What follows belongs to an exercise in optimizing a design on an open flow for small area, a short achievable clock period and few clock cycles per item; a production flow would make more cautious choices.
Where RTL was checked, it was by simulation tests only, not by an equivalence proof against the original.
Some runs may be left out. An edit can pass the tests and still lose a function that they never use.
Function not checked in run 2: the RTL went through the layout flow alone.

### config.mk
export PLATFORM = sky130hd
export DESIGN_NAME = coll_det
export DESIGN_NICKNAME = coll_det
export VERILOG_FILES = /design/flow/design.v
export SDC_FILE = /design/flow/constraint.sdc
export NUM_CORES = 4
export LEC_CHECK = 0
export CAP_MARGIN = 20
export CORE_MARGIN = 2
export CORE_UTILIZATION = 40
export SLEW_MARGIN = 20
### constraint.sdc
create_clock -name core_clock -period 45.0 [get_ports {clock}]
set_input_delay 9.0000 -clock core_clock [delete_from_list [all_inputs] [get_ports {clock}]]
set_output_delay 9.0000 -clock core_clock [all_outputs]
set_load 0.01 [all_outputs]
### design.v
module full_adder(S, Cout, A, B, Cin);
   output S;
   output Cout;
   input  A;
   input  B;
   input  Cin;
   wire   w1;
   wire   w2;
   wire   w3;
   wire   w4;
   xor(w1, A, B);
   xor(S, Cin, w1);
   and(w2, A, B);   
   and(w3, A, Cin);
   and(w4, B, Cin);   
   or(Cout, w2, w3, w4);
endmodule  
module adder_4bit(Cout, S, A, B, Cin);
   output [3:0] S;    
   output 	Cout;    
   input [3:0] 	A;    
   input [3:0] 	B;    
   input	Cin;
   wire 	C0;  
   wire 	C1;  
   wire 	C2;  
   wire 	C3;  
   wire 	B0;  
   wire 	B1;  
   wire 	B2;  
   wire 	B3;  
   xor(B0, B[0], 1'b0);
   xor(B1, B[1], 1'b0);
   xor(B2, B[2], 1'b0);
   xor(B3, B[3], 1'b0);
   xor(Cout, C3, 1'b0);      
   full_adder fa0(S[0], C0, A[0], B0, Cin);     
   full_adder fa1(S[1], C1, A[1], B1, C0);
   full_adder fa2(S[2], C2, A[2], B2, C1);
   full_adder fa3(S[3], C3, A[3], B3, C2);     
endmodule  
module adder_16bit(Cout, S, A, B, Cin);
   output [15:0] S;
   output 	Cout;
   input [15:0] A;
   input [15:0] B;
   input 	Cin;
   wire 	Ca0; 
   wire 	Ca1; 
   wire 	Ca2; 
   wire 	Ca3;
   wire [3:0] carry;
   xor(Ca0, carry[0], 1'b0);
   xor(Ca1, carry[1], 1'b0);
   xor(Ca2, carry[2], 1'b0);
   xor(Ca3, carry[3], 1'b0);
   xor(Cout, Ca3, 1'b0);
   adder_4bit ad0(.Cout(carry[0]), .S(S[3:0]), .A(A[3:0]), .B(B[3:0]), .Cin(Cin));
   adder_4bit ad1(carry[1], S[7:4], A[7:4], B[7:4], Ca0);
   adder_4bit ad2(carry[2], S[11:8], A[11:8], B[11:8], Ca1);
   adder_4bit ad3(carry[3], S[15:12], A[15:12], B[15:12], Ca2);
endmodule
module adder_32bit(Cout, S, A, B, Cin);
   output [31:0] S;
   output 	Cout;
   input [31:0] A;
   input [31:0] B;
   input 	Cin;
   wire 	Ca0; 
   wire		Ca1;
   wire [1:0] carry;
   xor(Ca0, carry[0], 1'b0);
   xor(Ca1, carry[1], 1'b0);
   xor(Cout, Ca1, 1'b0);
   adder_16bit adder0(carry[0], S[15:0], A[15:0], B[15:0], Cin);
   adder_16bit adder1(carry[1], S[31:16], A[31:16], B[31:16], Ca0);
endmodule
module adder_64bit(Cout, S, A, B, Cin);
   output[63:0] S;
   output 	Cout;
   input [63:0] A;
   input [63:0] B;
   input 	Cin;
   wire 	Ca0; 
   wire		Ca1;
   wire 	Ca2; 
   wire		Ca3;
   wire [3:0] carry;
   xor(Ca0, carry[0], 1'b0);
   xor(Ca1, carry[1], 1'b0);
   xor(Ca2, carry[2], 1'b0);
   xor(Ca3, carry[3], 1'b0);
   xor(Cout, Ca3, 1'b0);
   adder_16bit adder_0(carry[0], S[15:0], A[15:0], B[15:0], Cin);
   adder_16bit adder_1(carry[1], S[31:16], A[31:16], B[31:16], Ca0);
   adder_16bit adder_2(carry[2], S[47:32], A[47:32], B[47:32], Ca1);
   adder_16bit adder_3(carry[3], S[63:48], A[63:48], B[63:48], Ca2);
endmodule
module subtractor_4bit(Cout, S, A, B, Cin);
   output [3:0] S;    
   output 	Cout;    
   input [3:0] 	A;    
   input [3:0] 	B;    
   input	Cin;
   wire 	C0;  
   wire 	C1;  
   wire 	C2;  
   wire 	C3;  
   wire 	B0;  
   wire 	B1;  
   wire 	B2;  
   wire 	B3;  
   xor(B0, B[0], 1'b1);
   xor(B1, B[1], 1'b1);
   xor(B2, B[2], 1'b1);
   xor(B3, B[3], 1'b1);
   xor(Cout, C3, 1'b1);      
   full_adder fa0(S[0], C0, A[0], B0, Cin);     
   full_adder fa1(S[1], C1, A[1], B1, C0);
   full_adder fa2(S[2], C2, A[2], B2, C1);
   full_adder fa3(S[3], C3, A[3], B3, C2);     
endmodule  
module subtractor_16bit(Cout, S, A, B, Cin);
   output [15:0] S;
   output 	Cout;
   input [15:0] A;
   input [15:0] B;
   input 	Cin;
   wire 	Ca0; 
   wire 	Ca1; 
   wire 	Ca2; 
   wire 	Ca3;
   wire [3:0] carry;
   xor(Ca0, carry[0], 1'b1);
   xor(Ca1, carry[1], 1'b1);
   xor(Ca2, carry[2], 1'b1);
   xor(Ca3, carry[3], 1'b1);
   xor(Cout, Ca3, 1'b1);
   subtractor_4bit su0(.Cout(carry[0]), .S(S[3:0]), .A(A[3:0]), .B(B[3:0]), .Cin(Cin));
   subtractor_4bit su1(carry[1], S[7:4], A[7:4], B[7:4], Ca0);
   subtractor_4bit su2(carry[2], S[11:8], A[11:8], B[11:8], Ca1);
   subtractor_4bit su3(carry[3], S[15:12], A[15:12], B[15:12], Ca2);
endmodule
module subtractor_32bit(Cout, S, A, B, Cin);
   output [31:0] S;
   output 	Cout;
   input [31:0] A;
   input [31:0] B;
   input 	Cin;
   wire 	Ca0; 
   wire		Ca1;
   wire [1:0] carry;
   xor(Ca0, carry[0], 1'b1);
   xor(Ca1, carry[1], 1'b1);
   xor(Cout, Ca1, 1'b1);
   subtractor_16bit subt0(carry[0], S[15:0], A[15:0], B[15:0], Cin);
   subtractor_16bit subt1(carry[1], S[31:16], A[31:16], B[31:16], Ca0);
endmodule
module subtractor_64bit(Cout, S, A, B, Cin);
   output [63:0] S;
   output 	Cout;
   input [63:0] A;
   input [63:0] B;
   input 	Cin;
   wire 	Ca0; 
   wire		Ca1;
   wire		Ca2;
   wire		Ca3;
   wire [3:0] carry;
   xor(Ca0, carry[0], 1'b1);
   xor(Ca1, carry[1], 1'b1);
   xor(Ca2, carry[2], 1'b1);
   xor(Ca3, carry[3], 1'b1);
   xor(Cout, Ca3, 1'b1);
   subtractor_16bit subtrac0(carry[0], S[15:0], A[15:0], B[15:0], Cin);
   subtractor_16bit subtrac1(carry[1], S[31:16], A[31:16], B[31:16], Ca0);
   subtractor_16bit subtrac2(carry[2], S[47:32], A[47:32], B[47:32], Ca1);
   subtractor_16bit subtrac3(carry[3], S[63:48], A[63:48], B[63:48], Ca2);
endmodule
module comparator(O, A, B);   
   input [63:0] 	A;   
   input [63:0] 	B;      
   output		O;
   wire [63:0]		Bnot,S;
   wire			Cout;
   xor(Bnot[0], B[0], 1'b1);
   xor(Bnot[1], B[1], 1'b1);
   xor(Bnot[2], B[2], 1'b1);
   xor(Bnot[3], B[3], 1'b1);
   xor(Bnot[4], B[4], 1'b1);
   xor(Bnot[5], B[5], 1'b1);
   xor(Bnot[6], B[6], 1'b1);
   xor(Bnot[7], B[7], 1'b1);
   xor(Bnot[8], B[8], 1'b1);
   xor(Bnot[9], B[9], 1'b1);
   xor(Bnot[10], B[10], 1'b1);
   xor(Bnot[11], B[11], 1'b1);
   xor(Bnot[12], B[12], 1'b1);
   xor(Bnot[13], B[13], 1'b1);
   xor(Bnot[14], B[14], 1'b1);
   xor(Bnot[15], B[15], 1'b1);
   xor(Bnot[16], B[16], 1'b1);
   xor(Bnot[17], B[17], 1'b1);
   xor(Bnot[18], B[18], 1'b1);
   xor(Bnot[19], B[19], 1'b1);
   xor(Bnot[20], B[20], 1'b1);
   xor(Bnot[21], B[21], 1'b1);
   xor(Bnot[22], B[22], 1'b1);
   xor(Bnot[23], B[23], 1'b1);
   xor(Bnot[24], B[24], 1'b1);
   xor(Bnot[25], B[25], 1'b1);
   xor(Bnot[26], B[26], 1'b1);
   xor(Bnot[27], B[27], 1'b1);
   xor(Bnot[28], B[28], 1'b1);
   xor(Bnot[29], B[29], 1'b1);
   xor(Bnot[30], B[30], 1'b1);
   xor(Bnot[31], B[31], 1'b1);
   xor(Bnot[32], B[32], 1'b1);
   xor(Bnot[33], B[33], 1'b1);
   xor(Bnot[34], B[34], 1'b1);
   xor(Bnot[35], B[35], 1'b1);
   xor(Bnot[36], B[36], 1'b1);
   xor(Bnot[37], B[37], 1'b1);
   xor(Bnot[38], B[38], 1'b1);
   xor(Bnot[39], B[39], 1'b1);
   xor(Bnot[40], B[40], 1'b1);
   xor(Bnot[41], B[41], 1'b1);
   xor(Bnot[42], B[42], 1'b1);
   xor(Bnot[43], B[43], 1'b1);
   xor(Bnot[44], B[44], 1'b1);
   xor(Bnot[45], B[45], 1'b1);
   xor(Bnot[46], B[46], 1'b1);
   xor(Bnot[47], B[47], 1'b1);
   xor(Bnot[48], B[48], 1'b1);
   xor(Bnot[49], B[49], 1'b1);
   xor(Bnot[50], B[50], 1'b1);
   xor(Bnot[51], B[51], 1'b1);
   xor(Bnot[52], B[52], 1'b1);
   xor(Bnot[53], B[53], 1'b1);
   xor(Bnot[54], B[54], 1'b1);
   xor(Bnot[55], B[55], 1'b1);
   xor(Bnot[56], B[56], 1'b1);
   xor(Bnot[57], B[57], 1'b1);
   xor(Bnot[58], B[58], 1'b1);
   xor(Bnot[59], B[59], 1'b1);
   xor(Bnot[60], B[60], 1'b1);
   xor(Bnot[61], B[61], 1'b1);
   xor(Bnot[62], B[62], 1'b1);
   xor(Bnot[63], B[63], 1'b1); 
   adder_64bit adder64c(Cout, S, A, Bnot, 1'b1);
   assign O= Cout?1'b0:1'b1;
endmodule 
module multiplier_32bit(Q, A, B);
    input [31:0]	A;
    input [31:0]	B;
    output [63:0]	Q;
    wire [63:0]		P;
    wire		carry;
    wire [31:0]	w0,w1,w3,w4,w6,w7,w9,w10,w12,w13,w15,w16,w18,w19,w21,w22,w24,w25,w27,w28,w30,w31,w33,w34,w36,w37,w39,w40,w42,w43,w45,w46,w48,w49,w51,w52,w54,w55,w57,w58,w60,w61,w63,w64,w66,w67,w69,w70,w72,w73,w75,w76,w78,w79,w81,w82,w84,w85,w87,w88,w90,w91;
    wire [32:0]	w2,w5,w8,w11,w14,w17,w20,w23,w26,w29,w32,w35,w38,w41,w44,w47,w50,w53,w56,w59,w62,w65,w68,w71,w74,w77,w80,w83,w86,w89;
and(P[0],A[0],B[0]);
and(w0[0],A[1],B[0]);
and(w0[1],A[2],B[0]);
and(w0[2],A[3],B[0]);
and(w0[3],A[4],B[0]);
and(w0[4],A[5],B[0]);
and(w0[5],A[6],B[0]);
and(w0[6],A[7],B[0]);
and(w0[7],A[8],B[0]);
and(w0[8],A[9],B[0]);
and(w0[9],A[10],B[0]);
and(w0[10],A[11],B[0]);
and(w0[11],A[12],B[0]);
and(w0[12],A[13],B[0]);
and(w0[13],A[14],B[0]);
and(w0[14],A[15],B[0]);
and(w0[15],A[16],B[0]);
and(w0[16],A[17],B[0]);
and(w0[17],A[18],B[0]);
and(w0[18],A[19],B[0]);
and(w0[19],A[20],B[0]);
and(w0[20],A[21],B[0]);
and(w0[21],A[22],B[0]);
and(w0[22],A[23],B[0]);
and(w0[23],A[24],B[0]);
and(w0[24],A[25],B[0]);
and(w0[25],A[26],B[0]);
and(w0[26],A[27],B[0]);
and(w0[27],A[28],B[0]);
and(w0[28],A[29],B[0]);
and(w0[29],A[30],B[0]);
nand(w0[30],A[31],B[0]);
and(w0[31],1'b1,1'b1);
and(w1[0],A[0],B[1]);
and(w1[1],A[1],B[1]);
and(w1[2],A[2],B[1]);
and(w1[3],A[3],B[1]);
and(w1[4],A[4],B[1]);
and(w1[5],A[5],B[1]);
and(w1[6],A[6],B[1]);
and(w1[7],A[7],B[1]);
and(w1[8],A[8],B[1]);
and(w1[9],A[9],B[1]);
and(w1[10],A[10],B[1]);
and(w1[11],A[11],B[1]);
and(w1[12],A[12],B[1]);
and(w1[13],A[13],B[1]);
and(w1[14],A[14],B[1]);
and(w1[15],A[15],B[1]);
and(w1[16],A[16],B[1]);
and(w1[17],A[17],B[1]);
and(w1[18],A[18],B[1]);
and(w1[19],A[19],B[1]);
and(w1[20],A[20],B[1]);
and(w1[21],A[21],B[1]);
and(w1[22],A[22],B[1]);
and(w1[23],A[23],B[1]);
and(w1[24],A[24],B[1]);
and(w1[25],A[25],B[1]);
and(w1[26],A[26],B[1]);
and(w1[27],A[27],B[1]);
and(w1[28],A[28],B[1]);
and(w1[29],A[29],B[1]);
and(w1[30],A[30],B[1]);
nand(w1[31],A[31],B[1]);
and(w3[0],A[0],B[2]);
and(w3[1],A[1],B[2]);
and(w3[2],A[2],B[2]);
and(w3[3],A[3],B[2]);
and(w3[4],A[4],B[2]);
and(w3[5],A[5],B[2]);
and(w3[6],A[6],B[2]);
and(w3[7],A[7],B[2]);
and(w3[8],A[8],B[2]);
and(w3[9],A[9],B[2]);
and(w3[10],A[10],B[2]);
and(w3[11],A[11],B[2]);
and(w3[12],A[12],B[2]);
and(w3[13],A[13],B[2]);
and(w3[14],A[14],B[2]);
and(w3[15],A[15],B[2]);
and(w3[16],A[16],B[2]);
and(w3[17],A[17],B[2]);
and(w3[18],A[18],B[2]);
and(w3[19],A[19],B[2]);
and(w3[20],A[20],B[2]);
and(w3[21],A[21],B[2]);
and(w3[22],A[22],B[2]);
and(w3[23],A[23],B[2]);
and(w3[24],A[24],B[2]);
and(w3[25],A[25],B[2]);
and(w3[26],A[26],B[2]);
and(w3[27],A[27],B[2]);
and(w3[28],A[28],B[2]);
and(w3[29],A[29],B[2]);
and(w3[30],A[30],B[2]);
nand(w3[31],A[31],B[2]);
and(w6[0],A[0],B[3]);
and(w6[1],A[1],B[3]);
and(w6[2],A[2],B[3]);
and(w6[3],A[3],B[3]);
and(w6[4],A[4],B[3]);
and(w6[5],A[5],B[3]);
and(w6[6],A[6],B[3]);
and(w6[7],A[7],B[3]);
and(w6[8],A[8],B[3]);
and(w6[9],A[9],B[3]);
and(w6[10],A[10],B[3]);
and(w6[11],A[11],B[3]);
and(w6[12],A[12],B[3]);
and(w6[13],A[13],B[3]);
and(w6[14],A[14],B[3]);
and(w6[15],A[15],B[3]);
and(w6[16],A[16],B[3]);
and(w6[17],A[17],B[3]);
and(w6[18],A[18],B[3]);
and(w6[19],A[19],B[3]);
and(w6[20],A[20],B[3]);
and(w6[21],A[21],B[3]);
and(w6[22],A[22],B[3]);
and(w6[23],A[23],B[3]);
and(w6[24],A[24],B[3]);
and(w6[25],A[25],B[3]);
and(w6[26],A[26],B[3]);
and(w6[27],A[27],B[3]);
and(w6[28],A[28],B[3]);
and(w6[29],A[29],B[3]);
and(w6[30],A[30],B[3]);
nand(w6[31],A[31],B[3]);
and(w9[0],A[0],B[4]);
and(w9[1],A[1],B[4]);
and(w9[2],A[2],B[4]);
and(w9[3],A[3],B[4]);
and(w9[4],A[4],B[4]);
and(w9[5],A[5],B[4]);
and(w9[6],A[6],B[4]);
and(w9[7],A[7],B[4]);
and(w9[8],A[8],B[4]);
and(w9[9],A[9],B[4]);
and(w9[10],A[10],B[4]);
and(w9[11],A[11],B[4]);
and(w9[12],A[12],B[4]);
and(w9[13],A[13],B[4]);
and(w9[14],A[14],B[4]);
and(w9[15],A[15],B[4]);
and(w9[16],A[16],B[4]);
and(w9[17],A[17],B[4]);
and(w9[18],A[18],B[4]);
and(w9[19],A[19],B[4]);
and(w9[20],A[20],B[4]);
and(w9[21],A[21],B[4]);
and(w9[22],A[22],B[4]);
and(w9[23],A[23],B[4]);
and(w9[24],A[24],B[4]);
and(w9[25],A[25],B[4]);
and(w9[26],A[26],B[4]);
and(w9[27],A[27],B[4]);
and(w9[28],A[28],B[4]);
and(w9[29],A[29],B[4]);
and(w9[30],A[30],B[4]);
nand(w9[31],A[31],B[4]);
and(w12[0],A[0],B[5]);
and(w12[1],A[1],B[5]);
and(w12[2],A[2],B[5]);
and(w12[3],A[3],B[5]);
and(w12[4],A[4],B[5]);
and(w12[5],A[5],B[5]);
and(w12[6],A[6],B[5]);
and(w12[7],A[7],B[5]);
and(w12[8],A[8],B[5]);
and(w12[9],A[9],B[5]);
and(w12[10],A[10],B[5]);
and(w12[11],A[11],B[5]);
and(w12[12],A[12],B[5]);
and(w12[13],A[13],B[5]);
and(w12[14],A[14],B[5]);
and(w12[15],A[15],B[5]);
and(w12[16],A[16],B[5]);
and(w12[17],A[17],B[5]);
and(w12[18],A[18],B[5]);
and(w12[19],A[19],B[5]);
and(w12[20],A[20],B[5]);
and(w12[21],A[21],B[5]);
and(w12[22],A[22],B[5]);
and(w12[23],A[23],B[5]);
and(w12[24],A[24],B[5]);
and(w12[25],A[25],B[5]);
and(w12[26],A[26],B[5]);
and(w12[27],A[27],B[5]);
and(w12[28],A[28],B[5]);
and(w12[29],A[29],B[5]);
and(w12[30],A[30],B[5]);
nand(w12[31],A[31],B[5]);
and(w15[0],A[0],B[6]);
and(w15[1],A[1],B[6]);
and(w15[2],A[2],B[6]);
and(w15[3],A[3],B[6]);
and(w15[4],A[4],B[6]);
and(w15[5],A[5],B[6]);
and(w15[6],A[6],B[6]);
and(w15[7],A[7],B[6]);
and(w15[8],A[8],B[6]);
and(w15[9],A[9],B[6]);
and(w15[10],A[10],B[6]);
and(w15[11],A[11],B[6]);
and(w15[12],A[12],B[6]);
and(w15[13],A[13],B[6]);
and(w15[14],A[14],B[6]);
and(w15[15],A[15],B[6]);
and(w15[16],A[16],B[6]);
and(w15[17],A[17],B[6]);
and(w15[18],A[18],B[6]);
and(w15[19],A[19],B[6]);
and(w15[20],A[20],B[6]);
and(w15[21],A[21],B[6]);
and(w15[22],A[22],B[6]);
and(w15[23],A[23],B[6]);
and(w15[24],A[24],B[6]);
and(w15[25],A[25],B[6]);
and(w15[26],A[26],B[6]);
and(w15[27],A[27],B[6]);
and(w15[28],A[28],B[6]);
and(w15[29],A[29],B[6]);
and(w15[30],A[30],B[6]);
nand(w15[31],A[31],B[6]);
and(w18[0],A[0],B[7]);
and(w18[1],A[1],B[7]);
and(w18[2],A[2],B[7]);
and(w18[3],A[3],B[7]);
and(w18[4],A[4],B[7]);
and(w18[5],A[5],B[7]);
and(w18[6],A[6],B[7]);
and(w18[7],A[7],B[7]);
and(w18[8],A[8],B[7]);
and(w18[9],A[9],B[7]);
and(w18[10],A[10],B[7]);
and(w18[11],A[11],B[7]);
and(w18[12],A[12],B[7]);
and(w18[13],A[13],B[7]);
and(w18[14],A[14],B[7]);
and(w18[15],A[15],B[7]);
and(w18[16],A[16],B[7]);
and(w18[17],A[17],B[7]);
and(w18[18],A[18],B[7]);
and(w18[19],A[19],B[7]);
and(w18[20],A[20],B[7]);
and(w18[21],A[21],B[7]);
and(w18[22],A[22],B[7]);
and(w18[23],A[23],B[7]);
and(w18[24],A[24],B[7]);
and(w18[25],A[25],B[7]);
and(w18[26],A[26],B[7]);
and(w18[27],A[27],B[7]);
and(w18[28],A[28],B[7]);
and(w18[29],A[29],B[7]);
and(w18[30],A[30],B[7]);
nand(w18[31],A[31],B[7]);
and(w21[0],A[0],B[8]);
and(w21[1],A[1],B[8]);
and(w21[2],A[2],B[8]);
and(w21[3],A[3],B[8]);
and(w21[4],A[4],B[8]);
and(w21[5],A[5],B[8]);
and(w21[6],A[6],B[8]);
and(w21[7],A[7],B[8]);
and(w21[8],A[8],B[8]);
and(w21[9],A[9],B[8]);
and(w21[10],A[10],B[8]);
and(w21[11],A[11],B[8]);
and(w21[12],A[12],B[8]);
and(w21[13],A[13],B[8]);
and(w21[14],A[14],B[8]);
and(w21[15],A[15],B[8]);
and(w21[16],A[16],B[8]);
and(w21[17],A[17],B[8]);
and(w21[18],A[18],B[8]);
and(w21[19],A[19],B[8]);
and(w21[20],A[20],B[8]);
and(w21[21],A[21],B[8]);
and(w21[22],A[22],B[8]);
and(w21[23],A[23],B[8]);
and(w21[24],A[24],B[8]);
and(w21[25],A[25],B[8]);
and(w21[26],A[26],B[8]);
and(w21[27],A[27],B[8]);
and(w21[28],A[28],B[8]);
and(w21[29],A[29],B[8]);
and(w21[30],A[30],B[8]);
nand(w21[31],A[31],B[8]);
and(w24[0],A[0],B[9]);
and(w24[1],A[1],B[9]);
and(w24[2],A[2],B[9]);
and(w24[3],A[3],B[9]);
and(w24[4],A[4],B[9]);
and(w24[5],A[5],B[9]);
and(w24[6],A[6],B[9]);
and(w24[7],A[7],B[9]);
and(w24[8],A[8],B[9]);
and(w24[9],A[9],B[9]);
and(w24[10],A[10],B[9]);
and(w24[11],A[11],B[9]);
and(w24[12],A[12],B[9]);
and(w24[13],A[13],B[9]);
and(w24[14],A[14],B[9]);
and(w24[15],A[15],B[9]);
and(w24[16],A[16],B[9]);
and(w24[17],A[17],B[9]);
and(w24[18],A[18],B[9]);
and(w24[19],A[19],B[9]);
and(w24[20],A[20],B[9]);
and(w24[21],A[21],B[9]);
and(w24[22],A[22],B[9]);
and(w24[23],A[23],B[9]);
and(w24[24],A[24],B[9]);
and(w24[25],A[25],B[9]);
and(w24[26],A[26],B[9]);
and(w24[27],A[27],B[9]);
and(w24[28],A[28],B[9]);
and(w24[29],A[29],B[9]);
and(w24[30],A[30],B[9]);
nand(w24[31],A[31],B[9]);
and(w27[0],A[0],B[10]);
and(w27[1],A[1],B[10]);
and(w27[2],A[2],B[10]);
and(w27[3],A[3],B[10]);
and(w27[4],A[4],B[10]);
and(w27[5],A[5],B[10]);
and(w27[6],A[6],B[10]);
and(w27[7],A[7],B[10]);
and(w27[8],A[8],B[10]);
and(w27[9],A[9],B[10]);
and(w27[10],A[10],B[10]);
and(w27[11],A[11],B[10]);
and(w27[12],A[12],B[10]);
and(w27[13],A[13],B[10]);
and(w27[14],A[14],B[10]);
and(w27[15],A[15],B[10]);
and(w27[16],A[16],B[10]);
and(w27[17],A[17],B[10]);
and(w27[18],A[18],B[10]);
and(w27[19],A[19],B[10]);
and(w27[20],A[20],B[10]);
and(w27[21],A[21],B[10]);
and(w27[22],A[22],B[10]);
and(w27[23],A[23],B[10]);
and(w27[24],A[24],B[10]);
and(w27[25],A[25],B[10]);
and(w27[26],A[26],B[10]);
and(w27[27],A[27],B[10]);
and(w27[28],A[28],B[10]);
and(w27[29],A[29],B[10]);
and(w27[30],A[30],B[10]);
nand(w27[31],A[31],B[10]);
and(w30[0],A[0],B[11]);
and(w30[1],A[1],B[11]);
and(w30[2],A[2],B[11]);
and(w30[3],A[3],B[11]);
and(w30[4],A[4],B[11]);
and(w30[5],A[5],B[11]);
and(w30[6],A[6],B[11]);
and(w30[7],A[7],B[11]);
and(w30[8],A[8],B[11]);
and(w30[9],A[9],B[11]);
and(w30[10],A[10],B[11]);
and(w30[11],A[11],B[11]);
and(w30[12],A[12],B[11]);
and(w30[13],A[13],B[11]);
and(w30[14],A[14],B[11]);
and(w30[15],A[15],B[11]);
and(w30[16],A[16],B[11]);
and(w30[17],A[17],B[11]);
and(w30[18],A[18],B[11]);
and(w30[19],A[19],B[11]);
and(w30[20],A[20],B[11]);
and(w30[21],A[21],B[11]);
and(w30[22],A[22],B[11]);
and(w30[23],A[23],B[11]);
and(w30[24],A[24],B[11]);
and(w30[25],A[25],B[11]);
and(w30[26],A[26],B[11]);
and(w30[27],A[27],B[11]);
and(w30[28],A[28],B[11]);
and(w30[29],A[29],B[11]);
and(w30[30],A[30],B[11]);
nand(w30[31],A[31],B[11]);
and(w33[0],A[0],B[12]);
and(w33[1],A[1],B[12]);
and(w33[2],A[2],B[12]);
and(w33[3],A[3],B[12]);
and(w33[4],A[4],B[12]);
and(w33[5],A[5],B[12]);
and(w33[6],A[6],B[12]);
and(w33[7],A[7],B[12]);
and(w33[8],A[8],B[12]);
and(w33[9],A[9],B[12]);
and(w33[10],A[10],B[12]);
and(w33[11],A[11],B[12]);
and(w33[12],A[12],B[12]);
and(w33[13],A[13],B[12]);
and(w33[14],A[14],B[12]);
and(w33[15],A[15],B[12]);
and(w33[16],A[16],B[12]);
and(w33[17],A[17],B[12]);
and(w33[18],A[18],B[12]);
and(w33[19],A[19],B[12]);
and(w33[20],A[20],B[12]);
and(w33[21],A[21],B[12]);
and(w33[22],A[22],B[12]);
and(w33[23],A[23],B[12]);
and(w33[24],A[24],B[12]);
and(w33[25],A[25],B[12]);
and(w33[26],A[26],B[12]);
and(w33[27],A[27],B[12]);
and(w33[28],A[28],B[12]);
and(w33[29],A[29],B[12]);
and(w33[30],A[30],B[12]);
nand(w33[31],A[31],B[12]);
and(w36[0],A[0],B[13]);
and(w36[1],A[1],B[13]);
and(w36[2],A[2],B[13]);
and(w36[3],A[3],B[13]);
and(w36[4],A[4],B[13]);
and(w36[5],A[5],B[13]);
and(w36[6],A[6],B[13]);
and(w36[7],A[7],B[13]);
and(w36[8],A[8],B[13]);
and(w36[9],A[9],B[13]);
and(w36[10],A[10],B[13]);
and(w36[11],A[11],B[13]);
and(w36[12],A[12],B[13]);
and(w36[13],A[13],B[13]);
and(w36[14],A[14],B[13]);
and(w36[15],A[15],B[13]);
and(w36[16],A[16],B[13]);
and(w36[17],A[17],B[13]);
and(w36[18],A[18],B[13]);
and(w36[19],A[19],B[13]);
and(w36[20],A[20],B[13]);
and(w36[21],A[21],B[13]);
and(w36[22],A[22],B[13]);
and(w36[23],A[23],B[13]);
and(w36[24],A[24],B[13]);
and(w36[25],A[25],B[13]);
and(w36[26],A[26],B[13]);
and(w36[27],A[27],B[13]);
and(w36[28],A[28],B[13]);
and(w36[29],A[29],B[13]);
and(w36[30],A[30],B[13]);
nand(w36[31],A[31],B[13]);
and(w39[0],A[0],B[14]);
and(w39[1],A[1],B[14]);
and(w39[2],A[2],B[14]);
and(w39[3],A[3],B[14]);
and(w39[4],A[4],B[14]);
and(w39[5],A[5],B[14]);
and(w39[6],A[6],B[14]);
and(w39[7],A[7],B[14]);
and(w39[8],A[8],B[14]);
and(w39[9],A[9],B[14]);
and(w39[10],A[10],B[14]);
and(w39[11],A[11],B[14]);
and(w39[12],A[12],B[14]);
and(w39[13],A[13],B[14]);
and(w39[14],A[14],B[14]);
and(w39[15],A[15],B[14]);
and(w39[16],A[16],B[14]);
and(w39[17],A[17],B[14]);
and(w39[18],A[18],B[14]);
and(w39[19],A[19],B[14]);
and(w39[20],A[20],B[14]);
and(w39[21],A[21],B[14]);
and(w39[22],A[22],B[14]);
and(w39[23],A[23],B[14]);
and(w39[24],A[24],B[14]);
and(w39[25],A[25],B[14]);
and(w39[26],A[26],B[14]);
and(w39[27],A[27],B[14]);
and(w39[28],A[28],B[14]);
and(w39[29],A[29],B[14]);
and(w39[30],A[30],B[14]);
nand(w39[31],A[31],B[14]);
and(w42[0],A[0],B[15]);
and(w42[1],A[1],B[15]);
and(w42[2],A[2],B[15]);
and(w42[3],A[3],B[15]);
and(w42[4],A[4],B[15]);
and(w42[5],A[5],B[15]);
and(w42[6],A[6],B[15]);
and(w42[7],A[7],B[15]);
and(w42[8],A[8],B[15]);
and(w42[9],A[9],B[15]);
and(w42[10],A[10],B[15]);
and(w42[11],A[11],B[15]);
and(w42[12],A[12],B[15]);
and(w42[13],A[13],B[15]);
and(w42[14],A[14],B[15]);
and(w42[15],A[15],B[15]);
and(w42[16],A[16],B[15]);
and(w42[17],A[17],B[15]);
and(w42[18],A[18],B[15]);
and(w42[19],A[19],B[15]);
and(w42[20],A[20],B[15]);
and(w42[21],A[21],B[15]);
and(w42[22],A[22],B[15]);
and(w42[23],A[23],B[15]);
and(w42[24],A[24],B[15]);
and(w42[25],A[25],B[15]);
and(w42[26],A[26],B[15]);
and(w42[27],A[27],B[15]);
and(w42[28],A[28],B[15]);
and(w42[29],A[29],B[15]);
and(w42[30],A[30],B[15]);
nand(w42[31],A[31],B[15]);
and(w45[0],A[0],B[16]);
and(w45[1],A[1],B[16]);
and(w45[2],A[2],B[16]);
and(w45[3],A[3],B[16]);
and(w45[4],A[4],B[16]);
and(w45[5],A[5],B[16]);
and(w45[6],A[6],B[16]);
and(w45[7],A[7],B[16]);
and(w45[8],A[8],B[16]);
and(w45[9],A[9],B[16]);
and(w45[10],A[10],B[16]);
and(w45[11],A[11],B[16]);
and(w45[12],A[12],B[16]);
and(w45[13],A[13],B[16]);
and(w45[14],A[14],B[16]);
and(w45[15],A[15],B[16]);
and(w45[16],A[16],B[16]);
and(w45[17],A[17],B[16]);
and(w45[18],A[18],B[16]);
and(w45[19],A[19],B[16]);
and(w45[20],A[20],B[16]);
and(w45[21],A[21],B[16]);
and(w45[22],A[22],B[16]);
and(w45[23],A[23],B[16]);
and(w45[24],A[24],B[16]);
and(w45[25],A[25],B[16]);
and(w45[26],A[26],B[16]);
and(w45[27],A[27],B[16]);
and(w45[28],A[28],B[16]);
and(w45[29],A[29],B[16]);
and(w45[30],A[30],B[16]);
nand(w45[31],A[31],B[16]);
and(w48[0],A[0],B[17]);
and(w48[1],A[1],B[17]);
and(w48[2],A[2],B[17]);
and(w48[3],A[3],B[17]);
and(w48[4],A[4],B[17]);
and(w48[5],A[5],B[17]);
and(w48[6],A[6],B[17]);
and(w48[7],A[7],B[17]);
and(w48[8],A[8],B[17]);
and(w48[9],A[9],B[17]);
and(w48[10],A[10],B[17]);
and(w48[11],A[11],B[17]);
and(w48[12],A[12],B[17]);
and(w48[13],A[13],B[17]);
and(w48[14],A[14],B[17]);
and(w48[15],A[15],B[17]);
and(w48[16],A[16],B[17]);
and(w48[17],A[17],B[17]);
and(w48[18],A[18],B[17]);
and(w48[19],A[19],B[17]);
and(w48[20],A[20],B[17]);
and(w48[21],A[21],B[17]);
and(w48[22],A[22],B[17]);
and(w48[23],A[23],B[17]);
and(w48[24],A[24],B[17]);
and(w48[25],A[25],B[17]);
and(w48[26],A[26],B[17]);
and(w48[27],A[27],B[17]);
and(w48[28],A[28],B[17]);
and(w48[29],A[29],B[17]);
and(w48[30],A[30],B[17]);
nand(w48[31],A[31],B[17]);
and(w51[0],A[0],B[18]);
and(w51[1],A[1],B[18]);
and(w51[2],A[2],B[18]);
and(w51[3],A[3],B[18]);
and(w51[4],A[4],B[18]);
and(w51[5],A[5],B[18]);
and(w51[6],A[6],B[18]);
and(w51[7],A[7],B[18]);
and(w51[8],A[8],B[18]);
and(w51[9],A[9],B[18]);
and(w51[10],A[10],B[18]);
and(w51[11],A[11],B[18]);
and(w51[12],A[12],B[18]);
and(w51[13],A[13],B[18]);
and(w51[14],A[14],B[18]);
and(w51[15],A[15],B[18]);
and(w51[16],A[16],B[18]);
and(w51[17],A[17],B[18]);
and(w51[18],A[18],B[18]);
and(w51[19],A[19],B[18]);
and(w51[20],A[20],B[18]);
and(w51[21],A[21],B[18]);
and(w51[22],A[22],B[18]);
and(w51[23],A[23],B[18]);
and(w51[24],A[24],B[18]);
and(w51[25],A[25],B[18]);
and(w51[26],A[26],B[18]);
and(w51[27],A[27],B[18]);
and(w51[28],A[28],B[18]);
and(w51[29],A[29],B[18]);
and(w51[30],A[30],B[18]);
nand(w51[31],A[31],B[18]);
and(w54[0],A[0],B[19]);
and(w54[1],A[1],B[19]);
and(w54[2],A[2],B[19]);
and(w54[3],A[3],B[19]);
and(w54[4],A[4],B[19]);
and(w54[5],A[5],B[19]);
and(w54[6],A[6],B[19]);
and(w54[7],A[7],B[19]);
and(w54[8],A[8],B[19]);
and(w54[9],A[9],B[19]);
and(w54[10],A[10],B[19]);
and(w54[11],A[11],B[19]);
and(w54[12],A[12],B[19]);
and(w54[13],A[13],B[19]);
and(w54[14],A[14],B[19]);
and(w54[15],A[15],B[19]);
and(w54[16],A[16],B[19]);
and(w54[17],A[17],B[19]);
and(w54[18],A[18],B[19]);
and(w54[19],A[19],B[19]);
and(w54[20],A[20],B[19]);
and(w54[21],A[21],B[19]);
and(w54[22],A[22],B[19]);
and(w54[23],A[23],B[19]);
and(w54[24],A[24],B[19]);
and(w54[25],A[25],B[19]);
and(w54[26],A[26],B[19]);
and(w54[27],A[27],B[19]);
and(w54[28],A[28],B[19]);
and(w54[29],A[29],B[19]);
and(w54[30],A[30],B[19]);
nand(w54[31],A[31],B[19]);
and(w57[0],A[0],B[20]);
and(w57[1],A[1],B[20]);
and(w57[2],A[2],B[20]);
and(w57[3],A[3],B[20]);
and(w57[4],A[4],B[20]);
and(w57[5],A[5],B[20]);
and(w57[6],A[6],B[20]);
and(w57[7],A[7],B[20]);
and(w57[8],A[8],B[20]);
and(w57[9],A[9],B[20]);
and(w57[10],A[10],B[20]);
and(w57[11],A[11],B[20]);
and(w57[12],A[12],B[20]);
and(w57[13],A[13],B[20]);
and(w57[14],A[14],B[20]);
and(w57[15],A[15],B[20]);
and(w57[16],A[16],B[20]);
and(w57[17],A[17],B[20]);
and(w57[18],A[18],B[20]);
and(w57[19],A[19],B[20]);
and(w57[20],A[20],B[20]);
and(w57[21],A[21],B[20]);
and(w57[22],A[22],B[20]);
and(w57[23],A[23],B[20]);
and(w57[24],A[24],B[20]);
and(w57[25],A[25],B[20]);
and(w57[26],A[26],B[20]);
and(w57[27],A[27],B[20]);
and(w57[28],A[28],B[20]);
and(w57[29],A[29],B[20]);
and(w57[30],A[30],B[20]);
nand(w57[31],A[31],B[20]);
and(w60[0],A[0],B[21]);
and(w60[1],A[1],B[21]);
and(w60[2],A[2],B[21]);
and(w60[3],A[3],B[21]);
and(w60[4],A[4],B[21]);
and(w60[5],A[5],B[21]);
and(w60[6],A[6],B[21]);
and(w60[7],A[7],B[21]);
and(w60[8],A[8],B[21]);
and(w60[9],A[9],B[21]);
and(w60[10],A[10],B[21]);
and(w60[11],A[11],B[21]);
and(w60[12],A[12],B[21]);
and(w60[13],A[13],B[21]);
and(w60[14],A[14],B[21]);
and(w60[15],A[15],B[21]);
and(w60[16],A[16],B[21]);
and(w60[17],A[17],B[21]);
and(w60[18],A[18],B[21]);
and(w60[19],A[19],B[21]);
and(w60[20],A[20],B[21]);
and(w60[21],A[21],B[21]);
and(w60[22],A[22],B[21]);
and(w60[23],A[23],B[21]);
and(w60[24],A[24],B[21]);
and(w60[25],A[25],B[21]);
and(w60[26],A[26],B[21]);
and(w60[27],A[27],B[21]);
and(w60[28],A[28],B[21]);
and(w60[29],A[29],B[21]);
and(w60[30],A[30],B[21]);
nand(w60[31],A[31],B[21]);
and(w63[0],A[0],B[22]);
and(w63[1],A[1],B[22]);
and(w63[2],A[2],B[22]);
and(w63[3],A[3],B[22]);
and(w63[4],A[4],B[22]);
and(w63[5],A[5],B[22]);
and(w63[6],A[6],B[22]);
and(w63[7],A[7],B[22]);
and(w63[8],A[8],B[22]);
and(w63[9],A[9],B[22]);
and(w63[10],A[10],B[22]);
and(w63[11],A[11],B[22]);
and(w63[12],A[12],B[22]);
and(w63[13],A[13],B[22]);
and(w63[14],A[14],B[22]);
and(w63[15],A[15],B[22]);
and(w63[16],A[16],B[22]);
and(w63[17],A[17],B[22]);
and(w63[18],A[18],B[22]);
and(w63[19],A[19],B[22]);
and(w63[20],A[20],B[22]);
and(w63[21],A[21],B[22]);
and(w63[22],A[22],B[22]);
and(w63[23],A[23],B[22]);
and(w63[24],A[24],B[22]);
and(w63[25],A[25],B[22]);
and(w63[26],A[26],B[22]);
and(w63[27],A[27],B[22]);
and(w63[28],A[28],B[22]);
and(w63[29],A[29],B[22]);
and(w63[30],A[30],B[22]);
nand(w63[31],A[31],B[22]);
and(w66[0],A[0],B[23]);
and(w66[1],A[1],B[23]);
and(w66[2],A[2],B[23]);
and(w66[3],A[3],B[23]);
and(w66[4],A[4],B[23]);
and(w66[5],A[5],B[23]);
and(w66[6],A[6],B[23]);
and(w66[7],A[7],B[23]);
and(w66[8],A[8],B[23]);
and(w66[9],A[9],B[23]);
and(w66[10],A[10],B[23]);
and(w66[11],A[11],B[23]);
and(w66[12],A[12],B[23]);
and(w66[13],A[13],B[23]);
and(w66[14],A[14],B[23]);
and(w66[15],A[15],B[23]);
and(w66[16],A[16],B[23]);
and(w66[17],A[17],B[23]);
and(w66[18],A[18],B[23]);
and(w66[19],A[19],B[23]);
and(w66[20],A[20],B[23]);
and(w66[21],A[21],B[23]);
and(w66[22],A[22],B[23]);
and(w66[23],A[23],B[23]);
and(w66[24],A[24],B[23]);
and(w66[25],A[25],B[23]);
and(w66[26],A[26],B[23]);
and(w66[27],A[27],B[23]);
and(w66[28],A[28],B[23]);
and(w66[29],A[29],B[23]);
and(w66[30],A[30],B[23]);
nand(w66[31],A[31],B[23]);
and(w69[0],A[0],B[24]);
and(w69[1],A[1],B[24]);
and(w69[2],A[2],B[24]);
and(w69[3],A[3],B[24]);
and(w69[4],A[4],B[24]);
and(w69[5],A[5],B[24]);
and(w69[6],A[6],B[24]);
and(w69[7],A[7],B[24]);
and(w69[8],A[8],B[24]);
and(w69[9],A[9],B[24]);
and(w69[10],A[10],B[24]);
and(w69[11],A[11],B[24]);
and(w69[12],A[12],B[24]);
and(w69[13],A[13],B[24]);
and(w69[14],A[14],B[24]);
and(w69[15],A[15],B[24]);
and(w69[16],A[16],B[24]);
and(w69[17],A[17],B[24]);
and(w69[18],A[18],B[24]);
and(w69[19],A[19],B[24]);
and(w69[20],A[20],B[24]);
and(w69[21],A[21],B[24]);
and(w69[22],A[22],B[24]);
and(w69[23],A[23],B[24]);
and(w69[24],A[24],B[24]);
and(w69[25],A[25],B[24]);
and(w69[26],A[26],B[24]);
and(w69[27],A[27],B[24]);
and(w69[28],A[28],B[24]);
and(w69[29],A[29],B[24]);
and(w69[30],A[30],B[24]);
nand(w69[31],A[31],B[24]);
and(w72[0],A[0],B[25]);
and(w72[1],A[1],B[25]);
and(w72[2],A[2],B[25]);
and(w72[3],A[3],B[25]);
and(w72[4],A[4],B[25]);
and(w72[5],A[5],B[25]);
and(w72[6],A[6],B[25]);
and(w72[7],A[7],B[25]);
and(w72[8],A[8],B[25]);
and(w72[9],A[9],B[25]);
and(w72[10],A[10],B[25]);
and(w72[11],A[11],B[25]);
and(w72[12],A[12],B[25]);
and(w72[13],A[13],B[25]);
and(w72[14],A[14],B[25]);
and(w72[15],A[15],B[25]);
and(w72[16],A[16],B[25]);
and(w72[17],A[17],B[25]);
and(w72[18],A[18],B[25]);
and(w72[19],A[19],B[25]);
and(w72[20],A[20],B[25]);
and(w72[21],A[21],B[25]);
and(w72[22],A[22],B[25]);
and(w72[23],A[23],B[25]);
and(w72[24],A[24],B[25]);
and(w72[25],A[25],B[25]);
and(w72[26],A[26],B[25]);
and(w72[27],A[27],B[25]);
and(w72[28],A[28],B[25]);
and(w72[29],A[29],B[25]);
and(w72[30],A[30],B[25]);
nand(w72[31],A[31],B[25]);
and(w75[0],A[0],B[26]);
and(w75[1],A[1],B[26]);
and(w75[2],A[2],B[26]);
and(w75[3],A[3],B[26]);
and(w75[4],A[4],B[26]);
and(w75[5],A[5],B[26]);
and(w75[6],A[6],B[26]);
and(w75[7],A[7],B[26]);
and(w75[8],A[8],B[26]);
and(w75[9],A[9],B[26]);
and(w75[10],A[10],B[26]);
and(w75[11],A[11],B[26]);
and(w75[12],A[12],B[26]);
and(w75[13],A[13],B[26]);
and(w75[14],A[14],B[26]);
and(w75[15],A[15],B[26]);
and(w75[16],A[16],B[26]);
and(w75[17],A[17],B[26]);
and(w75[18],A[18],B[26]);
and(w75[19],A[19],B[26]);
and(w75[20],A[20],B[26]);
and(w75[21],A[21],B[26]);
and(w75[22],A[22],B[26]);
and(w75[23],A[23],B[26]);
and(w75[24],A[24],B[26]);
and(w75[25],A[25],B[26]);
and(w75[26],A[26],B[26]);
and(w75[27],A[27],B[26]);
and(w75[28],A[28],B[26]);
and(w75[29],A[29],B[26]);
and(w75[30],A[30],B[26]);
nand(w75[31],A[31],B[26]);
and(w78[0],A[0],B[27]);
and(w78[1],A[1],B[27]);
and(w78[2],A[2],B[27]);
and(w78[3],A[3],B[27]);
and(w78[4],A[4],B[27]);
and(w78[5],A[5],B[27]);
and(w78[6],A[6],B[27]);
and(w78[7],A[7],B[27]);
and(w78[8],A[8],B[27]);
and(w78[9],A[9],B[27]);
and(w78[10],A[10],B[27]);
and(w78[11],A[11],B[27]);
and(w78[12],A[12],B[27]);
and(w78[13],A[13],B[27]);
and(w78[14],A[14],B[27]);
and(w78[15],A[15],B[27]);
and(w78[16],A[16],B[27]);
and(w78[17],A[17],B[27]);
and(w78[18],A[18],B[27]);
and(w78[19],A[19],B[27]);
and(w78[20],A[20],B[27]);
and(w78[21],A[21],B[27]);
and(w78[22],A[22],B[27]);
and(w78[23],A[23],B[27]);
and(w78[24],A[24],B[27]);
and(w78[25],A[25],B[27]);
and(w78[26],A[26],B[27]);
and(w78[27],A[27],B[27]);
and(w78[28],A[28],B[27]);
and(w78[29],A[29],B[27]);
and(w78[30],A[30],B[27]);
nand(w78[31],A[31],B[27]);
and(w81[0],A[0],B[28]);
and(w81[1],A[1],B[28]);
and(w81[2],A[2],B[28]);
and(w81[3],A[3],B[28]);
and(w81[4],A[4],B[28]);
and(w81[5],A[5],B[28]);
and(w81[6],A[6],B[28]);
and(w81[7],A[7],B[28]);
and(w81[8],A[8],B[28]);
and(w81[9],A[9],B[28]);
and(w81[10],A[10],B[28]);
and(w81[11],A[11],B[28]);
and(w81[12],A[12],B[28]);
and(w81[13],A[13],B[28]);
and(w81[14],A[14],B[28]);
and(w81[15],A[15],B[28]);
and(w81[16],A[16],B[28]);
and(w81[17],A[17],B[28]);
and(w81[18],A[18],B[28]);
and(w81[19],A[19],B[28]);
and(w81[20],A[20],B[28]);
and(w81[21],A[21],B[28]);
and(w81[22],A[22],B[28]);
and(w81[23],A[23],B[28]);
and(w81[24],A[24],B[28]);
and(w81[25],A[25],B[28]);
and(w81[26],A[26],B[28]);
and(w81[27],A[27],B[28]);
and(w81[28],A[28],B[28]);
and(w81[29],A[29],B[28]);
and(w81[30],A[30],B[28]);
nand(w81[31],A[31],B[28]);
and(w84[0],A[0],B[29]);
and(w84[1],A[1],B[29]);
and(w84[2],A[2],B[29]);
and(w84[3],A[3],B[29]);
and(w84[4],A[4],B[29]);
and(w84[5],A[5],B[29]);
and(w84[6],A[6],B[29]);
and(w84[7],A[7],B[29]);
and(w84[8],A[8],B[29]);
and(w84[9],A[9],B[29]);
and(w84[10],A[10],B[29]);
and(w84[11],A[11],B[29]);
and(w84[12],A[12],B[29]);
and(w84[13],A[13],B[29]);
and(w84[14],A[14],B[29]);
and(w84[15],A[15],B[29]);
and(w84[16],A[16],B[29]);
and(w84[17],A[17],B[29]);
and(w84[18],A[18],B[29]);
and(w84[19],A[19],B[29]);
and(w84[20],A[20],B[29]);
and(w84[21],A[21],B[29]);
and(w84[22],A[22],B[29]);
and(w84[23],A[23],B[29]);
and(w84[24],A[24],B[29]);
and(w84[25],A[25],B[29]);
and(w84[26],A[26],B[29]);
and(w84[27],A[27],B[29]);
and(w84[28],A[28],B[29]);
and(w84[29],A[29],B[29]);
and(w84[30],A[30],B[29]);
nand(w84[31],A[31],B[29]);
and(w87[0],A[0],B[30]);
and(w87[1],A[1],B[30]);
and(w87[2],A[2],B[30]);
and(w87[3],A[3],B[30]);
and(w87[4],A[4],B[30]);
and(w87[5],A[5],B[30]);
and(w87[6],A[6],B[30]);
and(w87[7],A[7],B[30]);
and(w87[8],A[8],B[30]);
and(w87[9],A[9],B[30]);
and(w87[10],A[10],B[30]);
and(w87[11],A[11],B[30]);
and(w87[12],A[12],B[30]);
and(w87[13],A[13],B[30]);
and(w87[14],A[14],B[30]);
and(w87[15],A[15],B[30]);
and(w87[16],A[16],B[30]);
and(w87[17],A[17],B[30]);
and(w87[18],A[18],B[30]);
and(w87[19],A[19],B[30]);
and(w87[20],A[20],B[30]);
and(w87[21],A[21],B[30]);
and(w87[22],A[22],B[30]);
and(w87[23],A[23],B[30]);
and(w87[24],A[24],B[30]);
and(w87[25],A[25],B[30]);
and(w87[26],A[26],B[30]);
and(w87[27],A[27],B[30]);
and(w87[28],A[28],B[30]);
and(w87[29],A[29],B[30]);
and(w87[30],A[30],B[30]);
nand(w87[31],A[31],B[30]);
nand(w90[0],A[0],B[31]);
nand(w90[1],A[1],B[31]);
nand(w90[2],A[2],B[31]);
nand(w90[3],A[3],B[31]);
nand(w90[4],A[4],B[31]);
nand(w90[5],A[5],B[31]);
nand(w90[6],A[6],B[31]);
nand(w90[7],A[7],B[31]);
nand(w90[8],A[8],B[31]);
nand(w90[9],A[9],B[31]);
nand(w90[10],A[10],B[31]);
nand(w90[11],A[11],B[31]);
nand(w90[12],A[12],B[31]);
nand(w90[13],A[13],B[31]);
nand(w90[14],A[14],B[31]);
nand(w90[15],A[15],B[31]);
nand(w90[16],A[16],B[31]);
nand(w90[17],A[17],B[31]);
nand(w90[18],A[18],B[31]);
nand(w90[19],A[19],B[31]);
nand(w90[20],A[20],B[31]);
nand(w90[21],A[21],B[31]);
nand(w90[22],A[22],B[31]);
nand(w90[23],A[23],B[31]);
nand(w90[24],A[24],B[31]);
nand(w90[25],A[25],B[31]);
nand(w90[26],A[26],B[31]);
nand(w90[27],A[27],B[31]);
nand(w90[28],A[28],B[31]);
nand(w90[29],A[29],B[31]);
nand(w90[30],A[30],B[31]);
and(w90[31],A[31],B[31]);
assign P[1]= w2[0];
assign w4[30:0]=w2[31:1];
assign w4[31]=w2[32];
assign P[2]= w5[0];
assign w7[30:0]=w5[31:1];
assign w7[31]=w5[32];
assign P[3]= w8[0];
assign w10[30:0]=w8[31:1];
assign w10[31]=w8[32];
assign P[4]= w11[0];
assign w13[30:0]=w11[31:1];
assign w13[31]=w11[32];
assign P[5]= w14[0];
assign w16[30:0]=w14[31:1];
assign w16[31]=w14[32];
assign P[6]= w17[0];
assign w19[30:0]=w17[31:1];
assign w19[31]=w17[32];
assign P[7]= w20[0];
assign w22[30:0]=w20[31:1];
assign w22[31]=w20[32];
assign P[8]= w23[0];
assign w25[30:0]=w23[31:1];
assign w25[31]=w23[32];
assign P[9]= w26[0];
assign w28[30:0]=w26[31:1];
assign w28[31]=w26[32];
assign P[10]= w29[0];
assign w31[30:0]=w29[31:1];
assign w31[31]=w29[32];
assign P[11]= w32[0];
assign w34[30:0]=w32[31:1];
assign w34[31]=w32[32];
assign P[12]= w35[0];
assign w37[30:0]=w35[31:1];
assign w37[31]=w35[32];
assign P[13]= w38[0];
assign w40[30:0]=w38[31:1];
assign w40[31]=w38[32];
assign P[14]= w41[0];
assign w43[30:0]=w41[31:1];
assign w43[31]=w41[32];
assign P[15]= w44[0];
assign w46[30:0]=w44[31:1];
assign w46[31]=w44[32];
assign P[16]= w47[0];
assign w49[30:0]=w47[31:1];
assign w49[31]=w47[32];
assign P[17]= w50[0];
assign w52[30:0]=w50[31:1];
assign w52[31]=w50[32];
assign P[18]= w53[0];
assign w55[30:0]=w53[31:1];
assign w55[31]=w53[32];
assign P[19]= w56[0];
assign w58[30:0]=w56[31:1];
assign w58[31]=w56[32];
assign P[20]= w59[0];
assign w61[30:0]=w59[31:1];
assign w61[31]=w59[32];
assign P[21]= w62[0];
assign w64[30:0]=w62[31:1];
assign w64[31]=w62[32];
assign P[22]= w65[0];
assign w67[30:0]=w65[31:1];
assign w67[31]=w65[32];
assign P[23]= w68[0];
assign w70[30:0]=w68[31:1];
assign w70[31]=w68[32];
assign P[24]= w71[0];
assign w73[30:0]=w71[31:1];
assign w73[31]=w71[32];
assign P[25]= w74[0];
assign w76[30:0]=w74[31:1];
assign w76[31]=w74[32];
assign P[26]= w77[0];
assign w79[30:0]=w77[31:1];
assign w79[31]=w77[32];
assign P[27]= w80[0];
assign w82[30:0]=w80[31:1];
assign w82[31]=w80[32];
assign P[28]= w83[0];
assign w85[30:0]=w83[31:1];
assign w85[31]=w83[32];
assign P[29]= w86[0];
assign w88[30:0]=w86[31:1];
assign w88[31]=w86[32];
assign P[30]= w89[0];
assign w91[30:0]=w89[31:1];
assign w91[31]=w89[32];
adder_32bit add1(w2[32],w2[31:0],w1,w0,0);
adder_32bit add2(w5[32],w5[31:0],w4,w3,0);
adder_32bit add3(w8[32],w8[31:0],w7,w6,0);
adder_32bit add4(w11[32],w11[31:0],w10,w9,0);
adder_32bit add5(w14[32],w14[31:0],w13,w12,0);
adder_32bit add6(w17[32],w17[31:0],w16,w15,0);
adder_32bit add7(w20[32],w20[31:0],w19,w18,0);
adder_32bit add8(w23[32],w23[31:0],w22,w21,0);
adder_32bit add9(w26[32],w26[31:0],w25,w24,0);
adder_32bit add10(w29[32],w29[31:0],w28,w27,0);
adder_32bit add11(w32[32],w32[31:0],w31,w30,0);
adder_32bit add12(w35[32],w35[31:0],w34,w33,0);
adder_32bit add13(w38[32],w38[31:0],w37,w36,0);
adder_32bit add14(w41[32],w41[31:0],w40,w39,0);
adder_32bit add15(w44[32],w44[31:0],w43,w42,0);
adder_32bit add16(w47[32],w47[31:0],w46,w45,0);
adder_32bit add17(w50[32],w50[31:0],w49,w48,0);
adder_32bit add18(w53[32],w53[31:0],w52,w51,0);
adder_32bit add19(w56[32],w56[31:0],w55,w54,0);
adder_32bit add20(w59[32],w59[31:0],w58,w57,0);
adder_32bit add21(w62[32],w62[31:0],w61,w60,0);
adder_32bit add22(w65[32],w65[31:0],w64,w63,0);
adder_32bit add23(w68[32],w68[31:0],w67,w66,0);
adder_32bit add24(w71[32],w71[31:0],w70,w69,0);
adder_32bit add25(w74[32],w74[31:0],w73,w72,0);
adder_32bit add26(w77[32],w77[31:0],w76,w75,0);
adder_32bit add27(w80[32],w80[31:0],w79,w78,0);
adder_32bit add28(w83[32],w83[31:0],w82,w81,0);
adder_32bit add29(w86[32],w86[31:0],w85,w84,0);
adder_32bit add30(w89[32],w89[31:0],w88,w87,0);
adder_32bit add31(P[63],P[62:31],w91,w90,0);
adder_64bit add32(carry,Q,P,64'b1000000000000000000000000000000000000000000000000000000000000000,0);
endmodule
module coll_det(x1, y1, x2, y2, vx1, vy1, vx2, vy2, r2, trial, clock, reset, in_rdy, out_rdy);
input [15:0] x1, y1, x2, y2, vx1, vy1, vx2, vy2;
input [31:0] r2;
output trial;
input clock,reset,in_rdy;
output out_rdy;
reg [31:0] X1,Y1,X2,Y2,VX1,VY1,VX2,VY2,R2;     
reg trial;  
reg [31:0] e,f,g,h;
reg [31:0] a,b,c,d,r_sq,vab_sq,M0A,M0B,M1A,M1B,P0,Q0,P1,Q1,P2,Q2,P3,Q3,P4,Q4,P5,Q5,P6,Q6;
reg [63:0] C1,C2,P7,Q7;
wire [0:10] carry;
reg [3:0] count;
wire C0;
wire[63:0] M0P,M1P,S7;
wire [31:0] S0,S1,S2,S3,S4,S5,S6;
reg output_ready;
assign out_rdy=output_ready;
multiplier_32bit mult0(M0P, M0A, M0B);
multiplier_32bit mult1(M1P, M1A, M1B);
adder_32bit add0(carry[0],S0,P0,Q0,1'b0);
adder_32bit add1(carry[1],S1,P1,Q1,1'b0);
adder_32bit add2(carry[2],S2,P2,Q2,1'b0);
subtractor_32bit sub0(carry[3],S3,P3,Q3,1'b1);
subtractor_32bit sub1(carry[4],S4,P4,Q4,1'b1);
subtractor_32bit sub2(carry[5],S5,P5,Q5,1'b1);
subtractor_32bit sub3(carry[6],S6,P6,Q6,1'b1);
subtractor_64bit sub4(carry[7],S7,P7,Q7,1'b1);
comparator comp1(C0,C1,C2);
always @(posedge clock)
 if(reset)
  begin
  count<=4'd0;
  output_ready<=1'b0;
  end
 else
  begin
  output_ready<=1'b0;      
  if(in_rdy)
  begin
  case(count)
  4'd0: begin
      X1<={{16{x1[15]}},x1};     
      Y1<={{16{y1[15]}},y1};
      X2<={{16{x2[15]}},x2};
      Y2<={{16{y2[15]}},y2};
      VX1<={{16{vx1[15]}},vx1};
      VY1<={{16{vy1[15]}},vy1};
      VX2<={{16{vx2[15]}},vx2};
      VY2<={{16{vy2[15]}},vy2};
      R2<=r2;      
     end
  4'd1:begin
     P3<=X1; Q3<=X2;
     P4<=Y1; Q4<=Y2;
     P5<=VX1; Q5<=VX2;
     P6<=VY1; Q6<=VY2;
    end
  4'd2:begin
     a<=S3;
     b<=S4;
     c<=S5;
     d<=S6;
     M0A<=S3; M0B<=S3;
     M1A<=S4; M1B<=S4;
    end
  4'd3:begin
     e<=M0P[31:0];
     f<=M1P[31:0];
     M0A<=c; M0B<=c;
     M1A<=d; M1B<=d;
    end
  4'd4:begin
     g<=M0P[31:0];
     h<=M1P[31:0];
     M0A<=a; M0B<=c;
     M1A<=b; M1B<=d;
     end
  4'd5:begin
     P0<=e; Q0<=f;
     P1<=g; Q1<=h;
     P2<=M0P[31:0]; Q2<=M1P[31:0];
    end
  4'd6:begin
     r_sq<=S0;
     vab_sq<=S1;
     M0A<=S2; M0B<=S2;
     M1A<=S0; M1B<=S1;
    end
  4'd7:begin
     P7<=M1P; Q7<=M0P;
     M0A<=vab_sq; M0B<=R2;
    end
  4'd8:begin
    if(S7<64'd1759218604)
     begin
     C1<={32'b0,r_sq}; C2<={32'b0,R2};
     end
     else
     begin
     C1<=S7; C2<=M0P;
     end
    end
  4'd9:begin
        trial<=C0;
        output_ready<=1'b1;          
    end
  default: ;
  endcase
  if(count==4'd9)
   count<=4'd0;
  else
   count<=count+4'd1;
  end
  end
endmodule
### run.sh
#!/bin/bash
# synth_recipe.tcl (not shown) runs the flow's synth.tcl, then flattens the netlist and writes it again
# the make line also repeats each setting of config.mk as NAME=value (left out here)
make -C /OpenROAD-flow-scripts/flow DESIGN_CONFIG=/design/flow/config.mk WORK_HOME=/design/flow/orfs CLKGATE_MAP_FILE= SYNTH_SCRIPT=/design/flow/synth_recipe.tcl finish
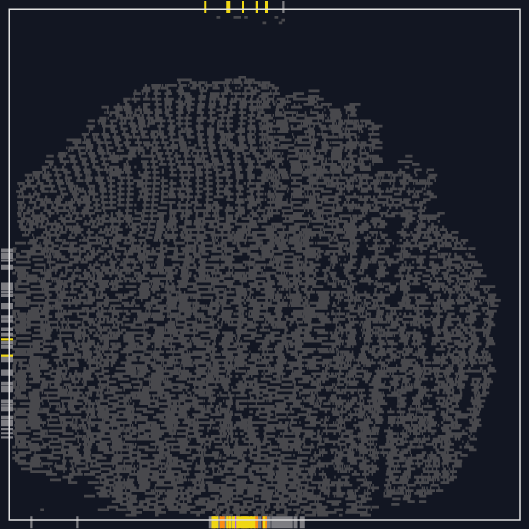
(run_1/io_placement.png)
Scale: 1 px per um. Pins as bars across the die edge, other pins in grey.
port	colour	pins	direction	edge
out_rdy	purple	1	output	south
r2	yellow	32	input	23 south, 7 north, 2 west
x2	orange	16	input	south
all pins by edge	92 south, 65 west, 8 north
IO Port Bufs: 164
Die X: 509 um

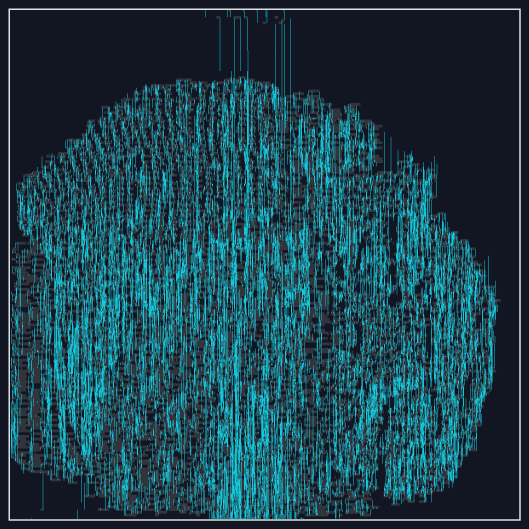
(run_1/layer_met2.png)
Scale: 1 px per um.
wire length on this layer	109 mm
share of all routed wire	49%
via count: 54.7k
Routed WL: 221000 um
GR Layer Usage met2: 30.1%

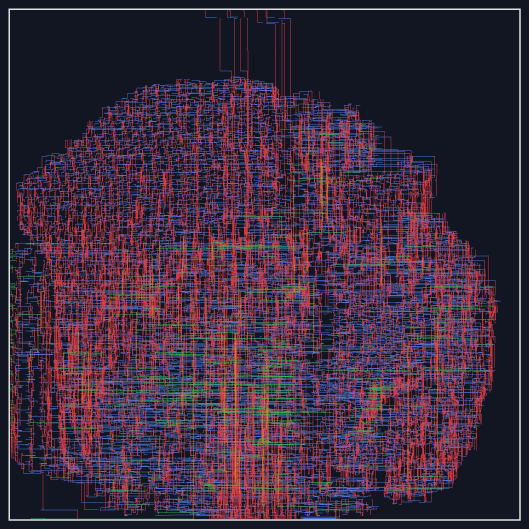
(run_1/wires.png)
Scale: 1 px per um.
layer	colour	wire length
metal 1	blue	98.9 mm
metal 2	red	109 mm
metal 3	green	10300 um
metal 4	orange	3590 um
DR WL/cell: 20.1 um
GRT Util Overall: 18.0%

==> run 1: cells in the final DEF, fill, tap and decap left out, types with 5 or more instances in the layout <==
cell,synthesis,final
nor3_1,13,9
and2_1,1549,1549
edfxtp_1,1173,1173
nor2_1,57,54
inv_1,1016,1012
fa_1,2223,2092
fa_2,0,131
buf_12,0,5
clkbuf_1,425,29
clkdlybuf4s50_1,0,164
clkinv_1,0,22
o2111ai_1,5,5
buf_4,4,79
o221ai_1,7,7
nand2b_1,51,51
nand4_1,5,5
mux2i_1,8,8
nand2_1,567,567
o22ai_1,27,27
a222oi_1,54,54
clkbuf_16,0,120
bufinv_16,0,14
xnor2_1,6,6
o21ai_0,54,54
ha_1,72,72
nor2b_1,20,20
a21oi_1,18,17
diode_2,0,5
nand3_1,13,13
a22oi_1,43,43
a221o_1,26,26
nor4_2,0,5
maj3_1,14,14
mux2_1,55,55
clkinv_2,0,21
o211ai_1,5,5
a221oi_1,13,13
buf_8,0,24
dfxtp_1,5,5
clkinv_16,0,6
==> run 1: worst min path at each step <==
stage,cells past startpoint,to,slack [ns],startpoint
floorplan,0,P0[0],0.40,e[0]
global placement,0,Q0[22],0.40,f[22]
detailed placement,0,P3[14],0.40,X1[14]
CTS,0,P0[7],0.37,e[7]
global route,0,P0[7],0.38,e[7]
finish,0,P0[0],0.39,e[0]
==> run 1: sequential cells by signal (all words and copies together) (netlist names), 64 cells and up <==
register,count
Q7,64
C2,64
P7,64
C1,64
==> run 1: repair_timing <==
| item | 4_1_cts | 5_1_grt |
|---|---|---|
| buffers inserted | 0 | 3 |
| gates cloned | 0 | 3 |
| pin swaps | 0 | 45 |
| resized for setup | 20 | 125 |
| setup endpoints to repair | 5 | 10 |
==> run 1: layout make-up <==
cell class	count	area (um^2)
Antenna cell	5	12.5
Multi-Input combinational cell	4952	61700
Tap cell	3366	4210
Clock buffer	146	3040
Fill cell	22872	142000
Timing Repair Buffer	277	2810
Inverter	1016	3810
Sequential cell	1178	35300
Clock inverter	75	902
==> run 1: per-layer routing <==
metal	vias to the layer above	share of wire, %	GRT usage (%)
met2	1116	49	30.1
met5	-	0	0
li1	23370	-	-
met4	0	1.6	3.60
met1	29982	45	25.6
met3	187	4.7	1.75
==> qor.yml, run 1 <==
htree_num_levels: 3
yosysMostFrequentCell: "fa_1"
layout_setup_ws_ns: 1.30
io_pins: 165
grt_pass1_vias: 62244
tritoncts: "built"
cpPeakStageDelay_ns: 0.64
ys_top_cells_by_area: "fa_1, edfxtp_1, and2_1, inv_1, nand2_1"
max_slew_margin_pct: 26.9
clock_sinks: 1178
synthMuxAreaShare_pct: 0.685
dpl-instance-area_mm2: 0.107
fin_skew_ns: 0.102
maxCapViolCount: 0
dr.pass1.iters: 9
synth_area_per_cell_um2: 13.4
postSynth.asyncResetShare_pct: 0
path_buf_inv: 6
path_common_cell: "fa_1"
drtIter0Drc: 3929
clk_latency_ns: 0.79
hpwl_um: 175000
r2r_setup_slack_ns: 1.30
yosys.area_share.xor_xnor_pct: 0.0858
synth_top_family_by_area: "adder cells"
netlist_area_mm2: 0.102
setup_violations: 0
yosys.area_share.adder_pct: 44.6
hold_class: "reg -> reg"
final_cell_area_mm2: 0.112
via_per_inst: 4.96
cp-startpoint: "M0A[0]"
grt_start_max_net_pins: 193
syn-instance-count: 7594
crit_required_ns: 45.45
place_ws_ns: -0.0971
crit_path_end_kind: "flip-flop"
cp_num_cells: 100
areaGrowthSynthToFinish_pct: 9.48
rr_worst_depth: 100
globalRouteOverflowTotal: 0
synthSimpleGateAreaFrac_pct: 12.5
finalCriticalPeriod_ns: 43.70
drc: 0
outcome: "finished clean"
yosys.area.top_type_share_pct: 43.6
ys_top_cells_by_count: "fa_1, and2_1, edfxtp_1"
num_rows: 185
tightestPinTransition_ns: 1.10
antenna_left: 0
layout.nets: 10000
ys_ff_latch: 1178
synth_edf_count: 1173
start_util_pct: 40.2
drive_gt1_share_pct: 5.77
core_mm2: 0.254
place.gp.congestion: 0.843
synth_cell_types: 53
dp.cells: 10760
grt_pass1_wl_um: 362000
yosysSeqAreaShare_pct: 34.6
yosysWarnings: 33
critical-path-top-delay-family: "adder cells"
cts-root-buf: "clkbuf_16"
maxSlewViolCount: 0
path_clk_slew_ns: 0.06
post-route-util_pct: 44.0
synth_largest_area_cell: "fa_1"
holdWs_ns: 0.388
hold_viol: 0
period_share_pct: 97.1
cp.arrival_ns: 44.14
synth_ff_type: "edfxtp_1"
instances_no_fill: 11015
r2r_end: "C2[62]"
start_kind: "flip-flop"
cts.path.max_buffers: 3
antenna_found_initial: 12
dieArea_mm2: 0.259
synth-compound-area-share_pct: 2.08
fmax_mhz: 22.9
worstPathMaxFanout: 16
cts-buffers-inserted: 117
fin_tns_setup_ns: 0
ctsHoldBuffers: 0
slowest_stage: "fa_2"
path_class: "reg -> reg"
rr_startpoint: "M0A[0]"
crit_end: "C2[62]"
Testbench counts for the RTL of run 1, summed over its fixed seeds: cycles 9,600, items 960.
--- run 2 (changed files replaced; the others as in run 1) ---
==> design.v <==
module coll_det(x1, y1, x2, y2, vx1, vy1, vx2, vy2, r2, trial, clock, reset, in_rdy, out_rdy);
input [15:0] x1, y1, x2, y2, vx1, vy1, vx2, vy2;
input [31:0] r2;
output reg trial;
input clock, reset, in_rdy;
output reg out_rdy;
wire [31:0] a = {{16{x1[15]}}, x1} - {{16{x2[15]}}, x2};
wire [31:0] b = {{16{y1[15]}}, y1} - {{16{y2[15]}}, y2};
wire [31:0] c = {{16{vx1[15]}}, vx1} - {{16{vx2[15]}}, vx2};
wire [31:0] d = {{16{vy1[15]}}, vy1} - {{16{vy2[15]}}, vy2};
wire [31:0] r_sq   = a * a + b * b;
wire [31:0] vab_sq = c * c + d * d;
wire [31:0] k      = a * c + b * d;
wire signed [63:0] l   = $signed(r_sq) * $signed(vab_sq);
wire signed [63:0] kk  = $signed(k) * $signed(k);
wire signed [63:0] vr  = $signed(vab_sq) * $signed(r2);
wire [63:0] s7 = l - kk;
wire res = (s7 < 64'd1759218604) ? (r_sq < r2) : (s7 < vr);
always @(posedge clock)
  if (reset) out_rdy <= 1'b0;
  else begin
    out_rdy <= in_rdy;
    trial <= res;
  end
endmodule
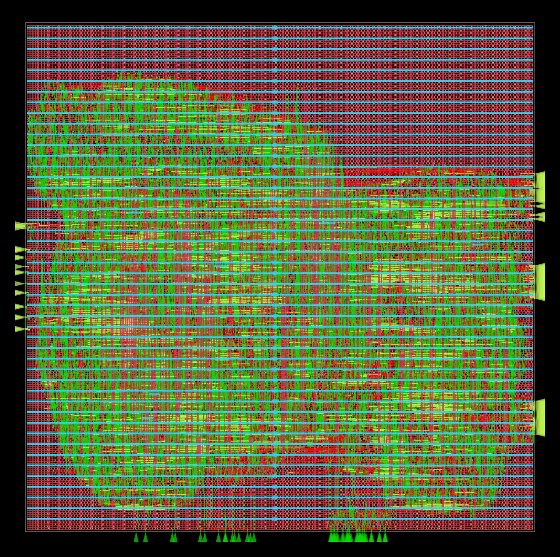
(run_2/chip.png)
Die Height: 648 um
Final Cell Area: 0.176 mm^2
Die X: 648 um

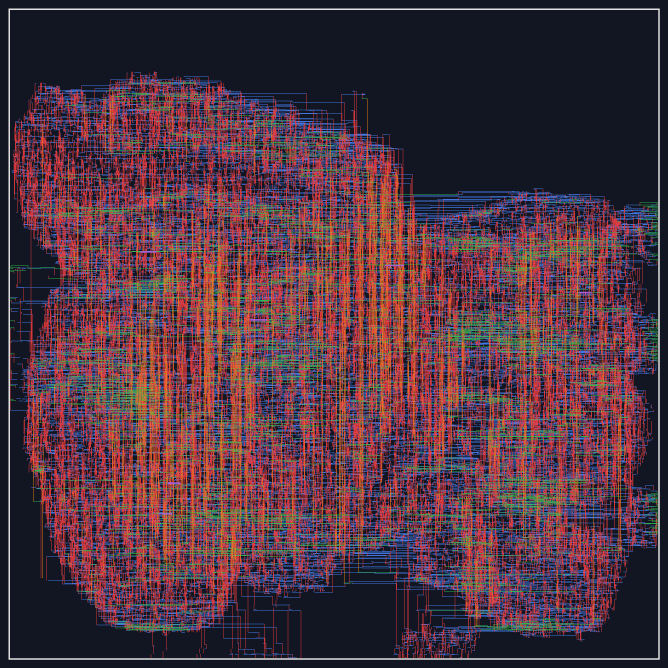
(run_2/wires.png)
Scale: 1 px per um.
layer	colour	wire length
metal 5	purple	81.0 um
metal 2	red	252 mm
metal 1	blue	203 mm
metal 3	green	39.9 mm
metal 4	orange	30.0 mm
via count: 118k
DR WL/cell: 22.6 um
Routed WL: 525000 um
GRT Util Overall: 26.1%

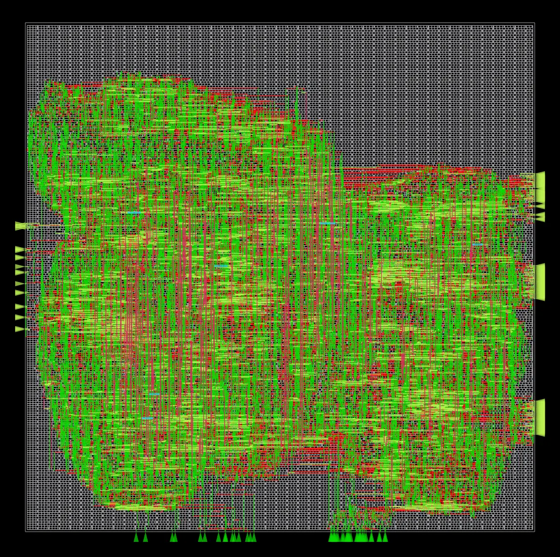
(run_2/routing.png)
routed wl met3: 39900 um
M1 WL: 203000 um
Routed met2 length: 252000 um
max layer used: met5

==> run 2 against run 1 <==
Still clean on timing, DRC and antenna. Sequential share of layout area decreased by 32 points. Worst setup slack improved by 12 ns. Count of clock-buffer cells in the layout decreased by 142. Die area increased by 62%. Synthesized cell count increased by 140%. Critical path depth decreased by 23. First-iteration DRC count increased by 120%. Global-route usage increased by 8.1 points. Final cell count increased by 110%. Hold slack improved by 8.9 ns. Largest cell class unchanged.
==> qor.yml, run 2 <==
postSynth.asyncResetShare_pct: 0  # unchanged
synth_edf_count: 1  # -99.9%
synthSimpleGateAreaFrac_pct: 10.9  # -1.6 points
synth_area_per_cell_um2: 9.26  # -31%
worstPathMaxFanout: 24  # +8
cts.path.max_buffers: 2  # -1
hold_class: "in -> reg"
start_kind: "input pin"
fin_tns_setup_ns: 0  # unchanged
drive_gt1_share_pct: 2.99  # -2.8 points
rsz0062_at_grt: "no"
layout_setup_ws_ns: 13.36  # +12.06 ns
hold_viol: 0  # unchanged
ys_top_cells_by_count: "inv_1, fa_1, nand2_1"
start_util_pct: 40.2  # about the same
clock_sinks: 2  # -99.8%
yosys.area.top_type_share_pct: 61.8  # +18 points
yosysSeqAreaShare_pct: 0.0302  # -35 points
yosys.area_share.xor_xnor_pct: 2.20  # +2.1 points
outcome: "finished clean"
nFillCells: 40607  # +78%
grt_start_max_net_pins: 63  # -67%
setup_violations: 0  # unchanged
hpwl_um: 437000  # +150%
max_slew_margin_pct: 21.2  # -5.7 points
dieArea_mm2: 0.420  # +62%
drtIter0Drc: 8579  # +120%
ctsHoldBuffers: 0  # unchanged
antenna_found_initial: 27  # +15
slowest_stage: "a2111oi_0"
path_class: "in -> reg"
io_pins: 165  # unchanged
maxCapViolCount: 0  # unchanged
place.gp.congestion: 0.955  # +13%
ys_ff_latch: 2  # -99.8%
via_per_inst: 5.09  # +2.5%
synthMuxAreaShare_pct: 0.0520  # -0.63 points
maxSlewViolCount: 0  # unchanged
reg_top3: "out_rdy (1), trial (1)"
globalRouteOverflowTotal: 0  # unchanged
period_share_pct: 70.3  # -27 points
place_ws_ns: 13.42  # +13.52 ns
cts_resized: 0  # -100%
dr.pass1.iters: 6  # -3
tightestPinTransition_ns: 1.18  # +0.0843 ns
layout.nets: 24106  # +140%
path_buf_inv: 18  # +12
syn-instance-count: 17921  # +140%
grt_pass1_vias: 133290  # +110%
finalCriticalPeriod_ns: 31.64  # -12.06 ns
cp.arrival_ns: 31.59  # -12.55 ns
port_buffers: 164  # unchanged
synth_top_family_by_area: "adder cells"
post_cts_buffers: 0  # unchanged
multi_input_area_mm2: 0.144  # +130%
layout_common_cells: "inv_1, fa_1, nand2_1, nor2_1, ha_1"
netlist_area_mm2: 0.166  # +63%
ys_top_cells_by_area: "fa_1, inv_1, ha_1, nand2_1, nor2_1"
synth_ff_type: "edfxtp_1"
path_clk_slew_ns: 0.03  # -0.03 ns
seq_area_um2: 50.0  # -99.9%
antenna_left: 0  # unchanged
yosys.area_share.adder_pct: 69.9  # +25 points
tritoncts: "built"
path_common_cell: "fa_1"
cpPeakStageDelay_ns: 0.88  # +0.24 ns
crit_required_ns: 44.95  # -0.50 ns
cts-buffers-inserted: 3  # -97%
synth_largest_area_cell: "fa_1"
crit_path_end_kind: "flip-flop"
core_mm2: 0.413  # +63%
cts-root-buf: "clkbuf_16"
critical-path-top-delay-family: "adder cells"
htree_num_levels: 1  # -2
num_rows: 236  # +28%
yosysWarnings: 1  # -97%
grt_pass1_wl_um: 820000  # +130%
areaGrowthSynthToFinish_pct: 5.81
final_common_cell: "inv_1"
drc: 0  # unchanged
fmax_mhz: 31.6  # +38%
synth_cell_types: 96  # +81%
yosysMostFrequentCell: "inv_1"
synth-compound-area-share_pct: 2.94  # +0.86 points
## run 2: layout make-up
type / instances / share of cell area [%]
antenna: 11 / 0.0157
clock buffer: 4 / 0.0449
inverter: 5477 / 11.7
multi-input combinational: 11750 / 81.9
sequential: 2 / 0.0285
tap: 5474 / 3.90
timing repair buffer: 512 / 2.42
## run 2: per-stage QoR
step / utilization (%) / std cells / area, um^2 / hold slack [ns]
floorplan: - / 17921 / 166000 / 9.07
global route: 42.5 / 23220 / 176000 / 9.34
detailed placement: 42.5 / 23214 / 176000 / 9.57
finish: 42.5 / 23230 / 176000 / 9.33
CTS: 42.5 / 23218 / 176000 / 9.33
global placement: 42.5 / 23213 / 176000 / 9.57
## run 2: worst paths after layout
path	cells past startpoint	startpoint	slack, ns	endpoint
worst max-delay path	77	x2[5]	13.36	trial
worst min-delay path	2	in_rdy	9.33	out_rdy
## run 2: metal layers
metal  GRT usage (%)  vias up
met5               0        -
met4            11.6       12
met3            3.75     1041
met2            43.8     4922
met1            33.4    62493
li1                -    49685
## run 2: kinds of logic (layout without fill, tap and decap cells)
kind of cell / count (synthesis) / after routing
buf+inv: 6169 / 5993
other cells: 0 / 11
simple gates: 4388 / 4388
flops: 2 / 2
compound gates: 741 / 741
fa+ha+maj: 6197 / 6197
xor+xnor: 416 / 416
mux: 8 / 8
--- run 3: outline of the changes from run 2 ---
design.v: 25 -> 6926 lines; modules unchanged: 0
  coll_det: edited, 25 -> 6926 lines
--- a/config.mk
+++ b/config.mk
@@ -6,6 +6,7 @@
 export NUM_CORES = 4
 export LEC_CHECK = 0
+export ABC_AREA = 1
 export CAP_MARGIN = 20
 export CORE_MARGIN = 2
-export CORE_UTILIZATION = 40
+export CORE_UTILIZATION = 60
 export SLEW_MARGIN = 20
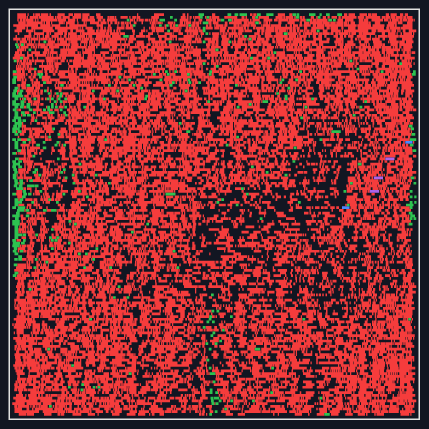
(run_3/placement_by_type.png)
Scale: 1 px per um.
class	colour	cells	share of their area
clock drivers	purple	3	0.076%
sequential cells	blue	2	0.040%
combinational and other logic	red	12191	96%
remaining buffers and delay cells	green	435	3.7%
sequential cell area share: 0.0392%
Final Cell Area: 0.102 mm^2
Core Area: 0.163 mm^2

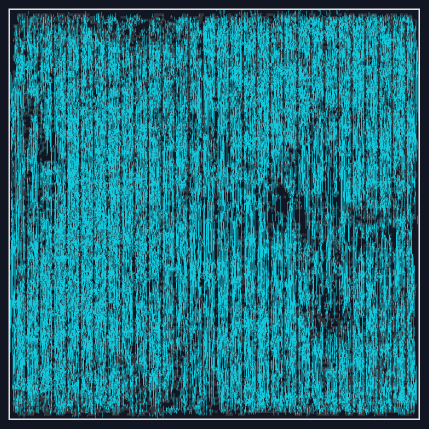
(run_3/layer_met2.png)
Scale: 1 px per um.
longest straight run	170 um
nets with wire on the layer	13108
Routed WL: 436000 um
GR Layer Usage met2: 76.7%
via count: 97.2k

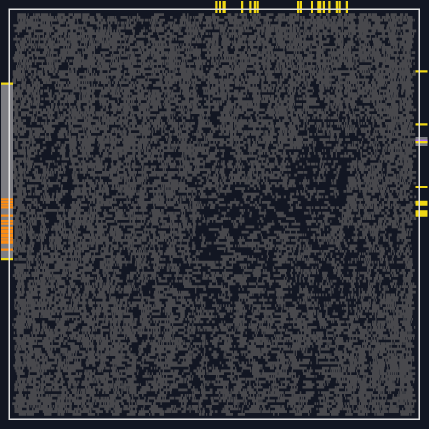
(run_3/io_placement.png)
Scale: 1 px per um. Pins as bars across the die edge, other pins in grey.
Die Height: 409 um
Die X: 409 um

==> run 3 against run 2 <==
Largest cell class unchanged. Worst setup slack improved by 4.4 ns. Synthesized cell count fell by 28%. Hold slack got worse by 0.021 ns. Still clean on timing, DRC and antenna. Critical endpoint is now trial. Global-route usage increased by 26 points.
==> qor.yml, run 3 <==
slowest_stage: "o22ai_1"
dieArea_mm2: 0.167  # -60%
fmax_mhz: 36.7  # +16%
finalCriticalPeriod_ns: 27.23  # -4.40 ns
postSynth.asyncResetShare_pct: 0  # unchanged
start_kind: "input pin"
netlist_area_mm2: 0.0982  # -41%
yosysMostFrequentCell: "inv_1"
ys_top_cells_by_count: "inv_1, fa_1, nand2_1"
cp-startpoint: "vx2[2]"
max_slew_margin_pct: 16.3  # -4.9 points
io_pins: 165  # unchanged
yosysWarnings: 1  # unchanged
areaGrowthSynthToFinish_pct: 3.92
clock_sinks: 2  # unchanged
layout.nets: 15402  # -36%
ys_top_cells_by_area: "fa_1, inv_1, xor2_1, ha_1, nand2_1"
cp.arrival_ns: 27.35  # -4.24 ns
crit_end: "trial"
period_share_pct: 60.5  # -9.8 points
antenna_left: 0  # unchanged
port_buffers: 164  # unchanged
fin_tns_setup_ns: 0  # unchanged
yosys.area.top_type_share_pct: 40.8  # -21 points
cts-buffers-inserted: 3  # unchanged
path_buf_inv: 17  # -1
multi_input_area_mm2: 0.0841  # -42%
antenna_found_initial: 13  # -52%
cts-root-buf: "clkbuf_16"
maxSlewViolCount: 0  # unchanged
hold_viol: 0  # unchanged
tritoncts: "built"
crit_path_end_kind: "flip-flop"
reg_top3: "out_rdy (1), trial (1)"
maxCapViolCount: 0  # unchanged
holdWs_ns: 9.31  # -0.0213 ns
post_cts_buffers: 0  # unchanged
cp_num_cells: 73  # -5.2%
setup_violations: 0  # unchanged
grt_pass1_vias: 100729  # -24%
seq_area_um2: 40.0  # -20%
layout_common_cells: "inv_1, fa_1, nand2_1, xor2_1, nor2_1"
globalRouteOverflowTotal: 0  # unchanged
synth_cell_types: 64  # -33%
synth_ff_type: "dfxtp_1"
num_rows: 148  # -37%
grt_pass1_wl_um: 639000  # -22%
final_common_cell: "inv_1"
dr.pass1.iters: 14  # +8
cts_resized: 0  # unchanged
drive_gt1_share_pct: 3.55  # +0.56 points
via_per_inst: 6.56  # +29%
synth_area_per_cell_um2: 7.60  # -18%
outcome: "finished clean"
nFillCells: 14863  # -63%
start_util_pct: 60.4  # +20 points
critical-path-top-delay-family: "adder cells"
ys_ff_latch: 2  # unchanged
path_class: "in -> reg"
cts.path.max_buffers: 2  # unchanged
grt_start_max_net_pins: 56  # -11%
avgRoutedWirePerCell_um: 29.4  # +30%
yosysSeqAreaShare_pct: 0.0408  # +0.011 points
htree_num_levels: 1  # unchanged
syn-instance-count: 12926  # -28%
hpwl_um: 314000  # -28%
top_usage_layer: "met2"
gr-usage-all-layers_pct: 51.7  # +26 points
drc: 0  # unchanged
met3_usage_pct: 19.4  # +16 points
drtIter0Drc: 13903  # +62%
tightestPinTransition_ns: 1.25  # +0.0657 ns
synth_edf_count: 0  # -1
met1_usage_pct: 59.0  # +26 points
rsz0062_at_grt: "no"
crit_required_ns: 45.12  # +0.17 ns
ctsHoldBuffers: 0  # unchanged
hold_class: "in -> reg"
cpPeakStageDelay_ns: 0.70  # -0.18 ns
synth_largest_area_cell: "fa_1"
worstPathMaxFanout: 31  # +29%
place.gp.congestion: 1.09  # +14%
path_clk_slew_ns: 0.03  # about the same
Testbench counts for the RTL of run 3, summed over its fixed seeds: cycles 960, items 960.
[run 3: worst min path at each step]
stage | cells past startpoint | start | slack (ns) | end
global route | 2 | reset | 9.32 | out_rdy
CTS | 2 | reset | 9.31 | out_rdy
floorplan | 1 | reset | 9.07 | out_rdy
detailed placement | 2 | reset | 9.54 | out_rdy
global placement | 3 | in_rdy | 9.52 | out_rdy
finish | 2 | reset | 9.31 | out_rdy
[run 3: area by class of cell]
cell class,instances,area share (%)
Tap cell,2175,2.67
Antenna cell,10,0.0245
Timing Repair Buffer,435,3.63
Sequential cell,2,0.0392
Inverter,3031,11.2
Clock buffer,3,0.0736
Multi-Input combinational cell,9160,82.4
[run 3: cells by family (layout without fill, tap and decap cells)]
group           after synthesis  in the layout  synth area share (%)
fa+ha+maj                  2606           2606                  48.5
flops                         2              2                0.0408
compound gates             2075           2075                  12.5
other cells                   0             10                     0
simple gates               3200           3200                  12.9
buf+inv                    3764           3469                  14.5
xor+xnor                   1279           1279                  11.5
[run 3: metrics by stage]
stage               setup WS (ns)  instance area (um^2)  cells  util, %
finish                      17.77                102000  14816     62.8
detailed placement          18.08                102000  14799     62.6
CTS                         18.27                102000  14802     62.7
floorplan                   21.73                 98200  12926        -
global placement            18.07                102000  14798     62.6
global route                17.06                102000  14806     62.7
[run 3: layer usage]
metal	routed length (um)	share of wire, %	vias to the layer above
li1	-	-	38865
met1	138000	32	46133
met2	180000	41	8881
met5	192	0.044	-
met3	66900	15	3295
met4	50900	12	18
==> run 3 -> run 4 <==
--- a/config.mk
+++ b/config.mk
@@ -8,5 +8,5 @@
 export ABC_AREA = 1
 export CAP_MARGIN = 20
 export CORE_MARGIN = 2
-export CORE_UTILIZATION = 60
+export CORE_UTILIZATION = 40
 export SLEW_MARGIN = 20
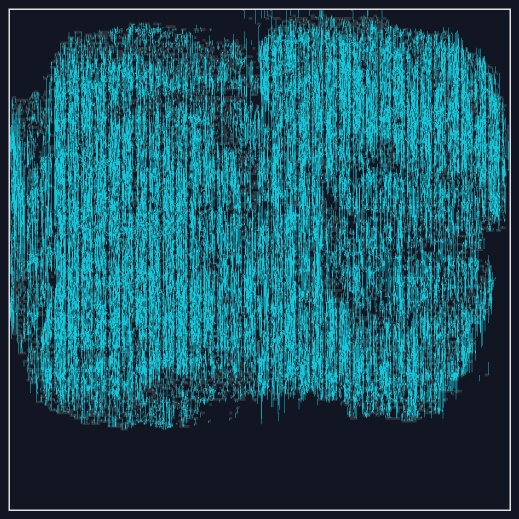
(run_4/layer_met2.png)
Scale: 1 px per um.
Routed WL: 418000 um
GR Layer Usage met2: 50.3%
via count: 91.6k

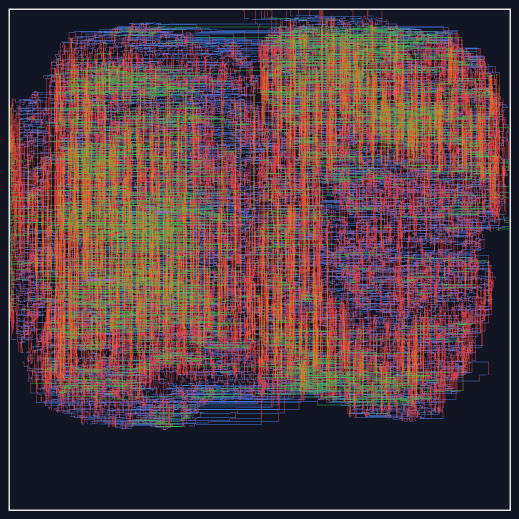
(run_4/wires.png)
Scale: 1 px per um.
layer	colour	wire length
metal 4	orange	35.9 mm
metal 5	purple	36.8 um
metal 1	blue	152 mm
metal 3	green	52.4 mm
metal 2	red	177 mm
GRT Util Overall: 33.0%
DR WL/cell: 26.3 um

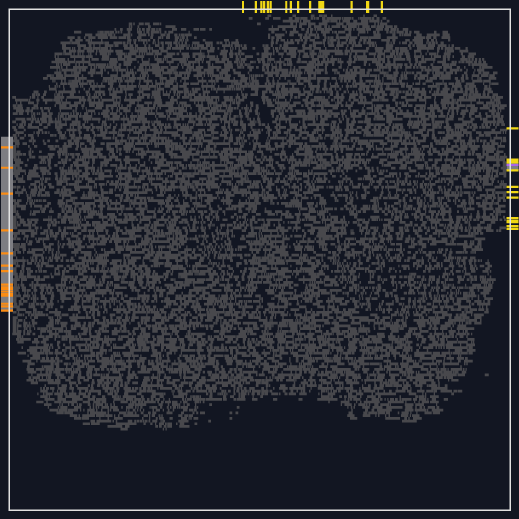
(run_4/io_placement.png)
Scale: 1 px per um. Pins as bars across the die edge, other pins in grey.
port	colour	pins	direction	edge
r2	yellow	32	input	19 north, 13 east
x2	orange	16	input	west
out_rdy	purple	1	output	east
all pins by edge	128 west, 19 north, 18 east
Die X: 499 um
Die Height: 499 um

==> run 4 against run 3 <==
Still clean. Final area up 1.5%. Maximum frequency up 2.1%. Hold slack worse by 0.013 ns. Global-route usage down 19 points. Largest cell class unchanged.
==> qor.yml, run 4 <==
start_kind: "input pin"
cpPeakStageDelay_ns: 0.62  # -0.08 ns
multi_input_area_mm2: 0.0841  # about the same
dieArea_mm2: 0.249  # +49%
layout_setup_ws_ns: 18.32  # +0.552 ns
path_buf_inv: 19  # +2
rsz0062_at_grt: "no"
post_cts_buffers: 0  # unchanged
dr.pass1.iters: 9  # -5
nFillCells: 25320  # +70%
path_class: "in -> reg"
yosys.area.top_type_share_pct: 40.8  # unchanged
layout_common_cells: "inv_1, fa_1, nand2_1, xor2_1, nor2_1"
layout.nets: 15434  # +0.21%
place_ws_ns: 18.43  # +0.355 ns
ys_top_cells_by_area: "fa_1, inv_1, xor2_1, ha_1, nand2_1"
hold_viol: 0  # unchanged
drc: 0  # unchanged
cts_resized: 0  # unchanged
hpwl_um: 308000  # -1.7%
path_common_cell: "nand2_1"
yosysWarnings: 1  # unchanged
outcome: "finished clean"
globalRouteOverflowTotal: 0  # unchanged
start_util_pct: 40.3  # -20 points
netlist_area_mm2: 0.0982  # unchanged
core_mm2: 0.244  # +50%
synth_edf_count: 0  # unchanged
cts-root-buf: "clkbuf_16"
antenna_found_initial: 11  # -2
synth_area_per_cell_um2: 7.60  # unchanged
post-route-util_pct: 42.5  # -20 points
path_clk_slew_ns: 0.04  # about the same
tritoncts: "built"
seq_area_um2: 40.0  # unchanged
slowest_stage: "ha_1"
synth_largest_area_cell: "fa_1"
tightestPinTransition_ns: 1.24  # -0.00492 ns
via_per_inst: 5.77  # -12%
syn-instance-count: 12926  # unchanged
synth_ff_type: "dfxtp_1"
yosysSeqAreaShare_pct: 0.0408  # unchanged
ctsHoldBuffers: 0  # unchanged
io_pins: 165  # unchanged
critical-path-top-delay-family: "adder cells"
crit_path_end_kind: "flip-flop"
place.gp.congestion: 1.01  # -6.9%
antenna_left: 0  # unchanged
num_rows: 181  # +22%
cp.arrival_ns: 26.81  # -0.54 ns
postSynth.asyncResetShare_pct: 0  # unchanged
instances_no_fill: 15875  # +7.1%
cts.path.max_buffers: 2  # unchanged
areaGrowthSynthToFinish_pct: 5.47
cts-buffers-inserted: 3  # unchanged
port_buffers: 164  # unchanged
setup_violations: 0  # unchanged
synth_cell_types: 64  # unchanged
maxSlewViolCount: 0  # unchanged
finalCriticalPeriod_ns: 26.68  # -0.552 ns
htree_num_levels: 1  # unchanged
clock_sinks: 2  # unchanged
max_slew_margin_pct: 17.0  # +0.75 points
period_share_pct: 59.3  # -1.2 points
ys_ff_latch: 2  # unchanged
final_common_cell: "inv_1"
fmax_mhz: 37.5  # +2.1%
drtIter0Drc: 10845  # -22%
yosysMostFrequentCell: "inv_1"
drive_gt1_share_pct: 3.82  # +0.27 points
fin_tns_setup_ns: 0  # unchanged
grt_start_max_net_pins: 53  # -5.4%
reg_top3: "out_rdy (1), trial (1)"
maxCapViolCount: 0  # unchanged
grt_pass1_wl_um: 615000  # -3.8%
ys_top_cells_by_count: "inv_1, fa_1, nand2_1"
worstPathMaxFanout: 25  # -19%
crit_required_ns: 45.13  # about the same
hold_class: "in -> reg"
dp.cells: 15861  # +7.2%
grt_pass1_vias: 93630  # -7.0%
## run 4: path summary, 6_finish.rpt
check / from / endpoint / slack (ns) / depth (start not counted)
worst max-delay path: vy2[9] / trial / 18.32 / 75
worst min-delay path: in_rdy / out_rdy / 9.30 / 3
## run 4: per-stage QoR
| step | instance area [um^2] | hold slack (ns) |
|---|---|---|
| global route | 104000 | 9.31 |
| detailed placement | 103000 | 9.53 |
| global placement | 103000 | 9.53 |
| CTS | 104000 | 9.30 |
| finish | 104000 | 9.30 |
| floorplan | 98200 | 9.07 |
## run 4: final cells by class
class / count / share of cell area [%]
multi-input cells: 9160 / 81.2
inverters: 3031 / 11.0
well taps: 3202 / 3.87
repair buffers: 467 / 3.76
clock buffers: 3 / 0.0725
flip-flops and latches: 2 / 0.0387
diodes: 10 / 0.0242
## run 4: routing by layer
metal / global-route usage [%] / vias up / share of wire [%]
li1: - / 38928 / -
met1: 40.8 / 44383 / 36
met2: 50.3 / 6434 / 42
met3: 9.21 / 1836 / 13
met4: 21.7 / 6 / 8.6
met5: 0 / - / 0.0086
## run 4: cells by family (layout without fill, tap and decap cells)
group,after synthesis,in the layout,share of synthesized area [%]
and+or+nand+nor,3200,3200,12.9
buffers and inverters,3764,3501,14.5
adders and majority gates,2606,2606,48.5
DFF,2,2,0.0408
xor gates and xnor gates,1279,1279,11.5
AOI/OAI and AO/OA,2075,2075,12.5
other,0,10,0
==> run 4 -> run 5 <==
==> flow/run.sh (new file) <==
#!/bin/bash
# Standard layout, except that synthesis skips the quick ABC pass inside
# Yosys's "synth -run fine:" (-noabc), so that extract_fa sees the full-adder
# logic as written and maps it to sky130 full adders without inverters
# between them. Everything else is the standard flow (standard.sh).
set -euo pipefail
cd "$(dirname "$0")/.."
sed 's/yosys synth -nofsm -noshare {\*}\$args/yosys synth -nofsm -noshare -noabc {*}$args/' \
  synth_recipe.tcl > flow_synth.tcl
grep -q -- '-noabc' flow_synth.tcl
sed 's#synth_recipe\.tcl#flow_synth.tcl#g' standard.sh > flow_standard.sh
grep -q 'flow_synth.tcl' flow_standard.sh
bash flow_standard.sh SETUP_SLACK_MARGIN=20 finish > flow_make.log 2>&1
==> standard.sh (new file) <==
#!/bin/bash
# synth_recipe.tcl (not shown) runs the flow's synth.tcl, then flattens the netlist and writes it again
# the make line also repeats each setting of config.mk as NAME=value (left out here)
make -C /OpenROAD-flow-scripts/flow DESIGN_CONFIG=/design/flow/config.mk WORK_HOME=/design/flow/orfs CLKGATE_MAP_FILE= SYNTH_SCRIPT=/design/flow/synth_recipe.tcl "${@:-finish}"
removed: run.sh
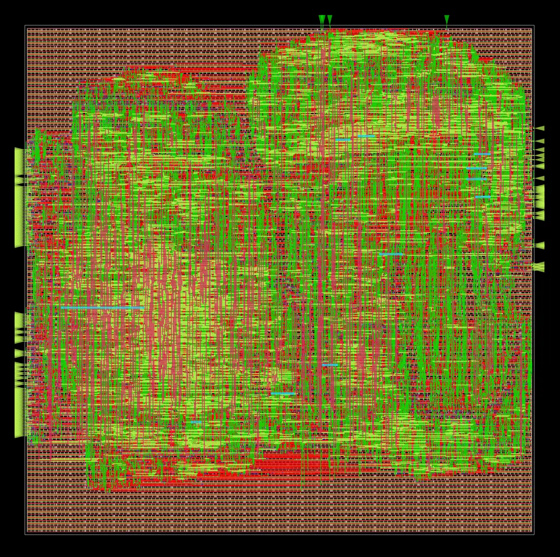
(run_5/routing.png)
GRT Util Overall: 35.2%
routed wl met3: 51500 um

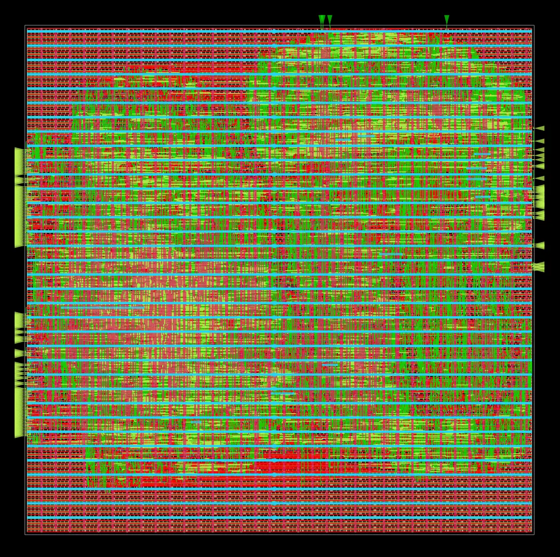
(run_5/chip.png)
Die Height: 485 um
num rows: 176
Routed WL: 425000 um
Final Cell Area: 0.0996 mm^2

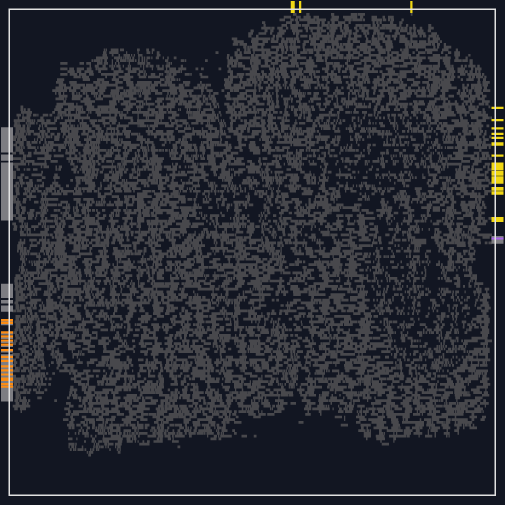
(run_5/io_placement.png)
Scale: 1 px per um. Pins as bars across the die edge, other pins in grey.
port	colour	pins	direction	edge
out_rdy	purple	1	output	east
r2	yellow	32	input	28 east, 4 north
x2	orange	16	input	west
Die X: 485 um

==> run 5 against run 4 <==
Synthesized cell count is 12% lower. Critical endpoint unchanged. Non-clock buffer count is 34 higher. Critical path depth is 11 lower. First-iteration DRC count is 4.1% lower. Core utilization is 0.85 points higher. Via count is 3.3% lower. Still clean.
==> qor.yml, run 5 <==
path_clk_slew_ns: 0.03  # about the same
crit_path_end_kind: "flip-flop"
yosys.area.top_type_share_pct: 43.7  # +2.9 points
fin_tns_setup_ns: 0  # unchanged
critical-path-top-delay-family: "adder cells"
yosysMostFrequentCell: "fa_1"
start_kind: "input pin"
globalRouteOverflowTotal: 0  # unchanged
layout.nets: 13857  # -10%
maxCapViolCount: 0  # unchanged
gr-usage-met2_pct: 54.0  # +3.7 points
grt_pass1_wl_um: 615000  # about the same
maxSlewViolCount: 0  # unchanged
dr.pass1.iters: 9  # unchanged
worstPathMaxFanout: 18  # -28%
fmax_mhz: 40.6  # +8.4%
synth_area_per_cell_um2: 8.16  # +7.5%
path_buf_inv: 10  # -9
rsz0062_at_grt: "no"
hpwl_um: 311000  # +0.90%
routed-via-count: 88534  # -3.3%
cp.arrival_ns: 24.72  # -2.09 ns
avgRoutedWirePerCell_um: 30.2  # +15%
slowest_stage: "fa_1"
ctsHoldBuffers: 0  # unchanged
final_common_cell: "fa_1"
clock_sinks: 2  # unchanged
outcome: "finished clean"
grt_pass1_vias: 93183  # -0.48%
antenna_left: 0  # unchanged
cts.path.max_buffers: 2  # unchanged
met3_usage_pct: 10.3  # +1.1 points
core_mm2: 0.230  # -5.7%
cts-buffers-inserted: 3  # unchanged
synth_cell_types: 64  # unchanged
port_buffers: 164  # unchanged
hold_viol: 0  # unchanged
period_share_pct: 54.7  # -4.6 points
place.gp.congestion: 1.04  # +2.9%
dieArea_mm2: 0.235  # -5.9%
hold_depth: 3  # unchanged
-- run 5: cell types whose count changed after synthesis, moves of 14 or more --
cell      previous run  this run
nand3_1            175       292
a21oi_1            458       415
o22ai_1            996       859
inv_1             2958       931
fa_1              2001      2018
nor2_1            1056      1555
o21ai_1             20        46
nand2_1           1764      1684
a31oi_1             47        63
o21ai_0            345       311
clkinv_1            45        31
-- run 5: layer usage --
layer / vias to the layer above / wire length (um)
met1: 43943 / 155000
met4: 22 / 35500
met2: 6760 / 183000
met5: - / 226
li1: 36011 / -
met3: 1798 / 51500
-- run 5: final cells by class --
cell class | count | area [um^2]
antenna | 16 | 40.0
timing repair buffer | 501 | 4880
sequential | 2 | 40.0
inverter | 990 | 3830
fill | 22817 | 130000
multi-input combinational | 9565 | 86900
clock buffer | 3 | 75.1
tap | 3026 | 3790
-- run 5: per-stage QoR --
| step | utilization, % | instances | hold slack (ns) | area, um^2 |
|---|---|---|---|---|
| 2_1_floorplan | - | 11313 | 9.07 | 92400 |
| 3_3_place_gp | 42.4 | 14018 | 9.53 | 97300 |
| 3_5_place_dp | 42.4 | 14018 | 9.54 | 97300 |
| 4_1_cts | 42.5 | 14038 | 9.32 | 97700 |
| 5_1_grt | 43.3 | 14087 | 9.33 | 99500 |
| 6_report | 43.3 | 14103 | 9.32 | 99600 |
-- run 5: tightest hold or removal path, delay by kind of cell --
kind,cells,cell delay [ns]
buffers and inverters,2,0.46
and+or+nand+nor,1,0.03
-- run 5: worst max-delay path by stage --
stage                      start     to  slack [ns]  cells after the start
after floorplan            x1[0]  trial       22.16                     80
after detailed placement  vy1[0]  trial       19.00                     68
final                      y2[2]  trial       20.38                     64
after global routing       y1[0]  trial       19.88                     72
after global placement    vx2[6]  trial       19.11                     66
after CTS                 vx2[4]  trial       20.00                     66
-- run 5: cell families after synthesis --
group,count (synthesis),synth area share [%]
simple gates,3736,16.1
flops,2,0.0434
xor+xnor,1280,12.2
fa+ha+maj,2631,52.0
compound gates,1917,12.3
buf+inv,1746,7.26
mux,1,0.0108
==> run 5 -> run 6 <==
--- a/flow/run.sh
+++ b/flow/run.sh
@@ -10,4 +10,4 @@
 grep -q -- '-noabc' flow_synth.tcl
 sed 's#synth_recipe\.tcl#flow_synth.tcl#g' standard.sh > flow_standard.sh
 grep -q 'flow_synth.tcl' flow_standard.sh
-bash flow_standard.sh SETUP_SLACK_MARGIN=20 finish > flow_make.log 2>&1
+bash flow_standard.sh SETUP_SLACK_MARGIN=24 finish > flow_make.log 2>&1
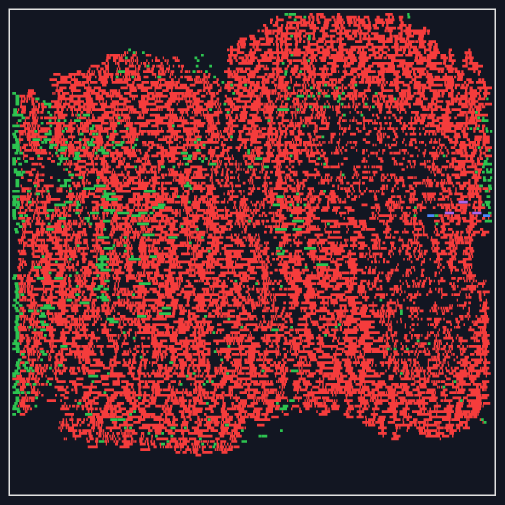
(run_6/placement_by_type.png)
Scale: 1 px per um.
final core utilization: 44.6%
Final Cell Area: 0.102 mm^2
sequential cell area share: 0.0391%
Core Area: 0.230 mm^2

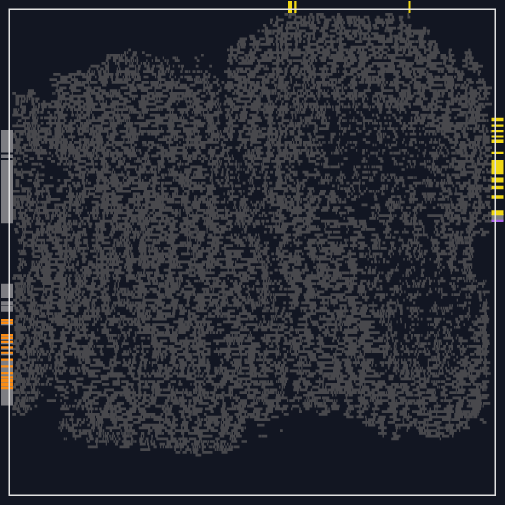
(run_6/io_placement.png)
Scale: 1 px per um. Pins as bars across the die edge, other pins in grey.

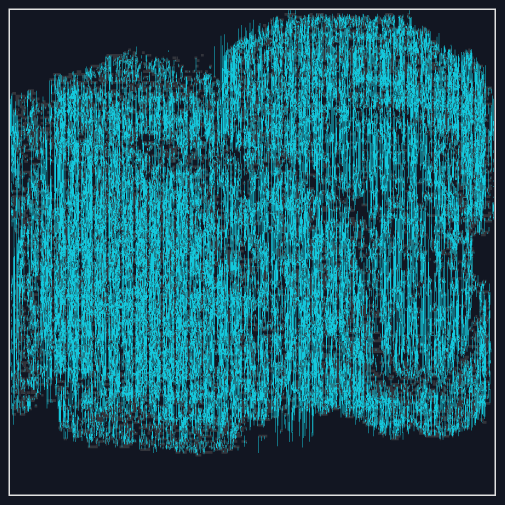
(run_6/layer_met2.png)
Scale: 1 px per um.
GR Layer Usage met2: 55.6%
Routed WL: 438000 um
via count: 90.0k

==> run 6 against run 5 <==
Critical endpoint unchanged. Final cell count is 0.51% higher. Synthesized area stayed put. Final area is 2.8% higher. Die area stayed put. Non-clock buffer count is 75 higher. Via count is 1.7% higher.
==> qor.yml, run 6 <==
cts-buffers-inserted: 3  # unchanged
fmax_mhz: 41.9  # +3.2%
layout_common_cells: "fa_1, nand2_1, nor2_1, xor2_1, inv_1"
cp.arrival_ns: 23.96  # -0.76 ns
yosysWarnings: 1
io_pins: 165
grt_start_max_net_pins: 48
dp.cells: 14006  # -0.086%
crit_path_end_kind: "flip-flop"
maxSlewViolCount: 0  # unchanged
tritoncts: "built"
gr-usage-all-layers_pct: 36.1  # +0.89 points
drc: 0
htree_num_levels: 1
fin_tns_setup_ns: 0  # unchanged
start_util_pct: 40.2
slowest_stage: "clkinv_1"
max_slew_margin_pct: 22.0
netlist_area_mm2: 0.0924
areaGrowthSynthToFinish_pct: 10.8
setup_violations: 0
syn-instance-count: 11313
final_common_cell: "fa_1"
die_w_um: 485  # unchanged
path_class: "in -> reg"
ys_top_cells_by_area: "fa_1, xor2_1, ha_1, nand2_1, nor2_1"
maxCapViolCount: 0  # unchanged
antenna_left: 0  # unchanged
hold_class: "in -> reg"
yosysSeqAreaShare_pct: 0.0433
path_clk_slew_ns: 0.03  # about the same
outcome: "finished clean"
layout.nets: 13936  # +0.57%
synth_edf_count: 0
hpwl_um: 310000  # -0.29%
yosysMostFrequentCell: "fa_1"
cts-root-buf: "clkbuf_16"
hold_depth: 3  # unchanged
multi_input_area_mm2: 0.0882  # +1.5%
rsz0062_at_grt: "yes"
start_kind: "input pin"
via_per_inst: 6.35
tightestPinTransition_ns: 1.16
clock_sinks: 2  # unchanged
antenna_found_initial: 23
postSynth.asyncResetShare_pct: 0
nFillCells: 22660  # -0.69%
finalCriticalPeriod_ns: 23.85
synth_area_per_cell_um2: 8.16  # unchanged
globalRouteOverflowTotal: 0  # unchanged
ys_top_cells_by_count: "fa_1, nand2_1, nor2_1"
yosys.area.top_type_share_pct: 43.7  # unchanged
dieArea_mm2: 0.235  # unchanged
dr.pass1.iters: 9  # unchanged
cpPeakStageDelay_ns: 0.82
num_rows: 176  # unchanged
die_h_um: 485  # unchanged
crit_required_ns: 45.11
reg_top3: "out_rdy (1), trial (1)"
grt_pass1_wl_um: 630000  # +2.4%
avgRoutedWirePerCell_um: 30.9  # +2.4%
dpl-instance-area_mm2: 0.0974  # about the same
path_common_cell: "fa_1"
worstPathMaxFanout: 25  # +7
seq_area_um2: 40.0  # unchanged
drive_gt1_share_pct: 9.06
cts.path.max_buffers: 2  # unchanged
synth_largest_area_cell: "fa_1"
period_share_pct: 53.0  # -1.7 points
ys_ff_latch: 2
hold_viol: 0  # unchanged
port_buffers: 164  # unchanged
instances_no_fill: 14175  # +0.51%
grt_pass1_vias: 94412  # +1.3%
synth_cell_types: 64  # unchanged
place.gp.congestion: 1.02  # -2.3%
drtIter0Drc: 11707
==> run 6: worst max-delay path, delay by kind of cell <==
family                   cells  cell delay (ns)
adder cells (fa/ha/maj)     15             6.95
buffers and inverters       11             2.59
AND/OR/NAND/NOR             25             3.53
AO/OA/AOI/OAI                9             1.49
XOR/XNOR                     2             0.35
==> run 6: layout make-up <==
class                      instances  area share, %
antenna                            9         0.0220
clock buffer                       3         0.0733
inverter                         990           3.80
multi-input combinational       9566           86.2
sequential                         2         0.0391
tap                             3026           3.70
timing repair buffer             576           6.16
timing repair inverter             3         0.0220
==> run 6: final timing paths <==
check,startpoint,endpoint,slack (ns)
setup / recovery,vy1[0],trial,21.15
hold / removal,in_rdy,out_rdy,9.30
==> run 6: metrics by stage <==
stage               setup WS, ns  hold slack (ns)
finish                     21.15             9.30
global route               20.60             9.32
global placement           19.02             9.52
CTS                        21.37             9.31
floorplan                  22.86             9.07
detailed placement         18.99             9.52
==> run 6: cell families after synthesis <==
logic type                 count (synthesis)  share of synthesized area (%)
buffers and inverters                   1746                           7.26
DFF                                        2                         0.0434
AOI/OAI and AO/OA                       1917                           12.3
adders and majority gates               2631                           52.0
xor gates and xnor gates                1280                           12.2
and+or+nand+nor                         3736                           16.1
muxes                                      1                         0.0108
==> run 6: per-layer routing <==
metal	global-route usage, %	part of all wire, %	wire (um)	vias to the layer above
met4	22.5	8.1	35400	30
met2	55.6	43	189000	7133
met1	44.3	36	158000	44716
met3	10.5	13	54800	2005
met5	0	0.041	181	-
li1	-	-	-	36131
==> run 6: what timing repair did <==
item                       CTS  global route
pin swaps                   54            68
gates resized for setup    543           156
gates cloned                25            10
buffers inserted            74            48
setup endpoints to repair    1             1
hold buffers                 0             0
==> run 6 -> run 7 <==
--- a/flow/run.sh
+++ b/flow/run.sh
@@ -10,4 +10,4 @@
 grep -q -- '-noabc' flow_synth.tcl
 sed 's#synth_recipe\.tcl#flow_synth.tcl#g' standard.sh > flow_standard.sh
 grep -q 'flow_synth.tcl' flow_standard.sh
-bash flow_standard.sh SETUP_SLACK_MARGIN=24 finish > flow_make.log 2>&1
+bash flow_standard.sh SETUP_SLACK_MARGIN=30 finish > flow_make.log 2>&1
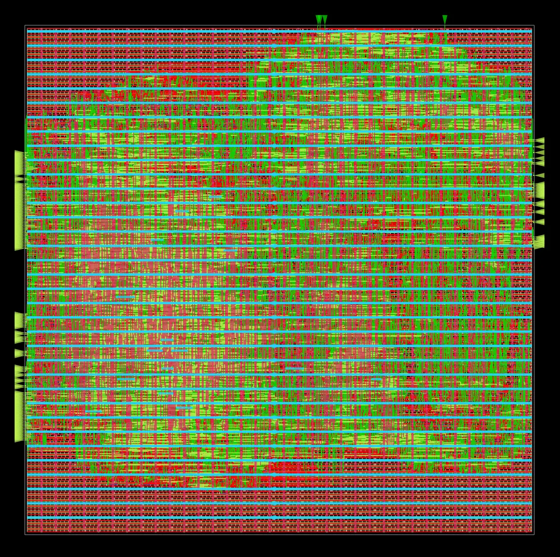
(run_7/chip.png)
final std cells w/o fill: 14.2k
io pins: 165
Die Area: 0.235 mm^2

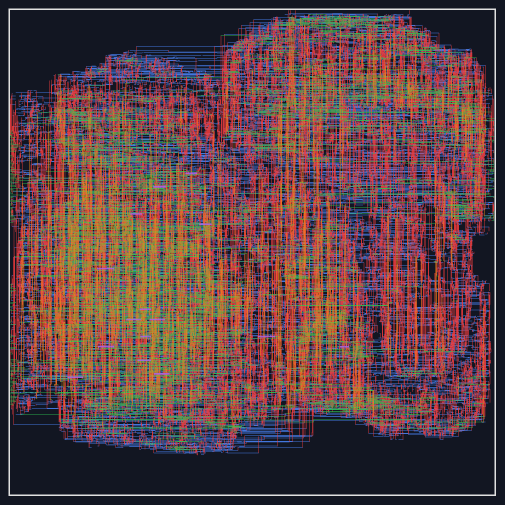
(run_7/wires.png)
Scale: 1 px per um.
DR WL/cell: 30.9 um
GRT Util Overall: 36.1%

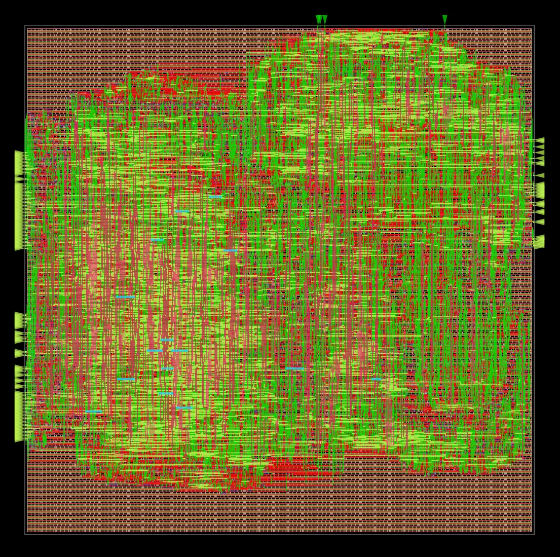
(run_7/routing.png)
routed wl met3: 54800 um
Routed met2 length: 189000 um
M1 WL: 158000 um

==> run 7 against run 6 <==
Synthesized area stayed put. Critical endpoint unchanged.
==> qor.yml, run 7 <==
maxSlewViolCount: 0  # unchanged
ctsHoldBuffers: 0  # unchanged
outcome: "finished clean"
nFillCells: 22660  # unchanged
cts-root-buf: "clkbuf_16"
multi_input_area_mm2: 0.0882  # unchanged
layout_setup_ws_ns: 21.15  # unchanged
cts-buffers-inserted: 3  # unchanged
yosysSeqAreaShare_pct: 0.0433  # unchanged
ys_top_cells_by_area: "fa_1, xor2_1, ha_1, nand2_1, nor2_1"
seq_area_um2: 40.0  # unchanged
cts.path.max_buffers: 2  # unchanged
antenna_found_initial: 23  # unchanged
path_class: "in -> reg"
die_w_um: 485  # unchanged
clock_sinks: 2  # unchanged
worstPathMaxFanout: 25  # unchanged
yosysWarnings: 1  # unchanged
place.gp.congestion: 1.02  # unchanged
start_util_pct: 40.2  # unchanged
hpwl_um: 310000  # unchanged
routed-via-count: 90015  # unchanged
path_common_cell: "fa_1"
slowest_stage: "clkinv_1"
finalCriticalPeriod_ns: 23.85  # unchanged
via_per_inst: 6.35  # unchanged
worstHoldStart: "in_rdy"
ys_ff_latch: 2  # unchanged
fmax_mhz: 41.9  # unchanged
synth_area_per_cell_um2: 8.16  # unchanged
setup_violations: 0  # unchanged
worstHoldEndpoint: "out_rdy"
layout.nets: 13936  # unchanged
drc: 0  # unchanged
globalRouteOverflowTotal: 0  # unchanged
drtIter0Drc: 11707  # unchanged
maxCapViolCount: 0  # unchanged
rsz0062_at_grt: "yes"
num_rows: 176  # unchanged
dp.cells: 14006  # unchanged
tritoncts: "built"
grt_pass1_wl_um: 630000  # unchanged
syn-instance-count: 11313  # unchanged
antenna_left: 0  # unchanged
hold_class: "in -> reg"
reg_top3: "out_rdy (1), trial (1)"
hold_viol: 0  # unchanged
postSynth.asyncResetShare_pct: 0  # unchanged
tightestPinTransition_ns: 1.16  # unchanged
critical-path-top-delay-family: "adder cells"
htree_num_levels: 1  # unchanged
hold_depth: 3  # unchanged
crit_required_ns: 45.11  # about the same
yosysMostFrequentCell: "fa_1"
==> run 7: cell counts after synthesis <==
No cell type changed its count.
==> run 7: worst max path at each step <==
stage / start / endpoint / slack, ns / cells past startpoint
floorplan: x1[0] / trial / 22.86 / 79
global placement: vx2[1] / trial / 19.02 / 67
detailed placement: vx1[0] / trial / 18.99 / 73
CTS: vx2[6] / trial / 21.37 / 64
global route: vx1[0] / trial / 20.60 / 72
finish: vy1[0] / trial / 21.15 / 62
==> run 7: cell families (layout without fill, tap and decap cells) <==
| kind of cell | count (synthesis) | count (layout) | share of synthesized area (%) |
|---|---|---|---|
| compound gates | 1917 | 1917 | 12.3 |
| simple gates | 3736 | 3737 | 16.1 |
| other cells | 0 | 9 | 0 |
| mux | 1 | 1 | 0.0108 |
| buf+inv | 1746 | 1572 | 7.26 |
| xor+xnor | 1280 | 1280 | 12.2 |
| fa+ha+maj | 2631 | 2631 | 52.0 |
| flops | 2 | 2 | 0.0434 |
==> run 7: through the flow <==
stage	util (%)	hold slack, ns	instance area (um^2)
floorplan	-	9.07	92600
global placement	42.4	9.52	97400
detailed placement	42.4	9.52	97400
CTS	44.0	9.31	101000
global route	44.6	9.32	102000
finish	44.6	9.30	102000
==> run 7: cell type report <==
class,instances,area share [%]
multi-input combinational,9566,86.2
timing repair buffer,576,6.16
inverter,990,3.80
tap,3026,3.70
clock buffer,3,0.0733
sequential,2,0.0391
timing repair inverter,3,0.0220
antenna,9,0.0220
==> run 7: repair_timing <==
action / CTS / global route
endpoints found under the setup margin: 1 / 1
cloned: 25 / 10
buffers inserted: 74 / 48
resized for setup: 543 / 156
pin swaps: 54 / 68
==> run 7: metal layers <==
metal  GRT usage [%]  vias up  part of all wire [%]
li1                -    36131                     -
met1            44.3    44716                    36
met2            55.6     7133                    43
met3            10.5     2005                    13
met4            22.5       30                   8.1
met5               0        -                 0.041
==> run 7 -> run 8 <==
--- a/flow/run.sh
+++ b/flow/run.sh
@@ -10,4 +10,4 @@
 grep -q -- '-noabc' flow_synth.tcl
 sed 's#synth_recipe\.tcl#flow_synth.tcl#g' standard.sh > flow_standard.sh
 grep -q 'flow_synth.tcl' flow_standard.sh
-bash flow_standard.sh SETUP_SLACK_MARGIN=30 finish > flow_make.log 2>&1
+bash flow_standard.sh > flow_make.log 2>&1
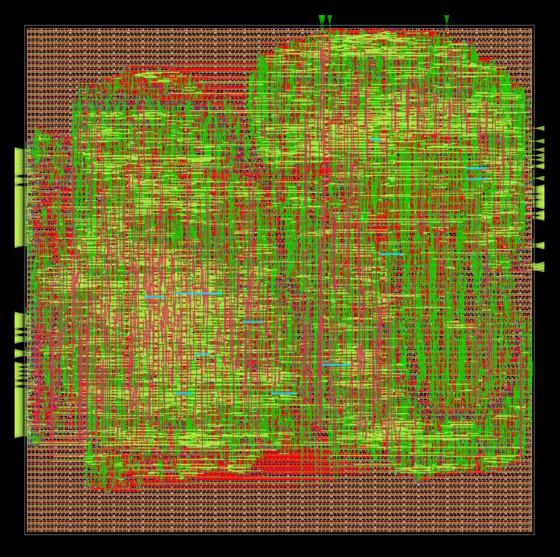
(run_8/routing.png)
Routed WL: 421000 um
routed wl met3: 50000 um
via count: 87.6k
Routed met2 length: 182000 um

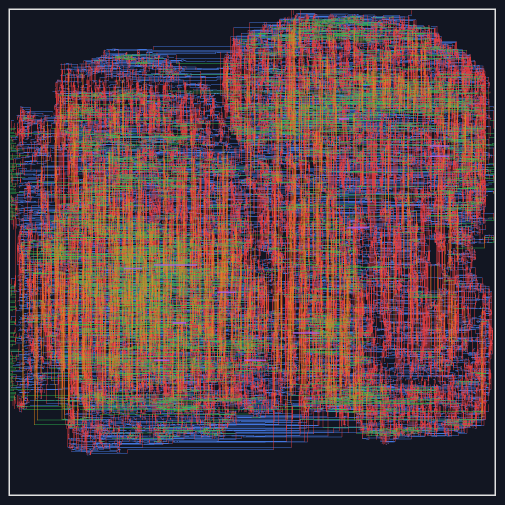
(run_8/wires.png)
Scale: 1 px per um.
layer	colour	wire length
metal 1	blue	156 mm
metal 5	purple	209 um
metal 2	red	182 mm
metal 3	green	50.0 mm
metal 4	orange	33.7 mm
DR WL/cell: 30.0 um
GRT Util Overall: 35.1%

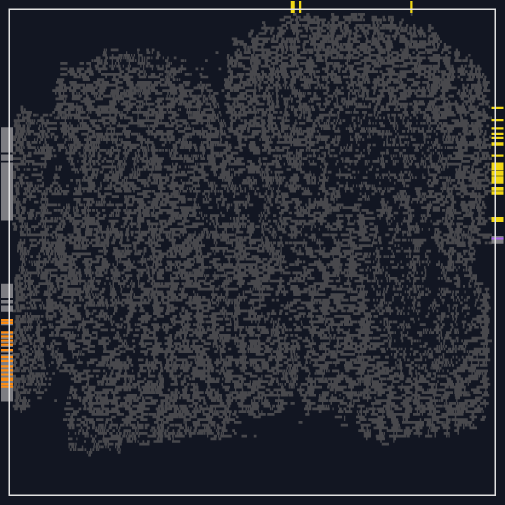
(run_8/io_placement.png)
Scale: 1 px per um. Pins as bars across the die edge, other pins in grey.
port	colour	pins	direction	edge
x2	orange	16	input	west
out_rdy	purple	1	output	east
r2	yellow	32	input	28 east, 4 north

==> run 8 against run 7 <==
Final area decreased by 4.8%. Critical path depth is 7 higher. Critical path type unchanged. Synthesized area did not move. Still clean on timing, DRC and antenna. Sequential share of layout area barely moved. Die area unchanged. Global-route usage shrank 0.95 points.
==> qor.yml, run 8 <==
place.gp.congestion: 1.04  # +2.3%
maxSlewViolCount: 0  # unchanged
htree_num_levels: 1  # unchanged
num_rows: 176  # unchanged
slowest_stage: "inv_1"
hold_viol: 0  # unchanged
die_w_um: 485  # unchanged
outcome: "finished clean"
hold_class: "in -> reg"
post_cts_buffers: 0  # -100%
dpl-instance-area_mm2: 0.0973  # about the same
hpwl_um: 311000  # +0.29%
via_per_inst: 6.24  # -1.7%
synth_area_per_cell_um2: 8.16  # unchanged
io_pins: 165  # unchanged
instances_no_fill: 14029  # -1.0%
layout.nets: 13792  # -1.0%
postSynth.asyncResetShare_pct: 0  # unchanged
finalCriticalPeriod_ns: 26.36  # +2.52 ns
syn-instance-count: 11313  # unchanged
yosysSeqAreaShare_pct: 0.0433  # unchanged
yosysMostFrequentCell: "fa_1"
multi_input_area_mm2: 0.0862  # -2.3%
crit_required_ns: 45.11  # about the same
worstPathMaxFanout: 21  # -16%
drc: 0  # unchanged
holdWs_ns: 9.32  # +0.0156 ns
ctsHoldBuffers: 0  # unchanged
tritoncts: "built"
tightestPinTransition_ns: 1.19  # +0.0289 ns
start_util_pct: 40.2  # unchanged
cts.path.max_buffers: 2  # unchanged
fmax_mhz: 37.9  # -9.5%
cts-buffers-inserted: 3  # unchanged
rsz0062_at_grt: "no"
clock_sinks: 2  # unchanged
drtIter0Drc: 10604  # -9.4%
path_class: "in -> reg"
[run 8: kinds of logic (layout without fill, tap and decap cells)]
group | after synthesis | in the layout | synth area share [%]
flops | 2 | 2 | 0.0434
buf+inv | 1746 | 1429 | 7.26
mux | 1 | 1 | 0.0108
simple gates | 3736 | 3736 | 16.1
xor+xnor | 1280 | 1280 | 12.2
other cells | 0 | 7 | 0
compound gates | 1917 | 1917 | 12.3
fa+ha+maj | 2631 | 2631 | 52.0
[run 8: layer usage]
metal	wire (um)	GRT usage (%)	up-vias
met5	208	0	-
met4	33700	22.6	22
met3	50000	10.3	1689
met2	182000	54.0	6361
met1	156000	43.0	43636
li1	-	-	35858
[run 8: final timing paths]
path	to	depth (start not counted)	from
setup / recovery	trial	69	x1[0]
hold / removal	out_rdy	3	in_rdy
[run 8: cell type report]
class | count | area share, %
Multi-Input combinational cell | 9565 | 88.5
Tap cell | 3026 | 3.89
Inverter | 990 | 3.82
Timing Repair Buffer | 436 | 3.70
Clock buffer | 3 | 0.0771
Sequential cell | 2 | 0.0411
Antenna cell | 7 | 0.0180
[run 8: critical path, delay by kind of cell]
family                   cells  cell delay, ns
AO/OA/AOI/OAI               17            3.63
XOR/XNOR                     1            0.22
adder cells (fa/ha/maj)     17            7.23
buffers and inverters       12            3.24
AND/OR/NAND/NOR             22            3.10
==> run 8 -> run 9 <==
==> flow/run.sh (replaced) <==
#!/bin/bash
set -euo pipefail
cd "$(dirname "$0")/.."
sed 's/yosys synth -nofsm -noshare {\*}\$args/yosys synth -nofsm -noshare -noabc {*}$args/' \
  synth_recipe.tcl > flow_synth.tcl
grep -q -- '-noabc' flow_synth.tcl
sed 's#synth_recipe\.tcl#flow_synth.tcl#g' standard.sh > flow_standard.sh
grep -q 'flow_synth.tcl' flow_standard.sh
bash flow_standard.sh SETUP_SLACK_MARGIN=24 finish > flow_make.log 2>&1
==> run 9 against run 8 <==
Critical path depth down 7. Maximum frequency grew 11%. Core utilization grew 2.2 points. First-iteration DRC count grew 10%. Synthesized area unchanged. Hold slack lost 0.016 ns. Final cell count grew 1.0%.
==> qor.yml, run 9 <==
ys_top_cells_by_area: "fa_1, xor2_1, ha_1, nand2_1, nor2_1"
areaGrowthSynthToFinish_pct: 10.8
port_buffers: 164
grt_pass1_wl_um: 630000
crit_path_end_kind: "flip-flop"
synth_ff_type: "dfxtp_1"
finalCriticalPeriod_ns: 23.85  # -2.52 ns
dieArea_mm2: 0.235
synth_edf_count: 0
fmax_mhz: 41.9  # +11%
dpl-instance-area_mm2: 0.0974  # about the same
drive_gt1_share_pct: 9.06
final_common_cell: "fa_1"
slowest_stage: "clkinv_1"
outcome: "finished clean"
io_pins: 165  # unchanged
avgRoutedWirePerCell_um: 30.9  # +2.8%
cts-buffers-inserted: 3  # unchanged
drc: 0  # unchanged
fin_tns_setup_ns: 0
netlist_area_mm2: 0.0924
wl_um: 438000  # +3.9%
path_class: "in -> reg"
grt_start_max_net_pins: 48
globalRouteOverflowTotal: 0
num_rows: 176  # unchanged
holdWs_ns: 9.30  # -0.0156 ns
clock_sinks: 2  # unchanged
period_share_pct: 53.0
tightestPinTransition_ns: 1.16  # -0.0289 ns
antenna_left: 0
path_common_cell: "fa_1"
max_slew_margin_pct: 22.0
routed-via-count: 90015  # +2.8%
ys_ff_latch: 2
hold_viol: 0  # unchanged
core_mm2: 0.230
ys_top_cells_by_count: "fa_1, nand2_1, nor2_1"
start_kind: "input pin"
postSynth.asyncResetShare_pct: 0  # unchanged
syn-instance-count: 11313  # unchanged
final_cell_area_mm2: 0.102
hold_class: "in -> reg"
antenna_found_initial: 23
die_w_um: 485  # unchanged
cts-root-buf: "clkbuf_16"
yosysMostFrequentCell: "fa_1"
setup_violations: 0
place_ws_ns: 18.99
htree_num_levels: 1  # unchanged
ctsHoldBuffers: 0  # unchanged
path_clk_slew_ns: 0.03
die_h_um: 485
cp.arrival_ns: 23.96
cts.path.max_buffers: 2  # unchanged
drtIter0Drc: 11707  # +10%
dr.pass1.iters: 9
yosysSeqAreaShare_pct: 0.0433  # unchanged
place.gp.congestion: 1.02  # -2.3%
maxCapViolCount: 0
hpwl_um: 310000  # -0.29%
yosys.area.top_type_share_pct: 43.7
tritoncts: "built"
grt_pass1_vias: 94412
maxSlewViolCount: 0  # unchanged
rsz0062_at_grt: "yes"
synth_cell_types: 64
cpPeakStageDelay_ns: 0.82
via_per_inst: 6.35  # +1.7%
crit_required_ns: 45.11  # about the same
gr-usage-all-layers_pct: 36.1  # +0.95 points
worstPathMaxFanout: 25  # +19%
synth_area_per_cell_um2: 8.16  # unchanged
start_util_pct: 40.2  # unchanged
layout.nets: 13936  # +1.0%
synth_largest_area_cell: "fa_1"
yosysWarnings: 1
reg_top3: "out_rdy (1), trial (1)"
layout_setup_ws_ns: 21.15
layout_common_cells: "fa_1, nand2_1, nor2_1, xor2_1, inv_1"
-- run 9: area by class of cell --
| cell class | count | area [um^2] |
|---|---|---|
| inverter | 990 | 3890 |
| clock buffer | 3 | 75.1 |
| tap | 3026 | 3790 |
| fill | 22660 | 127000 |
| timing repair buffer | 576 | 6310 |
| multi-input combinational | 9566 | 88200 |
| timing repair inverter | 3 | 22.5 |
| sequential | 2 | 40.0 |
| antenna | 9 | 22.5 |
-- run 9: final timing paths --
| path | to | startpoint | cells after the start |
|---|---|---|---|
| min | out_rdy | in_rdy | 3 |
| max | trial | vy1[0] | 62 |
-- run 9: logic make-up (layout without fill, tap and decap cells) --
kind of cell	Yosys count	count (layout)	share of synthesized area, %
simple gates	3736	3737	16.1
fa+ha+maj	2631	2631	52.0
compound gates	1917	1917	12.3
buf+inv	1746	1572	7.26
xor+xnor	1280	1280	12.2
flops	2	2	0.0434
mux	1	1	0.0108
other cells	0	9	0
-- run 9: metrics by stage --
step                utilization (%)  cells
finish                         44.6  14175
global route                   44.6  14166
CTS                            44.0  14108
detailed placement             42.4  14006
global placement               42.4  14006
floorplan                         -  11313
-- run 9: critical path: cells and delay by family --
family / cells / cell delay (ns)
AOI/OAI and AO/OA: 9 / 1.49
xor gates and xnor gates: 2 / 0.35
adders and majority gates: 15 / 6.95
buffers and inverters: 11 / 2.59
and+or+nand+nor: 25 / 3.53
-- run 9: metal layers --
| metal | wire length (um) | track usage, % |
|---|---|---|
| met1 | 158000 | 44.3 |
| met2 | 189000 | 55.6 |
| met3 | 54800 | 10.5 |
| met4 | 35400 | 22.5 |
| met5 | 181 | 0 |
-- run 9: timing repair --
action                                  CTS  global route
cloned                                   25            10
pin swaps                                54            68
resized for setup                       543           156
endpoints found under the setup margin    1             1
buffers inserted                         74            48
==> run 9 -> run 10 <==
--- a/flow/run.sh
+++ b/flow/run.sh
@@ -6,4 +6,4 @@
 grep -q -- '-noabc' flow_synth.tcl
 sed 's#synth_recipe\.tcl#flow_synth.tcl#g' standard.sh > flow_standard.sh
 grep -q 'flow_synth.tcl' flow_standard.sh
-bash flow_standard.sh SETUP_SLACK_MARGIN=24 finish > flow_make.log 2>&1
+bash flow_standard.sh SETUP_SLACK_MARGIN=24 'BUFFER_PORTS_ARGS=-buffer_cell sky130_fd_sc_hd__buf_2' finish > flow_make.log 2>&1
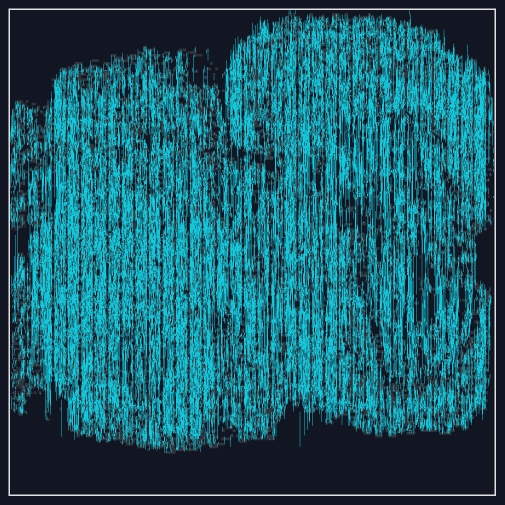
(run_10/layer_met2.png)
Scale: 1 px per um.
share of all routed wire	43%
nets with wire on the layer	11800
main direction	vertical
wire length on this layer	186 mm
via count: 89.0k
GR Layer Usage met2: 54.7%

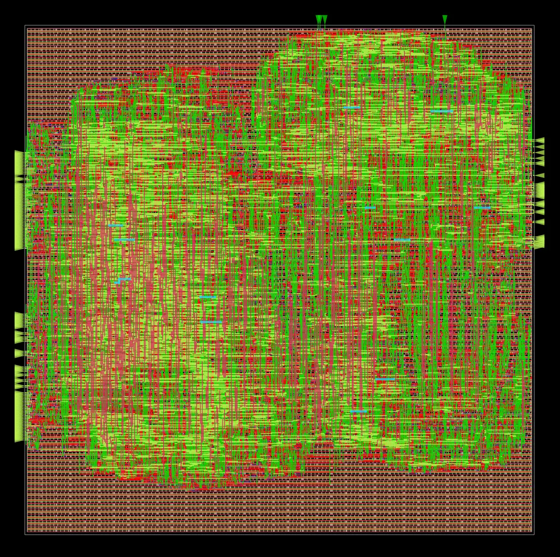
(run_10/routing.png)
Routed met2 length: 186000 um
GRT Util Overall: 35.6%

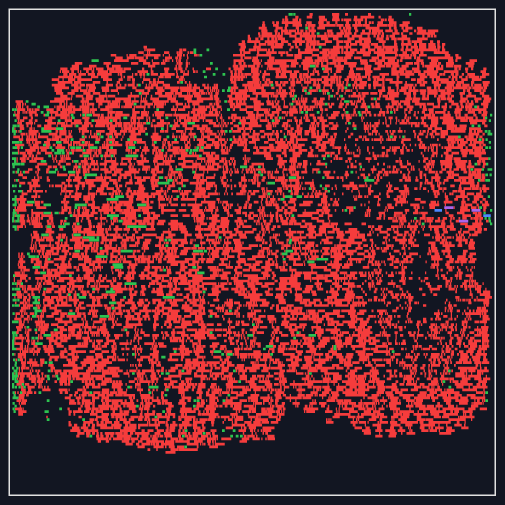
(run_10/placement_by_type.png)
Scale: 1 px per um.
Final Cell Area: 0.0995 mm^2
sequential cell area share: 0.0402%
final core utilization: 43.3%

==> run 10 against run 9 <==
First-iteration DRC count shrank 5.6%. Global-route usage shrank 0.47 points. Sequential cell count did not move. Final area down 2.8%. Synthesized cell count is the same. Critical path depth up 3. Critical path type unchanged.
==> qor.yml, run 10 <==
outcome: "finished clean"
syn-instance-count: 11313  # unchanged
path_class: "in -> reg"
grt_start_max_net_pins: 47  # -2.1%
maxCapViolCount: 0  # unchanged
tritoncts: "built"
synth_largest_area_cell: "fa_1"
dr.pass1.iters: 8  # -1
critical-path-top-delay-family: "adder cells"
drive_gt1_share_pct: 8.22  # -0.84 points
maxSlewViolCount: 0  # unchanged
htree_num_levels: 1  # unchanged
start_kind: "input pin"
clock_sinks: 2  # unchanged
rsz0062_at_grt: "yes"
dieArea_mm2: 0.235  # unchanged
path_clk_slew_ns: 0.03  # about the same
start_util_pct: 40.2  # unchanged
postSynth.asyncResetShare_pct: 0  # unchanged
synth_cell_types: 64  # unchanged
crit_required_ns: 45.10  # about the same
hold_viol: 0  # unchanged
via_per_inst: 6.31  # -0.68%
ys_top_cells_by_count: "fa_1, nand2_1, nor2_1"
cts.path.max_buffers: 2  # unchanged
fmax_mhz: 41.6  # -0.78%
layout_common_cells: "fa_1, nand2_1, nor2_1, xor2_1, inv_1"
wl_um: 429000  # -1.9%
layout_setup_ws_ns: 20.97  # -0.187 ns
core_mm2: 0.230  # unchanged
cts-buffers-inserted: 3  # unchanged
ctsHoldBuffers: 0  # unchanged
synth_edf_count: 0  # unchanged
ys_top_cells_by_area: "fa_1, xor2_1, ha_1, nand2_1, nor2_1"
cpPeakStageDelay_ns: 0.57  # -0.25 ns
yosysMostFrequentCell: "fa_1"
hold_class: "in -> reg"
place.gp.congestion: 1.01  # -0.44%
worstPathMaxFanout: 35  # +40%
finalCriticalPeriod_ns: 24.03  # +0.187 ns
layout.nets: 13864  # -0.52%
antenna_left: 0  # unchanged
yosys.area.top_type_share_pct: 43.7  # unchanged
slowest_stage: "fa_1"
areaGrowthSynthToFinish_pct: 7.74
yosysWarnings: 1  # unchanged
num_rows: 176  # unchanged
port_buffers: 164  # unchanged
period_share_pct: 53.4  # +0.42 points
place_ws_ns: 19.32  # +0.326 ns
cp.arrival_ns: 24.14  # +0.18 ns
globalRouteOverflowTotal: 0  # unchanged
cts-root-buf: "clkbuf_16"
drtIter0Drc: 11046  # -5.6%
netlist_area_mm2: 0.0924  # unchanged
setup_violations: 0  # unchanged
final_common_cell: "fa_1"
die_w_um: 485  # unchanged
crit_path_end_kind: "flip-flop"
ys_ff_latch: 2  # unchanged
cp_num_cells: 65  # +4.8%
hold_depth: 2  # -1
io_pins: 165  # unchanged
fin_tns_setup_ns: 0  # unchanged
drc: 0  # unchanged
reg_top3: "out_rdy (1), trial (1)"
grt_pass1_vias: 93602  # -0.86%
avgRoutedWirePerCell_um: 30.4  # -1.4%
antenna_found_initial: 24  # +4.3%
path_buf_inv: 12  # +1
synth_ff_type: "dfxtp_1"
[run 10: changes by cell type in the layout (fill, tap and decap cells not counted), sizes merged, moves of 3 or more]
cell | before | now
buf | 395 | 489
bufbuf | 22 | 11
clkbuf | 14 | 11
clkdlybuf4s50 | 148 | 0
diode | 9 | 15
inv | 941 | 937
[run 10: area by class of cell]
class	instances	area [um^2]
timing repair buffer	508	4550
multi-input combinational	9565	87100
antenna	15	37.5
fill	22925	130000
inverter	990	3880
sequential	2	40.0
clock buffer	3	75.1
tap	3026	3790
[run 10: routing by layer]
| layer | wire length [um] | vias up | global-route usage, % |
|---|---|---|---|
| met4 | 33200 | 24 | 21.9 |
| met1 | 154000 | 44023 | 43.4 |
| met5 | 178 | - | 0 |
| met2 | 186000 | 7043 | 54.7 |
| met3 | 55900 | 1851 | 11.4 |
| li1 | - | 36044 | - |
[run 10: cells by family after synthesis]
family                   share of synthesized area (%)
multiplexers                                    0.0108
AND/OR/NAND/NOR                                   16.1
adder cells (fa/ha/maj)                           52.0
AO/OA/AOI/OAI                                     12.3
flip-flops                                      0.0434
XOR/XNOR                                          12.2
buffers and inverters                             7.26
[run 10: what timing repair did]
item / in CTS / in global routing
resized for setup: 301 / 85
pin swaps: 12 / 19
buffers inserted: 50 / 13
setup endpoints to repair: 1 / 1
gates cloned: 11 / 6
endpoints found under the hold margin: 0 / 0
[run 10: worst paths after layout]
kind                  startpoint  endpoint
worst min-delay path       reset   out_rdy
worst max-delay path      vy1[2]     trial
[run 10: through the flow]
step | area (um^2) | instances | util (%) | hold WS (ns)
2_1_floorplan | 92600 | 11313 | - | 9.07
3_3_place_gp | 96700 | 14009 | 42.1 | 9.15
3_5_place_dp | 96800 | 14011 | 42.1 | 9.16
4_1_cts | 98900 | 14075 | 43.1 | 8.93
5_1_grt | 99500 | 14094 | 43.3 | 8.94
6_report | 99500 | 14109 | 43.3 | 8.93
==> run 11: too many edits to list; what changed since run 10 <==
design.v: 6926 -> 6938 lines; modules unchanged: 0
  coll_det: edited, 6926 -> 6926 lines
  cd_fa: new, 6 lines
  cd_ha: new, 6 lines
==> module cd_fa as of run 11 <==
module cd_fa(a, b, c, s, co);
input a, b, c;
output s, co;
assign s = a ^ b ^ c;
assign co = (a & b) | (a & c) | (b & c);
endmodule
==> module cd_ha as of run 11 <==
module cd_ha(a, b, s, co);
input a, b;
output s, co;
assign s = a ^ b;
assign co = a & b;
endmodule
==> flow/run.sh (replaced) <==
#!/bin/bash
set -euo pipefail
cd "$(dirname "$0")/.."
bash standard.sh SETUP_SLACK_MARGIN=24 'BUFFER_PORTS_ARGS=-buffer_cell sky130_fd_sc_hd__buf_2' finish > flow_make.log 2>&1
--- a/config.mk
+++ b/config.mk
@@ -11,2 +11,3 @@
 export CORE_UTILIZATION = 40
 export SLEW_MARGIN = 20
+export SYNTH_HIERARCHICAL = 1
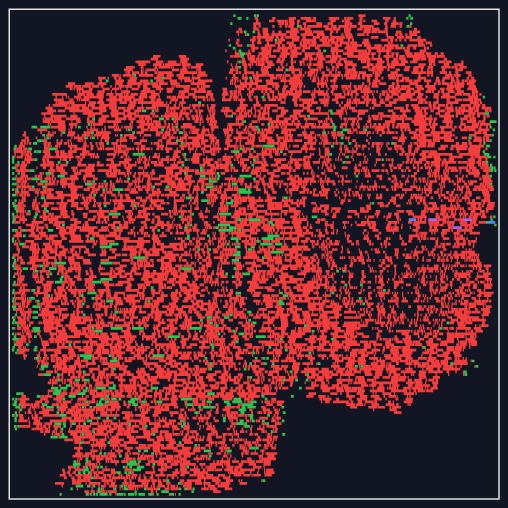
(run_11/placement_by_type.png)
Scale: 1 px per um.
Core Area: 0.233 mm^2
final core utilization: 44.8%
num rows: 177

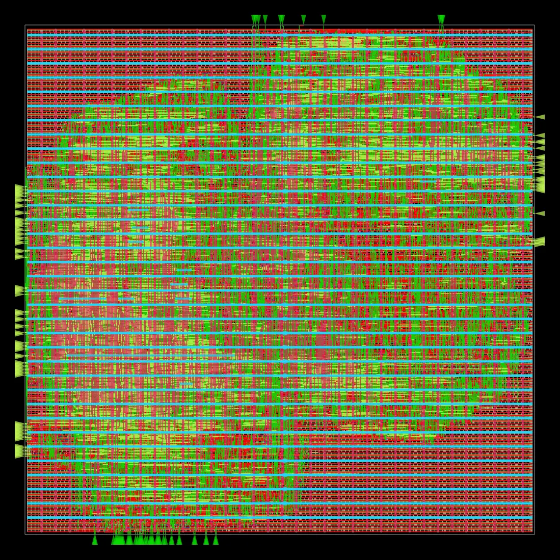
(run_11/chip.png)
Die Area: 0.239 mm^2
final std cells w/o fill: 14.9k
Die X: 488 um
Routed WL: 445000 um

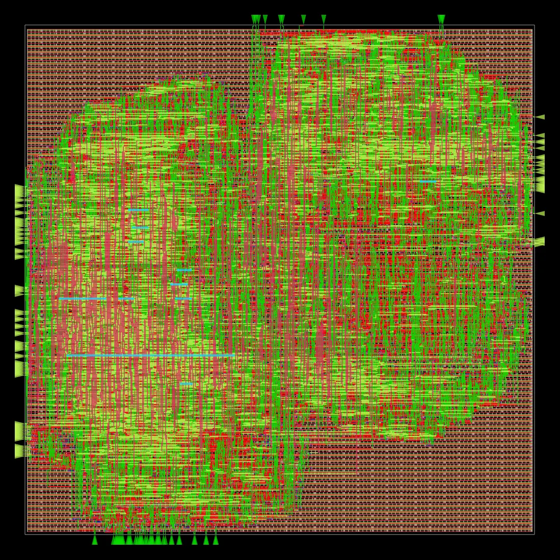
(run_11/routing.png)
via count: 93.8k
GRT Util Overall: 36.8%
DR WL/cell: 29.8 um

==> run 11 against run 10 <==
Sequential share of layout area about the same. Critical path type unchanged. Sequential cell count unchanged. Largest cell class unchanged. Worst setup slack improved by 1.4 ns. Maximum frequency increased by 6.4%. Global-route usage increased by 1.2 points. Synthesized area increased by 1.6%.
==> qor.yml, run 11 <==
dp.cells: 14700  # +4.9%
cts.path.max_buffers: 2  # unchanged
multi_input_area_mm2: 0.0901  # +3.4%
layout.nets: 14559  # +5.0%
worstHoldStart: "reset"
fmax_mhz: 44.3  # +6.4%
crit_required_ns: 45.11  # about the same
final_common_cell: "nand2_1"
period_share_pct: 50.2  # -3.2 points
finalCriticalPeriod_ns: 22.60  # -1.44 ns
setup_violations: 0  # unchanged
antenna_found_initial: 21  # -13%
ys_top_cells_by_count: "nand2_1, fa_1, nor2_1"
start_kind: "input pin"
maxSlewViolCount: 0  # unchanged
via_per_inst: 6.29  # -0.28%
grt_start_max_net_pins: 51  # +8.5%
reg_top3: "out_rdy (1), trial (1)"
cp.arrival_ns: 22.71  # -1.43 ns
crit_path_end_kind: "flip-flop"
start_util_pct: 40.3  # +0.067 points
synth_cell_types: 58  # -9.4%
slowest_stage: "fa_2"
hold_depth: 2  # unchanged
globalRouteOverflowTotal: 0  # unchanged
synth_ff_type: "dfxtp_1"
layout_common_cells: "nand2_1, fa_1, nor2_1, xor2_1, inv_1"
path_buf_inv: 9  # -3
synth_largest_area_cell: "fa_1"
syn-instance-count: 11846  # +4.7%
areaGrowthSynthToFinish_pct: 11.2
drtIter0Drc: 11859  # +7.4%
yosysMostFrequentCell: "nand2_1"
clock_sinks: 2  # unchanged
hold_class: "in -> reg"
nFillCells: 23138  # +0.93%
antenna_left: 0  # unchanged
outcome: "finished clean"
path_class: "in -> reg"
rsz0062_at_grt: "yes"
path_clk_slew_ns: 0.03  # about the same
cts-buffers-inserted: 3  # unchanged
drive_gt1_share_pct: 10.3  # +2.1 points
yosysWarnings: 7  # +6
critical-path-top-delay-family: "adder cells"
worstHoldEndpoint: "out_rdy"
tritoncts: "built"
maxCapViolCount: 0  # unchanged
hold_viol: 0  # unchanged
grt_pass1_vias: 97640  # +4.3%
cpPeakStageDelay_ns: 0.92  # +0.35 ns
Testbench counts for the RTL of run 11, summed over its fixed seeds: cycles 960, items 960.
-- run 11: what timing repair did --
action / CTS / global route
hold buffers: 0 / 0
pin swaps: 140 / 30
setup buffers: 145 / 10
gates cloned: 31 / 2
setup endpoints to repair: 1 / 1
resized for setup: 715 / 75
-- run 11: logic make-up (layout without fill, tap and decap cells) --
family / count (synthesis) / in the layout / synth area share (%)
other cells: 1 / 52 / 0.00400
xor+xnor: 1063 / 1063 / 9.98
buf+inv: 1739 / 1618 / 7.08
flops: 2 / 2 / 0.0427
fa+ha+maj: 2635 / 2635 / 51.5
compound gates: 1948 / 1948 / 12.3
simple gates: 4458 / 4459 / 19.1
-- run 11: final cells by class --
cell class | instances | area share [%]
Antenna cell | 18 | 0.0432
Clock buffer | 3 | 0.0720
Inverter | 967 | 3.65
Multi-Input combinational cell | 10139 | 86.3
Sequential cell | 2 | 0.0384
Tap cell | 3132 | 3.76
Timing Repair Buffer | 643 | 6.04
Timing Repair inverter | 5 | 0.0540
-- run 11: worst max path at each step --
stage | startpoint | endpoint | slack (ns) | depth (start not counted)
2_1_floorplan | vx2[8] | trial | 23.66 | 67
3_3_place_gp | vx2[2] | trial | 19.54 | 62
3_5_place_dp | vx2[2] | trial | 19.56 | 62
4_1_cts | vx1[0] | trial | 22.74 | 64
5_1_grt | vx1[0] | trial | 21.92 | 67
6_report | vx1[0] | trial | 22.40 | 59
-- run 11: per-layer routing --
layer  part of all wire [%]  up-vias  routed length (um)  GRT usage, %
li1                       -    38166                   -             -
met1                     36    46143              161000          44.9
met2                     42     7390              187000          54.8
met3                     13     2048               59400          13.0
met4                    8.3       22               36800          23.9
met5                  0.073        -                 323         0.469
-- run 11: Yosys stat by module (local to each module, per instance) --
module	cell area [um^2]	flops+latches
cd_fa	20.0	0
cd_ha	12.5	0
coll_det	51000	2
-- run 11: stage by stage --
stage	hold WS (ns)	cell area [um^2]	setup WS (ns)
after CTS	8.93	104000	22.74
after floorplan	9.07	94400	23.66
after detailed placement	9.16	98600	19.56
after global routing	8.94	104000	21.92
after global placement	9.16	98600	19.54
final	8.93	104000	22.40

==> notes/layouts.md <==
Pictures saved along the way, in no particular order.

Placed cells, one colour a class.
Scale: 1 px per um.
(a)
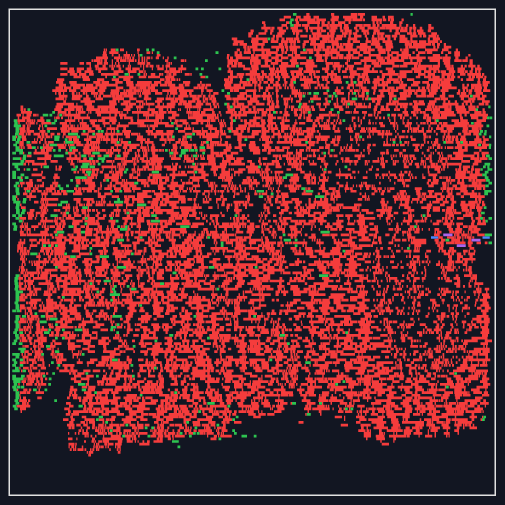
(b)
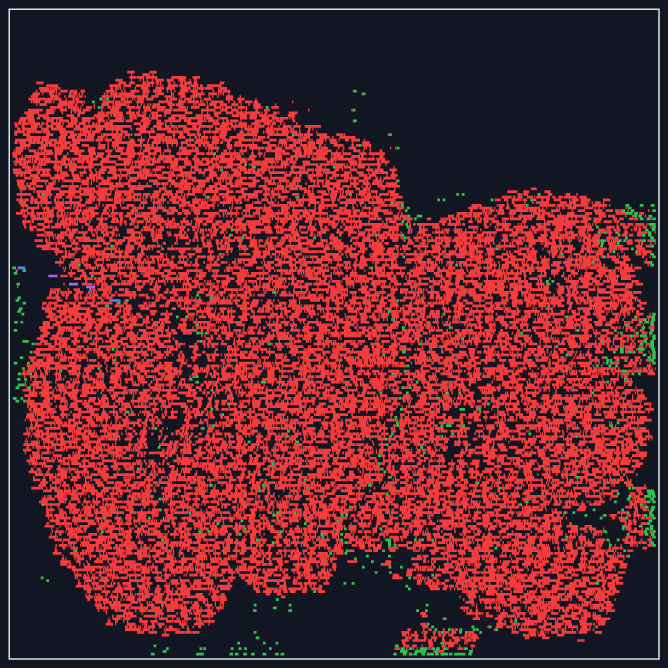
(c)
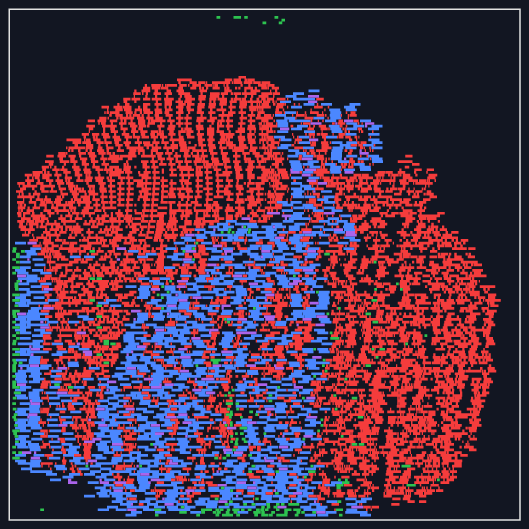
(d)
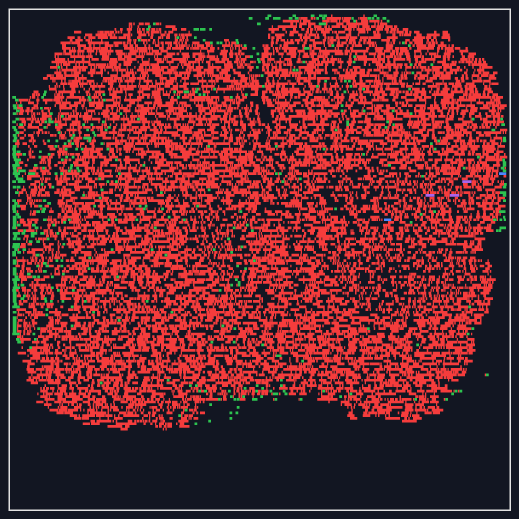
run 1: (c)
run 2: (b)
run 5: (a)
run 4: (d)

Key to (b):
class	colour	cells	share of their area
remaining buffers and delay cells	green	512	2.5%
clock drivers and dummy loads	purple	4	0.047%
combinational and other logic	red	17227	97%
sequential cells	blue	2	0.030%


==> notes/layouts.md <==
Pictures saved along the way, in no particular order.

Metal layers overlaid.
Scale: 1 px per um.
picture 1
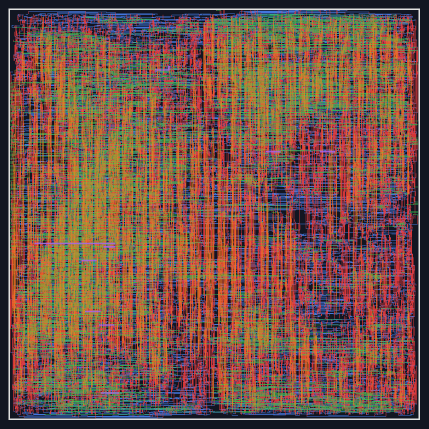
picture 2
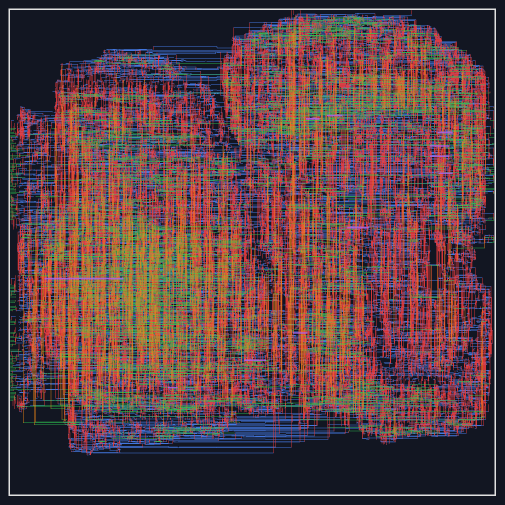
Of these, largest die: picture 2
Picture 2 is run 5.
Picture 1 is run 3.

what the ideal ports hide:
How much do the figures lean on ideal ports? The routed layouts below were timed once more, with nothing changed but the port constraints. Step 1 (the two cells are an assumption about what drives the block):
set clk [get_ports {clock}]
set_driving_cell -lib_cell sky130_fd_sc_hd__clkbuf_16 $clk
set_driving_cell -lib_cell sky130_fd_sc_hd__buf_2 [delete_from_list [all_inputs] $clk]
Step 2 times the ports against the registers' clock, not the clock port: input delays grow and output delays shrink by t, the midpoint of the rising clock arrivals with the driver on. Three values: no drivers, after step 1, after step 2; two values: the first two.
run | t (ns) | setup WS [ns] | worst setup path at the end | slew at the worst register clock pin (ns) | pins driven straight from the clock port
run 1 | 0.819 | 1.301 / 1.301 / 1.301 | register to register | 0.07 / 0.07 | 1
run 2 | 0.261 | 13.365 / 13.374 / 13.113 | input to register | 0.03 / 0.03 | 1
run 3 | 0.272 | 17.769 / 17.789 / 17.517 | input to register | 0.03 / 0.03 | 1
run 4 | 0.276 | 18.321 / 18.335 / 18.060 | input to register | 0.04 / 0.04 | 1
run 5 | 0.252 | 20.384 / 20.382 / 20.130 | input to register | 0.03 / 0.03 | 1
run 6 | 0.253 | 21.152 / 21.157 / 20.904 | input to register | 0.03 / 0.03 | 1
run 7 | 0.253 | 21.152 / 21.157 / 20.904 | input to register | 0.03 / 0.03 | 1
run 8 | 0.253 | 18.637 / 18.643 / 18.390 | input to register | 0.03 / 0.03 | 1
run 9 | 0.253 | 21.152 / 21.157 / 20.904 | input to register | 0.03 / 0.03 | 1
run 10 | 0.253 | 20.966 / 20.964 / 20.712 | input to register | 0.03 / 0.03 | 1
run 11 | 0.257 | 22.402 / 22.411 / 22.155 | input to register | 0.03 / 0.03 | 1
After both steps setup and hold are still met in every run listed. The setup slack of run 4, which loses most, moves by +0.014 ns with the drivers and by -0.261 ns with both steps.
